From an optimization exercise on the open Yosys and OpenROAD flow, aimed at small area, a short achievable clock period and few clock cycles; shortcuts taken in it are not production practice.
RTL that was checked went through simulation tests only; none was proved equivalent to the original.
The series may have gaps, and a smaller design here may also do less where the tests do not look.
For runs 1 and 2, only the layout was checked, not whether the RTL still works.
The clock port is modelled as an ideal driver; clocking choices that lean on that would not hold on a real chip.

==> design/flow/design.v <==
module conv_yt(
input             rst,
input             clk,
output            M0_R_req,
output     [31:0] M0_addr,
input      [31:0] M0_R_data,
output     [3:0]  M0_W_req,
output     [31:0] M0_W_data,
output            M1_R_req,
output     [31:0] M1_addr,
input      [31:0] M1_R_data,
output reg [3:0]  M1_W_req,
output     [31:0] M1_W_data,
input             start,
output reg        finish
);
localparam [2:0] S_IDLE = 3'd0, S_LOAD = 3'd1, S_PIX = 3'd2, S_WAIT = 3'd3, S_RLD = 3'd4;
function [9:0] waddr;
    input [3:0] k;
    case (k)
        4'd0: waddr = 10'd787;
        4'd1: waddr = 10'd790;
        4'd2: waddr = 10'd784;
        4'd3: waddr = 10'd788;
        4'd4: waddr = 10'd791;
        4'd5: waddr = 10'd785;
        4'd6: waddr = 10'd789;
        4'd7: waddr = 10'd792;
        4'd8: waddr = 10'd786;
        4'd9: waddr = 10'd793;
        default: waddr = 10'd0;
    endcase
endfunction
function [9:0] raddr_rl;
    input [3:0] n;
    case (n)
        4'd0: raddr_rl = 10'd790;
        4'd1: raddr_rl = 10'd784;
        4'd2: raddr_rl = 10'd787;
        4'd3: raddr_rl = 10'd791;
        4'd4: raddr_rl = 10'd785;
        4'd5: raddr_rl = 10'd788;
        4'd6: raddr_rl = 10'd792;
        4'd7: raddr_rl = 10'd786;
        default: raddr_rl = 10'd789;
    endcase
endfunction
reg  [2:0]  st;
reg  [3:0]  k;           
reg  [9:0]  raddr;       
reg  [9:0]  cbase;       
reg  [1:0]  ri;          
reg         pc;          
reg         rph;         
reg         rhi;         
reg  [4:0]  x;           
reg         nar;         
reg         wx;          
reg         dld_v;       
reg         dld_b;       
reg         dld_hi;      
reg         dld_i;       
reg         hit;         
reg         start_r;     
reg         d_v, d_col, d_wr, d_last, d_xh;
reg  [1:0]  d_al;
reg         m_v, m_col, m_wr, m_last;
reg  [1:0]  m_al, m_aln;         
wire        wy       = ~nar;
wire        last_pc  = (pc == wx);
wire        col_end  = last_pc && (rph == wy);
wire        last_col = (cbase == 10'd727);
wire        r_xh     = pc;
wire        r_yh     = rph;
wire        px_wide  = (M0_R_data[31:20] != {12{M0_R_data[31]}});
wire        w_narrow = (M0_R_data[31:19] == {13{M0_R_data[31]}});
always @(posedge clk) begin
    if (~rst) begin
        st      <= S_IDLE;
        k       <= 4'd0;
        raddr   <= waddr(4'd0);
        ri      <= 2'd0;
        pc      <= 1'b0;
        rph     <= 1'b0;
        x       <= 5'd0;
        dld_v   <= 1'b0;
        d_v     <= 1'b0;
        hit     <= 1'b0;
        wx      <= 1'b0;
        start_r <= 1'b0;
    end else begin
        start_r <= start;
        dld_v   <= 1'b0;
        d_v     <= 1'b0;
        d_al    <= 2'd0;
        hit     <= d_v & ~wx & px_wide;
        ri      <= (ri == 2'd2) ? 2'd0 : ri + 2'd1;
        if (hit) begin
            wx <= 1'b1;
            st <= S_WAIT;
        end else begin
            case (st)
            S_IDLE: begin
                if (start_r) begin
                    st     <= S_LOAD;
                    k      <= 4'd1;
                    raddr  <= waddr(4'd1);
                    dld_v  <= 1'b1;
                    dld_b  <= 1'b0;
                    dld_hi <= 1'b0;
                    dld_i  <= 1'b1;
                    wx     <= 1'b0;
                end
            end
            S_LOAD: begin
                dld_v  <= 1'b1;
                dld_b  <= (k == 4'd9);
                dld_hi <= 1'b0;
                dld_i  <= 1'b1;
                k      <= k + 4'd1;
                raddr  <= waddr(k + 4'd1);
                if (k == 4'd9) begin
                    st    <= S_PIX;
                    ri    <= 2'd0;
                    pc    <= 1'b0;
                    rph   <= 1'b0;
                    x     <= 5'd0;
                    cbase <= 10'd0;
                end
            end
            S_WAIT: begin
                if (ri == 2'd2) begin
                    st    <= S_RLD;
                    k     <= 4'd0;
                    rhi   <= 1'b0;
                    raddr <= raddr_rl(4'd0);
                    pc    <= 1'b0;
                    x     <= 5'd0;
                    cbase <= 10'd0;
                end
            end
            S_RLD: begin
                dld_v  <= 1'b1;
                dld_b  <= 1'b0;
                dld_hi <= rhi;
                dld_i  <= 1'b0;
                k      <= k + 4'd1;
                raddr  <= raddr_rl(k + 4'd1);
                if (k == 4'd8) begin
                    st    <= S_PIX;
                    rph   <= rhi;
                    raddr <= cbase;
                end
            end
            default: begin
                d_v    <= 1'b1;
                d_xh   <= r_xh;
                d_al   <= {r_xh & r_yh, r_xh ^ r_yh};
                d_col  <= (ri == 2'd2) && col_end;
                d_wr   <= (x >= 5'd2);
                d_last <= (ri == 2'd2) && col_end && last_col;
                if (ri != 2'd2) begin
                    raddr <= raddr + 10'd28;
                end else if (!last_pc) begin
                    pc    <= 1'b1;
                    raddr <= cbase;
                end else if (!col_end) begin
                    pc    <= 1'b0;
                    st    <= S_RLD;
                    k     <= 4'd0;
                    rhi   <= 1'b1;
                    raddr <= raddr_rl(4'd0);
                end else if (last_col) begin
                    pc    <= 1'b0;
                    st    <= S_IDLE;
                    raddr <= waddr(4'd0);
                end else begin
                    pc    <= 1'b0;
                    cbase <= cbase + 10'd1;
                    x     <= (x == 5'd27) ? 5'd0 : x + 5'd1;
                    raddr <= cbase + 10'd1;
                    if (rph) begin
                        st    <= S_RLD;
                        k     <= 4'd0;
                        rhi   <= 1'b0;
                        raddr <= raddr_rl(4'd0);
                    end
                end
            end
            endcase
        end
    end
end
function [30:0] benc;
    input [20:0] e;
    integer g;
    begin
        benc[30] = e[0];
        for (g = 0; g < 10; g = g + 1) begin
            benc[g]      = e[2*g+2];
            benc[10 + g] = e[2*g+1] ^ e[2*g];
            benc[20 + g] = (e[2*g+2] & ~e[2*g+1] & ~e[2*g]) | (~e[2*g+2] & e[2*g+1] & e[2*g]);
        end
    end
endfunction
function [20:0] bdec;
    input [30:0] d;
    integer g;
    begin
        bdec[0] = d[30];
        for (g = 0; g < 10; g = g + 1) begin
            bdec[2*g+2] = d[g];
            bdec[2*g+1] = d[10 + g] ^ ((g == 0) ? d[30] : d[g - 1]);
        end
    end
endfunction
reg  [30:0] s0 [0:2];
reg  [20:0] s1 [0:2];
reg  [20:0] s2 [0:2];
reg  [31:0] bias;
wire [20:0] e_new = dld_hi ? {{8{M0_R_data[31]}}, M0_R_data[31:19]} : {M0_R_data[19:0], 1'b0};
always @(posedge clk) begin
    s0[0] <= benc(s1[0]); s0[1] <= benc(s1[1]); s0[2] <= benc(s1[2]);
    s1[0] <= s2[0]; s1[1] <= s2[1]; s1[2] <= s2[2];
    if (dld_v && !dld_b) begin
        s2[0] <= bdec(s0[1]); s2[1] <= bdec(s0[2]); s2[2] <= e_new;
    end else begin
        s2[0] <= bdec(s0[0]); s2[1] <= bdec(s0[1]); s2[2] <= bdec(s0[2]);
    end
    if (dld_v && dld_b) bias <= M0_R_data;
    if (st == S_IDLE && start_r) nar <= 1'b1;
    else if (dld_v && dld_i && !dld_b) nar <= nar & w_narrow;
end
function [20:0] xsel;
    input        v;
    input        split;
    input        hi;
    input [31:0] p;
    xsel = ~v ? 21'd0 : (hi ? {{9{p[31]}}, p[31:20]} : {p[20] & ~split, p[19:0]});
endfunction
reg  [20:0] px;
always @(posedge clk) begin
    px    <= xsel(d_v, wx, d_xh, M0_R_data);
    m_al  <= d_al;
    m_aln <= ~d_al;
end
function [47:0] arow;
    input [1:0]  al;
    input [31:0] a;
    case (al)
        2'd0:    arow = {a, 16'b0};
        2'd1:    arow = {20'b0, a[31:4]};
        default: arow = {40'b0, a[31:24]};
    endcase
endfunction
function [31:0] res;
    input [1:0]  aln;
    input [47:0] t;
    input [31:0] a;
    case (aln)
        2'd3:    res = t[47:16];
        2'd2:    res = {t[27:0], a[3:0]};
        default: res = {t[7:0], a[23:0]};
    endcase
endfunction
reg  [31:0] acc0, acc1, acc2;
reg         pend;        
reg         sh;          
reg         wr_r;
reg         fin_r;
reg  [9:0]  widx;
wire        pend_n = (m_v & m_col) | (pend & ~m_v) | (dld_v & dld_i) | hit;
wire [31:0] ain0 = sh ? bias : acc0;
wire [31:0] ain1 = sh ? acc0 : acc1;
wire [31:0] ain2 = sh ? acc1 : acc2;
wire [47:0] t0, t1, t2;
mac21 u0(.x(px),    .neg(s0[0][9:0]), .one(s0[0][19:10]), .two(s0[0][29:20]), .a(arow(m_al, ain0)), .rnd(m_aln == 2'd3), .s(t0));
mac21 u1(.x(px),    .neg(s0[1][9:0]), .one(s0[1][19:10]), .two(s0[1][29:20]), .a(arow(m_al, ain1)), .rnd(m_aln == 2'd3), .s(t1));
mac21 u2(.x(px),    .neg(s0[2][9:0]), .one(s0[2][19:10]), .two(s0[2][29:20]), .a(arow(m_al, ain2)), .rnd(m_aln == 2'd3), .s(t2));
wire [31:0] r0 = res(m_aln, t0, ain0);
wire [31:0] r1 = res(m_aln, t1, ain1);
wire [31:0] r2 = res(m_aln, t2, ain2);
always @(posedge clk) begin
    if (~rst) begin
        m_v   <= 1'b0;
        wr_r  <= 1'b0;
        fin_r <= 1'b0;
    end else begin
        m_v   <= d_v & ~hit;
        wr_r  <= m_v & m_col & m_wr & ~hit;
        fin_r <= m_v & m_last & ~hit;
    end
    m_col  <= d_col;
    m_wr   <= d_wr;
    m_last <= d_last;
    pend   <= pend_n;
    sh     <= pend_n & d_v & ~hit;
    acc0   <= r0;
    acc1   <= r1;
    acc2   <= r2;
    if ((st == S_IDLE && start_r) || hit) widx <= 10'd0;
    else if (wr_r) widx <= widx + 10'd1;
end
assign M0_R_req  = 1'b1;
assign M0_addr   = {20'b0, raddr, 2'b0};
assign M0_W_req  = 4'b0000;
assign M0_W_data = 32'b0;
assign M1_R_req  = 1'b1;
assign M1_addr   = {20'b0, widx, 2'b0};
assign M1_W_data = acc2;    
always @(*) begin
    M1_W_req = {4{wr_r}};
    finish   = fin_r;
end
endmodule
module mac21(input [20:0] x, input [9:0] neg, input [9:0] one, input [9:0] two, input [47:0] a, input rnd, output [47:0] s);
  wire pp0_0;
  assign pp0_0 = ((one[0] & x[0])) ^ neg[0];
  wire pp0_1;
  assign pp0_1 = ((one[0] & x[1]) | (two[0] & x[0])) ^ neg[0];
  wire pp0_2;
  assign pp0_2 = ((one[0] & x[2]) | (two[0] & x[1])) ^ neg[0];
  wire pp0_3;
  assign pp0_3 = ((one[0] & x[3]) | (two[0] & x[2])) ^ neg[0];
  wire pp0_4;
  assign pp0_4 = ((one[0] & x[4]) | (two[0] & x[3])) ^ neg[0];
  wire pp0_5;
  assign pp0_5 = ((one[0] & x[5]) | (two[0] & x[4])) ^ neg[0];
  wire pp0_6;
  assign pp0_6 = ((one[0] & x[6]) | (two[0] & x[5])) ^ neg[0];
  wire pp0_7;
  assign pp0_7 = ((one[0] & x[7]) | (two[0] & x[6])) ^ neg[0];
  wire pp0_8;
  assign pp0_8 = ((one[0] & x[8]) | (two[0] & x[7])) ^ neg[0];
  wire pp0_9;
  assign pp0_9 = ((one[0] & x[9]) | (two[0] & x[8])) ^ neg[0];
  wire pp0_10;
  assign pp0_10 = ((one[0] & x[10]) | (two[0] & x[9])) ^ neg[0];
  wire pp0_11;
  assign pp0_11 = ((one[0] & x[11]) | (two[0] & x[10])) ^ neg[0];
  wire pp0_12;
  assign pp0_12 = ((one[0] & x[12]) | (two[0] & x[11])) ^ neg[0];
  wire pp0_13;
  assign pp0_13 = ((one[0] & x[13]) | (two[0] & x[12])) ^ neg[0];
  wire pp0_14;
  assign pp0_14 = ((one[0] & x[14]) | (two[0] & x[13])) ^ neg[0];
  wire pp0_15;
  assign pp0_15 = ((one[0] & x[15]) | (two[0] & x[14])) ^ neg[0];
  wire pp0_16;
  assign pp0_16 = ((one[0] & x[16]) | (two[0] & x[15])) ^ neg[0];
  wire pp0_17;
  assign pp0_17 = ((one[0] & x[17]) | (two[0] & x[16])) ^ neg[0];
  wire pp0_18;
  assign pp0_18 = ((one[0] & x[18]) | (two[0] & x[17])) ^ neg[0];
  wire pp0_19;
  assign pp0_19 = ((one[0] & x[19]) | (two[0] & x[18])) ^ neg[0];
  wire pp0_20;
  assign pp0_20 = ((one[0] & x[20]) | (two[0] & x[19])) ^ neg[0];
  wire pp0_21;
  assign pp0_21 = ~(((one[0] & x[20]) | (two[0] & x[20])) ^ neg[0]);
  wire pp1_0;
  assign pp1_0 = ((one[1] & x[0])) ^ neg[1];
  wire pp1_1;
  assign pp1_1 = ((one[1] & x[1]) | (two[1] & x[0])) ^ neg[1];
  wire pp1_2;
  assign pp1_2 = ((one[1] & x[2]) | (two[1] & x[1])) ^ neg[1];
  wire pp1_3;
  assign pp1_3 = ((one[1] & x[3]) | (two[1] & x[2])) ^ neg[1];
  wire pp1_4;
  assign pp1_4 = ((one[1] & x[4]) | (two[1] & x[3])) ^ neg[1];
  wire pp1_5;
  assign pp1_5 = ((one[1] & x[5]) | (two[1] & x[4])) ^ neg[1];
  wire pp1_6;
  assign pp1_6 = ((one[1] & x[6]) | (two[1] & x[5])) ^ neg[1];
  wire pp1_7;
  assign pp1_7 = ((one[1] & x[7]) | (two[1] & x[6])) ^ neg[1];
  wire pp1_8;
  assign pp1_8 = ((one[1] & x[8]) | (two[1] & x[7])) ^ neg[1];
  wire pp1_9;
  assign pp1_9 = ((one[1] & x[9]) | (two[1] & x[8])) ^ neg[1];
  wire pp1_10;
  assign pp1_10 = ((one[1] & x[10]) | (two[1] & x[9])) ^ neg[1];
  wire pp1_11;
  assign pp1_11 = ((one[1] & x[11]) | (two[1] & x[10])) ^ neg[1];
  wire pp1_12;
  assign pp1_12 = ((one[1] & x[12]) | (two[1] & x[11])) ^ neg[1];
  wire pp1_13;
  assign pp1_13 = ((one[1] & x[13]) | (two[1] & x[12])) ^ neg[1];
  wire pp1_14;
  assign pp1_14 = ((one[1] & x[14]) | (two[1] & x[13])) ^ neg[1];
  wire pp1_15;
  assign pp1_15 = ((one[1] & x[15]) | (two[1] & x[14])) ^ neg[1];
  wire pp1_16;
  assign pp1_16 = ((one[1] & x[16]) | (two[1] & x[15])) ^ neg[1];
  wire pp1_17;
  assign pp1_17 = ((one[1] & x[17]) | (two[1] & x[16])) ^ neg[1];
  wire pp1_18;
  assign pp1_18 = ((one[1] & x[18]) | (two[1] & x[17])) ^ neg[1];
  wire pp1_19;
  assign pp1_19 = ((one[1] & x[19]) | (two[1] & x[18])) ^ neg[1];
  wire pp1_20;
  assign pp1_20 = ((one[1] & x[20]) | (two[1] & x[19])) ^ neg[1];
  wire pp1_21;
  assign pp1_21 = ~(((one[1] & x[20]) | (two[1] & x[20])) ^ neg[1]);
  wire pp2_0;
  assign pp2_0 = ((one[2] & x[0])) ^ neg[2];
  wire pp2_1;
  assign pp2_1 = ((one[2] & x[1]) | (two[2] & x[0])) ^ neg[2];
  wire pp2_2;
  assign pp2_2 = ((one[2] & x[2]) | (two[2] & x[1])) ^ neg[2];
  wire pp2_3;
  assign pp2_3 = ((one[2] & x[3]) | (two[2] & x[2])) ^ neg[2];
  wire pp2_4;
  assign pp2_4 = ((one[2] & x[4]) | (two[2] & x[3])) ^ neg[2];
  wire pp2_5;
  assign pp2_5 = ((one[2] & x[5]) | (two[2] & x[4])) ^ neg[2];
  wire pp2_6;
  assign pp2_6 = ((one[2] & x[6]) | (two[2] & x[5])) ^ neg[2];
  wire pp2_7;
  assign pp2_7 = ((one[2] & x[7]) | (two[2] & x[6])) ^ neg[2];
  wire pp2_8;
  assign pp2_8 = ((one[2] & x[8]) | (two[2] & x[7])) ^ neg[2];
  wire pp2_9;
  assign pp2_9 = ((one[2] & x[9]) | (two[2] & x[8])) ^ neg[2];
  wire pp2_10;
  assign pp2_10 = ((one[2] & x[10]) | (two[2] & x[9])) ^ neg[2];
  wire pp2_11;
  assign pp2_11 = ((one[2] & x[11]) | (two[2] & x[10])) ^ neg[2];
  wire pp2_12;
  assign pp2_12 = ((one[2] & x[12]) | (two[2] & x[11])) ^ neg[2];
  wire pp2_13;
  assign pp2_13 = ((one[2] & x[13]) | (two[2] & x[12])) ^ neg[2];
  wire pp2_14;
  assign pp2_14 = ((one[2] & x[14]) | (two[2] & x[13])) ^ neg[2];
  wire pp2_15;
  assign pp2_15 = ((one[2] & x[15]) | (two[2] & x[14])) ^ neg[2];
  wire pp2_16;
  assign pp2_16 = ((one[2] & x[16]) | (two[2] & x[15])) ^ neg[2];
  wire pp2_17;
  assign pp2_17 = ((one[2] & x[17]) | (two[2] & x[16])) ^ neg[2];
  wire pp2_18;
  assign pp2_18 = ((one[2] & x[18]) | (two[2] & x[17])) ^ neg[2];
  wire pp2_19;
  assign pp2_19 = ((one[2] & x[19]) | (two[2] & x[18])) ^ neg[2];
  wire pp2_20;
  assign pp2_20 = ((one[2] & x[20]) | (two[2] & x[19])) ^ neg[2];
  wire pp2_21;
  assign pp2_21 = ~(((one[2] & x[20]) | (two[2] & x[20])) ^ neg[2]);
  wire pp3_0;
  assign pp3_0 = ((one[3] & x[0])) ^ neg[3];
  wire pp3_1;
  assign pp3_1 = ((one[3] & x[1]) | (two[3] & x[0])) ^ neg[3];
  wire pp3_2;
  assign pp3_2 = ((one[3] & x[2]) | (two[3] & x[1])) ^ neg[3];
  wire pp3_3;
  assign pp3_3 = ((one[3] & x[3]) | (two[3] & x[2])) ^ neg[3];
  wire pp3_4;
  assign pp3_4 = ((one[3] & x[4]) | (two[3] & x[3])) ^ neg[3];
  wire pp3_5;
  assign pp3_5 = ((one[3] & x[5]) | (two[3] & x[4])) ^ neg[3];
  wire pp3_6;
  assign pp3_6 = ((one[3] & x[6]) | (two[3] & x[5])) ^ neg[3];
  wire pp3_7;
  assign pp3_7 = ((one[3] & x[7]) | (two[3] & x[6])) ^ neg[3];
  wire pp3_8;
  assign pp3_8 = ((one[3] & x[8]) | (two[3] & x[7])) ^ neg[3];
  wire pp3_9;
  assign pp3_9 = ((one[3] & x[9]) | (two[3] & x[8])) ^ neg[3];
  wire pp3_10;
  assign pp3_10 = ((one[3] & x[10]) | (two[3] & x[9])) ^ neg[3];
  wire pp3_11;
  assign pp3_11 = ((one[3] & x[11]) | (two[3] & x[10])) ^ neg[3];
  wire pp3_12;
  assign pp3_12 = ((one[3] & x[12]) | (two[3] & x[11])) ^ neg[3];
  wire pp3_13;
  assign pp3_13 = ((one[3] & x[13]) | (two[3] & x[12])) ^ neg[3];
  wire pp3_14;
  assign pp3_14 = ((one[3] & x[14]) | (two[3] & x[13])) ^ neg[3];
  wire pp3_15;
  assign pp3_15 = ((one[3] & x[15]) | (two[3] & x[14])) ^ neg[3];
  wire pp3_16;
  assign pp3_16 = ((one[3] & x[16]) | (two[3] & x[15])) ^ neg[3];
  wire pp3_17;
  assign pp3_17 = ((one[3] & x[17]) | (two[3] & x[16])) ^ neg[3];
  wire pp3_18;
  assign pp3_18 = ((one[3] & x[18]) | (two[3] & x[17])) ^ neg[3];
  wire pp3_19;
  assign pp3_19 = ((one[3] & x[19]) | (two[3] & x[18])) ^ neg[3];
  wire pp3_20;
  assign pp3_20 = ((one[3] & x[20]) | (two[3] & x[19])) ^ neg[3];
  wire pp3_21;
  assign pp3_21 = ~(((one[3] & x[20]) | (two[3] & x[20])) ^ neg[3]);
  wire pp4_0;
  assign pp4_0 = ((one[4] & x[0])) ^ neg[4];
  wire pp4_1;
  assign pp4_1 = ((one[4] & x[1]) | (two[4] & x[0])) ^ neg[4];
  wire pp4_2;
  assign pp4_2 = ((one[4] & x[2]) | (two[4] & x[1])) ^ neg[4];
  wire pp4_3;
  assign pp4_3 = ((one[4] & x[3]) | (two[4] & x[2])) ^ neg[4];
  wire pp4_4;
  assign pp4_4 = ((one[4] & x[4]) | (two[4] & x[3])) ^ neg[4];
  wire pp4_5;
  assign pp4_5 = ((one[4] & x[5]) | (two[4] & x[4])) ^ neg[4];
  wire pp4_6;
  assign pp4_6 = ((one[4] & x[6]) | (two[4] & x[5])) ^ neg[4];
  wire pp4_7;
  assign pp4_7 = ((one[4] & x[7]) | (two[4] & x[6])) ^ neg[4];
  wire pp4_8;
  assign pp4_8 = ((one[4] & x[8]) | (two[4] & x[7])) ^ neg[4];
  wire pp4_9;
  assign pp4_9 = ((one[4] & x[9]) | (two[4] & x[8])) ^ neg[4];
  wire pp4_10;
  assign pp4_10 = ((one[4] & x[10]) | (two[4] & x[9])) ^ neg[4];
  wire pp4_11;
  assign pp4_11 = ((one[4] & x[11]) | (two[4] & x[10])) ^ neg[4];
  wire pp4_12;
  assign pp4_12 = ((one[4] & x[12]) | (two[4] & x[11])) ^ neg[4];
  wire pp4_13;
  assign pp4_13 = ((one[4] & x[13]) | (two[4] & x[12])) ^ neg[4];
  wire pp4_14;
  assign pp4_14 = ((one[4] & x[14]) | (two[4] & x[13])) ^ neg[4];
  wire pp4_15;
  assign pp4_15 = ((one[4] & x[15]) | (two[4] & x[14])) ^ neg[4];
  wire pp4_16;
  assign pp4_16 = ((one[4] & x[16]) | (two[4] & x[15])) ^ neg[4];
  wire pp4_17;
  assign pp4_17 = ((one[4] & x[17]) | (two[4] & x[16])) ^ neg[4];
  wire pp4_18;
  assign pp4_18 = ((one[4] & x[18]) | (two[4] & x[17])) ^ neg[4];
  wire pp4_19;
  assign pp4_19 = ((one[4] & x[19]) | (two[4] & x[18])) ^ neg[4];
  wire pp4_20;
  assign pp4_20 = ((one[4] & x[20]) | (two[4] & x[19])) ^ neg[4];
  wire pp4_21;
  assign pp4_21 = ~(((one[4] & x[20]) | (two[4] & x[20])) ^ neg[4]);
  wire pp5_0;
  assign pp5_0 = ((one[5] & x[0])) ^ neg[5];
  wire pp5_1;
  assign pp5_1 = ((one[5] & x[1]) | (two[5] & x[0])) ^ neg[5];
  wire pp5_2;
  assign pp5_2 = ((one[5] & x[2]) | (two[5] & x[1])) ^ neg[5];
  wire pp5_3;
  assign pp5_3 = ((one[5] & x[3]) | (two[5] & x[2])) ^ neg[5];
  wire pp5_4;
  assign pp5_4 = ((one[5] & x[4]) | (two[5] & x[3])) ^ neg[5];
  wire pp5_5;
  assign pp5_5 = ((one[5] & x[5]) | (two[5] & x[4])) ^ neg[5];
  wire pp5_6;
  assign pp5_6 = ((one[5] & x[6]) | (two[5] & x[5])) ^ neg[5];
  wire pp5_7;
  assign pp5_7 = ((one[5] & x[7]) | (two[5] & x[6])) ^ neg[5];
  wire pp5_8;
  assign pp5_8 = ((one[5] & x[8]) | (two[5] & x[7])) ^ neg[5];
  wire pp5_9;
  assign pp5_9 = ((one[5] & x[9]) | (two[5] & x[8])) ^ neg[5];
  wire pp5_10;
  assign pp5_10 = ((one[5] & x[10]) | (two[5] & x[9])) ^ neg[5];
  wire pp5_11;
  assign pp5_11 = ((one[5] & x[11]) | (two[5] & x[10])) ^ neg[5];
  wire pp5_12;
  assign pp5_12 = ((one[5] & x[12]) | (two[5] & x[11])) ^ neg[5];
  wire pp5_13;
  assign pp5_13 = ((one[5] & x[13]) | (two[5] & x[12])) ^ neg[5];
  wire pp5_14;
  assign pp5_14 = ((one[5] & x[14]) | (two[5] & x[13])) ^ neg[5];
  wire pp5_15;
  assign pp5_15 = ((one[5] & x[15]) | (two[5] & x[14])) ^ neg[5];
  wire pp5_16;
  assign pp5_16 = ((one[5] & x[16]) | (two[5] & x[15])) ^ neg[5];
  wire pp5_17;
  assign pp5_17 = ((one[5] & x[17]) | (two[5] & x[16])) ^ neg[5];
  wire pp5_18;
  assign pp5_18 = ((one[5] & x[18]) | (two[5] & x[17])) ^ neg[5];
  wire pp5_19;
  assign pp5_19 = ((one[5] & x[19]) | (two[5] & x[18])) ^ neg[5];
  wire pp5_20;
  assign pp5_20 = ((one[5] & x[20]) | (two[5] & x[19])) ^ neg[5];
  wire pp5_21;
  assign pp5_21 = ~(((one[5] & x[20]) | (two[5] & x[20])) ^ neg[5]);
  wire pp6_0;
  assign pp6_0 = ((one[6] & x[0])) ^ neg[6];
  wire pp6_1;
  assign pp6_1 = ((one[6] & x[1]) | (two[6] & x[0])) ^ neg[6];
  wire pp6_2;
  assign pp6_2 = ((one[6] & x[2]) | (two[6] & x[1])) ^ neg[6];
  wire pp6_3;
  assign pp6_3 = ((one[6] & x[3]) | (two[6] & x[2])) ^ neg[6];
  wire pp6_4;
  assign pp6_4 = ((one[6] & x[4]) | (two[6] & x[3])) ^ neg[6];
  wire pp6_5;
  assign pp6_5 = ((one[6] & x[5]) | (two[6] & x[4])) ^ neg[6];
  wire pp6_6;
  assign pp6_6 = ((one[6] & x[6]) | (two[6] & x[5])) ^ neg[6];
  wire pp6_7;
  assign pp6_7 = ((one[6] & x[7]) | (two[6] & x[6])) ^ neg[6];
  wire pp6_8;
  assign pp6_8 = ((one[6] & x[8]) | (two[6] & x[7])) ^ neg[6];
  wire pp6_9;
  assign pp6_9 = ((one[6] & x[9]) | (two[6] & x[8])) ^ neg[6];
  wire pp6_10;
  assign pp6_10 = ((one[6] & x[10]) | (two[6] & x[9])) ^ neg[6];
  wire pp6_11;
  assign pp6_11 = ((one[6] & x[11]) | (two[6] & x[10])) ^ neg[6];
  wire pp6_12;
  assign pp6_12 = ((one[6] & x[12]) | (two[6] & x[11])) ^ neg[6];
  wire pp6_13;
  assign pp6_13 = ((one[6] & x[13]) | (two[6] & x[12])) ^ neg[6];
  wire pp6_14;
  assign pp6_14 = ((one[6] & x[14]) | (two[6] & x[13])) ^ neg[6];
  wire pp6_15;
  assign pp6_15 = ((one[6] & x[15]) | (two[6] & x[14])) ^ neg[6];
  wire pp6_16;
  assign pp6_16 = ((one[6] & x[16]) | (two[6] & x[15])) ^ neg[6];
  wire pp6_17;
  assign pp6_17 = ((one[6] & x[17]) | (two[6] & x[16])) ^ neg[6];
  wire pp6_18;
  assign pp6_18 = ((one[6] & x[18]) | (two[6] & x[17])) ^ neg[6];
  wire pp6_19;
  assign pp6_19 = ((one[6] & x[19]) | (two[6] & x[18])) ^ neg[6];
  wire pp6_20;
  assign pp6_20 = ((one[6] & x[20]) | (two[6] & x[19])) ^ neg[6];
  wire pp6_21;
  assign pp6_21 = ~(((one[6] & x[20]) | (two[6] & x[20])) ^ neg[6]);
  wire pp7_0;
  assign pp7_0 = ((one[7] & x[0])) ^ neg[7];
  wire pp7_1;
  assign pp7_1 = ((one[7] & x[1]) | (two[7] & x[0])) ^ neg[7];
  wire pp7_2;
  assign pp7_2 = ((one[7] & x[2]) | (two[7] & x[1])) ^ neg[7];
  wire pp7_3;
  assign pp7_3 = ((one[7] & x[3]) | (two[7] & x[2])) ^ neg[7];
  wire pp7_4;
  assign pp7_4 = ((one[7] & x[4]) | (two[7] & x[3])) ^ neg[7];
  wire pp7_5;
  assign pp7_5 = ((one[7] & x[5]) | (two[7] & x[4])) ^ neg[7];
  wire pp7_6;
  assign pp7_6 = ((one[7] & x[6]) | (two[7] & x[5])) ^ neg[7];
  wire pp7_7;
  assign pp7_7 = ((one[7] & x[7]) | (two[7] & x[6])) ^ neg[7];
  wire pp7_8;
  assign pp7_8 = ((one[7] & x[8]) | (two[7] & x[7])) ^ neg[7];
  wire pp7_9;
  assign pp7_9 = ((one[7] & x[9]) | (two[7] & x[8])) ^ neg[7];
  wire pp7_10;
  assign pp7_10 = ((one[7] & x[10]) | (two[7] & x[9])) ^ neg[7];
  wire pp7_11;
  assign pp7_11 = ((one[7] & x[11]) | (two[7] & x[10])) ^ neg[7];
  wire pp7_12;
  assign pp7_12 = ((one[7] & x[12]) | (two[7] & x[11])) ^ neg[7];
  wire pp7_13;
  assign pp7_13 = ((one[7] & x[13]) | (two[7] & x[12])) ^ neg[7];
  wire pp7_14;
  assign pp7_14 = ((one[7] & x[14]) | (two[7] & x[13])) ^ neg[7];
  wire pp7_15;
  assign pp7_15 = ((one[7] & x[15]) | (two[7] & x[14])) ^ neg[7];
  wire pp7_16;
  assign pp7_16 = ((one[7] & x[16]) | (two[7] & x[15])) ^ neg[7];
  wire pp7_17;
  assign pp7_17 = ((one[7] & x[17]) | (two[7] & x[16])) ^ neg[7];
  wire pp7_18;
  assign pp7_18 = ((one[7] & x[18]) | (two[7] & x[17])) ^ neg[7];
  wire pp7_19;
  assign pp7_19 = ((one[7] & x[19]) | (two[7] & x[18])) ^ neg[7];
  wire pp7_20;
  assign pp7_20 = ((one[7] & x[20]) | (two[7] & x[19])) ^ neg[7];
  wire pp7_21;
  assign pp7_21 = ~(((one[7] & x[20]) | (two[7] & x[20])) ^ neg[7]);
  wire pp8_0;
  assign pp8_0 = ((one[8] & x[0])) ^ neg[8];
  wire pp8_1;
  assign pp8_1 = ((one[8] & x[1]) | (two[8] & x[0])) ^ neg[8];
  wire pp8_2;
  assign pp8_2 = ((one[8] & x[2]) | (two[8] & x[1])) ^ neg[8];
  wire pp8_3;
  assign pp8_3 = ((one[8] & x[3]) | (two[8] & x[2])) ^ neg[8];
  wire pp8_4;
  assign pp8_4 = ((one[8] & x[4]) | (two[8] & x[3])) ^ neg[8];
  wire pp8_5;
  assign pp8_5 = ((one[8] & x[5]) | (two[8] & x[4])) ^ neg[8];
  wire pp8_6;
  assign pp8_6 = ((one[8] & x[6]) | (two[8] & x[5])) ^ neg[8];
  wire pp8_7;
  assign pp8_7 = ((one[8] & x[7]) | (two[8] & x[6])) ^ neg[8];
  wire pp8_8;
  assign pp8_8 = ((one[8] & x[8]) | (two[8] & x[7])) ^ neg[8];
  wire pp8_9;
  assign pp8_9 = ((one[8] & x[9]) | (two[8] & x[8])) ^ neg[8];
  wire pp8_10;
  assign pp8_10 = ((one[8] & x[10]) | (two[8] & x[9])) ^ neg[8];
  wire pp8_11;
  assign pp8_11 = ((one[8] & x[11]) | (two[8] & x[10])) ^ neg[8];
  wire pp8_12;
  assign pp8_12 = ((one[8] & x[12]) | (two[8] & x[11])) ^ neg[8];
  wire pp8_13;
  assign pp8_13 = ((one[8] & x[13]) | (two[8] & x[12])) ^ neg[8];
  wire pp8_14;
  assign pp8_14 = ((one[8] & x[14]) | (two[8] & x[13])) ^ neg[8];
  wire pp8_15;
  assign pp8_15 = ((one[8] & x[15]) | (two[8] & x[14])) ^ neg[8];
  wire pp8_16;
  assign pp8_16 = ((one[8] & x[16]) | (two[8] & x[15])) ^ neg[8];
  wire pp8_17;
  assign pp8_17 = ((one[8] & x[17]) | (two[8] & x[16])) ^ neg[8];
  wire pp8_18;
  assign pp8_18 = ((one[8] & x[18]) | (two[8] & x[17])) ^ neg[8];
  wire pp8_19;
  assign pp8_19 = ((one[8] & x[19]) | (two[8] & x[18])) ^ neg[8];
  wire pp8_20;
  assign pp8_20 = ((one[8] & x[20]) | (two[8] & x[19])) ^ neg[8];
  wire pp8_21;
  assign pp8_21 = ~(((one[8] & x[20]) | (two[8] & x[20])) ^ neg[8]);
  wire pp9_0;
  assign pp9_0 = ((one[9] & x[0])) ^ neg[9];
  wire pp9_1;
  assign pp9_1 = ((one[9] & x[1]) | (two[9] & x[0])) ^ neg[9];
  wire pp9_2;
  assign pp9_2 = ((one[9] & x[2]) | (two[9] & x[1])) ^ neg[9];
  wire pp9_3;
  assign pp9_3 = ((one[9] & x[3]) | (two[9] & x[2])) ^ neg[9];
  wire pp9_4;
  assign pp9_4 = ((one[9] & x[4]) | (two[9] & x[3])) ^ neg[9];
  wire pp9_5;
  assign pp9_5 = ((one[9] & x[5]) | (two[9] & x[4])) ^ neg[9];
  wire pp9_6;
  assign pp9_6 = ((one[9] & x[6]) | (two[9] & x[5])) ^ neg[9];
  wire pp9_7;
  assign pp9_7 = ((one[9] & x[7]) | (two[9] & x[6])) ^ neg[9];
  wire pp9_8;
  assign pp9_8 = ((one[9] & x[8]) | (two[9] & x[7])) ^ neg[9];
  wire pp9_9;
  assign pp9_9 = ((one[9] & x[9]) | (two[9] & x[8])) ^ neg[9];
  wire pp9_10;
  assign pp9_10 = ((one[9] & x[10]) | (two[9] & x[9])) ^ neg[9];
  wire pp9_11;
  assign pp9_11 = ((one[9] & x[11]) | (two[9] & x[10])) ^ neg[9];
  wire pp9_12;
  assign pp9_12 = ((one[9] & x[12]) | (two[9] & x[11])) ^ neg[9];
  wire pp9_13;
  assign pp9_13 = ((one[9] & x[13]) | (two[9] & x[12])) ^ neg[9];
  wire pp9_14;
  assign pp9_14 = ((one[9] & x[14]) | (two[9] & x[13])) ^ neg[9];
  wire pp9_15;
  assign pp9_15 = ((one[9] & x[15]) | (two[9] & x[14])) ^ neg[9];
  wire pp9_16;
  assign pp9_16 = ((one[9] & x[16]) | (two[9] & x[15])) ^ neg[9];
  wire pp9_17;
  assign pp9_17 = ((one[9] & x[17]) | (two[9] & x[16])) ^ neg[9];
  wire pp9_18;
  assign pp9_18 = ((one[9] & x[18]) | (two[9] & x[17])) ^ neg[9];
  wire pp9_19;
  assign pp9_19 = ((one[9] & x[19]) | (two[9] & x[18])) ^ neg[9];
  wire pp9_20;
  assign pp9_20 = ((one[9] & x[20]) | (two[9] & x[19])) ^ neg[9];
  wire pp9_21;
  assign pp9_21 = ~(((one[9] & x[20]) | (two[9] & x[20])) ^ neg[9]);
  wire hs1;
  wire hc1;
  assign hs1 = pp0_14 ^ pp1_12;
  assign hc1 = pp0_14 & pp1_12;
  wire fs2;
  wire fc2;
  assign fs2 = pp0_15 ^ pp1_13 ^ pp2_11;
  assign fc2 = (pp0_15 & pp1_13) | (pp0_15 & pp2_11) | (pp1_13 & pp2_11);
  wire fs3;
  wire fc3;
  assign fs3 = pp0_16 ^ pp1_14 ^ pp2_12;
  assign fc3 = (pp0_16 & pp1_14) | (pp0_16 & pp2_12) | (pp1_14 & pp2_12);
  wire fs4;
  wire fc4;
  assign fs4 = pp0_17 ^ pp1_15 ^ pp2_13;
  assign fc4 = (pp0_17 & pp1_15) | (pp0_17 & pp2_13) | (pp1_15 & pp2_13);
  wire fs5;
  wire fc5;
  assign fs5 = pp0_18 ^ pp1_16 ^ pp2_14;
  assign fc5 = (pp0_18 & pp1_16) | (pp0_18 & pp2_14) | (pp1_16 & pp2_14);
  wire hs6;
  wire hc6;
  assign hs6 = pp3_12 ^ pp4_10;
  assign hc6 = pp3_12 & pp4_10;
  wire fs7;
  wire fc7;
  assign fs7 = pp0_19 ^ pp1_17 ^ pp2_15;
  assign fc7 = (pp0_19 & pp1_17) | (pp0_19 & pp2_15) | (pp1_17 & pp2_15);
  wire hs8;
  wire hc8;
  assign hs8 = pp3_13 ^ pp4_11;
  assign hc8 = pp3_13 & pp4_11;
  wire fs9;
  wire fc9;
  assign fs9 = pp0_20 ^ pp1_18 ^ pp2_16;
  assign fc9 = (pp0_20 & pp1_18) | (pp0_20 & pp2_16) | (pp1_18 & pp2_16);
  wire hs10;
  wire hc10;
  assign hs10 = pp3_14 ^ pp4_12;
  assign hc10 = pp3_14 & pp4_12;
  wire fs11;
  wire fc11;
  assign fs11 = pp0_21 ^ pp1_19 ^ pp2_17;
  assign fc11 = (pp0_21 & pp1_19) | (pp0_21 & pp2_17) | (pp1_19 & pp2_17);
  wire fs12;
  wire fc12;
  assign fs12 = pp3_15 ^ pp4_13 ^ pp5_11;
  assign fc12 = (pp3_15 & pp4_13) | (pp3_15 & pp5_11) | (pp4_13 & pp5_11);
  wire fs13;
  wire fc13;
  assign fs13 = pp1_20 ^ pp2_18 ^ pp3_16;
  assign fc13 = (pp1_20 & pp2_18) | (pp1_20 & pp3_16) | (pp2_18 & pp3_16);
  wire hs14;
  wire hc14;
  assign hs14 = pp4_14 ^ pp5_12;
  assign hc14 = pp4_14 & pp5_12;
  wire fs15;
  wire fc15;
  assign fs15 = pp1_21 ^ pp2_19 ^ pp3_17;
  assign fc15 = (pp1_21 & pp2_19) | (pp1_21 & pp3_17) | (pp2_19 & pp3_17);
  wire fs16;
  wire fc16;
  assign fs16 = pp2_20 ^ pp3_18 ^ pp4_16;
  assign fc16 = (pp2_20 & pp3_18) | (pp2_20 & pp4_16) | (pp3_18 & pp4_16);
  wire hs17;
  wire hc17;
  assign hs17 = pp2_21 ^ pp3_19;
  assign hc17 = pp2_21 & pp3_19;
  wire hs18;
  wire hc18;
  assign hs18 = pp3_20 ^ pp4_18;
  assign hc18 = pp3_20 & pp4_18;
  wire hs19;
  wire hc19;
  assign hs19 = pp0_8 ^ pp1_6;
  assign hc19 = pp0_8 & pp1_6;
  wire hs20;
  wire hc20;
  assign hs20 = pp0_9 ^ pp1_7;
  assign hc20 = pp0_9 & pp1_7;
  wire fs21;
  wire fc21;
  assign fs21 = pp0_10 ^ pp1_8 ^ pp2_6;
  assign fc21 = (pp0_10 & pp1_8) | (pp0_10 & pp2_6) | (pp1_8 & pp2_6);
  wire fs22;
  wire fc22;
  assign fs22 = pp0_11 ^ pp1_9 ^ pp2_7;
  assign fc22 = (pp0_11 & pp1_9) | (pp0_11 & pp2_7) | (pp1_9 & pp2_7);
  wire fs23;
  wire fc23;
  assign fs23 = pp0_12 ^ pp1_10 ^ pp2_8;
  assign fc23 = (pp0_12 & pp1_10) | (pp0_12 & pp2_8) | (pp1_10 & pp2_8);
  wire hs24;
  wire hc24;
  assign hs24 = pp3_6 ^ pp4_4;
  assign hc24 = pp3_6 & pp4_4;
  wire fs25;
  wire fc25;
  assign fs25 = pp0_13 ^ pp1_11 ^ pp2_9;
  assign fc25 = (pp0_13 & pp1_11) | (pp0_13 & pp2_9) | (pp1_11 & pp2_9);
  wire hs26;
  wire hc26;
  assign hs26 = pp3_7 ^ pp4_5;
  assign hc26 = pp3_7 & pp4_5;
  wire fs27;
  wire fc27;
  assign fs27 = hs1 ^ pp2_10 ^ pp3_8;
  assign fc27 = (hs1 & pp2_10) | (hs1 & pp3_8) | (pp2_10 & pp3_8);
  wire fs28;
  wire fc28;
  assign fs28 = pp4_6 ^ pp5_4 ^ pp6_2;
  assign fc28 = (pp4_6 & pp5_4) | (pp4_6 & pp6_2) | (pp5_4 & pp6_2);
  wire fs29;
  wire fc29;
  assign fs29 = fs2 ^ pp3_9 ^ pp4_7;
  assign fc29 = (fs2 & pp3_9) | (fs2 & pp4_7) | (pp3_9 & pp4_7);
  wire fs30;
  wire fc30;
  assign fs30 = pp5_5 ^ pp6_3 ^ pp7_1;
  assign fc30 = (pp5_5 & pp6_3) | (pp5_5 & pp7_1) | (pp6_3 & pp7_1);
  wire fs31;
  wire fc31;
  assign fs31 = fs3 ^ pp3_10 ^ pp4_8;
  assign fc31 = (fs3 & pp3_10) | (fs3 & pp4_8) | (pp3_10 & pp4_8);
  wire fs32;
  wire fc32;
  assign fs32 = pp5_6 ^ pp6_4 ^ pp7_2;
  assign fc32 = (pp5_6 & pp6_4) | (pp5_6 & pp7_2) | (pp6_4 & pp7_2);
  wire fs33;
  wire fc33;
  assign fs33 = fs4 ^ pp3_11 ^ pp4_9;
  assign fc33 = (fs4 & pp3_11) | (fs4 & pp4_9) | (pp3_11 & pp4_9);
  wire fs34;
  wire fc34;
  assign fs34 = pp5_7 ^ pp6_5 ^ pp7_3;
  assign fc34 = (pp5_7 & pp6_5) | (pp5_7 & pp7_3) | (pp6_5 & pp7_3);
  wire fs35;
  wire fc35;
  assign fs35 = fs5 ^ hs6 ^ pp5_8;
  assign fc35 = (fs5 & hs6) | (fs5 & pp5_8) | (hs6 & pp5_8);
  wire fs36;
  wire fc36;
  assign fs36 = pp6_6 ^ pp7_4 ^ pp8_2;
  assign fc36 = (pp6_6 & pp7_4) | (pp6_6 & pp8_2) | (pp7_4 & pp8_2);
  wire fs37;
  wire fc37;
  assign fs37 = fs7 ^ hs8 ^ pp5_9;
  assign fc37 = (fs7 & hs8) | (fs7 & pp5_9) | (hs8 & pp5_9);
  wire fs38;
  wire fc38;
  assign fs38 = pp6_7 ^ pp7_5 ^ pp8_3;
  assign fc38 = (pp6_7 & pp7_5) | (pp6_7 & pp8_3) | (pp7_5 & pp8_3);
  wire fs39;
  wire fc39;
  assign fs39 = fs9 ^ hs10 ^ pp5_10;
  assign fc39 = (fs9 & hs10) | (fs9 & pp5_10) | (hs10 & pp5_10);
  wire fs40;
  wire fc40;
  assign fs40 = pp6_8 ^ pp7_6 ^ pp8_4;
  assign fc40 = (pp6_8 & pp7_6) | (pp6_8 & pp8_4) | (pp7_6 & pp8_4);
  wire fs41;
  wire fc41;
  assign fs41 = fs11 ^ fs12 ^ pp6_9;
  assign fc41 = (fs11 & fs12) | (fs11 & pp6_9) | (fs12 & pp6_9);
  wire fs42;
  wire fc42;
  assign fs42 = pp7_7 ^ pp8_5 ^ pp9_3;
  assign fc42 = (pp7_7 & pp8_5) | (pp7_7 & pp9_3) | (pp8_5 & pp9_3);
  wire fs43;
  wire fc43;
  assign fs43 = fs13 ^ hs14 ^ pp6_10;
  assign fc43 = (fs13 & hs14) | (fs13 & pp6_10) | (hs14 & pp6_10);
  wire fs44;
  wire fc44;
  assign fs44 = pp7_8 ^ pp8_6 ^ pp9_4;
  assign fc44 = (pp7_8 & pp8_6) | (pp7_8 & pp9_4) | (pp8_6 & pp9_4);
  wire fs45;
  wire fc45;
  assign fs45 = fs15 ^ pp4_15 ^ pp5_13;
  assign fc45 = (fs15 & pp4_15) | (fs15 & pp5_13) | (pp4_15 & pp5_13);
  wire fs46;
  wire fc46;
  assign fs46 = pp6_11 ^ pp7_9 ^ pp8_7;
  assign fc46 = (pp6_11 & pp7_9) | (pp6_11 & pp8_7) | (pp7_9 & pp8_7);
  wire fs47;
  wire fc47;
  assign fs47 = fs16 ^ pp5_14 ^ pp6_12;
  assign fc47 = (fs16 & pp5_14) | (fs16 & pp6_12) | (pp5_14 & pp6_12);
  wire fs48;
  wire fc48;
  assign fs48 = pp7_10 ^ pp8_8 ^ pp9_6;
  assign fc48 = (pp7_10 & pp8_8) | (pp7_10 & pp9_6) | (pp8_8 & pp9_6);
  wire fs49;
  wire fc49;
  assign fs49 = hs17 ^ pp4_17 ^ pp5_15;
  assign fc49 = (hs17 & pp4_17) | (hs17 & pp5_15) | (pp4_17 & pp5_15);
  wire fs50;
  wire fc50;
  assign fs50 = pp6_13 ^ pp7_11 ^ pp8_9;
  assign fc50 = (pp6_13 & pp7_11) | (pp6_13 & pp8_9) | (pp7_11 & pp8_9);
  wire fs51;
  wire fc51;
  assign fs51 = hs18 ^ pp5_16 ^ pp6_14;
  assign fc51 = (hs18 & pp5_16) | (hs18 & pp6_14) | (pp5_16 & pp6_14);
  wire fs52;
  wire fc52;
  assign fs52 = pp7_12 ^ pp8_10 ^ pp9_8;
  assign fc52 = (pp7_12 & pp8_10) | (pp7_12 & pp9_8) | (pp8_10 & pp9_8);
  wire fs53;
  wire fc53;
  assign fs53 = pp3_21 ^ pp4_19 ^ pp5_17;
  assign fc53 = (pp3_21 & pp4_19) | (pp3_21 & pp5_17) | (pp4_19 & pp5_17);
  wire fs54;
  wire fc54;
  assign fs54 = pp6_15 ^ pp7_13 ^ pp8_11;
  assign fc54 = (pp6_15 & pp7_13) | (pp6_15 & pp8_11) | (pp7_13 & pp8_11);
  wire fs55;
  wire fc55;
  assign fs55 = pp4_20 ^ pp5_18 ^ pp6_16;
  assign fc55 = (pp4_20 & pp5_18) | (pp4_20 & pp6_16) | (pp5_18 & pp6_16);
  wire hs56;
  wire hc56;
  assign hs56 = pp7_14 ^ pp8_12;
  assign hc56 = pp7_14 & pp8_12;
  wire fs57;
  wire fc57;
  assign fs57 = pp4_21 ^ pp5_19 ^ pp6_17;
  assign fc57 = (pp4_21 & pp5_19) | (pp4_21 & pp6_17) | (pp5_19 & pp6_17);
  wire fs58;
  wire fc58;
  assign fs58 = pp5_20 ^ pp6_18 ^ pp7_16;
  assign fc58 = (pp5_20 & pp6_18) | (pp5_20 & pp7_16) | (pp6_18 & pp7_16);
  wire hs59;
  wire hc59;
  assign hs59 = pp5_21 ^ pp6_19;
  assign hc59 = pp5_21 & pp6_19;
  wire hs60;
  wire hc60;
  assign hs60 = pp6_20 ^ pp7_18;
  assign hc60 = pp6_20 & pp7_18;
  wire hs61;
  wire hc61;
  assign hs61 = pp0_4 ^ pp1_2;
  assign hc61 = pp0_4 & pp1_2;
  wire hs62;
  wire hc62;
  assign hs62 = pp0_5 ^ pp1_3;
  assign hc62 = pp0_5 & pp1_3;
  wire fs63;
  wire fc63;
  assign fs63 = pp0_6 ^ pp1_4 ^ pp2_2;
  assign fc63 = (pp0_6 & pp1_4) | (pp0_6 & pp2_2) | (pp1_4 & pp2_2);
  wire fs64;
  wire fc64;
  assign fs64 = pp0_7 ^ pp1_5 ^ pp2_3;
  assign fc64 = (pp0_7 & pp1_5) | (pp0_7 & pp2_3) | (pp1_5 & pp2_3);
  wire fs65;
  wire fc65;
  assign fs65 = hs19 ^ pp2_4 ^ pp3_2;
  assign fc65 = (hs19 & pp2_4) | (hs19 & pp3_2) | (pp2_4 & pp3_2);
  wire fs66;
  wire fc66;
  assign fs66 = hs20 ^ pp2_5 ^ pp3_3;
  assign fc66 = (hs20 & pp2_5) | (hs20 & pp3_3) | (pp2_5 & pp3_3);
  wire fs67;
  wire fc67;
  assign fs67 = fs21 ^ pp3_4 ^ pp4_2;
  assign fc67 = (fs21 & pp3_4) | (fs21 & pp4_2) | (pp3_4 & pp4_2);
  wire hs68;
  wire hc68;
  assign hs68 = pp5_0 ^ neg[5];
  assign hc68 = pp5_0 & neg[5];
  wire fs69;
  wire fc69;
  assign fs69 = fs22 ^ pp3_5 ^ pp4_3;
  assign fc69 = (fs22 & pp3_5) | (fs22 & pp4_3) | (pp3_5 & pp4_3);
  wire hs70;
  wire hc70;
  assign hs70 = pp5_1 ^ a[11];
  assign hc70 = pp5_1 & a[11];
  wire fs71;
  wire fc71;
  assign fs71 = fs23 ^ hs24 ^ pp5_2;
  assign fc71 = (fs23 & hs24) | (fs23 & pp5_2) | (hs24 & pp5_2);
  wire fs72;
  wire fc72;
  assign fs72 = pp6_0 ^ neg[6] ^ a[12];
  assign fc72 = (pp6_0 & neg[6]) | (pp6_0 & a[12]) | (neg[6] & a[12]);
  wire fs73;
  wire fc73;
  assign fs73 = fs25 ^ hs26 ^ pp5_3;
  assign fc73 = (fs25 & hs26) | (fs25 & pp5_3) | (hs26 & pp5_3);
  wire fs74;
  wire fc74;
  assign fs74 = pp6_1 ^ a[13] ^ fc23;
  assign fc74 = (pp6_1 & a[13]) | (pp6_1 & fc23) | (a[13] & fc23);
  wire fs75;
  wire fc75;
  assign fs75 = fs27 ^ fs28 ^ pp7_0;
  assign fc75 = (fs27 & fs28) | (fs27 & pp7_0) | (fs28 & pp7_0);
  wire fs76;
  wire fc76;
  assign fs76 = neg[7] ^ a[14] ^ fc25;
  assign fc76 = (neg[7] & a[14]) | (neg[7] & fc25) | (a[14] & fc25);
  wire fs77;
  wire fc77;
  assign fs77 = fs29 ^ fs30 ^ rnd;
  assign fc77 = (fs29 & fs30) | (fs29 & rnd) | (fs30 & rnd);
  wire fs78;
  wire fc78;
  assign fs78 = a[15] ^ hc1 ^ fc27;
  assign fc78 = (a[15] & hc1) | (a[15] & fc27) | (hc1 & fc27);
  wire fs79;
  wire fc79;
  assign fs79 = fs31 ^ fs32 ^ pp8_0;
  assign fc79 = (fs31 & fs32) | (fs31 & pp8_0) | (fs32 & pp8_0);
  wire fs80;
  wire fc80;
  assign fs80 = neg[8] ^ a[16] ^ fc2;
  assign fc80 = (neg[8] & a[16]) | (neg[8] & fc2) | (a[16] & fc2);
  wire fs81;
  wire fc81;
  assign fs81 = fs33 ^ fs34 ^ pp8_1;
  assign fc81 = (fs33 & fs34) | (fs33 & pp8_1) | (fs34 & pp8_1);
  wire fs82;
  wire fc82;
  assign fs82 = a[17] ^ fc3 ^ fc31;
  assign fc82 = (a[17] & fc3) | (a[17] & fc31) | (fc3 & fc31);
  wire fs83;
  wire fc83;
  assign fs83 = fs35 ^ fs36 ^ pp9_0;
  assign fc83 = (fs35 & fs36) | (fs35 & pp9_0) | (fs36 & pp9_0);
  wire fs84;
  wire fc84;
  assign fs84 = neg[9] ^ a[18] ^ fc4;
  assign fc84 = (neg[9] & a[18]) | (neg[9] & fc4) | (a[18] & fc4);
  wire fs85;
  wire fc85;
  assign fs85 = fs37 ^ fs38 ^ pp9_1;
  assign fc85 = (fs37 & fs38) | (fs37 & pp9_1) | (fs38 & pp9_1);
  wire fs86;
  wire fc86;
  assign fs86 = a[19] ^ fc5 ^ hc6;
  assign fc86 = (a[19] & fc5) | (a[19] & hc6) | (fc5 & hc6);
  wire fs87;
  wire fc87;
  assign fs87 = fs39 ^ fs40 ^ pp9_2;
  assign fc87 = (fs39 & fs40) | (fs39 & pp9_2) | (fs40 & pp9_2);
  wire fs88;
  wire fc88;
  assign fs88 = a[20] ^ fc7 ^ hc8;
  assign fc88 = (a[20] & fc7) | (a[20] & hc8) | (fc7 & hc8);
  wire fs89;
  wire fc89;
  assign fs89 = fs41 ^ fs42 ^ 1'b1;
  assign fc89 = (fs41 & fs42) | (fs41 & 1'b1) | (fs42 & 1'b1);
  wire fs90;
  wire fc90;
  assign fs90 = a[21] ^ fc9 ^ hc10;
  assign fc90 = (a[21] & fc9) | (a[21] & hc10) | (fc9 & hc10);
  wire fs91;
  wire fc91;
  assign fs91 = fs43 ^ fs44 ^ 1'b1;
  assign fc91 = (fs43 & fs44) | (fs43 & 1'b1) | (fs44 & 1'b1);
  wire fs92;
  wire fc92;
  assign fs92 = a[22] ^ fc11 ^ fc12;
  assign fc92 = (a[22] & fc11) | (a[22] & fc12) | (fc11 & fc12);
  wire fs93;
  wire fc93;
  assign fs93 = fs45 ^ fs46 ^ pp9_5;
  assign fc93 = (fs45 & fs46) | (fs45 & pp9_5) | (fs46 & pp9_5);
  wire fs94;
  wire fc94;
  assign fs94 = a[23] ^ fc13 ^ hc14;
  assign fc94 = (a[23] & fc13) | (a[23] & hc14) | (fc13 & hc14);
  wire fs95;
  wire fc95;
  assign fs95 = fs47 ^ fs48 ^ 1'b1;
  assign fc95 = (fs47 & fs48) | (fs47 & 1'b1) | (fs48 & 1'b1);
  wire fs96;
  wire fc96;
  assign fs96 = a[24] ^ fc15 ^ fc45;
  assign fc96 = (a[24] & fc15) | (a[24] & fc45) | (fc15 & fc45);
  wire fs97;
  wire fc97;
  assign fs97 = fs49 ^ fs50 ^ pp9_7;
  assign fc97 = (fs49 & fs50) | (fs49 & pp9_7) | (fs50 & pp9_7);
  wire fs98;
  wire fc98;
  assign fs98 = a[25] ^ fc16 ^ fc47;
  assign fc98 = (a[25] & fc16) | (a[25] & fc47) | (fc16 & fc47);
  wire fs99;
  wire fc99;
  assign fs99 = fs51 ^ fs52 ^ 1'b1;
  assign fc99 = (fs51 & fs52) | (fs51 & 1'b1) | (fs52 & 1'b1);
  wire fs100;
  wire fc100;
  assign fs100 = a[26] ^ hc17 ^ fc49;
  assign fc100 = (a[26] & hc17) | (a[26] & fc49) | (hc17 & fc49);
  wire fs101;
  wire fc101;
  assign fs101 = fs53 ^ fs54 ^ pp9_9;
  assign fc101 = (fs53 & fs54) | (fs53 & pp9_9) | (fs54 & pp9_9);
  wire fs102;
  wire fc102;
  assign fs102 = a[27] ^ hc18 ^ fc51;
  assign fc102 = (a[27] & hc18) | (a[27] & fc51) | (hc18 & fc51);
  wire fs103;
  wire fc103;
  assign fs103 = fs55 ^ hs56 ^ pp9_10;
  assign fc103 = (fs55 & hs56) | (fs55 & pp9_10) | (hs56 & pp9_10);
  wire fs104;
  wire fc104;
  assign fs104 = 1'b1 ^ a[28] ^ fc53;
  assign fc104 = (1'b1 & a[28]) | (1'b1 & fc53) | (a[28] & fc53);
  wire fs105;
  wire fc105;
  assign fs105 = fs57 ^ pp7_15 ^ pp8_13;
  assign fc105 = (fs57 & pp7_15) | (fs57 & pp8_13) | (pp7_15 & pp8_13);
  wire fs106;
  wire fc106;
  assign fs106 = pp9_11 ^ a[29] ^ fc55;
  assign fc106 = (pp9_11 & a[29]) | (pp9_11 & fc55) | (a[29] & fc55);
  wire fs107;
  wire fc107;
  assign fs107 = fs58 ^ pp8_14 ^ pp9_12;
  assign fc107 = (fs58 & pp8_14) | (fs58 & pp9_12) | (pp8_14 & pp9_12);
  wire hs108;
  wire hc108;
  assign hs108 = 1'b1 ^ a[30];
  assign hc108 = 1'b1 & a[30];
  wire fs109;
  wire fc109;
  assign fs109 = hs59 ^ pp7_17 ^ pp8_15;
  assign fc109 = (hs59 & pp7_17) | (hs59 & pp8_15) | (pp7_17 & pp8_15);
  wire hs110;
  wire hc110;
  assign hs110 = pp9_13 ^ a[31];
  assign hc110 = pp9_13 & a[31];
  wire fs111;
  wire fc111;
  assign fs111 = hs60 ^ pp8_16 ^ pp9_14;
  assign fc111 = (hs60 & pp8_16) | (hs60 & pp9_14) | (pp8_16 & pp9_14);
  wire hs112;
  wire hc112;
  assign hs112 = 1'b1 ^ a[32];
  assign hc112 = 1'b1 & a[32];
  wire fs113;
  wire fc113;
  assign fs113 = pp6_21 ^ pp7_19 ^ pp8_17;
  assign fc113 = (pp6_21 & pp7_19) | (pp6_21 & pp8_17) | (pp7_19 & pp8_17);
  wire hs114;
  wire hc114;
  assign hs114 = pp9_15 ^ a[33];
  assign hc114 = pp9_15 & a[33];
  wire fs115;
  wire fc115;
  assign fs115 = pp7_20 ^ pp8_18 ^ pp9_16;
  assign fc115 = (pp7_20 & pp8_18) | (pp7_20 & pp9_16) | (pp8_18 & pp9_16);
  wire hs116;
  wire hc116;
  assign hs116 = pp7_21 ^ pp8_19;
  assign hc116 = pp7_21 & pp8_19;
  wire hs117;
  wire hc117;
  assign hs117 = pp8_20 ^ pp9_18;
  assign hc117 = pp8_20 & pp9_18;
  wire hs118;
  wire hc118;
  assign hs118 = pp0_2 ^ pp1_0;
  assign hc118 = pp0_2 & pp1_0;
  wire hs119;
  wire hc119;
  assign hs119 = pp0_3 ^ pp1_1;
  assign hc119 = pp0_3 & pp1_1;
  wire fs120;
  wire fc120;
  assign fs120 = hs61 ^ pp2_0 ^ neg[2];
  assign fc120 = (hs61 & pp2_0) | (hs61 & neg[2]) | (pp2_0 & neg[2]);
  wire fs121;
  wire fc121;
  assign fs121 = hs62 ^ pp2_1 ^ a[5];
  assign fc121 = (hs62 & pp2_1) | (hs62 & a[5]) | (pp2_1 & a[5]);
  wire fs122;
  wire fc122;
  assign fs122 = fs63 ^ pp3_0 ^ neg[3];
  assign fc122 = (fs63 & pp3_0) | (fs63 & neg[3]) | (pp3_0 & neg[3]);
  wire fs123;
  wire fc123;
  assign fs123 = fs64 ^ pp3_1 ^ a[7];
  assign fc123 = (fs64 & pp3_1) | (fs64 & a[7]) | (pp3_1 & a[7]);
  wire fs124;
  wire fc124;
  assign fs124 = fs65 ^ pp4_0 ^ neg[4];
  assign fc124 = (fs65 & pp4_0) | (fs65 & neg[4]) | (pp4_0 & neg[4]);
  wire fs125;
  wire fc125;
  assign fs125 = fs66 ^ pp4_1 ^ a[9];
  assign fc125 = (fs66 & pp4_1) | (fs66 & a[9]) | (pp4_1 & a[9]);
  wire fs126;
  wire fc126;
  assign fs126 = fs67 ^ hs68 ^ a[10];
  assign fc126 = (fs67 & hs68) | (fs67 & a[10]) | (hs68 & a[10]);
  wire fs127;
  wire fc127;
  assign fs127 = fs69 ^ hs70 ^ fc21;
  assign fc127 = (fs69 & hs70) | (fs69 & fc21) | (hs70 & fc21);
  wire fs128;
  wire fc128;
  assign fs128 = fs71 ^ fs72 ^ fc22;
  assign fc128 = (fs71 & fs72) | (fs71 & fc22) | (fs72 & fc22);
  wire fs129;
  wire fc129;
  assign fs129 = fs73 ^ fs74 ^ hc24;
  assign fc129 = (fs73 & fs74) | (fs73 & hc24) | (fs74 & hc24);
  wire fs130;
  wire fc130;
  assign fs130 = fs75 ^ fs76 ^ hc26;
  assign fc130 = (fs75 & fs76) | (fs75 & hc26) | (fs76 & hc26);
  wire fs131;
  wire fc131;
  assign fs131 = fs77 ^ fs78 ^ fc28;
  assign fc131 = (fs77 & fs78) | (fs77 & fc28) | (fs78 & fc28);
  wire fs132;
  wire fc132;
  assign fs132 = fs79 ^ fs80 ^ fc29;
  assign fc132 = (fs79 & fs80) | (fs79 & fc29) | (fs80 & fc29);
  wire hs133;
  wire hc133;
  assign hs133 = fc30 ^ fc77;
  assign hc133 = fc30 & fc77;
  wire fs134;
  wire fc134;
  assign fs134 = fs81 ^ fs82 ^ fc32;
  assign fc134 = (fs81 & fs82) | (fs81 & fc32) | (fs82 & fc32);
  wire hs135;
  wire hc135;
  assign hs135 = fc79 ^ fc80;
  assign hc135 = fc79 & fc80;
  wire fs136;
  wire fc136;
  assign fs136 = fs83 ^ fs84 ^ fc33;
  assign fc136 = (fs83 & fs84) | (fs83 & fc33) | (fs84 & fc33);
  wire fs137;
  wire fc137;
  assign fs137 = fc34 ^ fc81 ^ fc82;
  assign fc137 = (fc34 & fc81) | (fc34 & fc82) | (fc81 & fc82);
  wire fs138;
  wire fc138;
  assign fs138 = fs85 ^ fs86 ^ fc35;
  assign fc138 = (fs85 & fs86) | (fs85 & fc35) | (fs86 & fc35);
  wire fs139;
  wire fc139;
  assign fs139 = fc36 ^ fc83 ^ fc84;
  assign fc139 = (fc36 & fc83) | (fc36 & fc84) | (fc83 & fc84);
  wire fs140;
  wire fc140;
  assign fs140 = fs87 ^ fs88 ^ fc37;
  assign fc140 = (fs87 & fs88) | (fs87 & fc37) | (fs88 & fc37);
  wire fs141;
  wire fc141;
  assign fs141 = fc38 ^ fc85 ^ fc86;
  assign fc141 = (fc38 & fc85) | (fc38 & fc86) | (fc85 & fc86);
  wire fs142;
  wire fc142;
  assign fs142 = fs89 ^ fs90 ^ fc39;
  assign fc142 = (fs89 & fs90) | (fs89 & fc39) | (fs90 & fc39);
  wire fs143;
  wire fc143;
  assign fs143 = fc40 ^ fc87 ^ fc88;
  assign fc143 = (fc40 & fc87) | (fc40 & fc88) | (fc87 & fc88);
  wire fs144;
  wire fc144;
  assign fs144 = fs91 ^ fs92 ^ fc41;
  assign fc144 = (fs91 & fs92) | (fs91 & fc41) | (fs92 & fc41);
  wire fs145;
  wire fc145;
  assign fs145 = fc42 ^ fc89 ^ fc90;
  assign fc145 = (fc42 & fc89) | (fc42 & fc90) | (fc89 & fc90);
  wire fs146;
  wire fc146;
  assign fs146 = fs93 ^ fs94 ^ fc43;
  assign fc146 = (fs93 & fs94) | (fs93 & fc43) | (fs94 & fc43);
  wire fs147;
  wire fc147;
  assign fs147 = fc44 ^ fc91 ^ fc92;
  assign fc147 = (fc44 & fc91) | (fc44 & fc92) | (fc91 & fc92);
  wire fs148;
  wire fc148;
  assign fs148 = fs95 ^ fs96 ^ fc46;
  assign fc148 = (fs95 & fs96) | (fs95 & fc46) | (fs96 & fc46);
  wire hs149;
  wire hc149;
  assign hs149 = fc93 ^ fc94;
  assign hc149 = fc93 & fc94;
  wire fs150;
  wire fc150;
  assign fs150 = fs97 ^ fs98 ^ fc48;
  assign fc150 = (fs97 & fs98) | (fs97 & fc48) | (fs98 & fc48);
  wire hs151;
  wire hc151;
  assign hs151 = fc95 ^ fc96;
  assign hc151 = fc95 & fc96;
  wire fs152;
  wire fc152;
  assign fs152 = fs99 ^ fs100 ^ fc50;
  assign fc152 = (fs99 & fs100) | (fs99 & fc50) | (fs100 & fc50);
  wire hs153;
  wire hc153;
  assign hs153 = fc97 ^ fc98;
  assign hc153 = fc97 & fc98;
  wire fs154;
  wire fc154;
  assign fs154 = fs101 ^ fs102 ^ fc52;
  assign fc154 = (fs101 & fs102) | (fs101 & fc52) | (fs102 & fc52);
  wire hs155;
  wire hc155;
  assign hs155 = fc99 ^ fc100;
  assign hc155 = fc99 & fc100;
  wire fs156;
  wire fc156;
  assign fs156 = fs103 ^ fs104 ^ fc54;
  assign fc156 = (fs103 & fs104) | (fs103 & fc54) | (fs104 & fc54);
  wire hs157;
  wire hc157;
  assign hs157 = fc101 ^ fc102;
  assign hc157 = fc101 & fc102;
  wire fs158;
  wire fc158;
  assign fs158 = fs105 ^ fs106 ^ hc56;
  assign fc158 = (fs105 & fs106) | (fs105 & hc56) | (fs106 & hc56);
  wire hs159;
  wire hc159;
  assign hs159 = fc103 ^ fc104;
  assign hc159 = fc103 & fc104;
  wire fs160;
  wire fc160;
  assign fs160 = fs107 ^ hs108 ^ fc57;
  assign fc160 = (fs107 & hs108) | (fs107 & fc57) | (hs108 & fc57);
  wire hs161;
  wire hc161;
  assign hs161 = fc105 ^ fc106;
  assign hc161 = fc105 & fc106;
  wire fs162;
  wire fc162;
  assign fs162 = fs109 ^ hs110 ^ fc58;
  assign fc162 = (fs109 & hs110) | (fs109 & fc58) | (hs110 & fc58);
  wire hs163;
  wire hc163;
  assign hs163 = fc107 ^ hc108;
  assign hc163 = fc107 & hc108;
  wire fs164;
  wire fc164;
  assign fs164 = fs111 ^ hs112 ^ hc59;
  assign fc164 = (fs111 & hs112) | (fs111 & hc59) | (hs112 & hc59);
  wire hs165;
  wire hc165;
  assign hs165 = fc109 ^ hc110;
  assign hc165 = fc109 & hc110;
  wire fs166;
  wire fc166;
  assign fs166 = fs113 ^ hs114 ^ hc60;
  assign fc166 = (fs113 & hs114) | (fs113 & hc60) | (hs114 & hc60);
  wire hs167;
  wire hc167;
  assign hs167 = fc111 ^ hc112;
  assign hc167 = fc111 & hc112;
  wire fs168;
  wire fc168;
  assign fs168 = fs115 ^ 1'b1 ^ a[34];
  assign fc168 = (fs115 & 1'b1) | (fs115 & a[34]) | (1'b1 & a[34]);
  wire hs169;
  wire hc169;
  assign hs169 = fc113 ^ hc114;
  assign hc169 = fc113 & hc114;
  wire fs170;
  wire fc170;
  assign fs170 = hs116 ^ pp9_17 ^ a[35];
  assign fc170 = (hs116 & pp9_17) | (hs116 & a[35]) | (pp9_17 & a[35]);
  wire fs171;
  wire fc171;
  assign fs171 = hs117 ^ 1'b1 ^ a[36];
  assign fc171 = (hs117 & 1'b1) | (hs117 & a[36]) | (1'b1 & a[36]);
  wire fs172;
  wire fc172;
  assign fs172 = pp8_21 ^ pp9_19 ^ a[37];
  assign fc172 = (pp8_21 & pp9_19) | (pp8_21 & a[37]) | (pp9_19 & a[37]);
  wire hs173;
  wire hc173;
  assign hs173 = pp9_20 ^ 1'b1;
  assign hc173 = pp9_20 & 1'b1;
  wire hs174;
  wire hc174;
  assign hs174 = pp0_0 ^ neg[0];
  assign hc174 = pp0_0 & neg[0];
  wire hs175;
  wire hc175;
  assign hs175 = pp0_1 ^ a[1];
  assign hc175 = pp0_1 & a[1];
  wire fs176;
  wire fc176;
  assign fs176 = hs118 ^ neg[1] ^ a[2];
  assign fc176 = (hs118 & neg[1]) | (hs118 & a[2]) | (neg[1] & a[2]);
  wire fs177;
  wire fc177;
  assign fs177 = hs119 ^ a[3] ^ hc118;
  assign fc177 = (hs119 & a[3]) | (hs119 & hc118) | (a[3] & hc118);
  wire fs178;
  wire fc178;
  assign fs178 = fs120 ^ a[4] ^ hc119;
  assign fc178 = (fs120 & a[4]) | (fs120 & hc119) | (a[4] & hc119);
  wire fs179;
  wire fc179;
  assign fs179 = fs121 ^ hc61 ^ fc120;
  assign fc179 = (fs121 & hc61) | (fs121 & fc120) | (hc61 & fc120);
  wire fs180;
  wire fc180;
  assign fs180 = fs122 ^ a[6] ^ hc62;
  assign fc180 = (fs122 & a[6]) | (fs122 & hc62) | (a[6] & hc62);
  wire fs181;
  wire fc181;
  assign fs181 = fs123 ^ fc63 ^ fc122;
  assign fc181 = (fs123 & fc63) | (fs123 & fc122) | (fc63 & fc122);
  wire fs182;
  wire fc182;
  assign fs182 = fs124 ^ a[8] ^ fc64;
  assign fc182 = (fs124 & a[8]) | (fs124 & fc64) | (a[8] & fc64);
  wire fs183;
  wire fc183;
  assign fs183 = fs125 ^ hc19 ^ fc65;
  assign fc183 = (fs125 & hc19) | (fs125 & fc65) | (hc19 & fc65);
  wire fs184;
  wire fc184;
  assign fs184 = fs126 ^ hc20 ^ fc66;
  assign fc184 = (fs126 & hc20) | (fs126 & fc66) | (hc20 & fc66);
  wire fs185;
  wire fc185;
  assign fs185 = fs127 ^ fc67 ^ hc68;
  assign fc185 = (fs127 & fc67) | (fs127 & hc68) | (fc67 & hc68);
  wire fs186;
  wire fc186;
  assign fs186 = fs128 ^ fc69 ^ hc70;
  assign fc186 = (fs128 & fc69) | (fs128 & hc70) | (fc69 & hc70);
  wire fs187;
  wire fc187;
  assign fs187 = fs129 ^ fc71 ^ fc72;
  assign fc187 = (fs129 & fc71) | (fs129 & fc72) | (fc71 & fc72);
  wire fs188;
  wire fc188;
  assign fs188 = fs130 ^ fc73 ^ fc74;
  assign fc188 = (fs130 & fc73) | (fs130 & fc74) | (fc73 & fc74);
  wire fs189;
  wire fc189;
  assign fs189 = fs131 ^ fc75 ^ fc76;
  assign fc189 = (fs131 & fc75) | (fs131 & fc76) | (fc75 & fc76);
  wire fs190;
  wire fc190;
  assign fs190 = fs132 ^ hs133 ^ fc78;
  assign fc190 = (fs132 & hs133) | (fs132 & fc78) | (hs133 & fc78);
  wire fs191;
  wire fc191;
  assign fs191 = fs134 ^ hs135 ^ fc132;
  assign fc191 = (fs134 & hs135) | (fs134 & fc132) | (hs135 & fc132);
  wire fs192;
  wire fc192;
  assign fs192 = fs136 ^ fs137 ^ fc134;
  assign fc192 = (fs136 & fs137) | (fs136 & fc134) | (fs137 & fc134);
  wire fs193;
  wire fc193;
  assign fs193 = fs138 ^ fs139 ^ fc136;
  assign fc193 = (fs138 & fs139) | (fs138 & fc136) | (fs139 & fc136);
  wire fs194;
  wire fc194;
  assign fs194 = fs140 ^ fs141 ^ fc138;
  assign fc194 = (fs140 & fs141) | (fs140 & fc138) | (fs141 & fc138);
  wire fs195;
  wire fc195;
  assign fs195 = fs142 ^ fs143 ^ fc140;
  assign fc195 = (fs142 & fs143) | (fs142 & fc140) | (fs143 & fc140);
  wire fs196;
  wire fc196;
  assign fs196 = fs144 ^ fs145 ^ fc142;
  assign fc196 = (fs144 & fs145) | (fs144 & fc142) | (fs145 & fc142);
  wire fs197;
  wire fc197;
  assign fs197 = fs146 ^ fs147 ^ fc144;
  assign fc197 = (fs146 & fs147) | (fs146 & fc144) | (fs147 & fc144);
  wire fs198;
  wire fc198;
  assign fs198 = fs148 ^ hs149 ^ fc146;
  assign fc198 = (fs148 & hs149) | (fs148 & fc146) | (hs149 & fc146);
  wire fs199;
  wire fc199;
  assign fs199 = fs150 ^ hs151 ^ fc148;
  assign fc199 = (fs150 & hs151) | (fs150 & fc148) | (hs151 & fc148);
  wire fs200;
  wire fc200;
  assign fs200 = fs152 ^ hs153 ^ fc150;
  assign fc200 = (fs152 & hs153) | (fs152 & fc150) | (hs153 & fc150);
  wire fs201;
  wire fc201;
  assign fs201 = fs154 ^ hs155 ^ fc152;
  assign fc201 = (fs154 & hs155) | (fs154 & fc152) | (hs155 & fc152);
  wire fs202;
  wire fc202;
  assign fs202 = fs156 ^ hs157 ^ fc154;
  assign fc202 = (fs156 & hs157) | (fs156 & fc154) | (hs157 & fc154);
  wire fs203;
  wire fc203;
  assign fs203 = fs158 ^ hs159 ^ fc156;
  assign fc203 = (fs158 & hs159) | (fs158 & fc156) | (hs159 & fc156);
  wire fs204;
  wire fc204;
  assign fs204 = fs160 ^ hs161 ^ fc158;
  assign fc204 = (fs160 & hs161) | (fs160 & fc158) | (hs161 & fc158);
  wire fs205;
  wire fc205;
  assign fs205 = fs162 ^ hs163 ^ fc160;
  assign fc205 = (fs162 & hs163) | (fs162 & fc160) | (hs163 & fc160);
  wire fs206;
  wire fc206;
  assign fs206 = fs164 ^ hs165 ^ fc162;
  assign fc206 = (fs164 & hs165) | (fs164 & fc162) | (hs165 & fc162);
  wire fs207;
  wire fc207;
  assign fs207 = fs166 ^ hs167 ^ fc164;
  assign fc207 = (fs166 & hs167) | (fs166 & fc164) | (hs167 & fc164);
  wire fs208;
  wire fc208;
  assign fs208 = fs168 ^ hs169 ^ fc166;
  assign fc208 = (fs168 & hs169) | (fs168 & fc166) | (hs169 & fc166);
  wire fs209;
  wire fc209;
  assign fs209 = fs170 ^ fc115 ^ fc168;
  assign fc209 = (fs170 & fc115) | (fs170 & fc168) | (fc115 & fc168);
  wire fs210;
  wire fc210;
  assign fs210 = fs171 ^ hc116 ^ fc170;
  assign fc210 = (fs171 & hc116) | (fs171 & fc170) | (hc116 & fc170);
  wire fs211;
  wire fc211;
  assign fs211 = fs172 ^ hc117 ^ fc171;
  assign fc211 = (fs172 & hc117) | (fs172 & fc171) | (hc117 & fc171);
  wire fs212;
  wire fc212;
  assign fs212 = hs173 ^ a[38] ^ fc172;
  assign fc212 = (hs173 & a[38]) | (hs173 & fc172) | (a[38] & fc172);
  wire fs213;
  wire fc213;
  assign fs213 = pp9_21 ^ a[39] ^ hc173;
  assign fc213 = (pp9_21 & a[39]) | (pp9_21 & hc173) | (a[39] & hc173);
  wire hs214;
  wire hc214;
  assign hs214 = 1'b1 ^ a[40];
  assign hc214 = 1'b1 & a[40];
  wire hs215;
  wire hc215;
  assign hs215 = 1'b1 ^ a[41];
  assign hc215 = 1'b1 & a[41];
  wire hs216;
  wire hc216;
  assign hs216 = 1'b1 ^ a[42];
  assign hc216 = 1'b1 & a[42];
  wire hs217;
  wire hc217;
  assign hs217 = 1'b1 ^ a[43];
  assign hc217 = 1'b1 & a[43];
  wire hs218;
  wire hc218;
  assign hs218 = 1'b1 ^ a[44];
  assign hc218 = 1'b1 & a[44];
  wire hs219;
  wire hc219;
  assign hs219 = 1'b1 ^ a[45];
  assign hc219 = 1'b1 & a[45];
  wire hs220;
  wire hc220;
  assign hs220 = 1'b1 ^ a[46];
  assign hc220 = 1'b1 & a[46];
  wire hs221;
  wire hc221;
  assign hs221 = 1'b1 ^ a[47];
  assign hc221 = 1'b1 & a[47];
  wire hs222;
  wire hc222;
  assign hs222 = fs180 ^ fc121;
  assign hc222 = fs180 & fc121;
  wire hs223;
  wire hc223;
  assign hs223 = fs181 ^ fc180;
  assign hc223 = fs181 & fc180;
  wire fs224;
  wire fc224;
  assign fs224 = fs182 ^ fc123 ^ fc181;
  assign fc224 = (fs182 & fc123) | (fs182 & fc181) | (fc123 & fc181);
  wire fs225;
  wire fc225;
  assign fs225 = fs183 ^ fc124 ^ fc182;
  assign fc225 = (fs183 & fc124) | (fs183 & fc182) | (fc124 & fc182);
  wire fs226;
  wire fc226;
  assign fs226 = fs184 ^ fc125 ^ fc183;
  assign fc226 = (fs184 & fc125) | (fs184 & fc183) | (fc125 & fc183);
  wire fs227;
  wire fc227;
  assign fs227 = fs185 ^ fc126 ^ fc184;
  assign fc227 = (fs185 & fc126) | (fs185 & fc184) | (fc126 & fc184);
  wire fs228;
  wire fc228;
  assign fs228 = fs186 ^ fc127 ^ fc185;
  assign fc228 = (fs186 & fc127) | (fs186 & fc185) | (fc127 & fc185);
  wire fs229;
  wire fc229;
  assign fs229 = fs187 ^ fc128 ^ fc186;
  assign fc229 = (fs187 & fc128) | (fs187 & fc186) | (fc128 & fc186);
  wire fs230;
  wire fc230;
  assign fs230 = fs188 ^ fc129 ^ fc187;
  assign fc230 = (fs188 & fc129) | (fs188 & fc187) | (fc129 & fc187);
  wire fs231;
  wire fc231;
  assign fs231 = fs189 ^ fc130 ^ fc188;
  assign fc231 = (fs189 & fc130) | (fs189 & fc188) | (fc130 & fc188);
  wire fs232;
  wire fc232;
  assign fs232 = fs190 ^ fc131 ^ fc189;
  assign fc232 = (fs190 & fc131) | (fs190 & fc189) | (fc131 & fc189);
  wire fs233;
  wire fc233;
  assign fs233 = fs191 ^ hc133 ^ fc190;
  assign fc233 = (fs191 & hc133) | (fs191 & fc190) | (hc133 & fc190);
  wire fs234;
  wire fc234;
  assign fs234 = fs192 ^ hc135 ^ fc191;
  assign fc234 = (fs192 & hc135) | (fs192 & fc191) | (hc135 & fc191);
  wire fs235;
  wire fc235;
  assign fs235 = fs193 ^ fc137 ^ fc192;
  assign fc235 = (fs193 & fc137) | (fs193 & fc192) | (fc137 & fc192);
  wire fs236;
  wire fc236;
  assign fs236 = fs194 ^ fc139 ^ fc193;
  assign fc236 = (fs194 & fc139) | (fs194 & fc193) | (fc139 & fc193);
  wire fs237;
  wire fc237;
  assign fs237 = fs195 ^ fc141 ^ fc194;
  assign fc237 = (fs195 & fc141) | (fs195 & fc194) | (fc141 & fc194);
  wire fs238;
  wire fc238;
  assign fs238 = fs196 ^ fc143 ^ fc195;
  assign fc238 = (fs196 & fc143) | (fs196 & fc195) | (fc143 & fc195);
  wire fs239;
  wire fc239;
  assign fs239 = fs197 ^ fc145 ^ fc196;
  assign fc239 = (fs197 & fc145) | (fs197 & fc196) | (fc145 & fc196);
  wire fs240;
  wire fc240;
  assign fs240 = fs198 ^ fc147 ^ fc197;
  assign fc240 = (fs198 & fc147) | (fs198 & fc197) | (fc147 & fc197);
  wire fs241;
  wire fc241;
  assign fs241 = fs199 ^ hc149 ^ fc198;
  assign fc241 = (fs199 & hc149) | (fs199 & fc198) | (hc149 & fc198);
  wire fs242;
  wire fc242;
  assign fs242 = fs200 ^ hc151 ^ fc199;
  assign fc242 = (fs200 & hc151) | (fs200 & fc199) | (hc151 & fc199);
  wire fs243;
  wire fc243;
  assign fs243 = fs201 ^ hc153 ^ fc200;
  assign fc243 = (fs201 & hc153) | (fs201 & fc200) | (hc153 & fc200);
  wire fs244;
  wire fc244;
  assign fs244 = fs202 ^ hc155 ^ fc201;
  assign fc244 = (fs202 & hc155) | (fs202 & fc201) | (hc155 & fc201);
  wire fs245;
  wire fc245;
  assign fs245 = fs203 ^ hc157 ^ fc202;
  assign fc245 = (fs203 & hc157) | (fs203 & fc202) | (hc157 & fc202);
  wire fs246;
  wire fc246;
  assign fs246 = fs204 ^ hc159 ^ fc203;
  assign fc246 = (fs204 & hc159) | (fs204 & fc203) | (hc159 & fc203);
  wire fs247;
  wire fc247;
  assign fs247 = fs205 ^ hc161 ^ fc204;
  assign fc247 = (fs205 & hc161) | (fs205 & fc204) | (hc161 & fc204);
  wire fs248;
  wire fc248;
  assign fs248 = fs206 ^ hc163 ^ fc205;
  assign fc248 = (fs206 & hc163) | (fs206 & fc205) | (hc163 & fc205);
  wire fs249;
  wire fc249;
  assign fs249 = fs207 ^ hc165 ^ fc206;
  assign fc249 = (fs207 & hc165) | (fs207 & fc206) | (hc165 & fc206);
  wire fs250;
  wire fc250;
  assign fs250 = fs208 ^ hc167 ^ fc207;
  assign fc250 = (fs208 & hc167) | (fs208 & fc207) | (hc167 & fc207);
  wire fs251;
  wire fc251;
  assign fs251 = fs209 ^ hc169 ^ fc208;
  assign fc251 = (fs209 & hc169) | (fs209 & fc208) | (hc169 & fc208);
  wire hs252;
  wire hc252;
  assign hs252 = fs210 ^ fc209;
  assign hc252 = fs210 & fc209;
  wire hs253;
  wire hc253;
  assign hs253 = fs211 ^ fc210;
  assign hc253 = fs211 & fc210;
  wire hs254;
  wire hc254;
  assign hs254 = fs212 ^ fc211;
  assign hc254 = fs212 & fc211;
  wire hs255;
  wire hc255;
  assign hs255 = fs213 ^ fc212;
  assign hc255 = fs213 & fc212;
  wire hs256;
  wire hc256;
  assign hs256 = hs214 ^ fc213;
  assign hc256 = hs214 & fc213;
  wire hs257;
  wire hc257;
  assign hs257 = hs215 ^ hc214;
  assign hc257 = hs215 & hc214;
  wire hs258;
  wire hc258;
  assign hs258 = hs216 ^ hc215;
  assign hc258 = hs216 & hc215;
  wire hs259;
  wire hc259;
  assign hs259 = hs217 ^ hc216;
  assign hc259 = hs217 & hc216;
  wire hs260;
  wire hc260;
  assign hs260 = hs218 ^ hc217;
  assign hc260 = hs218 & hc217;
  wire hs261;
  wire hc261;
  assign hs261 = hs219 ^ hc218;
  assign hc261 = hs219 & hc218;
  wire hs262;
  wire hc262;
  assign hs262 = hs220 ^ hc219;
  assign hc262 = hs220 & hc219;
  wire hs263;
  wire hc263;
  assign hs263 = hs221 ^ hc220;
  assign hc263 = hs221 & hc220;
  wire [47:0] ra = {hs263, hs262, hs261, hs260, hs259, hs258, hs257, hs256, hs255, hs254, hs253, hs252, fs251, fs250, fs249, fs248, fs247, fs246, fs245, fs244, fs243, fs242, fs241, fs240, fs239, fs238, fs237, fs236, fs235, fs234, fs233, fs232, fs231, fs230, fs229, fs228, fs227, fs226, fs225, fs224, hs223, hs222, fs179, fs178, fs177, fs176, hs175, hs174};
  wire [47:0] rb = {hc262, hc261, hc260, hc259, hc258, hc257, hc256, hc255, hc254, hc253, hc252, fc251, fc250, fc249, fc248, fc247, fc246, fc245, fc244, fc243, fc242, fc241, fc240, fc239, fc238, fc237, fc236, fc235, fc234, fc233, fc232, fc231, fc230, fc229, fc228, fc227, fc226, fc225, fc224, hc223, hc222, fc179, fc178, fc177, fc176, hc175, hc174, a[0]};
  mac21_cpa cpa(.a(ra), .b(rb), .s(s));
endmodule
module mac21_cpa(input [47:0] a, input [47:0] b, output [47:0] s);
  wire [47:0] p = a ^ b;
  wire [47:0] g = a & b;
  wire G1 = g[1] | (p[1] & g[0]);
  wire G2 = g[3] | (p[3] & g[2]);
  wire P2 = p[3] & p[2];
  wire G3 = g[5] | (p[5] & g[4]);
  wire P3 = p[5] & p[4];
  wire G4 = g[7] | (p[7] & g[6]);
  wire P4 = p[7] & p[6];
  wire G5 = g[9] | (p[9] & g[8]);
  wire P5 = p[9] & p[8];
  wire G6 = g[11] | (p[11] & g[10]);
  wire P6 = p[11] & p[10];
  wire G7 = g[13] | (p[13] & g[12]);
  wire P7 = p[13] & p[12];
  wire G8 = g[15] | (p[15] & g[14]);
  wire P8 = p[15] & p[14];
  wire G9 = g[17] | (p[17] & g[16]);
  wire P9 = p[17] & p[16];
  wire G10 = g[19] | (p[19] & g[18]);
  wire P10 = p[19] & p[18];
  wire G11 = g[21] | (p[21] & g[20]);
  wire P11 = p[21] & p[20];
  wire G12 = g[23] | (p[23] & g[22]);
  wire P12 = p[23] & p[22];
  wire G13 = g[25] | (p[25] & g[24]);
  wire P13 = p[25] & p[24];
  wire G14 = g[27] | (p[27] & g[26]);
  wire P14 = p[27] & p[26];
  wire G15 = g[29] | (p[29] & g[28]);
  wire P15 = p[29] & p[28];
  wire G16 = g[31] | (p[31] & g[30]);
  wire P16 = p[31] & p[30];
  wire G17 = g[33] | (p[33] & g[32]);
  wire P17 = p[33] & p[32];
  wire G18 = g[35] | (p[35] & g[34]);
  wire P18 = p[35] & p[34];
  wire G19 = g[37] | (p[37] & g[36]);
  wire P19 = p[37] & p[36];
  wire G20 = g[39] | (p[39] & g[38]);
  wire P20 = p[39] & p[38];
  wire G21 = g[41] | (p[41] & g[40]);
  wire P21 = p[41] & p[40];
  wire G22 = g[43] | (p[43] & g[42]);
  wire P22 = p[43] & p[42];
  wire G23 = g[45] | (p[45] & g[44]);
  wire P23 = p[45] & p[44];
  wire G24 = g[47] | (p[47] & g[46]);
  wire P24 = p[47] & p[46];
  wire G25 = G2 | (P2 & G1);
  wire G26 = G3 | (P3 & G2);
  wire P26 = P3 & P2;
  wire G27 = G4 | (P4 & G3);
  wire P27 = P4 & P3;
  wire G28 = G5 | (P5 & G4);
  wire P28 = P5 & P4;
  wire G29 = G6 | (P6 & G5);
  wire P29 = P6 & P5;
  wire G30 = G7 | (P7 & G6);
  wire P30 = P7 & P6;
  wire G31 = G8 | (P8 & G7);
  wire P31 = P8 & P7;
  wire G32 = G9 | (P9 & G8);
  wire P32 = P9 & P8;
  wire G33 = G10 | (P10 & G9);
  wire P33 = P10 & P9;
  wire G34 = G11 | (P11 & G10);
  wire P34 = P11 & P10;
  wire G35 = G12 | (P12 & G11);
  wire P35 = P12 & P11;
  wire G36 = G13 | (P13 & G12);
  wire P36 = P13 & P12;
  wire G37 = G14 | (P14 & G13);
  wire P37 = P14 & P13;
  wire G38 = G15 | (P15 & G14);
  wire P38 = P15 & P14;
  wire G39 = G16 | (P16 & G15);
  wire P39 = P16 & P15;
  wire G40 = G17 | (P17 & G16);
  wire P40 = P17 & P16;
  wire G41 = G18 | (P18 & G17);
  wire P41 = P18 & P17;
  wire G42 = G19 | (P19 & G18);
  wire P42 = P19 & P18;
  wire G43 = G20 | (P20 & G19);
  wire P43 = P20 & P19;
  wire G44 = G21 | (P21 & G20);
  wire P44 = P21 & P20;
  wire G45 = G22 | (P22 & G21);
  wire P45 = P22 & P21;
  wire G46 = G23 | (P23 & G22);
  wire P46 = P23 & P22;
  wire G47 = G24 | (P24 & G23);
  wire P47 = P24 & P23;
  wire G48 = G26 | (P26 & G1);
  wire G49 = G27 | (P27 & G25);
  wire G50 = G28 | (P28 & G26);
  wire P50 = P28 & P26;
  wire G51 = G29 | (P29 & G27);
  wire P51 = P29 & P27;
  wire G52 = G30 | (P30 & G28);
  wire P52 = P30 & P28;
  wire G53 = G31 | (P31 & G29);
  wire P53 = P31 & P29;
  wire G54 = G32 | (P32 & G30);
  wire P54 = P32 & P30;
  wire G55 = G33 | (P33 & G31);
  wire P55 = P33 & P31;
  wire G56 = G34 | (P34 & G32);
  wire P56 = P34 & P32;
  wire G57 = G35 | (P35 & G33);
  wire P57 = P35 & P33;
  wire G58 = G36 | (P36 & G34);
  wire P58 = P36 & P34;
  wire G59 = G37 | (P37 & G35);
  wire P59 = P37 & P35;
  wire G60 = G38 | (P38 & G36);
  wire P60 = P38 & P36;
  wire G61 = G39 | (P39 & G37);
  wire P61 = P39 & P37;
  wire G62 = G40 | (P40 & G38);
  wire P62 = P40 & P38;
  wire G63 = G41 | (P41 & G39);
  wire P63 = P41 & P39;
  wire G64 = G42 | (P42 & G40);
  wire P64 = P42 & P40;
  wire G65 = G43 | (P43 & G41);
  wire P65 = P43 & P41;
  wire G66 = G44 | (P44 & G42);
  wire P66 = P44 & P42;
  wire G67 = G45 | (P45 & G43);
  wire P67 = P45 & P43;
  wire G68 = G46 | (P46 & G44);
  wire P68 = P46 & P44;
  wire G69 = G47 | (P47 & G45);
  wire P69 = P47 & P45;
  wire G70 = G50 | (P50 & G1);
  wire G71 = G51 | (P51 & G25);
  wire G72 = G52 | (P52 & G48);
  wire G73 = G53 | (P53 & G49);
  wire G74 = G54 | (P54 & G50);
  wire P74 = P54 & P50;
  wire G75 = G55 | (P55 & G51);
  wire P75 = P55 & P51;
  wire G76 = G56 | (P56 & G52);
  wire P76 = P56 & P52;
  wire G77 = G57 | (P57 & G53);
  wire P77 = P57 & P53;
  wire G78 = G58 | (P58 & G54);
  wire P78 = P58 & P54;
  wire G79 = G59 | (P59 & G55);
  wire P79 = P59 & P55;
  wire G80 = G60 | (P60 & G56);
  wire P80 = P60 & P56;
  wire G81 = G61 | (P61 & G57);
  wire P81 = P61 & P57;
  wire G82 = G62 | (P62 & G58);
  wire P82 = P62 & P58;
  wire G83 = G63 | (P63 & G59);
  wire P83 = P63 & P59;
  wire G84 = G64 | (P64 & G60);
  wire P84 = P64 & P60;
  wire G85 = G65 | (P65 & G61);
  wire P85 = P65 & P61;
  wire G86 = G66 | (P66 & G62);
  wire P86 = P66 & P62;
  wire G87 = G67 | (P67 & G63);
  wire P87 = P67 & P63;
  wire G88 = G68 | (P68 & G64);
  wire P88 = P68 & P64;
  wire G89 = G69 | (P69 & G65);
  wire P89 = P69 & P65;
  wire G90 = G74 | (P74 & G1);
  wire G91 = G75 | (P75 & G25);
  wire G92 = G76 | (P76 & G48);
  wire G93 = G77 | (P77 & G49);
  wire G94 = G78 | (P78 & G70);
  wire G95 = G79 | (P79 & G71);
  wire G96 = G80 | (P80 & G72);
  wire G97 = G81 | (P81 & G73);
  wire G98 = G82 | (P82 & G74);
  wire P98 = P82 & P74;
  wire G99 = G83 | (P83 & G75);
  wire P99 = P83 & P75;
  wire G100 = G84 | (P84 & G76);
  wire P100 = P84 & P76;
  wire G101 = G85 | (P85 & G77);
  wire P101 = P85 & P77;
  wire G102 = G86 | (P86 & G78);
  wire P102 = P86 & P78;
  wire G103 = G87 | (P87 & G79);
  wire P103 = P87 & P79;
  wire G104 = G88 | (P88 & G80);
  wire P104 = P88 & P80;
  wire G105 = G89 | (P89 & G81);
  wire P105 = P89 & P81;
  wire G106 = G98 | (P98 & G1);
  wire G107 = G99 | (P99 & G25);
  wire G108 = G100 | (P100 & G48);
  wire G109 = G101 | (P101 & G49);
  wire G110 = G102 | (P102 & G70);
  wire G111 = G103 | (P103 & G71);
  wire G112 = G104 | (P104 & G72);
  wire G113 = G105 | (P105 & G73);
  wire G114 = g[2] | (p[2] & G1);
  wire G115 = g[4] | (p[4] & G25);
  wire G116 = g[6] | (p[6] & G48);
  wire G117 = g[8] | (p[8] & G49);
  wire G118 = g[10] | (p[10] & G70);
  wire G119 = g[12] | (p[12] & G71);
  wire G120 = g[14] | (p[14] & G72);
  wire G121 = g[16] | (p[16] & G73);
  wire G122 = g[18] | (p[18] & G90);
  wire G123 = g[20] | (p[20] & G91);
  wire G124 = g[22] | (p[22] & G92);
  wire G125 = g[24] | (p[24] & G93);
  wire G126 = g[26] | (p[26] & G94);
  wire G127 = g[28] | (p[28] & G95);
  wire G128 = g[30] | (p[30] & G96);
  wire G129 = g[32] | (p[32] & G97);
  wire G130 = g[34] | (p[34] & G106);
  wire G131 = g[36] | (p[36] & G107);
  wire G132 = g[38] | (p[38] & G108);
  wire G133 = g[40] | (p[40] & G109);
  wire G134 = g[42] | (p[42] & G110);
  wire G135 = g[44] | (p[44] & G111);
  wire G136 = g[46] | (p[46] & G112);
  assign s[0] = p[0];
  assign s[1] = p[1] ^ g[0];
  assign s[2] = p[2] ^ G1;
  assign s[3] = p[3] ^ G114;
  assign s[4] = p[4] ^ G25;
  assign s[5] = p[5] ^ G115;
  assign s[6] = p[6] ^ G48;
  assign s[7] = p[7] ^ G116;
  assign s[8] = p[8] ^ G49;
  assign s[9] = p[9] ^ G117;
  assign s[10] = p[10] ^ G70;
  assign s[11] = p[11] ^ G118;
  assign s[12] = p[12] ^ G71;
  assign s[13] = p[13] ^ G119;
  assign s[14] = p[14] ^ G72;
  assign s[15] = p[15] ^ G120;
  assign s[16] = p[16] ^ G73;
  assign s[17] = p[17] ^ G121;
  assign s[18] = p[18] ^ G90;
  assign s[19] = p[19] ^ G122;
  assign s[20] = p[20] ^ G91;
  assign s[21] = p[21] ^ G123;
  assign s[22] = p[22] ^ G92;
  assign s[23] = p[23] ^ G124;
  assign s[24] = p[24] ^ G93;
  assign s[25] = p[25] ^ G125;
  assign s[26] = p[26] ^ G94;
  assign s[27] = p[27] ^ G126;
  assign s[28] = p[28] ^ G95;
  assign s[29] = p[29] ^ G127;
  assign s[30] = p[30] ^ G96;
  assign s[31] = p[31] ^ G128;
  assign s[32] = p[32] ^ G97;
  assign s[33] = p[33] ^ G129;
  assign s[34] = p[34] ^ G106;
  assign s[35] = p[35] ^ G130;
  assign s[36] = p[36] ^ G107;
  assign s[37] = p[37] ^ G131;
  assign s[38] = p[38] ^ G108;
  assign s[39] = p[39] ^ G132;
  assign s[40] = p[40] ^ G109;
  assign s[41] = p[41] ^ G133;
  assign s[42] = p[42] ^ G110;
  assign s[43] = p[43] ^ G134;
  assign s[44] = p[44] ^ G111;
  assign s[45] = p[45] ^ G135;
  assign s[46] = p[46] ^ G112;
  assign s[47] = p[47] ^ G136;
endmodule
==> design/flow/flow/run.sh <==
#!/bin/bash
# The standard layout (standard.sh) with two additions, both hooks of the
# ORFS scripts:
#  - flow/ports.tcl, before the placement's resizing step: the buffers that
#    buffer_ports puts on the ports become buf_4 instead of the default delay
#    buffer;
#  - flow/post_cts.tcl, after clock tree synthesis: setup repair aimed at a
#    shorter clock period than the design's (the constraints are unchanged).
set -euo pipefail
here=$(pwd)
export PRE_RESIZE_TCL="$here/flow/ports.tcl"
export POST_CTS_TCL="$here/flow/post_cts.tcl"
export FLOW_TARGET_NS=6.4
bash standard.sh > "$here/standard_make.log" 2>&1
==> design/flow/flow/ports.tcl <==
# Port buffers: the buffers buffer_ports put on every input and output, as a
# stronger, faster buffer than the default delay cell.
set n 0
foreach inst [[ord::get_db_block] getInsts] {
  set name [$inst getName]
  if {[regexp {^(input|output)[0-9]+$} $name] && [[$inst getMaster] getName] eq "sky130_fd_sc_hd__clkdlybuf4s50_1"} {
    replace_cell $name sky130_fd_sc_hd__buf_4
    incr n
  }
}
puts "ports.tcl: replaced $n port buffers"
==> design/flow/flow/post_cts.tcl <==
set target $::env(FLOW_TARGET_NS)
set margin [expr {$::env(FLOW_PERIOD_NS) - $target}]
puts "post_cts.tcl: repair_timing -setup_margin $margin (target $target ns)"
estimate_parasitics -placement
repair_timing -setup -setup_margin $margin -verbose
detailed_placement
check_placement -verbose
estimate_parasitics -placement
report_worst_slack -max
==> design/flow/standard.sh <==
#!/bin/bash
# synth_recipe.tcl (not shown) runs the flow's synth.tcl, then flattens the netlist and writes it again
# the make line also repeats each setting of config.mk as NAME=value (left out here)
make -C /OpenROAD-flow-scripts/flow DESIGN_CONFIG=/design/flow/config.mk WORK_HOME=/design/flow/orfs CLKGATE_MAP_FILE= SYNTH_SCRIPT=/design/flow/synth_recipe.tcl "${@:-finish}"
==> design/flow/config.mk <==
export PLATFORM = sky130hd
export DESIGN_NAME = conv_yt
export DESIGN_NICKNAME = conv_yt
export VERILOG_FILES = /design/flow/design.v
export SDC_FILE = /design/flow/constraint.sdc
export NUM_CORES = 4
export LEC_CHECK = 0
export ABC_AREA = 1
export CAP_MARGIN = 20
export CORE_MARGIN = 2
export CORE_UTILIZATION = 40
export SLEW_MARGIN = 70
==> design/flow/constraint.sdc <==
create_clock -name core_clock -period 26.0 [get_ports {clk}]
set_input_delay 5.2000 -clock core_clock [delete_from_list [all_inputs] [get_ports {clk}]]
set_output_delay 5.2000 -clock core_clock [all_outputs]
set_load 0.01 [all_outputs]
==> reports/metrics.yaml, run 1 <==
grt:
  antenna_found_initial: 8
  grtUsageMet2: 0.459
  top_usage_layer: "met2"
  grt_max_degree: 51
  grt_pass1_vias: 47200
  met1_usage: 0.416
  grt-ovfl-total: 0
route:
  wl_um: 224000
  wl_met1_um: 85000
  viasPerCell: 5.85
  drc: 0
  wl_per_cell_um: 27.5
  wl_met2_um: 90500
  dr_wl_met3_um: 33100
  ant_nets: 0
synthesis:
  synthArstFlopShare: 0
  synth-seq-cells: 442
  yosys.area.top_type_share: 0.240
  syn-cell-area_mm2: 0.0530
  yosysSeqAreaShare: 0.177
finish:
  drive_gt1_frac: 0.157
  syn_to_final_growth_pct: 15.4
  fin_area_mm2: 0.0612
  fin_cells: 8148
timing:
  fin_crit_ps: 6650
  tightest_slew_ps: 518
  max_freq_mhz: 150
  rsz0062_at_grt: "no"
  hold_violations: 0
  period_share: 0.256
  fin_skew_ps: 47.9
critical_path:
  critPathCapture: "acc1[16]"
  critPathKind: "reg -> reg"
  cp-start-kind: "register"
  path_max_fanout: 8
  r2r_end: "acc1[16]"
  cp-end-kind: "register"
  crit_arrival_ps: 7180
placement:
  place.gp.congestion: 0.998
  dp_slack_ps: 18500
  portBuffers: 91
hold_path:
  hold_path_end: "s1[0][2]"
  holdPathStages: 0
  hold_class: "reg -> reg"
  hp-start: "s2[0][2]"
clocking:
  clk_pin_slew_ps: 70
  clock_latency_ps: 650
floorplan:
  die_w_um: 368
  start_util: 0.403
  die_y_um: 368
run_status:
  outcome: "no timing/DRC/antenna violations"
-- run 1: logic make-up (layout without fill, tap and decap cells) --
kind of cell,count (synthesis),in the layout,synth area share
AND/OR/NAND/NOR,1165,1165,0.0899
XOR/XNOR,765,765,0.126
multiplexers,68,68,0.0138
flip-flops,442,442,0.177
adder cells (fa/ha/maj),959,959,0.317
other,2,83,0.000142
AO/OA/AOI/OAI,1293,1293,0.148
buffers and inverters,1702,1618,0.129
-- run 1: critical path: stages, from the launching register on --
cell,delay [ps]
dfxtp_4,390
clkinv_8,70
buf_6,140
clkbuf_16,190
o22ai_2,190
xor2_1,200
fa_1,470
fa_1,540
inv_1,50
fa_1,500
fa_1,540
fa_1,530
inv_1,50
fa_1,440
ha_4,310
a21oi_4,290
buf_4,170
o21ai_2,70
a21oi_2,190
o21ai_1,90
a31oi_2,310
fa_2,600
o221ai_1,220
-- run 1: registers in the layout, indices dropped and copies added (netlist names), 3 cells and up --
name and cells:
acc0 32, acc2 32, k 4, widx 10, st 3, bias 32, px 21, acc1 32
s2 63, s1 63, x 5, s0 93, raddr 10, cbase 10
-- run 1: cells in the final DEF (no fill, tap or decap), drive strengths merged, types with 3 or more instances in the layout --
| master | instances |
|---|---|
| inv | 1212 |
| mux2 | 39 |
| nor2 | 395 |
| nor3 | 31 |
| o211ai | 23 |
| a21boi | 7 |
| conb | 82 |
| o21a | 6 |
| a21o | 26 |
| xor2 | 692 |
| o221ai | 49 |
| buf | 280 |
| nor4 | 7 |
| clkinv | 25 |
| clkbuf | 80 |
| a221o | 3 |
| o21ai | 244 |
| nand4 | 12 |
| or2 | 22 |
| ha | 323 |
| nand3 | 90 |
| nor3b | 4 |
| mux2i | 29 |
| o21bai | 26 |
| nand2 | 599 |
| dfxtp | 390 |
| a31oi | 15 |
| xnor2 | 73 |
| edfxtp | 52 |
| a22oi | 9 |
| bufinv | 11 |
| fa | 636 |
| o22ai | 679 |
| a21oi | 201 |
| clkinvlp | 10 |
-- run 1: area by class of cell --
type | instances | area, um^2
fillers | 12700 | 70300
diodes | 1 | 2.50
clock buffers | 55 | 1310
multi-input cells | 4332 | 39100
repair buffers | 305 | 3500
repair inverters | 11 | 96.3
flip-flops and latches | 442 | 9500
well taps | 1755 | 2200
clock inverters | 34 | 538
inverters | 1213 | 4890
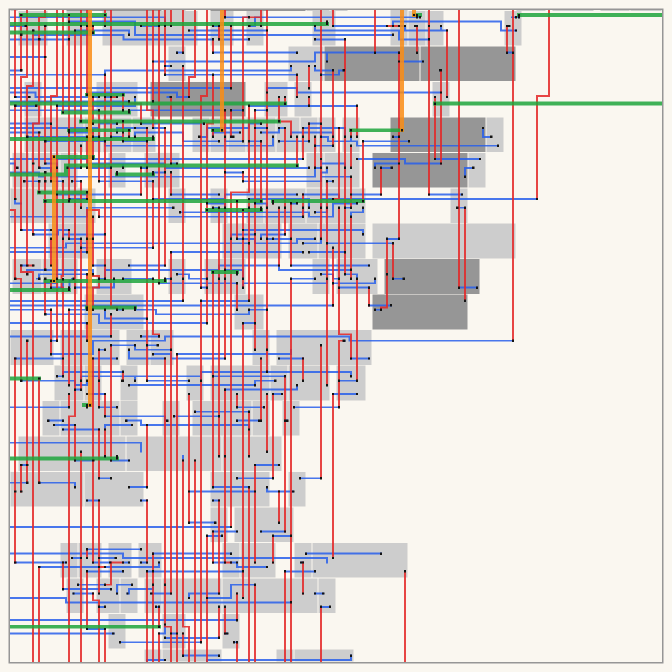
run_1/closeup.png
Window x 251 to 301, y 67 to 117 um. Cells in grey, sequential cells in the stronger grey; small squares are vias.
layer	colour
M2	red
M1	blue
M3	green
M4	orange
sequential cells in the window	7
cells with their middle in the window	115
most frequent	inv_1 (27), nand2_1 (15)
netlist names of flops here include	acc0 (7)

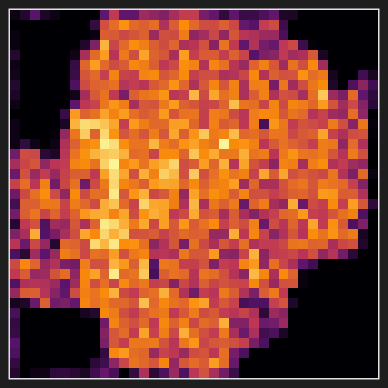
run_1/util_map.png
Drawn at 1 px/um. 37 x 37 tiles, from black (low) to pale yellow (high), 0 to 100% covered.
densest ninth of the die	centre
nearly empty tiles	21%
emptiest ninth of the die	south-east
tiles over 75% full	11%

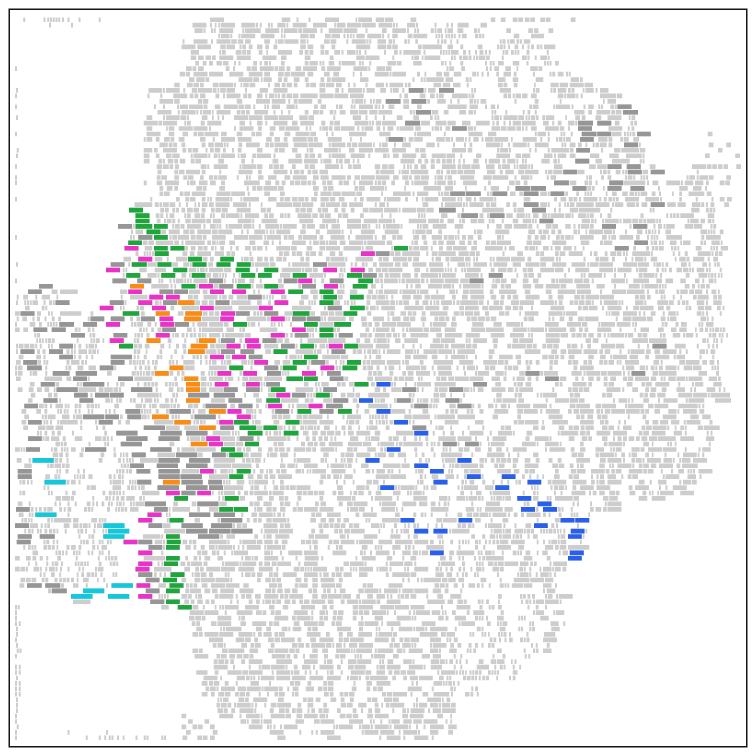
run_1/ff_map.png
Drawn at 2 px/um. Other sequential cells in the stronger grey, the rest of the logic in the fainter grey.
name in the netlist	colour	flops
s2	magenta	63
s0	green	93
acc0	blue	32
cbase	cyan	10
px	orange	21
not coloured	223

run_1/critical_path.png
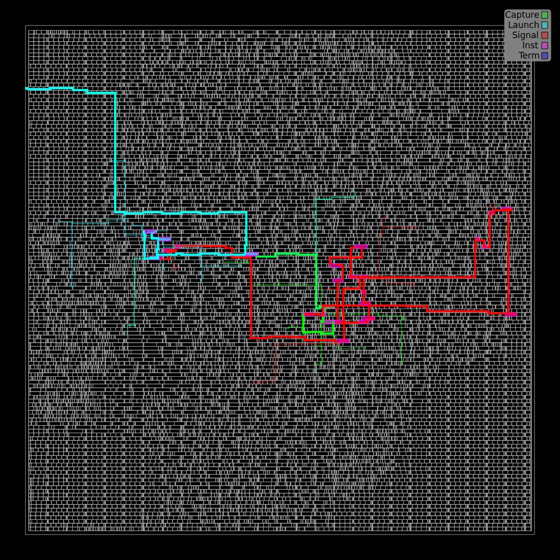

==> run 2: too many edits to list; what changed since run 1 <==
design/flow/design.v: 2089 -> 1988 lines; modules unchanged: 1
  conv_yt: edited, 315 -> 318 lines
  mac21: edited, 1497 -> 1393 lines
==> module conv_yt as of run 2 <==
module conv_yt(
input             rst,
input             clk,
output            M0_R_req,
output     [31:0] M0_addr,
input      [31:0] M0_R_data,
output     [3:0]  M0_W_req,
output     [31:0] M0_W_data,
output            M1_R_req,
output     [31:0] M1_addr,
input      [31:0] M1_R_data,
output reg [3:0]  M1_W_req,
output     [31:0] M1_W_data,
input             start,
output reg        finish
);
localparam [2:0] S_IDLE = 3'd0, S_LOAD = 3'd1, S_PIX = 3'd2, S_WAIT = 3'd3, S_RLD = 3'd4;
function [9:0] waddr;
    input [3:0] k;
    case (k)
        4'd0: waddr = 10'd787;
        4'd1: waddr = 10'd790;
        4'd2: waddr = 10'd784;
        4'd3: waddr = 10'd788;
        4'd4: waddr = 10'd791;
        4'd5: waddr = 10'd785;
        4'd6: waddr = 10'd789;
        4'd7: waddr = 10'd792;
        4'd8: waddr = 10'd786;
        4'd9: waddr = 10'd793;
        default: waddr = 10'd0;
    endcase
endfunction
function [9:0] raddr_rl;
    input [3:0] n;
    case (n)
        4'd0: raddr_rl = 10'd790;
        4'd1: raddr_rl = 10'd784;
        4'd2: raddr_rl = 10'd787;
        4'd3: raddr_rl = 10'd791;
        4'd4: raddr_rl = 10'd785;
        4'd5: raddr_rl = 10'd788;
        4'd6: raddr_rl = 10'd792;
        4'd7: raddr_rl = 10'd786;
        default: raddr_rl = 10'd789;
    endcase
endfunction
reg  [2:0]  st;
reg  [3:0]  k;           
reg  [9:0]  raddr;       
reg  [9:0]  cbase;       
reg  [1:0]  ri;          
reg         pc;          
reg         rph;         
reg         rhi;         
reg  [4:0]  x;           
reg         nar;         
reg         wx;          
reg         dld_v;       
reg         dld_b;       
reg         dld_hi;      
reg         dld_i;       
reg         hit;         
reg         start_r;     
reg         d_v, d_col, d_wr, d_last, d_xh;
reg  [1:0]  d_al;
reg         m_v, m_col, m_wr, m_last;
reg  [1:0]  m_al, m_aln;         
wire        wy       = ~nar;
wire        last_pc  = (pc == wx);
wire        col_end  = last_pc && (rph == wy);
wire        last_col = (cbase == 10'd727);
wire        r_xh     = pc;
wire        r_yh     = rph;
wire        px_wide  = (M0_R_data[31:20] != {12{M0_R_data[31]}});
wire        w_narrow = (M0_R_data[31:19] == {13{M0_R_data[31]}});
always @(posedge clk) begin
    if (~rst) begin
        st      <= S_IDLE;
        k       <= 4'd0;
        raddr   <= waddr(4'd0);
        ri      <= 2'd0;
        pc      <= 1'b0;
        rph     <= 1'b0;
        x       <= 5'd0;
        dld_v   <= 1'b0;
        d_v     <= 1'b0;
        hit     <= 1'b0;
        wx      <= 1'b0;
        start_r <= 1'b0;
    end else begin
        start_r <= start;
        dld_v   <= 1'b0;
        d_v     <= 1'b0;
        d_al    <= 2'd0;
        hit     <= d_v & ~wx & px_wide;
        ri      <= (ri == 2'd2) ? 2'd0 : ri + 2'd1;
        if (hit) begin
            wx <= 1'b1;
            st <= S_WAIT;
        end else begin
            case (st)
            S_IDLE: begin
                if (start_r) begin
                    st     <= S_LOAD;
                    k      <= 4'd1;
                    raddr  <= waddr(4'd1);
                    dld_v  <= 1'b1;
                    dld_b  <= 1'b0;
                    dld_hi <= 1'b0;
                    dld_i  <= 1'b1;
                    wx     <= 1'b0;
                end
            end
            S_LOAD: begin
                dld_v  <= 1'b1;
                dld_b  <= (k == 4'd9);
                dld_hi <= 1'b0;
                dld_i  <= 1'b1;
                k      <= k + 4'd1;
                raddr  <= waddr(k + 4'd1);
                if (k == 4'd9) begin
                    st    <= S_PIX;
                    ri    <= 2'd0;
                    pc    <= 1'b0;
                    rph   <= 1'b0;
                    x     <= 5'd0;
                    cbase <= 10'd0;
                end
            end
            S_WAIT: begin
                if (ri == 2'd2) begin
                    st    <= S_RLD;
                    k     <= 4'd0;
                    rhi   <= 1'b0;
                    raddr <= raddr_rl(4'd0);
                    pc    <= 1'b0;
                    x     <= 5'd0;
                    cbase <= 10'd0;
                end
            end
            S_RLD: begin
                dld_v  <= 1'b1;
                dld_b  <= 1'b0;
                dld_hi <= rhi;
                dld_i  <= 1'b0;
                k      <= k + 4'd1;
                raddr  <= raddr_rl(k + 4'd1);
                if (k == 4'd8) begin
                    st    <= S_PIX;
                    rph   <= rhi;
                    raddr <= cbase;
                end
            end
            default: begin
                d_v    <= 1'b1;
                d_xh   <= r_xh;
                d_al   <= {r_xh & r_yh, r_xh ^ r_yh};
                d_col  <= (ri == 2'd2) && col_end;
                d_wr   <= (x >= 5'd2);
                d_last <= (ri == 2'd2) && col_end && last_col;
                if (ri != 2'd2) begin
                    raddr <= raddr + 10'd28;
                end else if (!last_pc) begin
                    pc    <= 1'b1;
                    raddr <= cbase;
                end else if (!col_end) begin
                    pc    <= 1'b0;
                    st    <= S_RLD;
                    k     <= 4'd0;
                    rhi   <= 1'b1;
                    raddr <= raddr_rl(4'd0);
                end else if (last_col) begin
                    pc    <= 1'b0;
                    st    <= S_IDLE;
                    raddr <= waddr(4'd0);
                end else begin
                    pc    <= 1'b0;
                    cbase <= cbase + 10'd1;
                    x     <= (x == 5'd27) ? 5'd0 : x + 5'd1;
                    raddr <= cbase + 10'd1;
                    if (rph) begin
                        st    <= S_RLD;
                        k     <= 4'd0;
                        rhi   <= 1'b0;
                        raddr <= raddr_rl(4'd0);
                    end
                end
            end
            endcase
        end
    end
end
function [30:0] benc;
    input [20:0] e;
    integer g;
    begin
        benc[30] = e[0];
        for (g = 0; g < 10; g = g + 1) begin
            benc[g]      = e[2*g+2];
            benc[10 + g] = e[2*g+1] ^ e[2*g];
            benc[20 + g] = (e[2*g+2] & ~e[2*g+1] & ~e[2*g]) | (~e[2*g+2] & e[2*g+1] & e[2*g]);
        end
    end
endfunction
function [20:0] bdec;
    input [30:0] d;
    integer g;
    begin
        bdec[0] = d[30];
        for (g = 0; g < 10; g = g + 1) begin
            bdec[2*g+2] = d[g];
            bdec[2*g+1] = d[10 + g] ^ ((g == 0) ? d[30] : d[g - 1]);
        end
    end
endfunction
reg  [30:0] s0 [0:2];
reg  [20:0] s1 [0:2];
reg  [20:0] s2 [0:2];
reg  [31:0] bias;
wire [20:0] e_new = dld_hi ? {{8{M0_R_data[31]}}, M0_R_data[31:19]} : {M0_R_data[19:0], 1'b0};
always @(posedge clk) begin
    s0[0] <= benc(s1[0]); s0[1] <= benc(s1[1]); s0[2] <= benc(s1[2]);
    s1[0] <= s2[0]; s1[1] <= s2[1]; s1[2] <= s2[2];
    if (dld_v && !dld_b) begin
        s2[0] <= bdec(s0[1]); s2[1] <= bdec(s0[2]); s2[2] <= e_new;
    end else begin
        s2[0] <= bdec(s0[0]); s2[1] <= bdec(s0[1]); s2[2] <= bdec(s0[2]);
    end
    if (dld_v && dld_b) bias <= M0_R_data;
    if (st == S_IDLE && start_r) nar <= 1'b1;
    else if (dld_v && dld_i && !dld_b) nar <= nar & w_narrow;
end
function [20:0] xsel;
    input        v;
    input        split;
    input        hi;
    input [31:0] p;
    xsel = ~v ? 21'd0 : (hi ? {{9{p[31]}}, p[31:20]} : {p[20] & ~split, p[19:0]});
endfunction
reg  [20:0] px0, px1n, px2;      
always @(posedge clk) begin
    px0  <= xsel(d_v, wx, d_xh, M0_R_data);
    px1n <= ~xsel(d_v, wx, d_xh, M0_R_data);
    if (~rst) px2 <= 21'd0;
    else      px2 <= xsel(d_v, wx, d_xh, M0_R_data);
    m_al  <= d_al;
    m_aln <= ~d_al;
end
function [47:0] arow;
    input [1:0]  al;
    input [31:0] a;
    case (al)
        2'd0:    arow = {a, 16'b0};
        2'd1:    arow = {20'b0, a[31:4]};
        default: arow = {40'b0, a[31:24]};
    endcase
endfunction
function [31:0] res;
    input [1:0]  aln;
    input [47:0] t;
    input [31:0] a;
    case (aln)
        2'd3:    res = t[47:16];
        2'd2:    res = {t[27:0], a[3:0]};
        default: res = {t[7:0], a[23:0]};
    endcase
endfunction
reg  [31:0] acc0, acc1, acc2;
reg         pend;        
reg         sh;          
reg         wr_r;
reg         fin_r;
reg  [9:0]  widx;
wire        pend_n = (m_v & m_col) | (pend & ~m_v) | (dld_v & dld_i) | hit;
wire [31:0] ain0 = sh ? bias : acc0;
wire [31:0] ain1 = sh ? acc0 : acc1;
wire [31:0] ain2 = sh ? acc1 : acc2;
wire [47:0] t0, t1, t2;
mac21 u0(.x(px0),   .neg(s0[0][9:0]), .one(s0[0][19:10]), .two(s0[0][29:20]), .a(arow(m_al, ain0)), .rnd(m_aln == 2'd3), .s(t0));
mac21 u1(.x(~px1n), .neg(s0[1][9:0]), .one(s0[1][19:10]), .two(s0[1][29:20]), .a(arow(m_al, ain1)), .rnd(m_aln == 2'd3), .s(t1));
mac21 u2(.x(px2),   .neg(s0[2][9:0]), .one(s0[2][19:10]), .two(s0[2][29:20]), .a(arow(m_al, ain2)), .rnd(m_aln == 2'd3), .s(t2));
wire [31:0] r0 = res(m_aln, t0, ain0);
wire [31:0] r1 = res(m_aln, t1, ain1);
wire [31:0] r2 = res(m_aln, t2, ain2);
always @(posedge clk) begin
    if (~rst) begin
        m_v   <= 1'b0;
        wr_r  <= 1'b0;
        fin_r <= 1'b0;
    end else begin
        m_v   <= d_v & ~hit;
        wr_r  <= m_v & m_col & m_wr & ~hit;
        fin_r <= m_v & m_last & ~hit;
    end
    m_col  <= d_col;
    m_wr   <= d_wr;
    m_last <= d_last;
    pend   <= pend_n;
    sh     <= pend_n & d_v & ~hit;
    acc0   <= r0;
    acc1   <= r1;
    acc2   <= r2;
    if ((st == S_IDLE && start_r) || hit) widx <= 10'd0;
    else if (wr_r) widx <= widx + 10'd1;
end
assign M0_R_req  = 1'b1;
assign M0_addr   = {20'b0, raddr, 2'b0};
assign M0_W_req  = 4'b0000;
assign M0_W_data = 32'b0;
assign M1_R_req  = 1'b1;
assign M1_addr   = {20'b0, widx, 2'b0};
assign M1_W_data = acc2;    
always @(*) begin
    M1_W_req = {4{wr_r}};
    finish   = fin_r;
end
endmodule
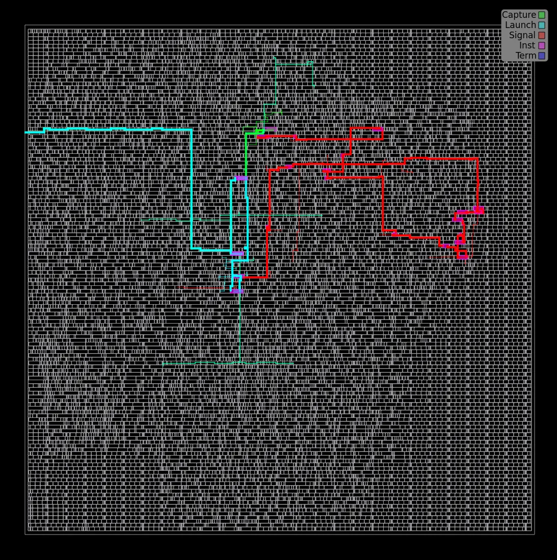
run_2/critical_path.png
setup TNS: 0 ps
post-route setup slack: 19410 ps
post-layout util: 0.439
min Tclk post-route: 6590 ps

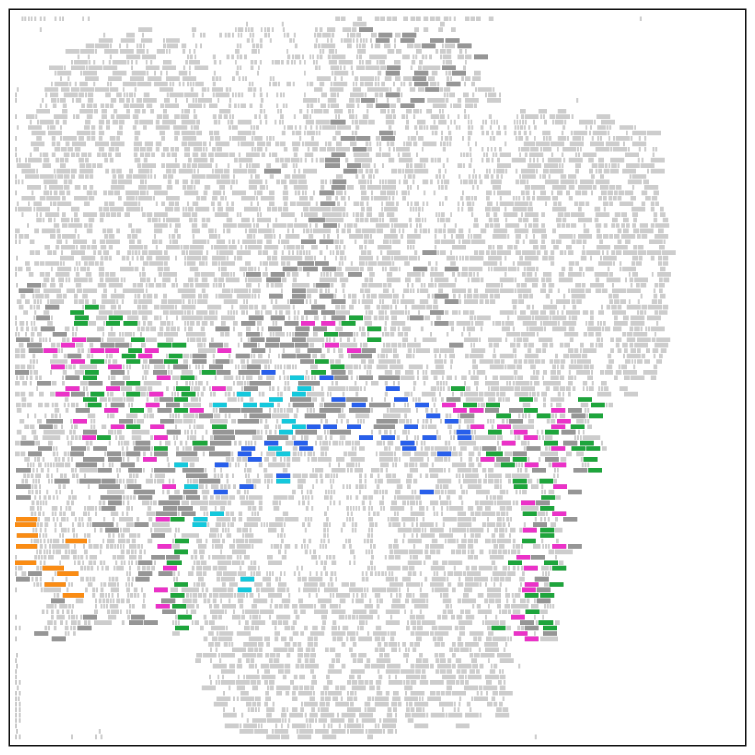
run_2/ff_map.png
Drawn at 2 px/um. Other sequential cells in the stronger grey, the rest of the logic in the fainter grey.
name in the netlist	colour	flops
s0	green	93
px0	cyan	21
s2	magenta	63
cbase	orange	10
acc0	blue	32

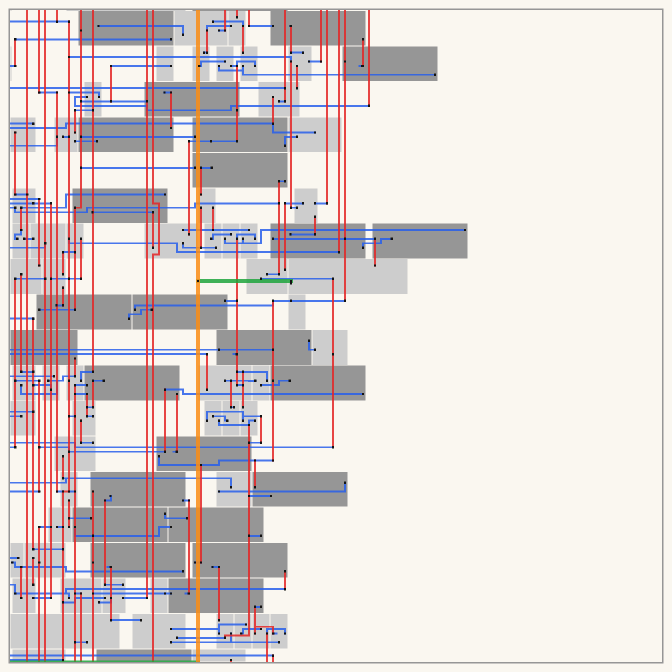
run_2/closeup.png
Window x 251 to 301, y 67 to 117 um. Cells in grey, sequential cells in the stronger grey; small squares are vias.
layer	colour
M4	orange
M2	red
M1	blue
M3	green
netlist names of flops here include	s0 (10), s1 (7), s2 (7)
sequential cells in the window	24
cells with their middle in the window	77
most frequent	dfxtp_1 (24), o21ai_0 (10)

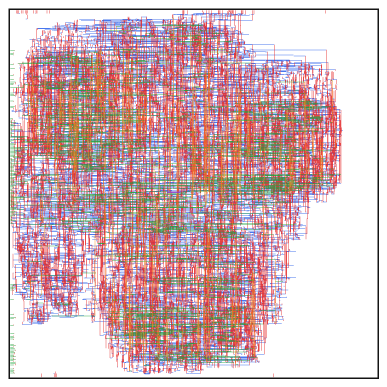
run_2/layers.png
Drawn at 1 px/um.
layer	colour	wire length
M5	purple	12.0 um
M2	red	85.9 mm
M4	orange	11900 um
M1	blue	78.5 mm
M3	green	22.5 mm

==> reports/metrics.yaml, run 2 <==
timing:
  period_share: 0.254
  rsz0062_at_grt: "no"
  fin_skew_ps: 33.4
  hold_violations: 0
  maxSlewViolCount: 0
  setup_viol: 0
  max_freq_mhz: 152
route:
  ant_nets: 0
  firstDrtPassIters: 6
  wl_um: 199000
  wl_per_cell_um: 24.7
  viasPerCell: 5.66
  drc: 0
  vias: 45500
finish:
  final_common_cell: "inv_1"
  drive_gt1_frac: 0.0971
  syn_to_final_growth_pct: 8.98
  multiInputGateArea_mm2: 0.0367
  reg.largest.list: "s0 (93), s1 (63), s2 (63)"
  fillers: 13000
  regArea_mm2: 0.0103
  largest_reg_flops: 93
  largest-register: "s0"
  layout_common_cells: "inv_1 (1097), xor2_1 (679), o22ai_1 (667)"
synthesis:
  synth-seq-cells: 484
  ys_top_cells_by_area: "fa_1 (24%), dfxtp_1 (16%), xor2_1 (11%), inv_1 (8.2%), o22ai_1 (8.1%)"
  synthArstFlopShare: 0
  yosysSeqAreaShare: 0.193
  syn-cell-area_mm2: 0.0528
  synthCells: 6356
  yosys.area.top_type_share: 0.242
  synth-edff-count: 52
  synth_warnings: 7
  syn_avg_cell_area_um2: 8.31
  yosys-top-cells-count: "inv_1 (1153), xor2_1 (689), o22ai_1 (682), fa_1 (639), nand2_1 (598)"
hold_path:
  hold_class: "reg -> reg"
  hp-start: "s2[1][2]"
critical_path:
  cp-end-kind: "register"
  cp-start-kind: "register"
  crit_arrival_ps: 7140
  critPathCapture: "acc1[8]"
  path_max_fanout: 14
  critPathKind: "reg -> reg"
  r2r_cells: 20
  rr_startpoint: "s0[1][11]"
  r2r_end: "acc1[8]"
  cp.required_ps: 26550
floorplan:
  pin_count: 206
  die_w_um: 367
  start_util: 0.403
  row_count: 133
  die_area_mm2: 0.135
  die_y_um: 367
clocking:
  clock_latency_ps: 640
  cts_tree: "built"
  numClockSinks: 484
  clk_pin_slew_ps: 60
run_status:
  outcome: "no timing/DRC/antenna violations"
placement:
  portBuffers: 91
  place.gp.congestion: 0.985
  place_hpwl_um: 149000
grt:
  grt-ovfl-total: 0
  grt_pass1_wl_um: 294000
  grt_usage: 0.290
  grt_max_degree: 59
  grt_pass1_vias: 45700
  antenna_found_initial: 9
job:
  maxCapViolations: 0
run 2: worst min-delay path by stage:
stage | endpoint | slack [ps] | depth (start not counted)
2_1_floorplan | s1[0][0] | 310 | 0
5_1_grt | s1[1][4] | 330 | 0
3_5_place_dp | s1[0][10] | 310 | 0
6_report | s1[1][2] | 300 | 0
3_3_place_gp | s1[0][14] | 310 | 0
run 2: layout make-up:
type,instances,area share
Multi-Input combinational cell,4273,0.637
Sequential cell,484,0.178
Inverter,1183,0.0794
Tap cell,1755,0.0381
Timing Repair Buffer,240,0.0347
Clock buffer,71,0.0256
Clock inverter,29,0.00702
Timing Repair inverter,1,0.0000869
Antenna cell,1,0.0000434
run 2: per-layer routing:
metal  wire, um  GRT usage  vias up
met2      85900      0.442     2799
met5         11          0        -
met3      22500     0.0647      600
met4      11900      0.146        2
met1      78500      0.386    22200
li1           -          -    19900
run 2: worst max-delay path: stages, from the launching register on:
cell,delay (ps)
dfxtp_2,420
inv_1,180
buf_6,220
o22ai_1,190
xor2_1,210
fa_1,480
fa_1,540
fa_1,550
inv_1,60
fa_1,540
inv_1,70
fa_1,500
ha_1,400
a21oi_2,340
o21ai_1,160
o21bai_1,200
o21bai_1,220
a21boi_1,290
fa_1,560
o22ai_1,250
o21bai_1,140
run 2: per-stage QoR:
step	std cells	util	setup WS, ps	area [um^2]
global route	8036	0.439	19170	57600
finish	8037	0.439	19410	57600
floorplan	6436	-	19620	53100
global placement	7911	0.418	18390	54900
detailed placement	7925	0.422	19260	55400
run 2: cell families (layout without fill, tap and decap cells):
group                    count (synthesis)  count (layout)  synth area share
multiplexers                            63              63            0.0127
AND/OR/NAND/NOR                       1195            1195            0.0928
flip-flops                             484             484             0.193
buffers and inverters                 1679            1524             0.128
other                                    2              83          0.000142
adder cells (fa/ha/maj)                884             884             0.300
XOR/XNOR                               764             764             0.127
AO/OA/AOI/OAI                         1285            1285             0.147
run_2/util_map.png
Drawn at 1 px/um. 37 x 37 tiles, from black (low) to pale yellow (high), 0 to 100% covered.
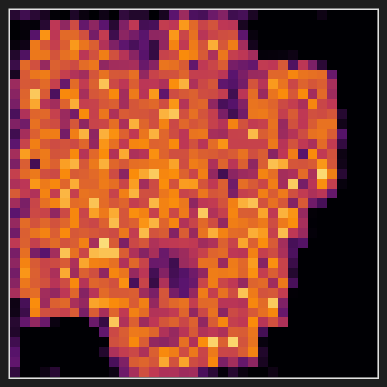

==> run 3, diff against run 2 <==
--- a/design/flow/design.v
+++ b/design/flow/design.v
@@ -238,12 +238,9 @@
     input [31:0] p;
     xsel = ~v ? 21'd0 : (hi ? {{9{p[31]}}, p[31:20]} : {p[20] & ~split, p[19:0]});
 endfunction
-reg  [20:0] px0, px1n, px2;      
+reg  [20:0] px;
 always @(posedge clk) begin
-    px0  <= xsel(d_v, wx, d_xh, M0_R_data);
-    px1n <= ~xsel(d_v, wx, d_xh, M0_R_data);
-    if (~rst) px2 <= 21'd0;
-    else      px2 <= xsel(d_v, wx, d_xh, M0_R_data);
+    px    <= xsel(d_v, wx, d_xh, M0_R_data);
     m_al  <= d_al;
     m_aln <= ~d_al;
 end
@@ -277,9 +274,9 @@
 wire [31:0] ain1 = sh ? acc0 : acc1;
 wire [31:0] ain2 = sh ? acc1 : acc2;
 wire [47:0] t0, t1, t2;
-mac21 u0(.x(px0),   .neg(s0[0][9:0]), .one(s0[0][19:10]), .two(s0[0][29:20]), .a(arow(m_al, ain0)), .rnd(m_aln == 2'd3), .s(t0));
-mac21 u1(.x(~px1n), .neg(s0[1][9:0]), .one(s0[1][19:10]), .two(s0[1][29:20]), .a(arow(m_al, ain1)), .rnd(m_aln == 2'd3), .s(t1));
-mac21 u2(.x(px2),   .neg(s0[2][9:0]), .one(s0[2][19:10]), .two(s0[2][29:20]), .a(arow(m_al, ain2)), .rnd(m_aln == 2'd3), .s(t2));
+mac21 u0(.x(px),    .neg(s0[0][9:0]), .one(s0[0][19:10]), .two(s0[0][29:20]), .a(arow(m_al, ain0)), .rnd(m_aln == 2'd3), .s(t0));
+mac21 u1(.x(px),    .neg(s0[1][9:0]), .one(s0[1][19:10]), .two(s0[1][29:20]), .a(arow(m_al, ain1)), .rnd(m_aln == 2'd3), .s(t1));
+mac21 u2(.x(px),    .neg(s0[2][9:0]), .one(s0[2][19:10]), .two(s0[2][29:20]), .a(arow(m_al, ain2)), .rnd(m_aln == 2'd3), .s(t2));
 wire [31:0] r0 = res(m_aln, t0, ain0);
 wire [31:0] r1 = res(m_aln, t1, ain1);
 wire [31:0] r2 = res(m_aln, t2, ain2);
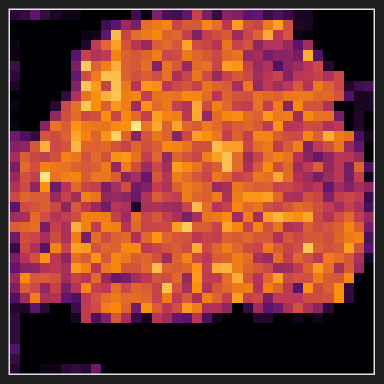
run_3/util_map.png
Drawn at 1 px/um. 36 x 36 tiles, from black (low) to pale yellow (high), 0 to 100% covered.
nearly empty tiles	23%
mean over tiles	41%
emptiest ninth of the die	south-east
tiles over 75% full	7.3%

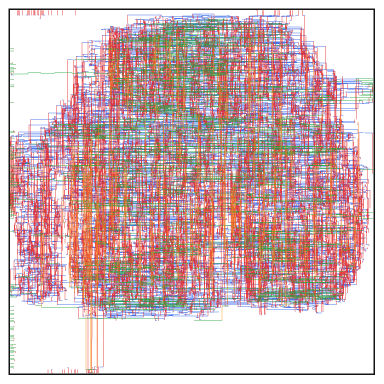
run_3/layers.png
Drawn at 1 px/um.
layer	colour	wire length
M2	red	84.5 mm
M4	orange	12400 um
M1	blue	76.5 mm
M3	green	25.3 mm

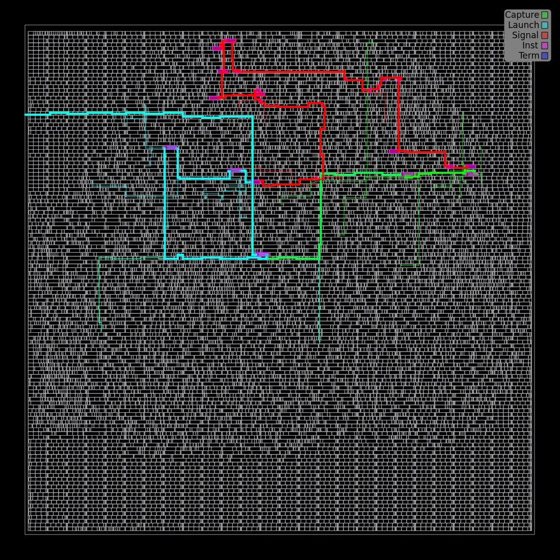
run_3/critical_path.png
post-layout util: 0.441
min Tclk post-route: 6610 ps
Non-Filler Instances: 7857
post-route setup slack: 19390 ps

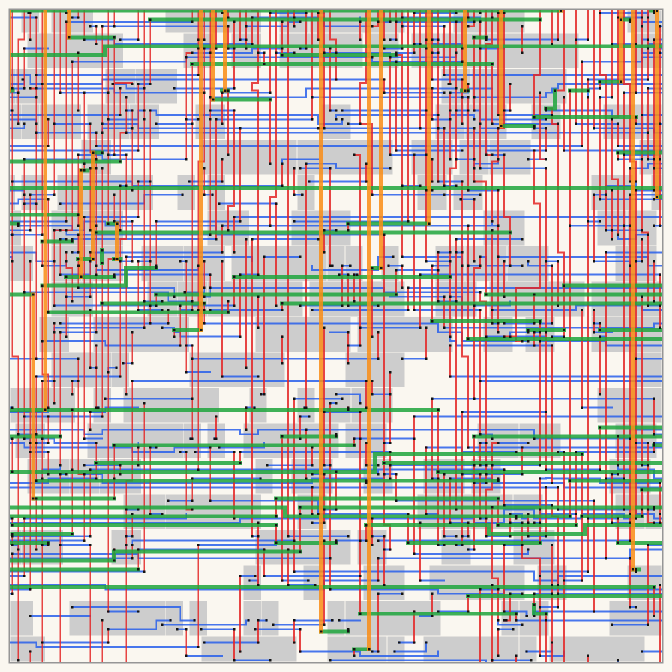
run_3/closeup.png
Window x 248 to 298, y 66 to 116 um. Cells in grey, sequential cells in the stronger grey; small squares are vias.
layer	colour
M4	orange
M1	blue
M2	red
M3	green
cells with their middle in the window	149
sequential cells in the window	0
most frequent	o22ai_1 (45), xor2_1 (40), fa_1 (31)

==> reports/metrics.yaml, run 3 <==
run_status:
  outcome: "no timing/DRC/antenna violations"
synthesis:
  synth_flop_cell: "dfxtp_1"
  synth_warnings: 7
  synthSimpleGateAreaFrac: 0.0901
  synth_compound_gate_area_share: 0.152
  ys_top_cells_by_area: "fa_1 (25%), dfxtp_1 (15%), xor2_1 (12%), o22ai_1 (8.3%), inv_1 (7.9%)"
  synthArstFlopShare: 0
  synth_area_leader_cell: "fa_1"
  yosys-top-cells-count: "inv_1 (1091), xor2_1 (694), o22ai_1 (685), fa_1 (639), nand2_1 (600)"
  syn_avg_cell_area_um2: 8.30
  synthCells: 6235
  yosysSeqAreaShare: 0.181
  synth-seq-cells: 442
  synthAdderAreaFrac: 0.307
  synth-xor-area-share: 0.130
  synth_top_family_by_area: "adder cells"
  syn-cell-area_mm2: 0.0517
  yosys.area.top_type_share: 0.247
  synth-edff-count: 52
  synth.area.mux_share: 0.0130
critical_path:
  worstPathBufferInverterCount: 3
  slowest_stage: "fa_1"
  cp.required_ps: 26560
  r2r_cells: 19
  crit_top_cell: "fa_1"
  cp-end-kind: "register"
  critPathTopFamily: "adder cells"
  crit_arrival_ps: 7170
  path_max_fanout: 20
  rr_startpoint: "s0[2][11]"
  cpPeakStageDelay_ps: 580
  cp_cell_sequence: "clkinv_2, o22ai_1, xor2_1, fa_1, fa_1, fa_1, inv_1, fa_1, inv_1, fa_1, ha_1, nand2_1, o21ai_0, a21oi_1, o21ai_0, a21oi_2, fa_1, or2_2, o221ai_1"
  critPathKind: "reg -> reg"
  cp-start-kind: "register"
  r2r_end: "acc2[8]"
floorplan:
  die_w_um: 364
  start_util: 0.404
  die_y_um: 364
  row_count: 131
  pin_count: 206
  die_area_mm2: 0.132
finish:
  largest_reg_flops: 93
  reg.largest.list: "s0 (93), s1 (63), s2 (63)"
  fin_area_mm2: 0.0565
  layout_common_cells: "inv_1 (1030), xor2_1 (683), o22ai_1 (673)"
  final_common_cell: "inv_1"
  largest-register: "s0"
  drive_gt1_frac: 0.0947
  syn_to_final_growth_pct: 9.23
hold_path:
  hp-start: "s2[1][16]"
  holdPathStages: 0
  hold_path_end: "s1[1][16]"
  hold_class: "reg -> reg"
job:
  maxCapViolations: 0
placement:
  place_hpwl_um: 148000
  place.gp.congestion: 0.999
  dpl-instance-area_mm2: 0.0542
  portBuffers: 91
  dp_slack_ps: 19320
route:
  wl_per_cell_um: 25.3
  ant_nets: 0
  vias: 44900
  firstDrtPassIters: 6
  viasPerCell: 5.71
  drc: 0
  wl_um: 199000
clocking:
  numClockSinks: 442
  clock_latency_ps: 650
  clk_pin_slew_ps: 60
  cts_tree: "built"
grt:
  grt_pass1_vias: 44300
  antenna_found_initial: 10
  grt_max_degree: 71
  grt_usage: 0.298
  grt_pass1_wl_um: 292000
  grt-ovfl-total: 0
timing:
  fin_skew_ps: 34.1
  tightest_slew_ps: 501
  setup_viol: 0
  max_freq_mhz: 151
  hold_violations: 0
  period_share: 0.254
  maxSlewViolCount: 0
  rsz0062_at_grt: "no"
  setup_tns_ps: 0
Testbench counts for the RTL of run 3, summed over its fixed seeds: cycles 52,752.
[run 3: changes by cell type after synthesis, moves of 5 or more]
| cell | change |
|---|---|
| xor2_1 | +5 |
| buf_2 | -6 |
| clkinv_1 | +12 |
| nand4_1 | -5 |
| nor2_1 | -44 |
| clkbuf_1 | +9 |
| a21oi_1 | +14 |
| dfxtp_1 | -42 |
| inv_1 | -62 |
| nor3_1 | -13 |
[run 3: area by class of cell]
type                    instances  area (um^2)
multi-input cells            4239        36500
well taps                    1729         2160
fillers                     12700        71500
flip-flops and latches        442         9430
diodes                          6         15.0
repair inverters                1         5.00
clock inverters                31          387
inverters                    1135         4430
clock buffers                  63         1390
repair buffers                211         2160
[run 3: stage by stage]
stage | hold WS [ps] | cells
detailed placement | 312 | 7747
floorplan | 310 | 6315
global route | 306 | 7855
finish | 299 | 7857
global placement | 310 | 7717
[run 3: how the worst max path moves through the flow]
stage / from / end / slack, ps / cells after the start
5_1_grt: s0[1][17] / acc1[29] / 19030 / 22
6_report: s0[2][11] / acc2[8] / 19390 / 19
3_5_place_dp: rst / d_col / 19320 / 5
2_1_floorplan: rst / cbase[0] / 19570 / 4
3_3_place_gp: sh / acc2[14] / 18220 / 19
[run 3: per-layer routing]
layer,up-vias,global-route usage,share of wire
met3,510,0.0870,0.13
met5,-,0,0
li1,19500,-,-
met2,2837,0.440,0.43
met4,0,0.170,0.062
met1,22000,0.388,0.39
[run 3: worst register-to-register path, stage by stage (launching register included)]
cell,delay (ps)
dfxtp_1,480
clkinv_2,390
o22ai_1,300
xor2_1,220
fa_1,500
fa_1,550
fa_1,580
inv_1,60
fa_1,530
inv_1,50
fa_1,500
ha_1,460
nand2_1,210
o21ai_0,280
a21oi_1,90
o21ai_0,320
a21oi_2,100
fa_1,540
or2_2,310
o221ai_1,80
[run 3: cells by family after synthesis]
kind of cell / count (synthesis)
adder cells (fa/ha/maj): 884
AND/OR/NAND/NOR: 1136
other: 2
AO/OA/AOI/OAI: 1307
XOR/XNOR: 767
multiplexers: 63
buffers and inverters: 1634
flip-flops: 442
run_3/ff_map.png
Drawn at 2 px/um. Other sequential cells in the stronger grey, the rest of the logic in the fainter grey.
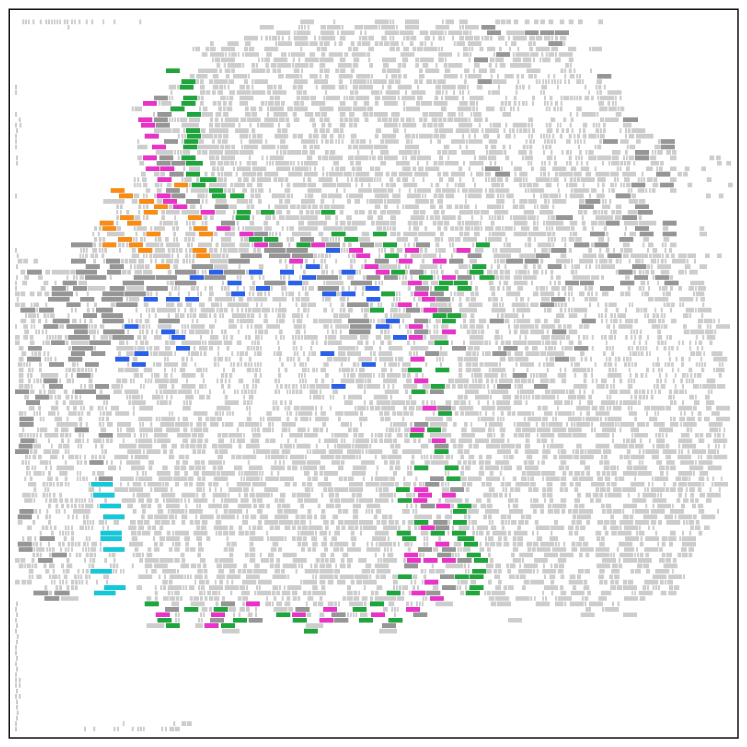

==> run 4, diff against run 3 <==
==> design/flow/flow/run.sh (replaced) <==
#!/bin/bash
# The standard layout (standard.sh) with three additions:
#  - flow/fapol.py, after the standard synthesis: chooses, for each full-adder
#    cell, whether it works on true or complemented signals (a full adder is
#    self-dual), so that fewer inverters are needed between adders; the
#    netlist's function and its registers are unchanged. The standard
#    synthesis's netlist is kept as 1_2_yosys.standard.v;
#  - flow/ports.tcl, before the placement's resizing step: the buffers that
#    buffer_ports puts on the ports become buf_4 instead of the default delay
#    buffer;
#  - flow/post_cts.tcl, after clock tree synthesis: setup repair aimed at a
#    shorter clock period than the design's (the constraints are unchanged).
set -euo pipefail
here=$(pwd)
export PRE_RESIZE_TCL="$here/flow/ports.tcl"
export POST_CTS_TCL="$here/flow/post_cts.tcl"
export FLOW_TARGET_NS=6.4
res="$here/orfs/results/$FLOW_PLATFORM/conv_yt/base"
bash standard.sh synth > "$here/standard_synth.log" 2>&1
cp "$res/1_2_yosys.v" "$here/1_2_yosys.standard.v"
python3 "$here/flow/fapol.py" "$here/1_2_yosys.standard.v" "$res/1_2_yosys.v" > "$here/fapol.log" 2>&1
rm -f "$res/1_synth.odb" "$res/1_synth.sdc"
bash standard.sh > "$here/standard_make.log" 2>&1
==> design/flow/flow/fapol.py (new file) <==
#!/usr/bin/env python3
"""Remove inverters around full adders in a flat gate-level netlist.

A full adder is self-dual: FA(~a, ~b, ~c) = (~sum, ~cout). So each
sky130_fd_sc_hd__fa_* cell may be fed the complements of its inputs, and then
drives the complements of its outputs. Yosys's adder extraction leaves many
inverters between adders; this script picks, for each adder, whether it works
on true or complemented signals so that fewer signals need an inverter, then
rewrites the netlist with one inverter per signal whose complement is still
needed. The function of the netlist is unchanged; registers are untouched.

usage: fapol.py IN.v OUT.v
"""
import re
import sys
from collections import defaultdict

src = open(sys.argv[1]).read()

# ---- parse the single flat module ----
cell_re = re.compile(r"^  (sky130_fd_sc_hd__\w+) (\\\S+ |\S+) \((.*?)\n  \);\n", re.S | re.M)
pin_re = re.compile(r"\.(\w+)\(((?:\\\S+ )|[^()]*?)\)")
cells = []
for m in cell_re.finditer(src):
    typ, name, body = m.group(1), m.group(2), m.group(3)
    pins = [(p, n.strip()) for p, n in pin_re.findall(body)]
    cells.append([typ, name, pins, m.start(), m.end()])

OUTPINS = {"X", "Y", "Q", "Q_N", "SUM", "COUT", "HI", "LO"}


def is_inv_type(t):
    return re.fullmatch(r"sky130_fd_sc_hd__(clk)?inv_\d+", t) is not None


port_out = set(re.findall(r"^\s*output (?:\[\d+:\d+\] )?(\S+);", src, re.M))
keep = set()
for ci, c in enumerate(cells):
    if is_inv_type(c[0]):
        y = dict(c[2])["Y"]
        if y.split("[")[0] in port_out:
            keep.add(ci)


def is_inv(t, ci=None):
    return is_inv_type(t) and ci not in keep


def is_fa(t):
    return re.fullmatch(r"sky130_fd_sc_hd__fa_\d+", t) is not None


driver = {}
for ci, (typ, name, pins, _, _) in enumerate(cells):
    for p, n in pins:
        if p in OUTPINS:
            driver[n] = (ci, p)

# the logical source of a net: follow inverters back; (source net, inversion)
def source(n):
    inv = 0
    seen = 0
    while n in driver and is_inv(cells[driver[n][0]][0], driver[n][0]) and seen < 100:
        ci = driver[n][0]
        n = dict(cells[ci][2])["A"]
        inv ^= 1
        seen += 1
    return n, inv


const_re = re.compile(r"^\d+'[bh][01]$")
fa_ids = [ci for ci, c in enumerate(cells) if is_fa(c[0])]
fa_of_net = {}
for ci in fa_ids:
    for p, n in cells[ci][2]:
        if p in ("SUM", "COUT"):
            fa_of_net[n] = ci

# loads of each logical signal: (kind, id, pin, inversion)
#   kind "fa": input pin of an adder; kind "fix": any other use, which must
#   see the original polarity
loads = defaultdict(list)
for ci, (typ, name, pins, _, _) in enumerate(cells):
    if is_inv(typ, ci):
        continue
    for p, n in pins:
        if p in OUTPINS:
            continue
        s, inv = source(n)
        if const_re.match(s):
            continue
        loads[s].append(("fa" if is_fa(typ) else "fix", ci, p, inv))
# nets that leave the module (ports) keep their polarity
assign_re = re.compile(r"^  assign (.*?) = (.*?);$", re.M)
for lhs, rhs in assign_re.findall(src):
    s, inv = source(rhs.strip())
    loads[s].append(("fix", -1, lhs, inv))
for n in list(driver):
    base = n.split("[")[0]
    if base in port_out:
        s, inv = source(n)
        loads[s].append(("fix", -1, n, inv))

d = {ci: 0 for ci in fa_ids}
# adders that drive a port, or a net with an escaped name, keep their polarity
frozen = set()
for ci in fa_ids:
    for p, n in cells[ci][2]:
        if p in ("SUM", "COUT") and (n.split("[")[0] in port_out or not re.fullmatch(r"[A-Za-z_][A-Za-z0-9_$]*", n)):
            frozen.add(ci)


def phys(s):
    ci = fa_of_net.get(s)
    return d[ci] if ci is not None else 0


def need(s):
    """1 if some load of signal s needs the complement of what its driver gives."""
    ps = phys(s)
    for kind, ci, p, inv in loads[s]:
        want = inv ^ (d[ci] if kind == "fa" else 0)
        if want != ps:
            return 1
    return 0


fa_in = {ci: [source(n) for p, n in cells[ci][2] if p in ("A", "B", "CIN")] for ci in fa_ids}
fa_out = {ci: [n for p, n in cells[ci][2] if p in ("SUM", "COUT")] for ci in fa_ids}


def touched(ci):
    ss = set(s for s, _ in fa_in[ci] if not const_re.match(s)) | set(fa_out[ci])
    return ss


before = sum(need(s) for s in loads)
for it in range(20):
    changed = 0
    for ci in fa_ids:
        if ci in frozen:
            continue
        ss = touched(ci)
        cur = sum(need(s) for s in ss)
        d[ci] ^= 1
        new = sum(need(s) for s in ss)
        if new < cur:
            changed += 1
        else:
            d[ci] ^= 1
    if not changed:
        break
after = sum(need(s) for s in loads)

# ---- rewrite ----
def esc(n):
    return n + " " if n.startswith("\\") else n



# complement nets: one inverter per signal that needs one
comp = {}
newcells = []
k = 0
for s in loads:
    if need(s):
        k += 1
        nn = f"_fapol_n{k}_"
        comp[s] = nn
        newcells.append((s, nn, k))


def pname(s):
    """the net that a signal's driver drives: renamed when complemented"""
    return s + "_fapol" if phys(s) else s


def net_for(s, want):
    """the physical net that carries logical signal s ^ want"""
    if const_re.match(s):
        width, val = s.split("'")
        bit = int(val[1:], 2 if val[0] == "b" else 16) & 1
        return f"1'b{bit ^ want}"
    return esc(pname(s)) if phys(s) == want else comp[s]


out = []
pos = 0
for ci, (typ, name, pins, a, b) in enumerate(cells):
    out.append(src[pos:a])
    pos = b
    if is_inv(typ, ci):
        continue  # replaced by the inverters above
    lines = []
    for p, n in pins:
        if p in OUTPINS:
            lines.append(f"    .{p}({esc(pname(n)) if is_fa(typ) else esc(n)})")
        else:
            s, inv = source(n)
            want = inv ^ (d[ci] if is_fa(typ) else 0)
            lines.append(f"    .{p}({net_for(s, want)})")
    out.append(f"  {typ} {name} (\n" + ",\n".join(lines) + "\n  );\n")
out.append(src[pos:])
res = "".join(out)
# declare the new nets and add the inverters before endmodule
decl = "".join(f"  wire {comp[s]};\n" for s in comp)
decl += "".join(f"  wire {n}_fapol;\n" for ci in fa_ids if d[ci] for n in fa_out[ci])
invs = "".join(f"  sky130_fd_sc_hd__inv_1 _fapol_i{k}_ (\n    .A({esc(pname(s))}),\n    .Y({nn})\n  );\n" for s, nn, k in newcells)
idx = res.rindex("endmodule")
res = res[:idx] + invs + res[idx:]
first_cell = re.search(r"^  sky130_fd_sc_hd__", res, re.M).start()
res = res[:first_cell] + decl + res[first_cell:]
# nets driven only through inverters that no longer exist: drive them again
# (ports and other fixed users were counted as loads, so they are covered)
open(sys.argv[2], "w").write(res)
ninv_before = sum(1 for ci, c in enumerate(cells) if is_inv(c[0], ci))
print(f"fapol: {len(fa_ids)} adders, {sum(d.values())} complemented; inverters {ninv_before} -> {len(comp)}"
      f" (signals needing one: {before} -> {after})")
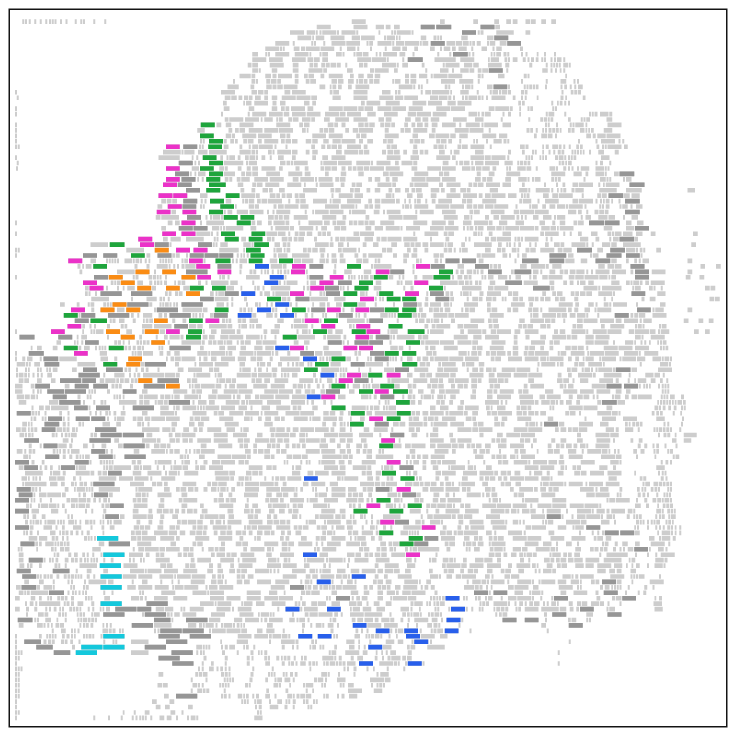
run_4/ff_map.png
Drawn at 2 px/um. Other sequential cells in the stronger grey, the rest of the logic in the fainter grey.
name in the netlist	colour	flops
acc0	blue	32
s2	magenta	63
cbase	cyan	10
s0	green	93
px	orange	21
not coloured	223

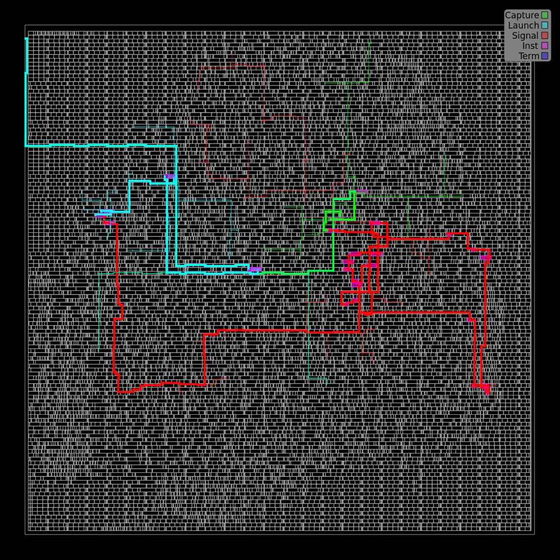
run_4/critical_path.png
min Tclk post-route: 6690 ps
Non-Filler Instances: 7328
post-layout util: 0.444
post-route setup slack: 19310 ps

==> reports/metrics.yaml, run 4 <==
floorplan:
  die_w_um: 358
  die_y_um: 358
  pin_count: 206
  row_count: 129
  die_area_mm2: 0.128
  start_util: 0.404
clocking:
  clk_pin_slew_ps: 60
  cts_tree: "built"
  clock_latency_ps: 670
timing:
  period_share: 0.257
  setup_tns_ps: 0
  max_freq_mhz: 149
  rsz0062_at_grt: "no"
  holdWs_ps: 312
  setup_viol: 0
  fin_skew_ps: 39.5
  tightest_slew_ps: 493
  hold_violations: 0
  maxSlewViolCount: 0
placement:
  post-place-cells: 7228
  place_hpwl_um: 151000
  place.gp.congestion: 0.966
  portBuffers: 91
route:
  wl_per_cell_um: 27.4
  drc: 0
  wl_um: 200000
  firstDrtPassIters: 6
  vias: 43500
  viasPerCell: 5.93
  ant_nets: 0
critical_path:
  critPathKind: "reg -> reg"
  cp.required_ps: 26500
  crit_arrival_ps: 7190
  cp-end-kind: "register"
  cp-start-kind: "register"
  r2r_cells: 21
grt:
  grt_pass1_vias: 42700
  antenna_found_initial: 4
  grt_usage: 0.310
  grt_max_degree: 73
  grt_pass1_wl_um: 292000
  grt-ovfl-total: 0
finish:
  reg.largest.list: "s0 (93), s1 (63), s2 (63)"
  final_common_cell: "xor2_1"
  largest_reg_flops: 93
  largest-register: "s0"
  syn_to_final_growth_pct: 9.86
  layout_common_cells: "xor2_1 (684), o22ai_1 (669), fa_1 (639)"
  fillers: 12000
synthesis:
  syn_avg_cell_area_um2: 8.62
  synthCells: 5814
  synth_warnings: 7
hold_path:
  holdPathStages: 0
job:
  maxCapViolations: 0
run_status:
  outcome: "no timing/DRC/antenna violations"
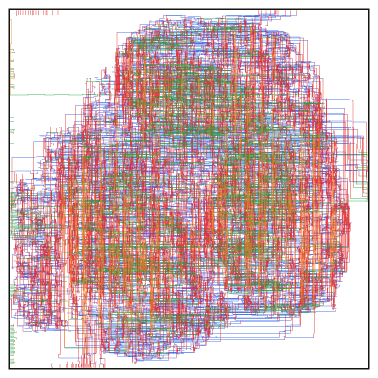
run_4/layers.png
Drawn at 1 px/um.
layer	colour	wire length
M4	orange	15200 um
M2	red	83.3 mm
M5	purple	26.7 um
M1	blue	76.9 mm
M3	green	25.0 mm

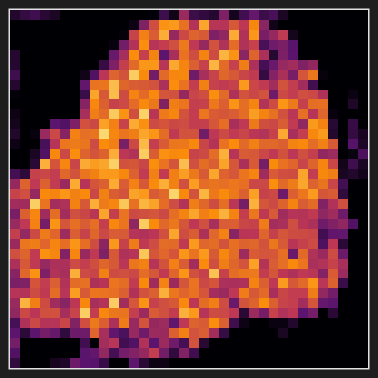
run_4/util_map.png
Drawn at 1 px/um. 36 x 36 tiles, from black (low) to pale yellow (high), 0 to 100% covered.
densest ninth of the die	centre
emptiest ninth of the die	north-west
mean over tiles	41%
fullest tile	91%
nearly empty tiles	23%

run 4: cell count changes in the layout (fill, tap and decap cells not counted), moves of 9 or more:
cell,previous run,this run
dfxtp_4,7,16
inv_1,1030,613
dfxtp_2,27,38
clkinv_2,32,22
buf_4,136,125
dfxtp_1,356,336
a21oi_2,12,24
a21oi_1,205,191
o21ai_0,218,204
run 4: stage by stage:
step	utilization	cell area (um^2)
after floorplan	-	50400
after global placement	0.417	51700
after detailed placement	0.425	52700
after global routing	0.444	55100
final	0.444	55100
run 4: final timing paths:
check	from	endpoint	slack, ps
worst min-delay path	s2[1][16]	s1[1][16]	310
worst max-delay path	px[13]	acc1[18]	19310
worst max register to register	px[13]	acc1[18]	19310
worst min register to register	s2[1][16]	s1[1][16]	310
run 4: routing by layer:
metal,track usage,share of wire,vias up
met3,0.0912,0.12,592
li1,-,-,18700
met4,0.192,0.076,4
met5,0,0.00013,-
met1,0.402,0.38,21200
met2,0.453,0.42,2964
run 4: layout make-up:
class                   instances  area (um^2)  share of cell area
multi-input cells            4239        36600               0.665
flip-flops and latches        442         9480               0.172
inverters                     714         2870              0.0522
repair buffers                201         2180              0.0395
well taps                    1637         2050              0.0372
clock buffers                  65         1450              0.0264
clock inverters                29          408             0.00741
diodes                          1         2.50           0.0000454
run 4: critical path: stages, from the launching register on:
cell and delay (ps):
dfxtp_1 310, inv_2 40, buf_6 290, buf_12 310
o22ai_1 140, xor2_1 200, fa_1 480, fa_1 530
fa_1 540, fa_1 540, fa_1 500, ha_1 360
a21oi_2 340, o21ai_1 220, a21oi_1 240, nand2_1 80
nand2_1 60, nand2_1 60, nor2_2 230, fa_1 480
o22ai_1 240, o21bai_1 290
run_4/closeup.png
Window x 244 to 294, y 65 to 115 um. Cells in grey, sequential cells in the stronger grey; small squares are vias.
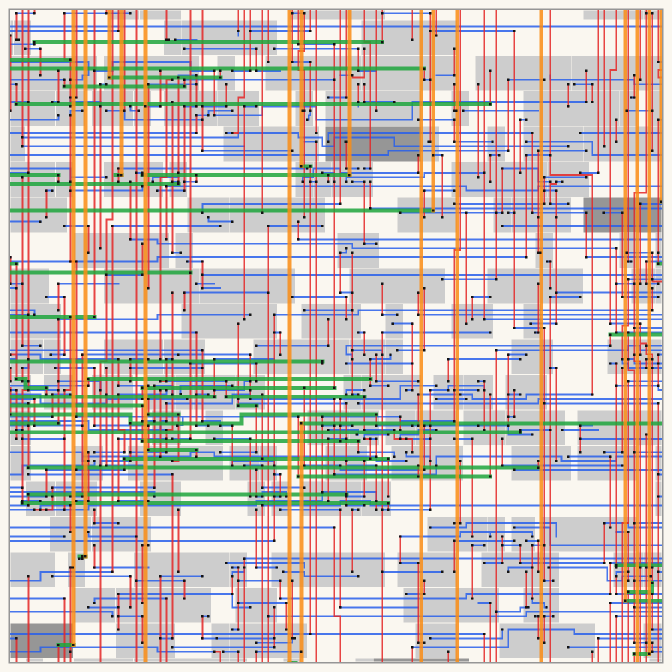

==> run 5, diff against run 4 <==
--- a/design/flow/flow/run.sh
+++ b/design/flow/flow/run.sh
@@ -14,7 +14,7 @@
 here=$(pwd)
 export PRE_RESIZE_TCL="$here/flow/ports.tcl"
 export POST_CTS_TCL="$here/flow/post_cts.tcl"
-export FLOW_TARGET_NS=6.4
+export FLOW_TARGET_NS=6.0
 res="$here/orfs/results/$FLOW_PLATFORM/conv_yt/base"
 bash standard.sh synth > "$here/standard_synth.log" 2>&1
 cp "$res/1_2_yosys.v" "$here/1_2_yosys.standard.v"
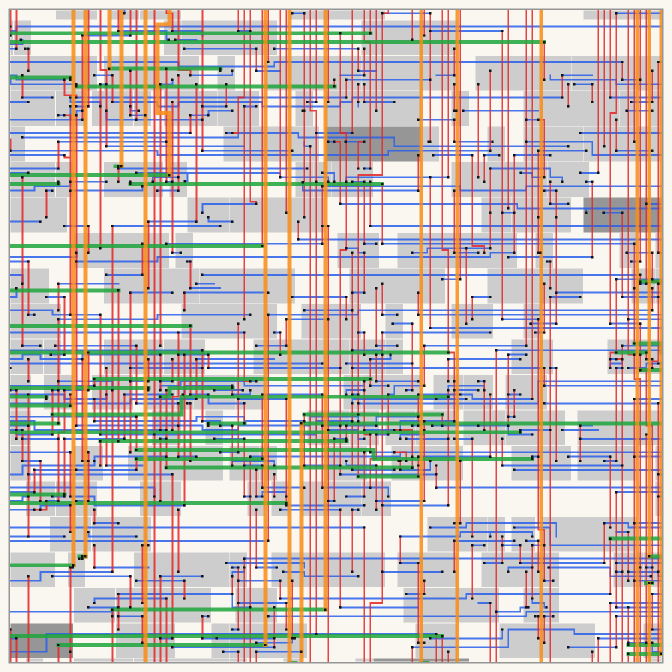
run_5/closeup.png
Window x 244 to 294, y 65 to 115 um. Cells in grey, sequential cells in the stronger grey; small squares are vias.
layer	colour
M1	blue
M3	green
M2	red
M4	orange
cells with their middle in the window	138
netlist names of flops here include	acc1 (3)
most frequent	fa_1 (31), inv_1 (25), o22ai_1 (18)
sequential cells in the window	3

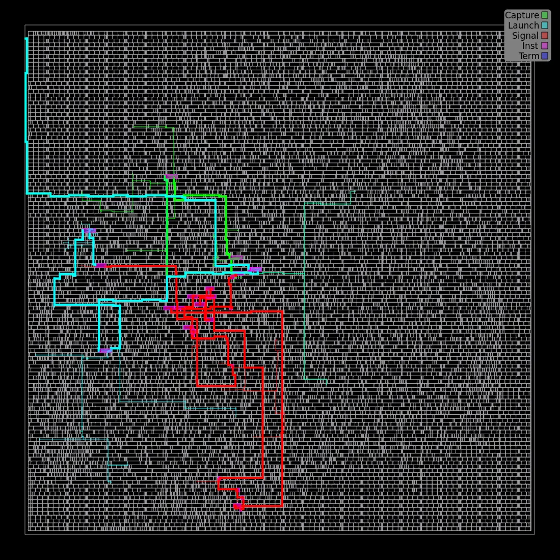
run_5/critical_path.png
min Tclk post-route: 6480 ps
post-layout util: 0.459

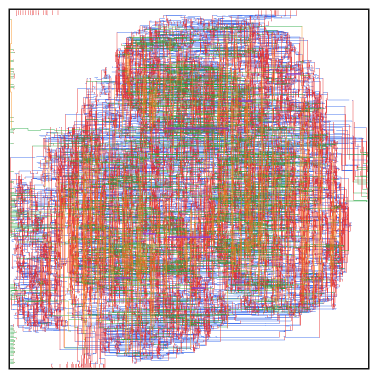
run_5/layers.png
Drawn at 1 px/um.
layer	colour	wire length
M5	purple	167 um
M3	green	26.9 mm
M1	blue	78.3 mm
M2	red	85.9 mm
M4	orange	17100 um

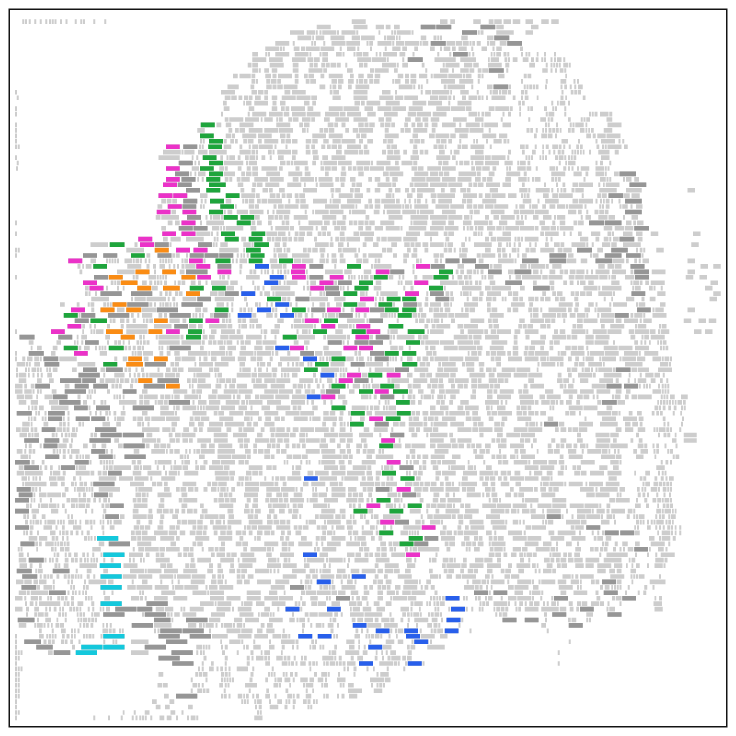
run_5/ff_map.png
Drawn at 2 px/um. Other sequential cells in the stronger grey, the rest of the logic in the fainter grey.
name in the netlist	colour	flops
s0	green	93
acc0	blue	32
px	orange	21
s2	magenta	63
cbase	cyan	10
not coloured	223

==> reports/metrics.yaml, run 5 <==
finish:
  reg.largest.list: "s0 (93), s1 (63), s2 (63)"
  fin_cells: 7403
  fillers: 11900
  largest-register: "s0"
  layout_common_cells: "xor2_1 (683), o22ai_1 (657), fa_1 (625)"
  final_common_cell: "xor2_1"
  syn_to_final_growth_pct: 13.5
  largest_reg_flops: 93
critical_path:
  path_max_fanout: 20
  cp.required_ps: 26570
  cp-start-kind: "register"
  cp-end-kind: "register"
grt:
  grt_usage: 0.322
  antenna_found_initial: 7
  grt_pass1_wl_um: 301000
  grt-ovfl-total: 0
  grt_pass1_vias: 43500
clocking:
  clk_pin_slew_ps: 60
  numClockSinks: 442
  clock_latency_ps: 670
timing:
  fin_skew_ps: 46.1
  maxSlewViolCount: 0
  layout_setup_ws_ps: 19520
  hold_violations: 0
  max_freq_mhz: 154
  setup_viol: 0
hold_path:
  hold_class: "reg -> reg"
run_status:
  outcome: "no timing/DRC/antenna violations"
synthesis:
  synthCells: 5814
  syn_avg_cell_area_um2: 8.62
  synth_warnings: 7
placement:
  place_hpwl_um: 151000
  post-place-cells: 7228
  dpl-instance-area_mm2: 0.0527
  place.gp.congestion: 0.966
  dp_slack_ps: 19150
  portBuffers: 91
route:
  viasPerCell: 6.00
  wl_per_cell_um: 28.1
  vias: 44400
  wl_um: 208000
floorplan:
  start_util: 0.404
  die_w_um: 358
  row_count: 129
  pin_count: 206
job:
  maxCapViolations: 0
-- run 5: area by class of cell --
type / count / area (um^2) / area share
repair inverters: 4 / 35.0 / 0.000615
clock inverters: 29 / 408 / 0.00717
flip-flops and latches: 442 / 9540 / 0.168
well taps: 1637 / 2050 / 0.0360
inverters: 714 / 3010 / 0.0529
repair buffers: 270 / 3230 / 0.0568
diodes: 3 / 7.51 / 0.000132
clock buffers: 65 / 1450 / 0.0255
multi-input cells: 4239 / 37200 / 0.653
-- run 5: worst paths after layout --
kind | from | endpoint | slack [ps] | cells after the start
worst max-delay path | s0[0][10] | acc0[18] | 19520 | 19
worst min-delay path | s2[1][2] | s1[1][2] | 310 | 0
worst max register to register | s0[0][10] | acc0[18] | 19520 | 19
worst min register to register | s2[1][2] | s1[1][2] | 310 | 0
-- run 5: per-stage QoR --
stage	utilization
final	0.459
after global routing	0.459
after detailed placement	0.425
after global placement	0.417
after floorplan	-
-- run 5: routing by layer --
| layer | vias up | global-route usage | routed length (um) |
|---|---|---|---|
| met5 | - | 0.00333 | 166 |
| met1 | 21800 | 0.411 | 78300 |
| met3 | 717 | 0.105 | 26900 |
| met4 | 14 | 0.208 | 17100 |
| li1 | 18900 | - | - |
| met2 | 3056 | 0.467 | 85900 |
-- run 5: critical path, stage by stage, from the launching register on --
cell and delay (ps):
dfxtp_2 500, clkinv_2 390, o22ai_1 260, xor2_1 210, fa_1 470, fa_1 530
fa_1 440, fa_1 420, fa_1 570, ha_2 320, a21oi_4 350, o21ai_1 190
a21oi_1 200, o21ai_0 170, nand2_1 90, nand2_1 80, nor2_4 300, fa_1 530
o22ai_1 230, o21bai_1 140
run_5/util_map.png
Drawn at 1 px/um. 36 x 36 tiles, from black (low) to pale yellow (high), 0 to 100% covered.
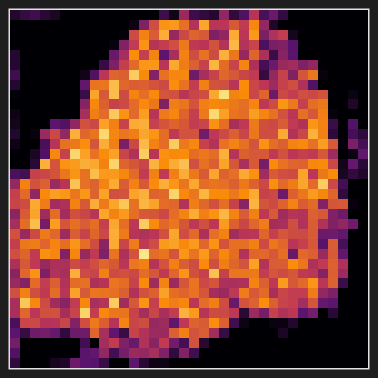

==> run 6, diff against run 5 <==
--- a/design/flow/design.v
+++ b/design/flow/design.v
@@ -1757,229 +1757,133 @@
   wire G24 = g[47] | (p[47] & g[46]);
   wire P24 = p[47] & p[46];
   wire G25 = G2 | (P2 & G1);
-  wire G26 = G3 | (P3 & G2);
-  wire P26 = P3 & P2;
-  wire G27 = G4 | (P4 & G3);
-  wire P27 = P4 & P3;
-  wire G28 = G5 | (P5 & G4);
-  wire P28 = P5 & P4;
-  wire G29 = G6 | (P6 & G5);
-  wire P29 = P6 & P5;
-  wire G30 = G7 | (P7 & G6);
-  wire P30 = P7 & P6;
-  wire G31 = G8 | (P8 & G7);
-  wire P31 = P8 & P7;
-  wire G32 = G9 | (P9 & G8);
-  wire P32 = P9 & P8;
-  wire G33 = G10 | (P10 & G9);
-  wire P33 = P10 & P9;
-  wire G34 = G11 | (P11 & G10);
-  wire P34 = P11 & P10;
-  wire G35 = G12 | (P12 & G11);
-  wire P35 = P12 & P11;
-  wire G36 = G13 | (P13 & G12);
-  wire P36 = P13 & P12;
-  wire G37 = G14 | (P14 & G13);
-  wire P37 = P14 & P13;
-  wire G38 = G15 | (P15 & G14);
-  wire P38 = P15 & P14;
-  wire G39 = G16 | (P16 & G15);
-  wire P39 = P16 & P15;
-  wire G40 = G17 | (P17 & G16);
-  wire P40 = P17 & P16;
-  wire G41 = G18 | (P18 & G17);
-  wire P41 = P18 & P17;
-  wire G42 = G19 | (P19 & G18);
-  wire P42 = P19 & P18;
-  wire G43 = G20 | (P20 & G19);
-  wire P43 = P20 & P19;
-  wire G44 = G21 | (P21 & G20);
-  wire P44 = P21 & P20;
-  wire G45 = G22 | (P22 & G21);
-  wire P45 = P22 & P21;
-  wire G46 = G23 | (P23 & G22);
-  wire P46 = P23 & P22;
-  wire G47 = G24 | (P24 & G23);
-  wire P47 = P24 & P23;
-  wire G48 = G26 | (P26 & G1);
-  wire G49 = G27 | (P27 & G25);
-  wire G50 = G28 | (P28 & G26);
-  wire P50 = P28 & P26;
-  wire G51 = G29 | (P29 & G27);
-  wire P51 = P29 & P27;
-  wire G52 = G30 | (P30 & G28);
-  wire P52 = P30 & P28;
-  wire G53 = G31 | (P31 & G29);
-  wire P53 = P31 & P29;
-  wire G54 = G32 | (P32 & G30);
-  wire P54 = P32 & P30;
-  wire G55 = G33 | (P33 & G31);
-  wire P55 = P33 & P31;
-  wire G56 = G34 | (P34 & G32);
-  wire P56 = P34 & P32;
-  wire G57 = G35 | (P35 & G33);
-  wire P57 = P35 & P33;
-  wire G58 = G36 | (P36 & G34);
-  wire P58 = P36 & P34;
-  wire G59 = G37 | (P37 & G35);
-  wire P59 = P37 & P35;
-  wire G60 = G38 | (P38 & G36);
-  wire P60 = P38 & P36;
-  wire G61 = G39 | (P39 & G37);
-  wire P61 = P39 & P37;
-  wire G62 = G40 | (P40 & G38);
-  wire P62 = P40 & P38;
-  wire G63 = G41 | (P41 & G39);
-  wire P63 = P41 & P39;
-  wire G64 = G42 | (P42 & G40);
-  wire P64 = P42 & P40;
-  wire G65 = G43 | (P43 & G41);
-  wire P65 = P43 & P41;
-  wire G66 = G44 | (P44 & G42);
-  wire P66 = P44 & P42;
-  wire G67 = G45 | (P45 & G43);
-  wire P67 = P45 & P43;
-  wire G68 = G46 | (P46 & G44);
-  wire P68 = P46 & P44;
-  wire G69 = G47 | (P47 & G45);
-  wire P69 = P47 & P45;
-  wire G70 = G50 | (P50 & G1);
-  wire G71 = G51 | (P51 & G25);
-  wire G72 = G52 | (P52 & G48);
-  wire G73 = G53 | (P53 & G49);
-  wire G74 = G54 | (P54 & G50);
-  wire P74 = P54 & P50;
-  wire G75 = G55 | (P55 & G51);
-  wire P75 = P55 & P51;
-  wire G76 = G56 | (P56 & G52);
-  wire P76 = P56 & P52;
-  wire G77 = G57 | (P57 & G53);
-  wire P77 = P57 & P53;
-  wire G78 = G58 | (P58 & G54);
-  wire P78 = P58 & P54;
-  wire G79 = G59 | (P59 & G55);
-  wire P79 = P59 & P55;
-  wire G80 = G60 | (P60 & G56);
-  wire P80 = P60 & P56;
-  wire G81 = G61 | (P61 & G57);
-  wire P81 = P61 & P57;
-  wire G82 = G62 | (P62 & G58);
-  wire P82 = P62 & P58;
-  wire G83 = G63 | (P63 & G59);
-  wire P83 = P63 & P59;
-  wire G84 = G64 | (P64 & G60);
-  wire P84 = P64 & P60;
-  wire G85 = G65 | (P65 & G61);
-  wire P85 = P65 & P61;
-  wire G86 = G66 | (P66 & G62);
-  wire P86 = P66 & P62;
-  wire G87 = G67 | (P67 & G63);
-  wire P87 = P67 & P63;
-  wire G88 = G68 | (P68 & G64);
-  wire P88 = P68 & P64;
-  wire G89 = G69 | (P69 & G65);
-  wire P89 = P69 & P65;
-  wire G90 = G74 | (P74 & G1);
-  wire G91 = G75 | (P75 & G25);
-  wire G92 = G76 | (P76 & G48);
-  wire G93 = G77 | (P77 & G49);
-  wire G94 = G78 | (P78 & G70);
-  wire G95 = G79 | (P79 & G71);
-  wire G96 = G80 | (P80 & G72);
-  wire G97 = G81 | (P81 & G73);
-  wire G98 = G82 | (P82 & G74);
-  wire P98 = P82 & P74;
-  wire G99 = G83 | (P83 & G75);
-  wire P99 = P83 & P75;
-  wire G100 = G84 | (P84 & G76);
-  wire P100 = P84 & P76;
-  wire G101 = G85 | (P85 & G77);
-  wire P101 = P85 & P77;
-  wire G102 = G86 | (P86 & G78);
-  wire P102 = P86 & P78;
-  wire G103 = G87 | (P87 & G79);
-  wire P103 = P87 & P79;
-  wire G104 = G88 | (P88 & G80);
-  wire P104 = P88 & P80;
-  wire G105 = G89 | (P89 & G81);
-  wire P105 = P89 & P81;
-  wire G106 = G98 | (P98 & G1);
-  wire G107 = G99 | (P99 & G25);
-  wire G108 = G100 | (P100 & G48);
-  wire G109 = G101 | (P101 & G49);
-  wire G110 = G102 | (P102 & G70);
-  wire G111 = G103 | (P103 & G71);
-  wire G112 = G104 | (P104 & G72);
-  wire G113 = G105 | (P105 & G73);
-  wire G114 = g[2] | (p[2] & G1);
-  wire G115 = g[4] | (p[4] & G25);
-  wire G116 = g[6] | (p[6] & G48);
-  wire G117 = g[8] | (p[8] & G49);
-  wire G118 = g[10] | (p[10] & G70);
-  wire G119 = g[12] | (p[12] & G71);
-  wire G120 = g[14] | (p[14] & G72);
-  wire G121 = g[16] | (p[16] & G73);
-  wire G122 = g[18] | (p[18] & G90);
-  wire G123 = g[20] | (p[20] & G91);
-  wire G124 = g[22] | (p[22] & G92);
-  wire G125 = g[24] | (p[24] & G93);
-  wire G126 = g[26] | (p[26] & G94);
-  wire G127 = g[28] | (p[28] & G95);
-  wire G128 = g[30] | (p[30] & G96);
-  wire G129 = g[32] | (p[32] & G97);
-  wire G130 = g[34] | (p[34] & G106);
-  wire G131 = g[36] | (p[36] & G107);
-  wire G132 = g[38] | (p[38] & G108);
-  wire G133 = g[40] | (p[40] & G109);
-  wire G134 = g[42] | (p[42] & G110);
-  wire G135 = g[44] | (p[44] & G111);
-  wire G136 = g[46] | (p[46] & G112);
+  wire G26 = G4 | (P4 & G3);
+  wire P26 = P4 & P3;
+  wire G27 = G6 | (P6 & G5);
+  wire P27 = P6 & P5;
+  wire G28 = G8 | (P8 & G7);
+  wire P28 = P8 & P7;
+  wire G29 = G10 | (P10 & G9);
+  wire P29 = P10 & P9;
+  wire G30 = G12 | (P12 & G11);
+  wire P30 = P12 & P11;
+  wire G31 = G14 | (P14 & G13);
+  wire P31 = P14 & P13;
+  wire G32 = G16 | (P16 & G15);
+  wire P32 = P16 & P15;
+  wire G33 = G18 | (P18 & G17);
+  wire P33 = P18 & P17;
+  wire G34 = G20 | (P20 & G19);
+  wire P34 = P20 & P19;
+  wire G35 = G22 | (P22 & G21);
+  wire P35 = P22 & P21;
+  wire G36 = G24 | (P24 & G23);
+  wire P36 = P24 & P23;
+  wire G37 = G26 | (P26 & G25);
+  wire G38 = G28 | (P28 & G27);
+  wire P38 = P28 & P27;
+  wire G39 = G30 | (P30 & G29);
+  wire P39 = P30 & P29;
+  wire G40 = G32 | (P32 & G31);
+  wire P40 = P32 & P31;
+  wire G41 = G34 | (P34 & G33);
+  wire P41 = P34 & P33;
+  wire G42 = G36 | (P36 & G35);
+  wire P42 = P36 & P35;
+  wire G43 = G38 | (P38 & G37);
+  wire G44 = G40 | (P40 & G39);
+  wire P44 = P40 & P39;
+  wire G45 = G42 | (P42 & G41);
+  wire P45 = P42 & P41;
+  wire G46 = G44 | (P44 & G43);
+  wire G47 = G45 | (P45 & G46);
+  wire G48 = G39 | (P39 & G43);
+  wire G49 = G41 | (P41 & G46);
+  wire G50 = G27 | (P27 & G37);
+  wire G51 = G29 | (P29 & G43);
+  wire G52 = G31 | (P31 & G48);
+  wire G53 = G33 | (P33 & G46);
+  wire G54 = G35 | (P35 & G49);
+  wire G55 = G3 | (P3 & G25);
+  wire G56 = G5 | (P5 & G37);
+  wire G57 = G7 | (P7 & G50);
+  wire G58 = G9 | (P9 & G43);
+  wire G59 = G11 | (P11 & G51);
+  wire G60 = G13 | (P13 & G48);
+  wire G61 = G15 | (P15 & G52);
+  wire G62 = G17 | (P17 & G46);
+  wire G63 = G19 | (P19 & G53);
+  wire G64 = G21 | (P21 & G49);
+  wire G65 = G23 | (P23 & G54);
+  wire G66 = g[2] | (p[2] & G1);
+  wire G67 = g[4] | (p[4] & G25);
+  wire G68 = g[6] | (p[6] & G55);
+  wire G69 = g[8] | (p[8] & G37);
+  wire G70 = g[10] | (p[10] & G56);
+  wire G71 = g[12] | (p[12] & G50);
+  wire G72 = g[14] | (p[14] & G57);
+  wire G73 = g[16] | (p[16] & G43);
+  wire G74 = g[18] | (p[18] & G58);
+  wire G75 = g[20] | (p[20] & G51);
+  wire G76 = g[22] | (p[22] & G59);
+  wire G77 = g[24] | (p[24] & G48);
+  wire G78 = g[26] | (p[26] & G60);
+  wire G79 = g[28] | (p[28] & G52);
+  wire G80 = g[30] | (p[30] & G61);
+  wire G81 = g[32] | (p[32] & G46);
+  wire G82 = g[34] | (p[34] & G62);
+  wire G83 = g[36] | (p[36] & G53);
+  wire G84 = g[38] | (p[38] & G63);
+  wire G85 = g[40] | (p[40] & G49);
+  wire G86 = g[42] | (p[42] & G64);
+  wire G87 = g[44] | (p[44] & G54);
+  wire G88 = g[46] | (p[46] & G65);
   assign s[0] = p[0];
   assign s[1] = p[1] ^ g[0];
   assign s[2] = p[2] ^ G1;
-  assign s[3] = p[3] ^ G114;
+  assign s[3] = p[3] ^ G66;
   assign s[4] = p[4] ^ G25;
-  assign s[5] = p[5] ^ G115;
-  assign s[6] = p[6] ^ G48;
-  assign s[7] = p[7] ^ G116;
-  assign s[8] = p[8] ^ G49;
-  assign s[9] = p[9] ^ G117;
-  assign s[10] = p[10] ^ G70;
-  assign s[11] = p[11] ^ G118;
-  assign s[12] = p[12] ^ G71;
-  assign s[13] = p[13] ^ G119;
-  assign s[14] = p[14] ^ G72;
-  assign s[15] = p[15] ^ G120;
-  assign s[16] = p[16] ^ G73;
-  assign s[17] = p[17] ^ G121;
-  assign s[18] = p[18] ^ G90;
-  assign s[19] = p[19] ^ G122;
-  assign s[20] = p[20] ^ G91;
-  assign s[21] = p[21] ^ G123;
-  assign s[22] = p[22] ^ G92;
-  assign s[23] = p[23] ^ G124;
-  assign s[24] = p[24] ^ G93;
-  assign s[25] = p[25] ^ G125;
-  assign s[26] = p[26] ^ G94;
-  assign s[27] = p[27] ^ G126;
-  assign s[28] = p[28] ^ G95;
-  assign s[29] = p[29] ^ G127;
-  assign s[30] = p[30] ^ G96;
-  assign s[31] = p[31] ^ G128;
-  assign s[32] = p[32] ^ G97;
-  assign s[33] = p[33] ^ G129;
-  assign s[34] = p[34] ^ G106;
-  assign s[35] = p[35] ^ G130;
-  assign s[36] = p[36] ^ G107;
-  assign s[37] = p[37] ^ G131;
-  assign s[38] = p[38] ^ G108;
-  assign s[39] = p[39] ^ G132;
-  assign s[40] = p[40] ^ G109;
-  assign s[41] = p[41] ^ G133;
-  assign s[42] = p[42] ^ G110;
-  assign s[43] = p[43] ^ G134;
-  assign s[44] = p[44] ^ G111;
-  assign s[45] = p[45] ^ G135;
-  assign s[46] = p[46] ^ G112;
-  assign s[47] = p[47] ^ G136;
+  assign s[5] = p[5] ^ G67;
+  assign s[6] = p[6] ^ G55;
+  assign s[7] = p[7] ^ G68;
+  assign s[8] = p[8] ^ G37;
+  assign s[9] = p[9] ^ G69;
+  assign s[10] = p[10] ^ G56;
+  assign s[11] = p[11] ^ G70;
+  assign s[12] = p[12] ^ G50;
+  assign s[13] = p[13] ^ G71;
+  assign s[14] = p[14] ^ G57;
+  assign s[15] = p[15] ^ G72;
+  assign s[16] = p[16] ^ G43;
+  assign s[17] = p[17] ^ G73;
+  assign s[18] = p[18] ^ G58;
+  assign s[19] = p[19] ^ G74;
+  assign s[20] = p[20] ^ G51;
+  assign s[21] = p[21] ^ G75;
+  assign s[22] = p[22] ^ G59;
+  assign s[23] = p[23] ^ G76;
+  assign s[24] = p[24] ^ G48;
+  assign s[25] = p[25] ^ G77;
+  assign s[26] = p[26] ^ G60;
+  assign s[27] = p[27] ^ G78;
+  assign s[28] = p[28] ^ G52;
+  assign s[29] = p[29] ^ G79;
+  assign s[30] = p[30] ^ G61;
+  assign s[31] = p[31] ^ G80;
+  assign s[32] = p[32] ^ G46;
+  assign s[33] = p[33] ^ G81;
+  assign s[34] = p[34] ^ G62;
+  assign s[35] = p[35] ^ G82;
+  assign s[36] = p[36] ^ G53;
+  assign s[37] = p[37] ^ G83;
+  assign s[38] = p[38] ^ G63;
+  assign s[39] = p[39] ^ G84;
+  assign s[40] = p[40] ^ G49;
+  assign s[41] = p[41] ^ G85;
+  assign s[42] = p[42] ^ G64;
+  assign s[43] = p[43] ^ G86;
+  assign s[44] = p[44] ^ G54;
+  assign s[45] = p[45] ^ G87;
+  assign s[46] = p[46] ^ G65;
+  assign s[47] = p[47] ^ G88;
 endmodule
--- a/design/flow/flow/run.sh
+++ b/design/flow/flow/run.sh
@@ -14,7 +14,7 @@
 here=$(pwd)
 export PRE_RESIZE_TCL="$here/flow/ports.tcl"
 export POST_CTS_TCL="$here/flow/post_cts.tcl"
-export FLOW_TARGET_NS=6.0
+export FLOW_TARGET_NS=6.2
 res="$here/orfs/results/$FLOW_PLATFORM/conv_yt/base"
 bash standard.sh synth > "$here/standard_synth.log" 2>&1
 cp "$res/1_2_yosys.v" "$here/1_2_yosys.standard.v"
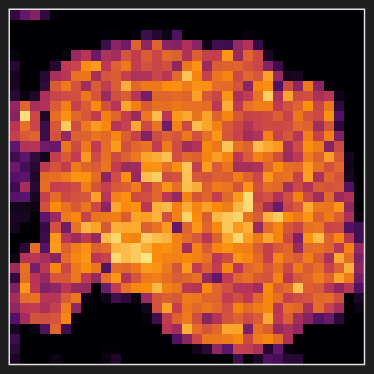
run_6/util_map.png
Drawn at 1 px/um. 35 x 35 tiles, from black (low) to pale yellow (high), 0 to 100% covered.
mean over tiles	43%
nearly empty tiles	23%
emptiest ninth of the die	north-east
densest ninth of the die	centre

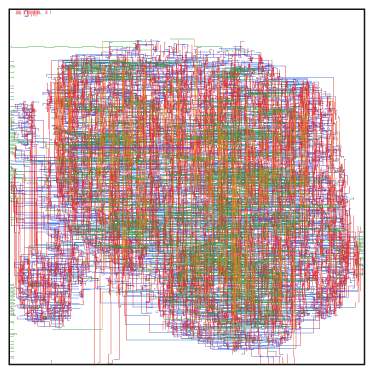
run_6/layers.png
Drawn at 1 px/um.
layer	colour	wire length
M5	purple	133 um
M3	green	27.2 mm
M2	red	81.0 mm
M4	orange	14000 um
M1	blue	73.1 mm

==> reports/metrics.yaml, run 6 <==
hold_path:
  holdPathStages: 0
  hold_class: "reg -> reg"
floorplan:
  die_y_um: 354
  die_area_mm2: 0.125
  pin_count: 206
  die_w_um: 354
  start_util: 0.402
  row_count: 128
  core_area_mm2: 0.122
route:
  wl_per_cell_um: 27.4
  drc: 0
  firstDrtPassIters: 7
  viasPerCell: 5.91
  vias: 42200
  ant_nets: 0
  wl_um: 195000
grt:
  grt_pass1_wl_um: 284000
  grt_pass1_vias: 42300
  grt_usage: 0.306
  grt-ovfl-total: 0
  antenna_found_initial: 6
  grt_max_degree: 46
critical_path:
  cp-end-kind: "register"
  crit_arrival_ps: 7060
  r2r_cells: 23
  cp-start-kind: "register"
  critPathKind: "reg -> reg"
  path_max_fanout: 20
  cp.required_ps: 26580
timing:
  hold_violations: 0
  fin_crit_ps: 6480
  setup_tns_ps: 0
  tightest_slew_ps: 512
  maxSlewViolCount: 0
  period_share: 0.249
  fin_skew_ps: 34.9
  max_freq_mhz: 154
  setup_viol: 0
  rsz0062_at_grt: "no"
finish:
  syn_to_final_growth_pct: 13.9
  largest-register: "s0"
  drive_gt1_frac: 0.141
  layout_common_cells: "xor2_1 (676), o22ai_1 (667), fa_1 (636)"
  fin_cells: 7137
  postLayoutCoreUtil: 0.459
  multiInputGateArea_mm2: 0.0355
  largest_reg_flops: 93
  fillers: 11500
  reg.largest.list: "s0 (93), s1 (63), s2 (63)"
  regArea_mm2: 0.00956
  final_common_cell: "xor2_1"
clocking:
  clock_latency_ps: 680
  cts_tree: "built"
  numClockSinks: 442
  clk_pin_slew_ps: 70
synthesis:
  syn-cell-area_mm2: 0.0489
  synthCells: 5514
  synth_warnings: 7
  syn_avg_cell_area_um2: 8.87
placement:
  post-place-cells: 6925
  place.gp.congestion: 0.953
  portBuffers: 91
  place_hpwl_um: 132000
run_status:
  outcome: "no timing/DRC/antenna violations"
job:
  maxCapViolations: 0
Testbench counts for the RTL of run 6, summed over its fixed seeds: cycles 52,752.
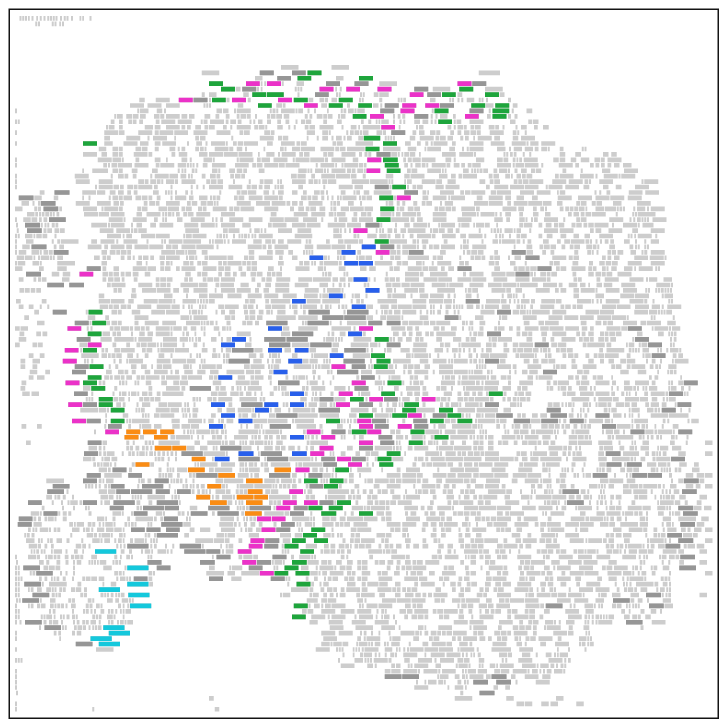
run_6/ff_map.png
Drawn at 2 px/um. Other sequential cells in the stronger grey, the rest of the logic in the fainter grey.
name in the netlist	colour	flops
s0	green	93
px	orange	21
s2	magenta	63
acc0	blue	32
cbase	cyan	10
not coloured	223

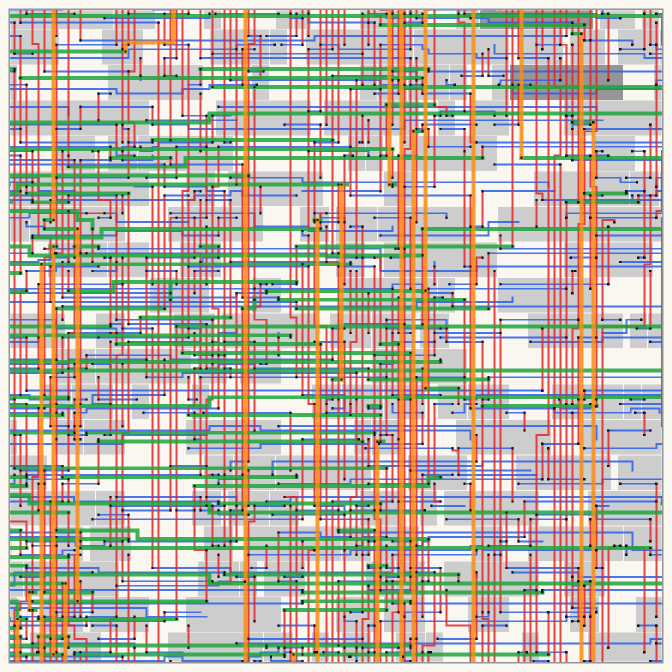
run_6/closeup.png
Window x 240 to 290, y 63 to 113 um. Cells in grey, sequential cells in the stronger grey; small squares are vias.
layer	colour
M3	green
M1	blue
M4	orange
M2	red
most frequent	fa_1 (40), xor2_1 (35), o22ai_1 (33)
sequential cells in the window	2
netlist names of flops here include	acc2 (2)
cells with their middle in the window	152

==> run 6: changes by cell type in the layout (fill, tap and decap cells not counted), moves of 13 or more <==
| cell | delta |
|---|---|
| buf_4 | +30 |
| a21oi_2 | -30 |
| inv_1 | +27 |
| o21ai_0 | -39 |
| nand3_1 | -17 |
| o21ai_1 | -14 |
| a21oi_1 | -50 |
| clkbuf_16 | +14 |
| mux2i_1 | +26 |
| nor2_2 | -13 |
| o21ai_2 | -14 |
| nor2_1 | -78 |
| nand2_1 | -56 |
==> run 6: critical path: stages, from the launching register on <==
cell      delay, ps
dfxtp_1         460
clkinv_2        410
o22ai_1         270
xor2_1          220
fa_1            480
fa_1            530
fa_1            580
fa_1            460
fa_1            590
ha_4            220
nand2_1          80
inv_1            40
nand2_1          60
nand2_1          50
a21oi_1         150
nand2_2         150
nand3_1         100
nand2_1         130
a21oi_2         300
nor2_1           70
nor2_1          130
fa_1            490
o22ai_1         250
o21bai_1        150
==> run 6: final timing paths <==
check             from       end  slack [ps]
max reg2reg  s0[1][20]  acc1[14]       19520
min reg2reg   s2[0][8]  s1[0][8]         320
max          s0[1][20]  acc1[14]       19520
min           s2[0][8]  s1[0][8]         320
==> run 6: stage by stage <==
step | setup slack, ps | instance area [um^2] | hold WS (ps)
final | 19520 | 55700 | 318
after global routing | 19280 | 55700 | 321
after detailed placement | 18820 | 51200 | 312
after global placement | 18000 | 50600 | 310
after floorplan | 19800 | 49200 | 310
==> run 6: final cells by class <==
cell class              instances  share of cell area
flip-flops and latches        442               0.172
clock buffers                  67              0.0264
clock inverters                32             0.00620
repair buffers                305              0.0664
repair inverters                8             0.00126
well taps                    1625              0.0365
multi-input cells            3930               0.637
inverters                     727              0.0553
diodes                          1           0.0000449
==> run 6: metal layers <==
layer	wire length, um	GRT usage
met5	132	0.00679
met4	14000	0.179
met3	27200	0.110
met2	81000	0.448
met1	73100	0.387
run_6/critical_path.png
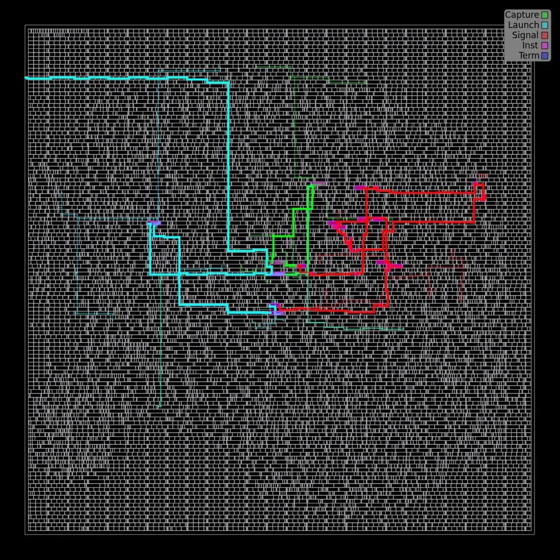

==> run 7, diff against run 6 <==
--- a/design/flow/flow/run.sh
+++ b/design/flow/flow/run.sh
@@ -14,7 +14,7 @@
 here=$(pwd)
 export PRE_RESIZE_TCL="$here/flow/ports.tcl"
 export POST_CTS_TCL="$here/flow/post_cts.tcl"
-export FLOW_TARGET_NS=6.2
+export FLOW_TARGET_NS=5.8
 res="$here/orfs/results/$FLOW_PLATFORM/conv_yt/base"
 bash standard.sh synth > "$here/standard_synth.log" 2>&1
 cp "$res/1_2_yosys.v" "$here/1_2_yosys.standard.v"
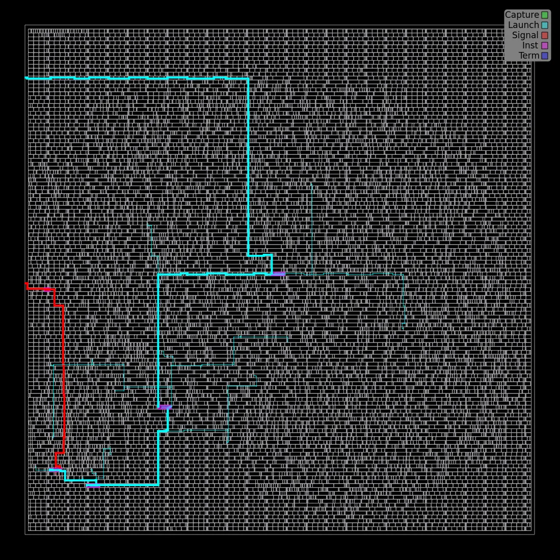
run_7/critical_path.png
post-layout util: 0.478
post-route setup slack: 19590 ps
min Tclk post-route: 6410 ps
Non-Filler Instances: 7236

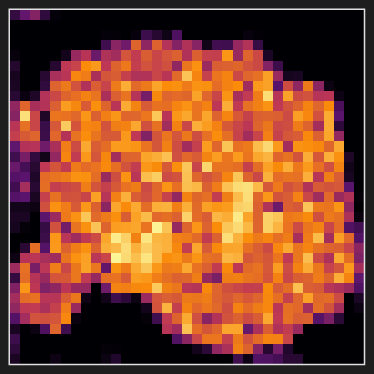
run_7/util_map.png
Drawn at 1 px/um. 35 x 35 tiles, from black (low) to pale yellow (high), 0 to 100% covered.
nearly empty tiles	23%
mean over tiles	45%
fullest tile	98%
emptiest ninth of the die	north-east
tiles over 75% full	16%
densest ninth of the die	centre

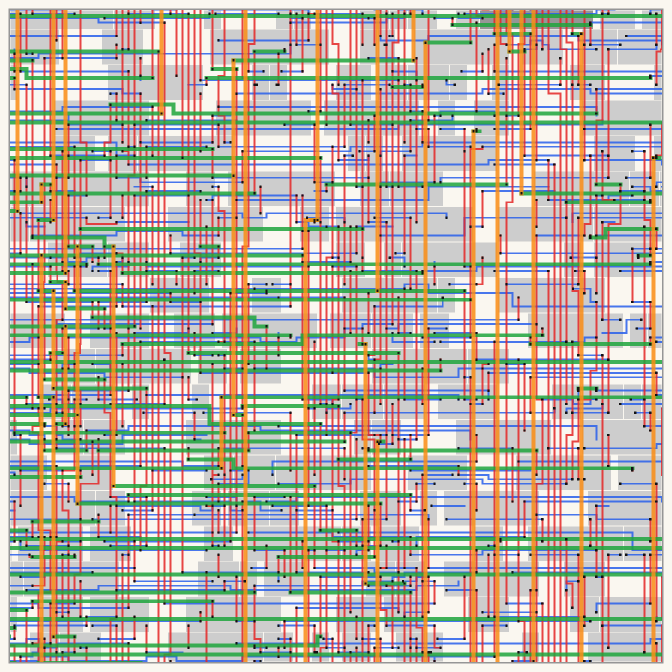
run_7/closeup.png
Window x 240 to 290, y 63 to 113 um. Cells in grey, sequential cells in the stronger grey; small squares are vias.
layer	colour
M4	orange
M3	green
M2	red
M1	blue
cells with their middle in the window	156
sequential cells in the window	1
most frequent	fa_1 (39), xor2_1 (35), o22ai_1 (31)
netlist names of flops here include	acc2 (1)

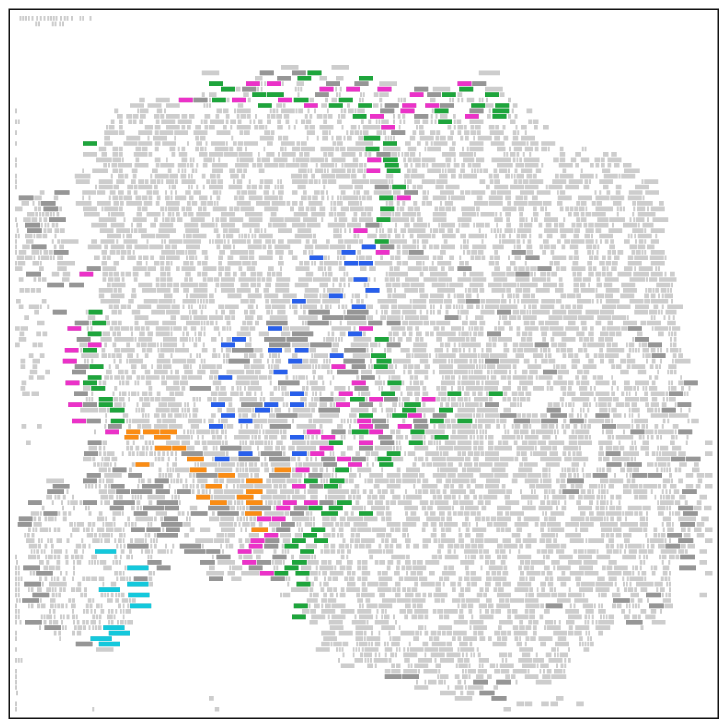
run_7/ff_map.png
Drawn at 2 px/um. Other sequential cells in the stronger grey, the rest of the logic in the fainter grey.
name in the netlist	colour	flops
cbase	cyan	10
px	orange	21
acc0	blue	32
s0	green	93
s2	magenta	63
not coloured	223

==> reports/metrics.yaml, run 7 <==
run_status:
  outcome: "no timing/DRC/antenna violations"
grt:
  grt_max_degree: 46
  grtUsageMet2: 0.459
  top_usage_layer: "met2"
  grt_usage: 0.318
  grt-ovfl-total: 0
  grt_pass1_wl_um: 293000
  met1_usage: 0.395
  use_met3: 0.123
timing:
  max_freq_mhz: 156
  fin_skew_ps: 42.3
  holdWs_ps: 319
  period_share: 0.247
  hold_violations: 0
  setup_viol: 0
  setup_tns_ps: 0
  rsz0062_at_grt: "no"
hold_path:
  hold_class: "reg -> reg"
clocking:
  clk_pin_slew_ps: 70
critical_path:
  slowest_stage: "dfxtp_4"
  cp.required_ps: 20800
  path_max_fanout: 5
  critPathKind: "reg -> out"
  cpPeakStageDelay_ps: 410
finish:
  final_common_cell: "xor2_1"
  reg.largest.list: "s0 (93), s1 (63), s2 (63)"
  syn_to_final_growth_pct: 18.7
  multiInputGateArea_mm2: 0.0365
  fillers: 11200
route:
  viasPerCell: 5.96
  vias: 43100
  ant_nets: 0
synthesis:
  syn_avg_cell_area_um2: 8.87
floorplan:
  die_y_um: 354
  pin_count: 206
  core_area_mm2: 0.122
## run 7: worst register-to-register path, stage by stage (launching register included)
cell and delay, ps:
dfxtp_1 370, clkinv_2 360, o22ai_2 310, xor2_1 190
fa_1 460, fa_1 510, fa_1 530, fa_1 560
fa_1 590, ha_4 230, a21oi_1 170, nand2_2 120
nand2_1 80, nand2_2 70, a21oi_2 190, nand2_4 100
nand2_2 100, nand2_4 90, nand2_2 90, nand2_2 70
nand2_1 90, nand2_2 70, fa_2 340, or2_2 300
nand3_1 70, nand3_1 70
## run 7: routing by layer
layer | vias to the layer above | part of all wire
met5 | - | 0.0015
met3 | 806 | 0.14
met4 | 8 | 0.078
met1 | 21100 | 0.36
met2 | 3173 | 0.41
li1 | 18100 | -
## run 7: metrics by stage
stage / cell area [um^2] / util
3_5_place_dp: 51200 / 0.421
6_report: 58100 / 0.478
3_3_place_gp: 50600 / 0.416
5_1_grt: 58100 / 0.478
2_1_floorplan: 49200 / -
## run 7: path summary, 6_finish.rpt
| kind | start | to | slack [ps] | depth (start not counted) |
|---|---|---|---|---|
| setup / recovery | raddr[7] | M0_addr[9] | 19590 | 1 |
| hold / removal | s2[0][8] | s1[0][8] | 320 | 0 |
| setup reg to reg | s0[1][21] | acc1[31] | 19770 | 25 |
| hold reg to reg | s2[0][8] | s1[0][8] | 320 | 0 |
## run 7: area by class of cell
class,instances,share of cell area
sequential,442,0.165
tap,1625,0.0350
inverter,727,0.0544
multi-input combinational,3930,0.629
antenna,3,0.000129
clock buffer,67,0.0253
timing repair buffer,395,0.0827
clock inverter,32,0.00595
timing repair inverter,15,0.00231
run_7/layers.png
Drawn at 1 px/um.
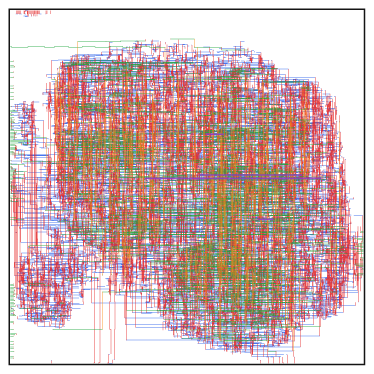

==> run 8, diff against run 7 <==
--- a/design/flow/flow/run.sh
+++ b/design/flow/flow/run.sh
@@ -14,7 +14,7 @@
 here=$(pwd)
 export PRE_RESIZE_TCL="$here/flow/ports.tcl"
 export POST_CTS_TCL="$here/flow/post_cts.tcl"
-export FLOW_TARGET_NS=5.8
+export FLOW_TARGET_NS=6.0
 res="$here/orfs/results/$FLOW_PLATFORM/conv_yt/base"
 bash standard.sh synth > "$here/standard_synth.log" 2>&1
 cp "$res/1_2_yosys.v" "$here/1_2_yosys.standard.v"
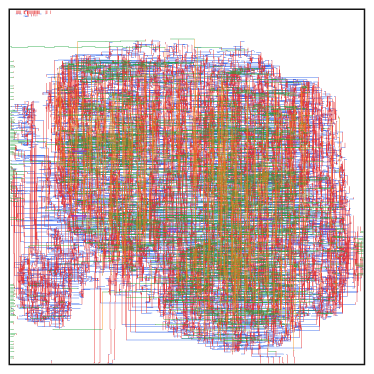
run_8/layers.png
Drawn at 1 px/um.
layer	colour	wire length
M3	green	29.0 mm
M4	orange	15100 um
M5	purple	60.7 um
M2	red	83.0 mm
M1	blue	73.0 mm

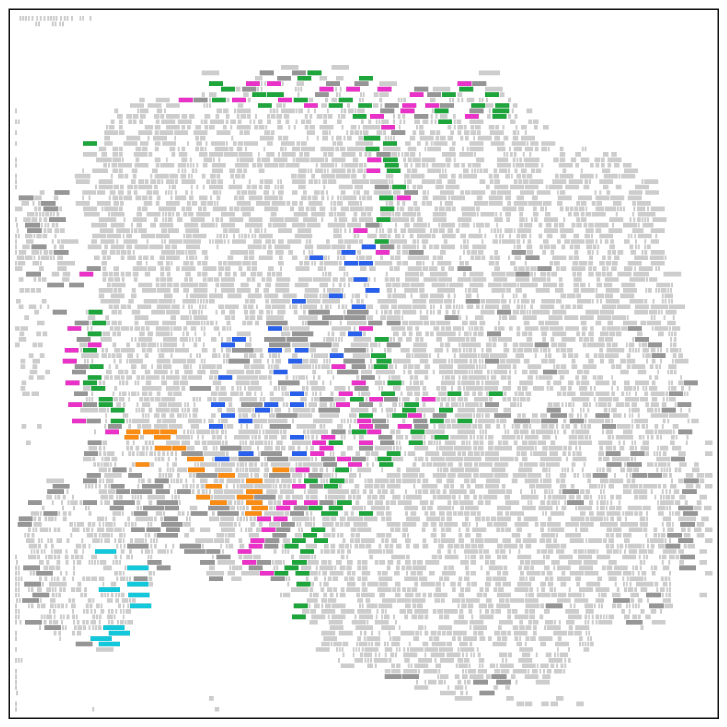
run_8/ff_map.png
Drawn at 2 px/um. Other sequential cells in the stronger grey, the rest of the logic in the fainter grey.
name in the netlist	colour	flops
acc0	blue	32
cbase	cyan	10
px	orange	21
s2	magenta	63
s0	green	93

==> reports/metrics.yaml, run 8 <==
timing:
  setup_viol: 0
  holdWs_ps: 320
  rsz0062_at_grt: "no"
  fin_skew_ps: 41.7
  maxSlewViolCount: 0
  max_freq_mhz: 156
  tightest_slew_ps: 462
  hold_violations: 0
  fin_crit_ps: 6410
finish:
  final_common_cell: "xor2_1"
  largest-register: "s0"
  fin_cells: 7184
  reg.largest.list: "s0 (93), s1 (63), s2 (63)"
  syn_to_final_growth_pct: 16.1
  largest_reg_flops: 93
grt:
  grt_max_degree: 46
  antenna_found_initial: 10
  grt_pass1_wl_um: 290000
  grt_usage: 0.314
  grt-ovfl-total: 0
synthesis:
  syn-cell-area_mm2: 0.0489
  synth_warnings: 7
  syn_avg_cell_area_um2: 8.87
  synthCells: 5514
floorplan:
  row_count: 128
  die_y_um: 354
  core_area_mm2: 0.122
  start_util: 0.402
  pin_count: 206
  die_w_um: 354
  die_area_mm2: 0.125
route:
  ant_nets: 0
  viasPerCell: 5.97
  firstDrtPassIters: 7
  wl_per_cell_um: 27.9
  wl_um: 200000
  drc: 0
critical_path:
  worstPathBufferInverterCount: 1
  cp.required_ps: 20800
  cp-start-kind: "register"
  crit_arrival_ps: 1210
  slowest_stage: "dfxtp_4"
  critPathTopFamily: "flip-flops"
  cp-end-kind: "output port"
  cp_cell_sequence: "buf_6"
  critPathKind: "reg -> out"
  cpPeakStageDelay_ps: 410
clocking:
  numClockSinks: 442
  clk_pin_slew_ps: 70
  cts_tree: "built"
  clock_latency_ps: 690
placement:
  post-place-cells: 6925
  place_hpwl_um: 132000
  portBuffers: 91
run_status:
  outcome: "no timing/DRC/antenna violations"
job:
  maxCapViolations: 0
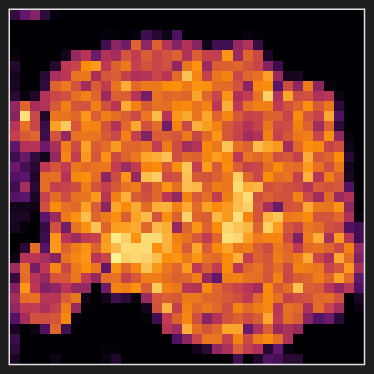
run_8/util_map.png
Drawn at 1 px/um. 35 x 35 tiles, from black (low) to pale yellow (high), 0 to 100% covered.
fullest tile	98%
mean over tiles	44%
tiles over 75% full	13%
emptiest ninth of the die	north-east

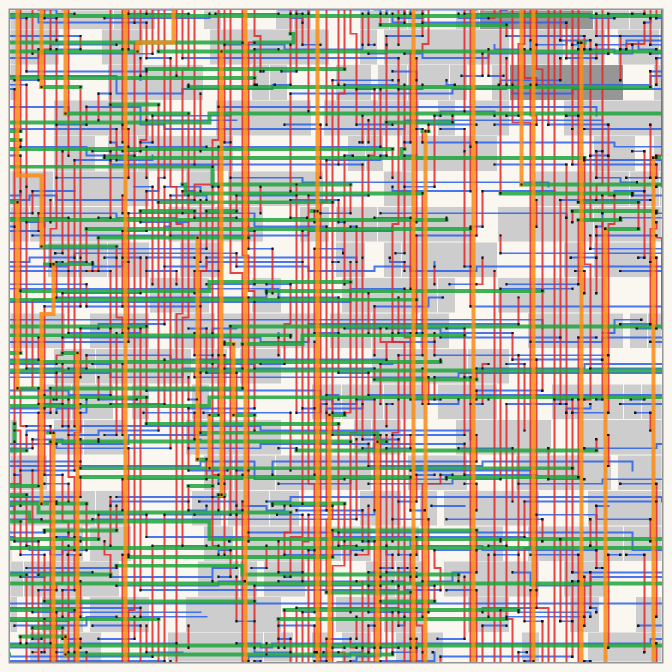
run_8/closeup.png
Window x 240 to 290, y 63 to 113 um. Cells in grey, sequential cells in the stronger grey; small squares are vias.
layer	colour
M1	blue
M3	green
M4	orange
M2	red
sequential cells in the window	2
netlist names of flops here include	acc2 (2)
cells with their middle in the window	153
most frequent	fa_1 (39), xor2_1 (35), o22ai_1 (31)

==> run 8: cell types whose count changed in the layout (fill, tap and decap cells not counted), moves of 8 or more <==
cell / before / now
buf_4: 196 / 167
fa_1: 594 / 621
fa_2: 45 / 18
o22ai_1: 631 / 648
nand2_1: 511 / 526
inv_1: 620 / 631
nor2_1: 247 / 258
o22ai_2: 44 / 33
o21ai_0: 142 / 152
inv_2: 34 / 25
buf_6: 92 / 84
nand2_4: 15 / 7
o21ai_1: 35 / 27
==> run 8: per-layer routing <==
metal,wire length [um],GRT usage,share of wire
met5,60,0.00151,0.00030
met3,29000,0.120,0.14
met4,15100,0.191,0.075
met1,73000,0.392,0.36
met2,83000,0.458,0.41
==> run 8: final timing paths <==
check             from             to  slack, ps  cells after the start
max           acc2[14]  M1_W_data[14]      19590                      1
min reg2reg   s2[0][8]       s1[0][8]        320                      0
max reg2reg  s0[0][12]       acc0[31]      19770                     27
min           s2[0][8]       s1[0][8]        320                      0
==> run 8: per-stage QoR <==
step | util | setup WS [ps] | instance area (um^2)
after floorplan | - | 19800 | 49200
after global placement | 0.416 | 18000 | 50600
after detailed placement | 0.421 | 18820 | 51200
after global routing | 0.467 | 19420 | 56800
final | 0.467 | 19590 | 56800
==> run 8: area by class of cell <==
type | count | area, um^2
tap | 1625 | 2030
clock buffer | 67 | 1470
fill | 11400 | 64800
timing repair inverter | 15 | 131
antenna | 2 | 5.00
inverter | 727 | 3150
sequential | 442 | 9600
timing repair buffer | 344 | 4220
multi-input combinational | 3930 | 35800
clock inverter | 32 | 345
==> run 8: worst register-to-register path: cells and delay by family (launching register included) <==
family	cells	cell delay, ps
adder cells (fa/ha/maj)	7	3170
AND/OR/NAND/NOR	14	1250
XOR/XNOR	1	240
AO/OA/AOI/OAI	3	580
buffers and inverters	2	410
flip-flops	1	420
run_8/critical_path.png
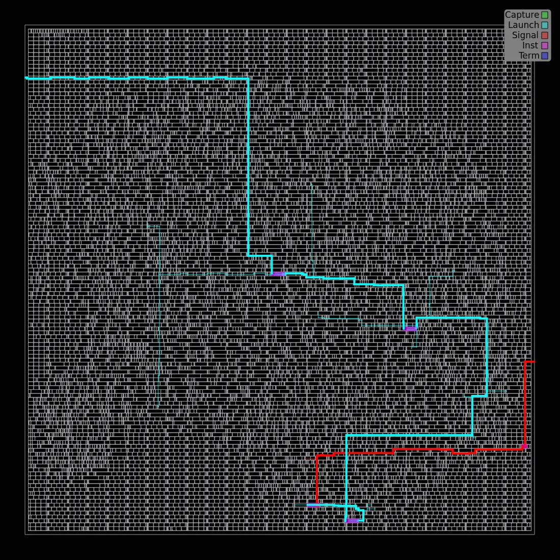

==> run 9, diff against run 8 <==
--- a/design/flow/config.mk
+++ b/design/flow/config.mk
@@ -9,4 +9,4 @@
 export CAP_MARGIN = 20
 export CORE_MARGIN = 2
 export CORE_UTILIZATION = 40
-export SLEW_MARGIN = 70
+export SLEW_MARGIN = 20
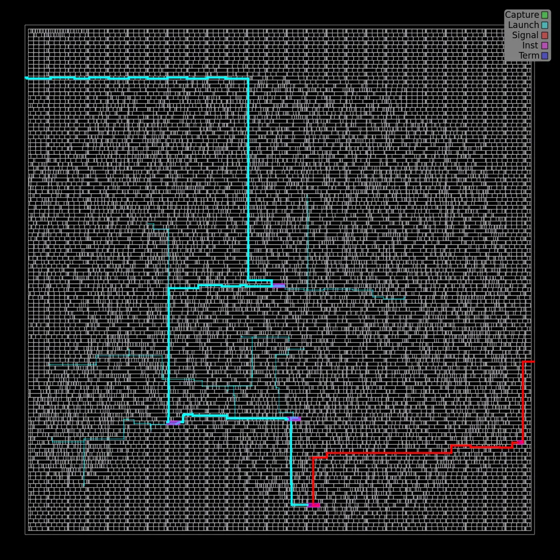
run_9/critical_path.png
Non-Filler Instances: 7343
post-layout util: 0.477

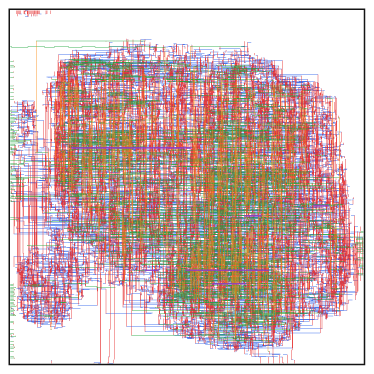
run_9/layers.png
Drawn at 1 px/um.
layer	colour	wire length
M2	red	84.2 mm
M5	purple	274 um
M3	green	32.7 mm
M4	orange	16000 um
M1	blue	75.0 mm

==> reports/metrics.yaml, run 9 <==
finish:
  fillers: 11300
  drive_gt1_frac: 0.184
  largest-register: "s0"
  reg.largest.list: "s0 (93), s1 (63), s2 (63)"
  largest_reg_flops: 93
  layout_common_cells: "xor2_1 (679), o22ai_1 (654), inv_1 (640)"
  nets: 6623
  final_common_cell: "xor2_1"
  syn_to_final_growth_pct: 18.5
grt:
  grt_pass1_wl_um: 299000
  grt_pass1_vias: 43900
  grt_usage: 0.326
  grt_max_degree: 88
  antenna_found_initial: 7
  grt-ovfl-total: 0
clocking:
  clock_latency_ps: 690
  clk_pin_slew_ps: 70
  numClockSinks: 442
  cts_tree: "built"
floorplan:
  die_area_mm2: 0.125
  die_w_um: 354
  start_util: 0.402
  core_area_mm2: 0.122
  row_count: 128
  die_y_um: 354
  pin_count: 206
timing:
  fin_skew_ps: 52.6
  period_share: 0.248
  maxSlewHeadroom: 0.309
  maxSlewViolCount: 0
  tightest_slew_ps: 1040
  setup_viol: 0
  rsz0062_at_grt: "no"
  hold_violations: 0
  fin_crit_ps: 6440
  setup_tns_ps: 0
  max_freq_mhz: 155
route:
  wl_um: 208000
  drtIter0Drc: 5948
  ant_nets: 0
  vias: 44000
  viasPerCell: 5.99
  wl_per_cell_um: 28.3
  firstDrtPassIters: 10
  drc: 0
critical_path:
  worstPathBufferInverterCount: 1
  cp.required_ps: 20800
  cp-start-kind: "register"
  cpPeakStageDelay_ps: 420
  cp_cell_sequence: "buf_6"
  r2r_slack_ps: 19740
  crit_arrival_ps: 1240
  critPathKind: "reg -> out"
  cp-end-kind: "output port"
  critPathTopFamily: "flip-flops"
  path_max_fanout: 2
  slowest_stage: "dfxtp_4"
synthesis:
  syn-cell-area_mm2: 0.0489
  syn_avg_cell_area_um2: 8.87
  synthCells: 5514
  synth_warnings: 7
placement:
  place.gp.congestion: 0.953
  place_hpwl_um: 130000
  post-place-cells: 6905
  portBuffers: 91
run_status:
  outcome: "no timing/DRC/antenna violations"
hold_path:
  hold_class: "reg -> reg"
job:
  maxCapViolations: 0
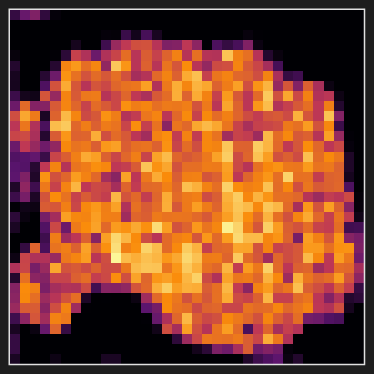
run_9/util_map.png
Drawn at 1 px/um. 35 x 35 tiles, from black (low) to pale yellow (high), 0 to 100% covered.
nearly empty tiles	23%
tiles over 75% full	15%
densest ninth of the die	centre
fullest tile	98%
mean over tiles	45%

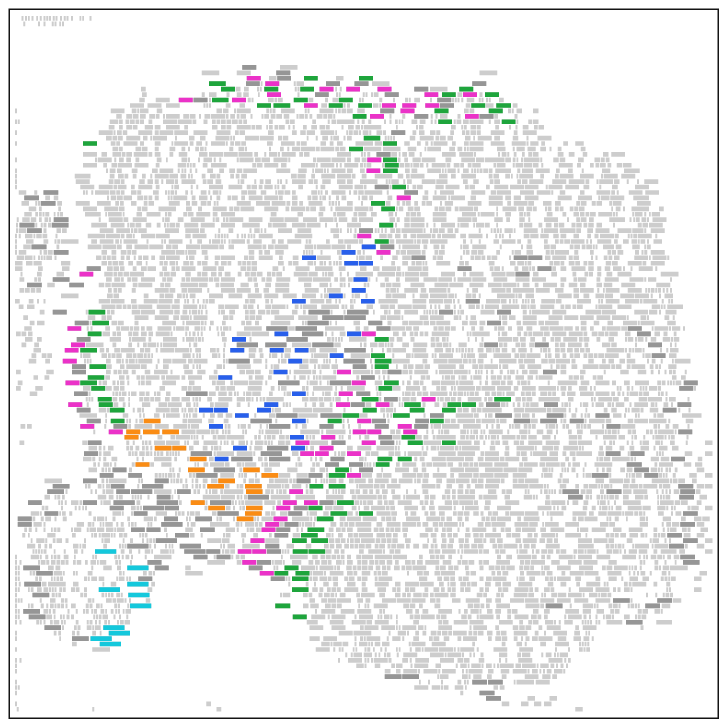
run_9/ff_map.png
Drawn at 2 px/um. Other sequential cells in the stronger grey, the rest of the logic in the fainter grey.
name in the netlist	colour	flops
px	orange	21
cbase	cyan	10
s0	green	93
acc0	blue	32
s2	magenta	63

[run 9: final cells by class]
| cell class | instances | area (um^2) | area share |
|---|---|---|---|
| Multi-Input combinational cell | 3930 | 35800 | 0.618 |
| Sequential cell | 442 | 9680 | 0.167 |
| Timing Repair Buffer | 468 | 5120 | 0.0883 |
| Inverter | 727 | 3190 | 0.0550 |
| Tap cell | 1625 | 2030 | 0.0351 |
| Clock buffer | 70 | 1500 | 0.0259 |
| Timing Repair inverter | 51 | 359 | 0.00620 |
| Clock inverter | 27 | 284 | 0.00490 |
| Antenna cell | 3 | 7.51 | 0.000130 |
[run 9: through the flow]
stage               instance area (um^2)  hold slack, ps  setup slack (ps)   util
floorplan                          49200             310             19800      -
global placement                   50600             310             18000  0.416
detailed placement                 50300             312             17940  0.414
global route                       58000             318             19410  0.477
finish                             58000             317             19560  0.477
[run 9: worst register-to-register path, delay by kind of cell (launching register included)]
kind                     cells  cell delay, ps
adder cells (fa/ha/maj)      7            3520
AO/OA/AOI/OAI                5             740
AND/OR/NAND/NOR              7             740
buffers and inverters        5             530
flip-flops                   1             390
XOR/XNOR                     1             230
[run 9: worst paths after layout]
| path | startpoint | end | cells past startpoint |
|---|---|---|---|
| worst max register to register | px[13] | acc2[14] | 25 |
| worst min-delay path | s2[2][16] | s1[2][16] | 0 |
| worst max-delay path | acc2[14] | M1_W_data[14] | 1 |
| worst min register to register | s2[2][16] | s1[2][16] | 0 |
[run 9: routing by layer]
layer,vias up,share of wire,track usage
met1,21300,0.36,0.398
met2,3526,0.40,0.465
met4,12,0.077,0.199
li1,18300,-,-
met5,-,0.0013,0.0113
met3,878,0.16,0.149
run_9/closeup.png
Window x 240 to 290, y 63 to 113 um. Cells in grey, sequential cells in the stronger grey; small squares are vias.
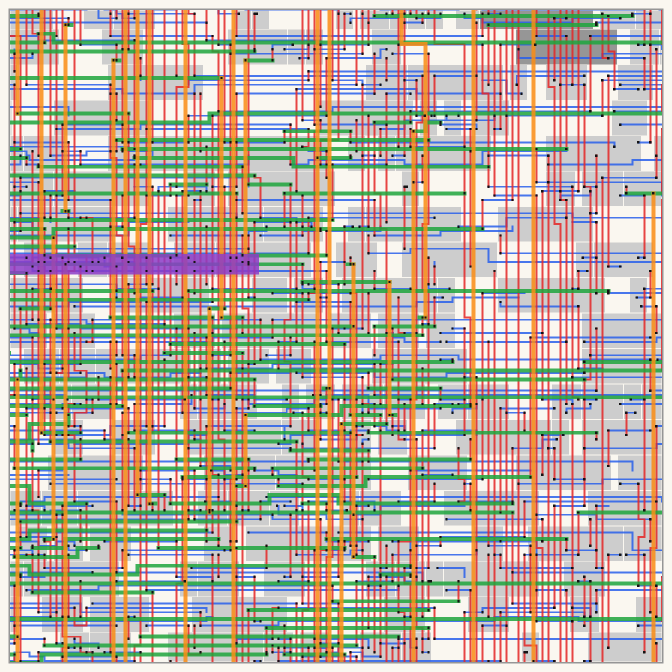

==> run 10, diff against run 9 <==
--- a/design/flow/config.mk
+++ b/design/flow/config.mk
@@ -8,5 +8,5 @@
 export ABC_AREA = 1
 export CAP_MARGIN = 20
 export CORE_MARGIN = 2
-export CORE_UTILIZATION = 40
-export SLEW_MARGIN = 20
+export CORE_UTILIZATION = 50
+export SLEW_MARGIN = 70
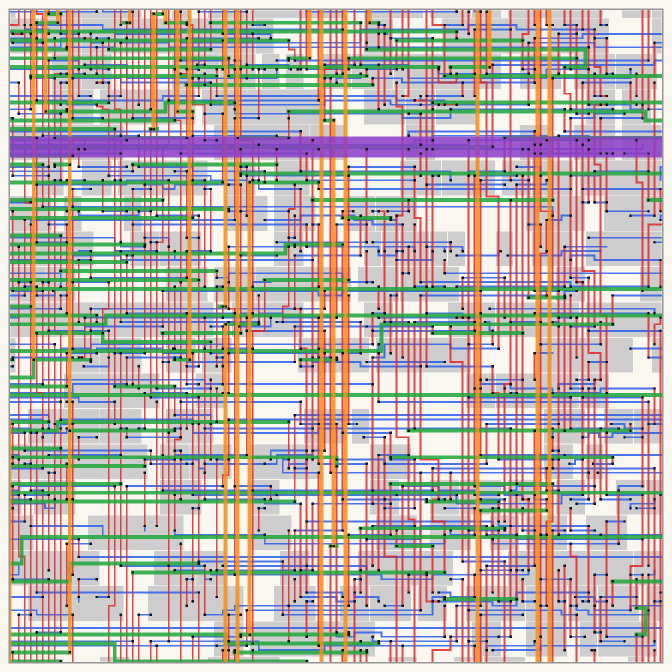
run_10/closeup.png
Window x 213 to 263, y 54 to 104 um. Cells in grey, sequential cells in the stronger grey; small squares are vias.
layer	colour
M4	orange
M5	purple
M2	red
M3	green
M1	blue
most frequent	o22ai_1 (52), xor2_1 (50), fa_1 (19)
sequential cells in the window	0
cells with their middle in the window	160

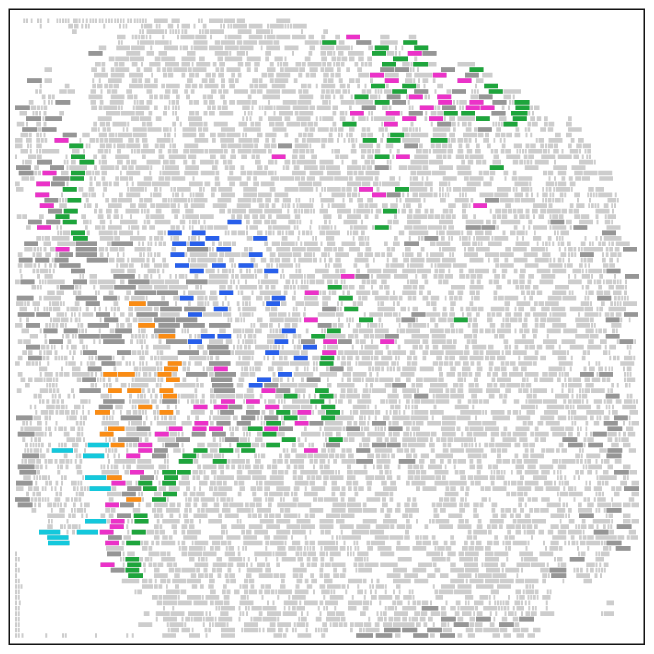
run_10/ff_map.png
Drawn at 2 px/um. Other sequential cells in the stronger grey, the rest of the logic in the fainter grey.
name in the netlist	colour	flops
cbase	cyan	10
acc0	blue	32
px	orange	21
s2	magenta	63
s0	green	93

==> reports/metrics.yaml, run 10 <==
run_status:
  outcome: "no timing/DRC/antenna violations"
floorplan:
  die_y_um: 317
  start_util: 0.505
  pin_count: 206
  core_area_mm2: 0.0969
  row_count: 114
  die_w_um: 317
  die_area_mm2: 0.100
grt:
  grt-ovfl-total: 0
  grt_usage: 0.381
  grt_pass1_vias: 41400
  antenna_found_initial: 7
  grt_pass1_wl_um: 277000
  grt_max_degree: 50
finish:
  largest-register: "s0"
  reg.largest.list: "s0 (93), s1 (63), s2 (63)"
  syn_to_final_growth_pct: 13.8
  drive_gt1_frac: 0.149
  fillers: 8568
  layout_common_cells: "xor2_1 (674), o22ai_1 (665), inv_1 (634)"
  fin_area_mm2: 0.0557
  final_common_cell: "xor2_1"
  nets: 6437
  largest_reg_flops: 93
synthesis:
  syn_avg_cell_area_um2: 8.87
  synth_warnings: 7
  synthCells: 5514
  syn-cell-area_mm2: 0.0489
job:
  maxCapViolations: 0
critical_path:
  slowest_stage: "dfxtp_4"
  crit_arrival_ps: 1210
  critPathTopFamily: "flip-flops"
  cpPeakStageDelay_ps: 400
  cp-start-kind: "register"
  cp-end-kind: "output port"
  cp.required_ps: 20800
  worstPathBufferInverterCount: 1
  critPathKind: "reg -> out"
  path_max_fanout: 2
  cp_cell_sequence: "buf_6"
clocking:
  clk_pin_slew_ps: 60
  numClockSinks: 442
  cts_tree: "built"
  clock_latency_ps: 700
placement:
  place_hpwl_um: 132000
  dpl-instance-area_mm2: 0.0510
  place.gp.congestion: 0.976
  portBuffers: 91
route:
  vias: 42000
  drtIter0Drc: 5579
  firstDrtPassIters: 6
  ant_nets: 0
  viasPerCell: 6.17
  wl_um: 192000
  drc: 0
  wl_per_cell_um: 28.1
timing:
  period_share: 0.246
  hold_violations: 0
  maxSlewViolCount: 0
  maxSlewHeadroom: 0.664
  tightest_slew_ps: 504
  fin_skew_ps: 35.1
  rsz0062_at_grt: "no"
  holdWs_ps: 317
  setup_viol: 0
  max_freq_mhz: 156
  setup_tns_ps: 0
hold_path:
  hold_class: "reg -> reg"
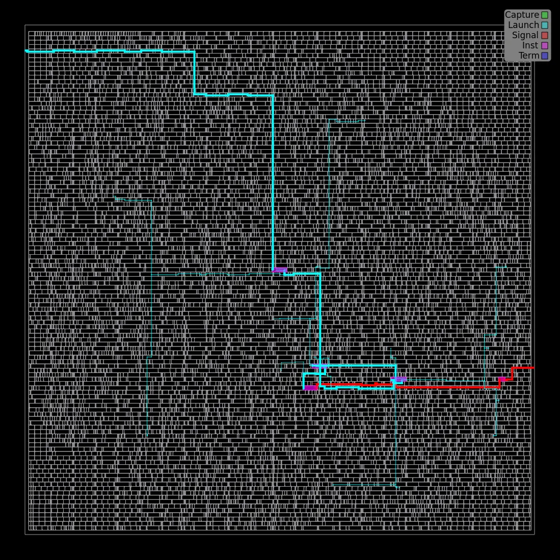
run_10/critical_path.png
min Tclk post-route: 6410 ps
Non-Filler Instances: 6813
post-layout util: 0.575
post-route setup slack: 19590 ps

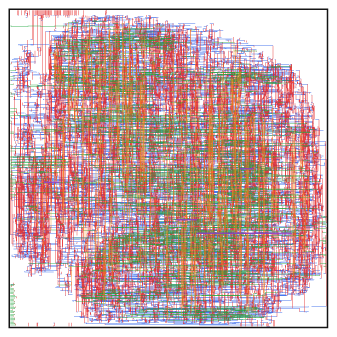
run_10/layers.png
Drawn at 1 px/um.
layer	colour	wire length
M1	blue	70.4 mm
M2	red	79.1 mm
M4	orange	14000 um
M3	green	28.1 mm
M5	purple	139 um

run 10: cell type report:
cell class / instances / area (um^2) / share of cell area
repair buffers: 328 / 3870 / 0.0695
inverters: 727 / 3040 / 0.0545
clock buffers: 72 / 1560 / 0.0279
clock inverters: 27 / 322 / 0.00578
flip-flops and latches: 442 / 9530 / 0.171
multi-input cells: 3930 / 35700 / 0.641
repair inverters: 4 / 35.0 / 0.000629
diodes: 7 / 17.5 / 0.000315
well taps: 1276 / 1600 / 0.0287
run 10: final timing paths:
path	from	end	slack, ps	cells past startpoint
setup reg to reg	px[4]	acc1[31]	19660	28
setup / recovery	acc2[3]	M1_W_data[3]	19590	1
hold reg to reg	s2[1][1]	s1[1][1]	320	0
hold / removal	s2[1][1]	s1[1][1]	320	0
run 10: metrics by stage:
step,std cells,util,setup WS [ps]
global route,6806,0.575,19310
global placement,6568,0.519,17900
detailed placement,6590,0.526,19170
finish,6813,0.575,19590
floorplan,5594,-,19800
run 10: layer usage:
layer	vias up	track usage	wire length [um]
li1	17900	-	-
met5	-	0.00710	138
met3	686	0.159	28100
met1	20600	0.476	70400
met4	8	0.234	14000
met2	2842	0.544	79100
run_10/util_map.png
Drawn at 1 px/um. 32 x 32 tiles, from black (low) to pale yellow (high), 0 to 100% covered.
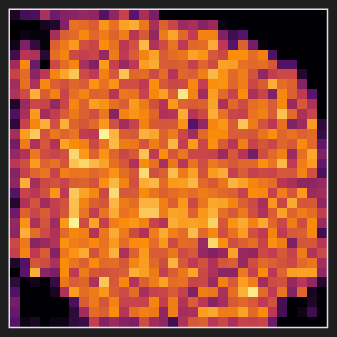

==> run 11, diff against run 10 <==
--- a/design/flow/config.mk
+++ b/design/flow/config.mk
@@ -8,5 +8,5 @@
 export ABC_AREA = 1
 export CAP_MARGIN = 20
 export CORE_MARGIN = 2
-export CORE_UTILIZATION = 50
+export CORE_UTILIZATION = 60
 export SLEW_MARGIN = 70
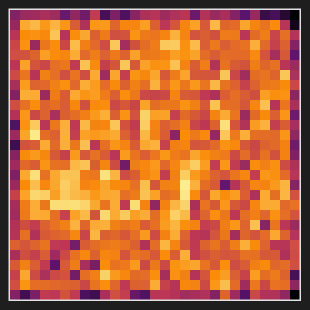
run_11/util_map.png
Drawn at 1 px/um. 29 x 29 tiles, from black (low) to pale yellow (high), 0 to 100% covered.
fullest tile	96%
mean over tiles	65%
tiles over 75% full	27%
nearly empty tiles	0.20%

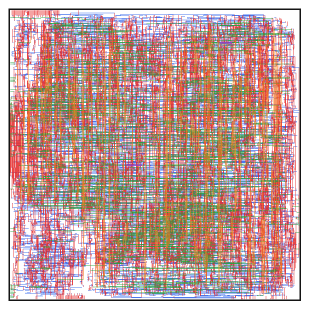
run_11/layers.png
Drawn at 1 px/um.
layer	colour	wire length
M1	blue	68.2 mm
M3	green	28.4 mm
M5	purple	24.8 um
M4	orange	15800 um
M2	red	77.3 mm

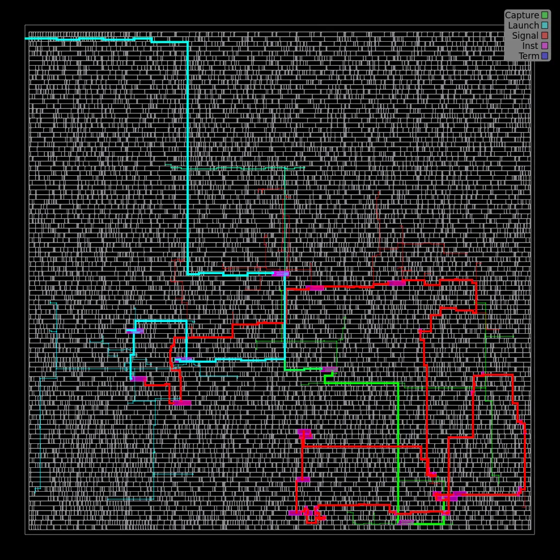
run_11/critical_path.png
min Tclk post-route: 6380 ps
post-route setup slack: 19620 ps
post-layout util: 0.687

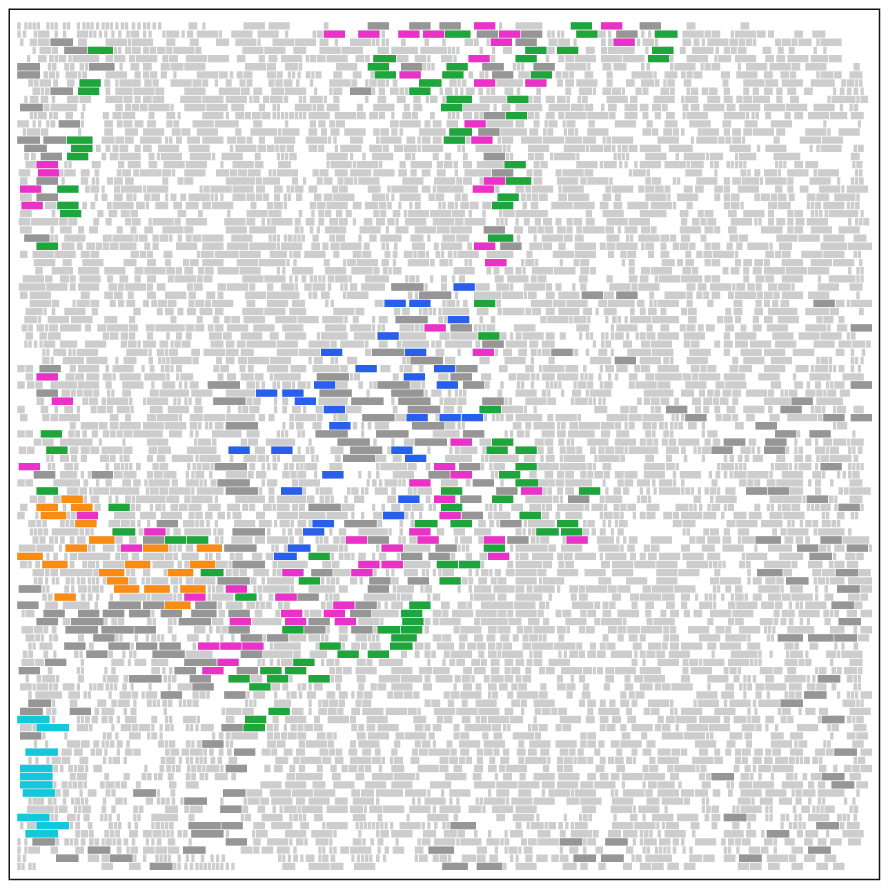
run_11/ff_map.png
Drawn at 3 px/um. Other sequential cells in the stronger grey, the rest of the logic in the fainter grey.
name in the netlist	colour	flops
cbase	cyan	10
acc0	blue	32
s0	green	93
px	orange	21
s2	magenta	63

==> reports/metrics.yaml, run 11 <==
run_status:
  outcome: "no timing/DRC/antenna violations"
critical_path:
  cp-start-kind: "register"
  path_max_fanout: 22
  critPathKind: "reg -> reg"
  crit_arrival_ps: 6900
  cp-end-kind: "register"
  slowest_stage: "fa_1"
  crit_top_cell: "nand2_1"
  cp.required_ps: 26510
  cpPeakStageDelay_ps: 550
floorplan:
  start_util: 0.606
  row_count: 104
  core_area_mm2: 0.0807
  die_area_mm2: 0.0838
  die_y_um: 290
  pin_count: 206
  die_w_um: 290
timing:
  fin_skew_ps: 70.5
  rsz0062_at_grt: "no"
  maxSlewViolCount: 0
  tightest_slew_ps: 499
  maxSlewHeadroom: 0.667
  setup_viol: 0
  period_share: 0.245
  setup_tns_ps: 0
  hold_violations: 0
  max_freq_mhz: 157
placement:
  portBuffers: 91
  place_hpwl_um: 127000
  place.gp.congestion: 0.975
  post-place-cells: 6354
route:
  drc: 0
  drtIter0Drc: 5297
  ant_nets: 0
  wl_um: 190000
  wl_per_cell_um: 28.8
  viasPerCell: 6.39
  firstDrtPassIters: 6
  vias: 42100
grt:
  grt_pass1_vias: 41600
  grt_pass1_wl_um: 276000
  antenna_found_initial: 8
  grt_usage: 0.455
  grt-ovfl-total: 0
  grt_max_degree: 62
finish:
  largest-register: "s0"
  nets: 6427
  fin_cells: 6583
  final_common_cell: "xor2_1"
  reg.largest.list: "s0 (93), s1 (63), s2 (63)"
  syn_to_final_growth_pct: 13.2
  largest_reg_flops: 93
  layout_common_cells: "xor2_1 (669), o22ai_1 (656), inv_1 (636)"
  drive_gt1_frac: 0.151
synthesis:
  synthCells: 5514
  syn_avg_cell_area_um2: 8.87
  synth_warnings: 7
  syn-cell-area_mm2: 0.0489
clocking:
  clk_pin_slew_ps: 70
  clock_latency_ps: 660
  numClockSinks: 442
  cts_tree: "built"
job:
  maxCapViolations: 0
hold_path:
  hold_class: "reg -> reg"
## run 11: cell type report
cell class / count / area (um^2)
tap: 1060 / 1330
inverter: 727 / 3070
multi-input combinational: 3930 / 35800
clock buffer: 64 / 1400
sequential: 442 / 9560
timing repair inverter: 13 / 103
fill: 6524 / 25300
clock inverter: 31 / 394
timing repair buffer: 311 / 3740
antenna: 5 / 12.5
## run 11: stage by stage
step / worst slack, ps / instance area [um^2] / hold WS (ps)
after floorplan: 19800 / 49200 / 310
after global placement: 18420 / 49800 / 310
final: 19620 / 55400 / 291
after detailed placement: 19060 / 50500 / 312
after global routing: 19300 / 55400 / 303
## run 11: routing by layer
| metal | wire length, um | up-vias | part of all wire | global-route usage |
|---|---|---|---|---|
| met1 | 68200 | 20500 | 0.36 | 0.572 |
| met3 | 28400 | 725 | 0.15 | 0.189 |
| li1 | - | 17900 | - | - |
| met5 | 24 | - | 0.00013 | 0 |
| met4 | 15800 | 4 | 0.083 | 0.307 |
| met2 | 77300 | 2986 | 0.41 | 0.640 |
## run 11: final timing paths
check | from | to | slack, ps | cells past startpoint
max | sh | acc2[31] | 19620 | 29
min | s2[1][1] | s1[1][1] | 290 | 0
max reg2reg | sh | acc2[31] | 19620 | 29
min reg2reg | s2[1][1] | s1[1][1] | 290 | 0
## run 11: worst max-delay path, delay by kind of cell (launching register included)
kind,cells,cell delay [ps]
buffers and inverters,5,840
AOI/OAI and AO/OA,5,650
DFF,1,400
adders and majority gates,6,2700
and+or+nand+nor,13,1590
run_11/closeup.png
Window x 192 to 242, y 47 to 97 um. Cells in grey, sequential cells in the stronger grey; small squares are vias.
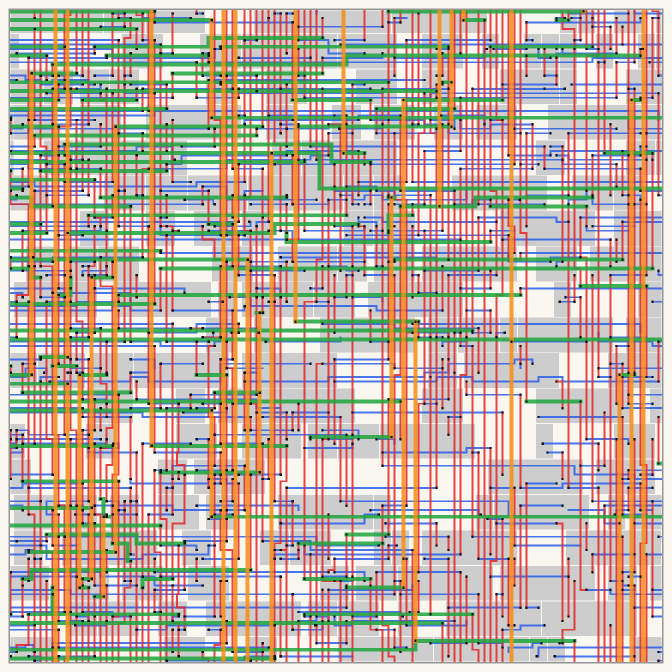

==> run 12, diff against run 11 <==
==> design/flow/flow/run.sh (replaced) <==
#!/bin/bash
# The standard layout (standard.sh) with two additions, both hooks of the
# ORFS scripts:
#  - flow/ports.tcl, before the placement's resizing step: the buffers that
#    buffer_ports puts on the ports become buf_4 instead of the default delay
#    buffer;
#  - flow/post_cts.tcl, after clock tree synthesis: setup repair aimed at a
#    shorter clock period than the design's (the constraints are unchanged).
set -euo pipefail
here=$(pwd)
export PRE_RESIZE_TCL="$here/flow/ports.tcl"
export POST_CTS_TCL="$here/flow/post_cts.tcl"
export FLOW_TARGET_NS=6.4
bash standard.sh > "$here/standard_make.log" 2>&1
--- a/design/flow/config.mk
+++ b/design/flow/config.mk
@@ -8,5 +8,5 @@
 export ABC_AREA = 1
 export CAP_MARGIN = 20
 export CORE_MARGIN = 2
-export CORE_UTILIZATION = 60
+export CORE_UTILIZATION = 40
 export SLEW_MARGIN = 70
removed: design/flow/flow/fapol.py
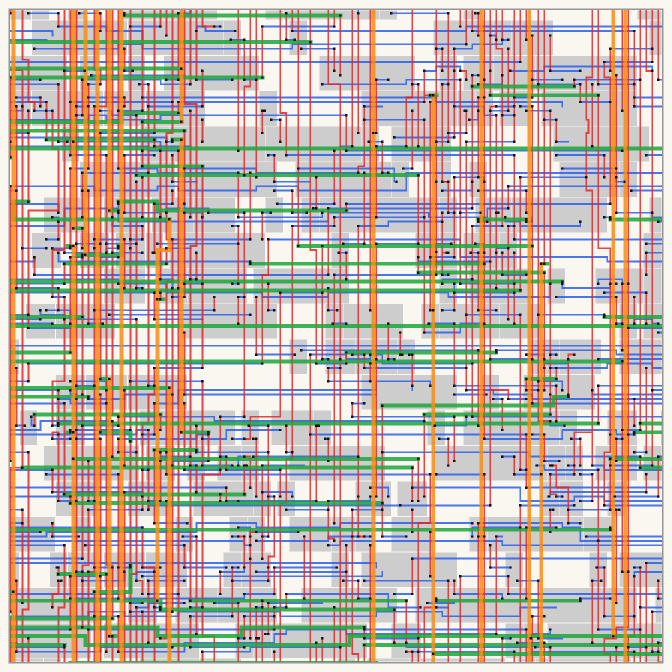
run_12/closeup.png
Window x 244 to 294, y 65 to 115 um. Cells in grey, sequential cells in the stronger grey; small squares are vias.
layer	colour
M2	red
M3	green
M1	blue
M4	orange
sequential cells in the window	0
cells with their middle in the window	173
most frequent	inv_1 (44), fa_1 (33), xor2_1 (23)

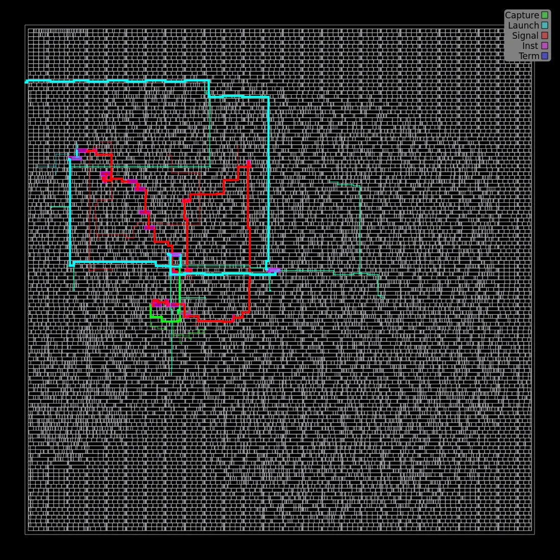
run_12/critical_path.png
Non-Filler Instances: 7505
min Tclk post-route: 6660 ps
post-route setup slack: 19340 ps

==> reports/metrics.yaml, run 12 <==
run_status:
  outcome: "no timing/DRC/antenna violations"
finish:
  multiInputGateArea_mm2: 0.0353
  layout_common_cells: "inv_1 (1035), xor2_1 (674), o22ai_1 (670)"
  largest-register: "s0"
  final_common_cell: "inv_1"
  fillers: 12100
  largest_reg_flops: 93
  reg.largest.list: "s0 (93), s1 (63), s2 (63)"
  drive_gt1_frac: 0.113
  postLayoutCoreUtil: 0.448
  regArea_mm2: 0.00950
  syn_to_final_growth_pct: 11.5
  nets: 6763
  fin_area_mm2: 0.0562
floorplan:
  start_util: 0.402
  die_w_um: 359
  pin_count: 206
  die_y_um: 359
  core_area_mm2: 0.125
  die_area_mm2: 0.129
  row_count: 130
timing:
  setup_viol: 0
  setup_tns_ps: 0
  period_share: 0.256
  holdWs_ps: 299
  rsz0062_at_grt: "no"
  hold_violations: 0
  max_freq_mhz: 150
  maxSlewViolCount: 0
  fin_skew_ps: 84.2
grt:
  grtUsageMet2: 0.440
  top_usage_layer: "met2"
  grt_pass1_wl_um: 285000
  antenna_found_initial: 3
  grt_pass1_vias: 42700
  use_met3: 0.0994
  grt_usage: 0.297
  grt-ovfl-total: 0
  grt_max_degree: 50
  met1_usage: 0.382
synthesis:
  synth-seq-cells: 442
  synthSimpleGateAreaFrac: 0.0799
  synth-xor-area-share: 0.132
  synth_compound_gate_area_share: 0.139
  synthArstFlopShare: 0
  syn-cell-area_mm2: 0.0504
  synth_area_leader_cell: "fa_1"
  synth_flop_cell: "dfxtp_1"
  yosys.area.top_type_share: 0.254
  synth.area.mux_share: 0.0192
  synthCells: 5915
  yosys-top-cells-count: "inv_1 (1084), xor2_1 (689), o22ai_1 (684), fa_1 (639), nand2_1 (545)"
  syn_avg_cell_area_um2: 8.53
  yosys.cell_types.count: 51
  synth-edff-count: 52
  yosysSeqAreaShare: 0.186
  synth_top_family_by_area: "adder cells"
  synthAdderAreaFrac: 0.314
  synth_most_common_cell: "inv_1"
  ys_top_cells_by_area: "fa_1 (25%), dfxtp_1 (15%), xor2_1 (12%), o22ai_1 (8.5%), inv_1 (8.1%)"
  synth_warnings: 7
placement:
  place.gp.congestion: 0.954
  post-place-cells: 7361
  dpl-instance-area_mm2: 0.0529
  dp_slack_ps: 18980
  place_hpwl_um: 135000
  portBuffers: 91
clocking:
  numClockSinks: 442
  clk_pin_slew_ps: 70
  cts_tree: "built"
  clock_latency_ps: 690
route:
  wl_um: 196000
  drc: 0
  viasPerCell: 5.77
  drtIter0Drc: 4975
  vias: 43300
  firstDrtPassIters: 8
  wl_per_cell_um: 26.2
  ant_nets: 0
critical_path:
  cp-end-kind: "register"
  crit_arrival_ps: 7200
  cp-start-kind: "register"
  worstPathBufferInverterCount: 4
  critPathTopFamily: "adder cells"
  cpPeakStageDelay_ps: 600
  cp.required_ps: 26530
  path_max_fanout: 20
  slowest_stage: "fa_1"
  critPathKind: "reg -> reg"
  crit_top_cell: "nand2_1"
hold_path:
  hold_class: "reg -> reg"
job:
  maxCapViolations: 0
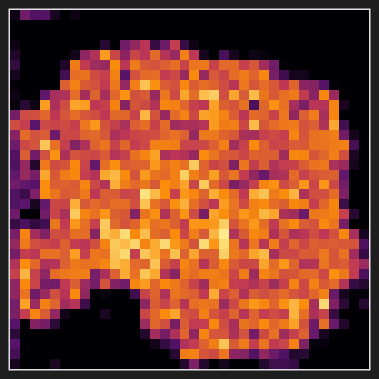
run_12/util_map.png
Drawn at 1 px/um. 36 x 36 tiles, from black (low) to pale yellow (high), 0 to 100% covered.
nearly empty tiles	25%
fullest tile	96%
densest ninth of the die	centre
mean over tiles	42%

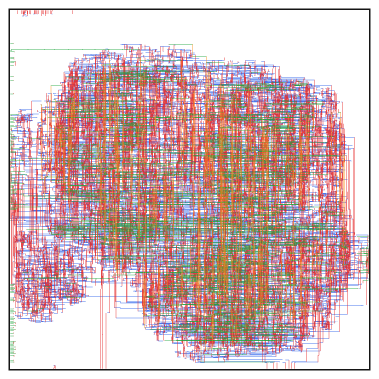
run_12/layers.png
Drawn at 1 px/um.
layer	colour	wire length
M3	green	27.1 mm
M4	orange	13000 um
M1	blue	73.8 mm
M2	red	82.4 mm

[run 12: cell count changes in the layout (fill, tap and decap cells not counted), moves of 8 or more]
cell     previous run  this run
inv_1             636      1035
buf_6              79        31
dfxtp_1           300       342
dfxtp_2            58        21
o22ai_1           656       670
nor2_1            257       268
nor2_2             19         9
o22ai_2            24        14
xnor2_1            55        64
xnor2_2            16         8
[run 12: layout make-up]
class / instances / area share
Timing Repair inverter: 6 / 0.000801
Multi-Input combinational cell: 3930 / 0.628
Sequential cell: 442 / 0.169
Antenna cell: 1 / 0.0000445
Timing Repair Buffer: 252 / 0.0529
Clock buffer: 74 / 0.0270
Tap cell: 1650 / 0.0367
Clock inverter: 22 / 0.00483
Inverter: 1128 / 0.0806
[run 12: worst reg2reg max path: stages (launching register included)]
cell and delay, ps:
dfxtp_1 500, clkinv_2 390, o22ai_1 270, xor2_1 220, fa_1 460, fa_1 550
inv_1 60, fa_1 520, fa_1 530, fa_1 600, inv_1 60, ha_1 340
nand2_1 100, inv_1 50, a21oi_2 170, nand2_1 100, a21oi_1 170, nand2_2 120
nand2_1 90, nand2_2 100, nand2_1 80, nand2_1 110, nand2_1 100, nand2_1 60
fa_1 380, nor3_1 170, nand3b_1 140, o221ai_1 100
[run 12: worst paths after layout]
check             depth (start not counted)  slack [ps]  startpoint        to
hold / removal                            0         300    s2[1][6]  s1[1][6]
setup reg to reg                         27       19340   s0[0][13]  acc0[31]
setup / recovery                         27       19340   s0[0][13]  acc0[31]
hold reg to reg                           0         300    s2[1][6]  s1[1][6]
[run 12: cells by family after synthesis]
group / count (synthesis)
mux: 93
simple gates: 970
xor+xnor: 761
compound gates: 1140
other cells: 2
buf+inv: 1623
fa+ha+maj: 884
flops: 442
[run 12: metal layers]
| layer | vias up | wire, um |
|---|---|---|
| met3 | 625 | 27100 |
| met2 | 2990 | 82400 |
| li1 | 18500 | - |
| met1 | 21200 | 73800 |
| met4 | 0 | 13000 |
| met5 | - | 0 |

-- afterwards: timing with drivers on the ports --
No port has a modelled driver above. Below, the same layouts with a new extraction and two added sets of constraints. Step 1 (the two cells are an assumption about what drives the block):
set clk [get_ports {clk}]
set_driving_cell -lib_cell sky130_fd_sc_hd__clkbuf_16 $clk
set_driving_cell -lib_cell sky130_fd_sc_hd__buf_2 [delete_from_list [all_inputs] $clk]
Step 2, shift: input delay + t, output delay - t, t = (earliest + latest rising clock arrival at the registers) / 2. This alone moves slack from input paths to output paths. Three values: ideal ports, drivers, drivers and shift; two values: the first two.
run | t, ns | slack for setup (ns) | worst setup path at the end | latest minus earliest clock arrival (ns) | cell pins on the clock port's net
run 1 | 0.697 | 19.348 / 19.348 / 19.348 | register to register | 0.047 / 0.047 | 1
run 2 | 0.695 | 19.408 / 19.408 / 19.393 | input to register | 0.033 / 0.033 | 1
run 3 | 0.702 | 19.390 / 19.390 / 19.318 | input to register | 0.039 / 0.040 | 1
run 4 | 0.716 | 19.306 / 19.306 / 18.999 | input to register | 0.043 / 0.043 | 1
run 5 | 0.720 | 19.518 / 19.518 / 19.110 | input to register | 0.046 / 0.046 | 1
run 6 | 0.735 | 19.523 / 19.519 / 19.110 | input to register | 0.036 / 0.036 | 1
run 7 | 0.742 | 19.590 / 19.516 / 19.507 | input to register | 0.043 / 0.043 | 1
run 8 | 0.739 | 19.592 / 19.518 / 19.285 | input to register | 0.042 / 0.042 | 1
run 9 | 0.738 | 19.558 / 19.484 / 19.303 | input to register | 0.054 / 0.053 | 1
run 10 | 0.756 | 19.594 / 19.520 / 19.313 | input to register | 0.035 / 0.035 | 1
run 11 | 0.702 | 19.618 / 19.560 / 19.328 | input to register | 0.075 / 0.075 | 1
run 12 | 0.726 | 19.336 / 19.336 / 19.088 | input to register | 0.088 / 0.089 | 1
After both steps setup and hold are still met in every run listed. The setup slack of run 6, which loses most, moves by -0.004 ns with the drivers and by -0.413 ns with both steps.
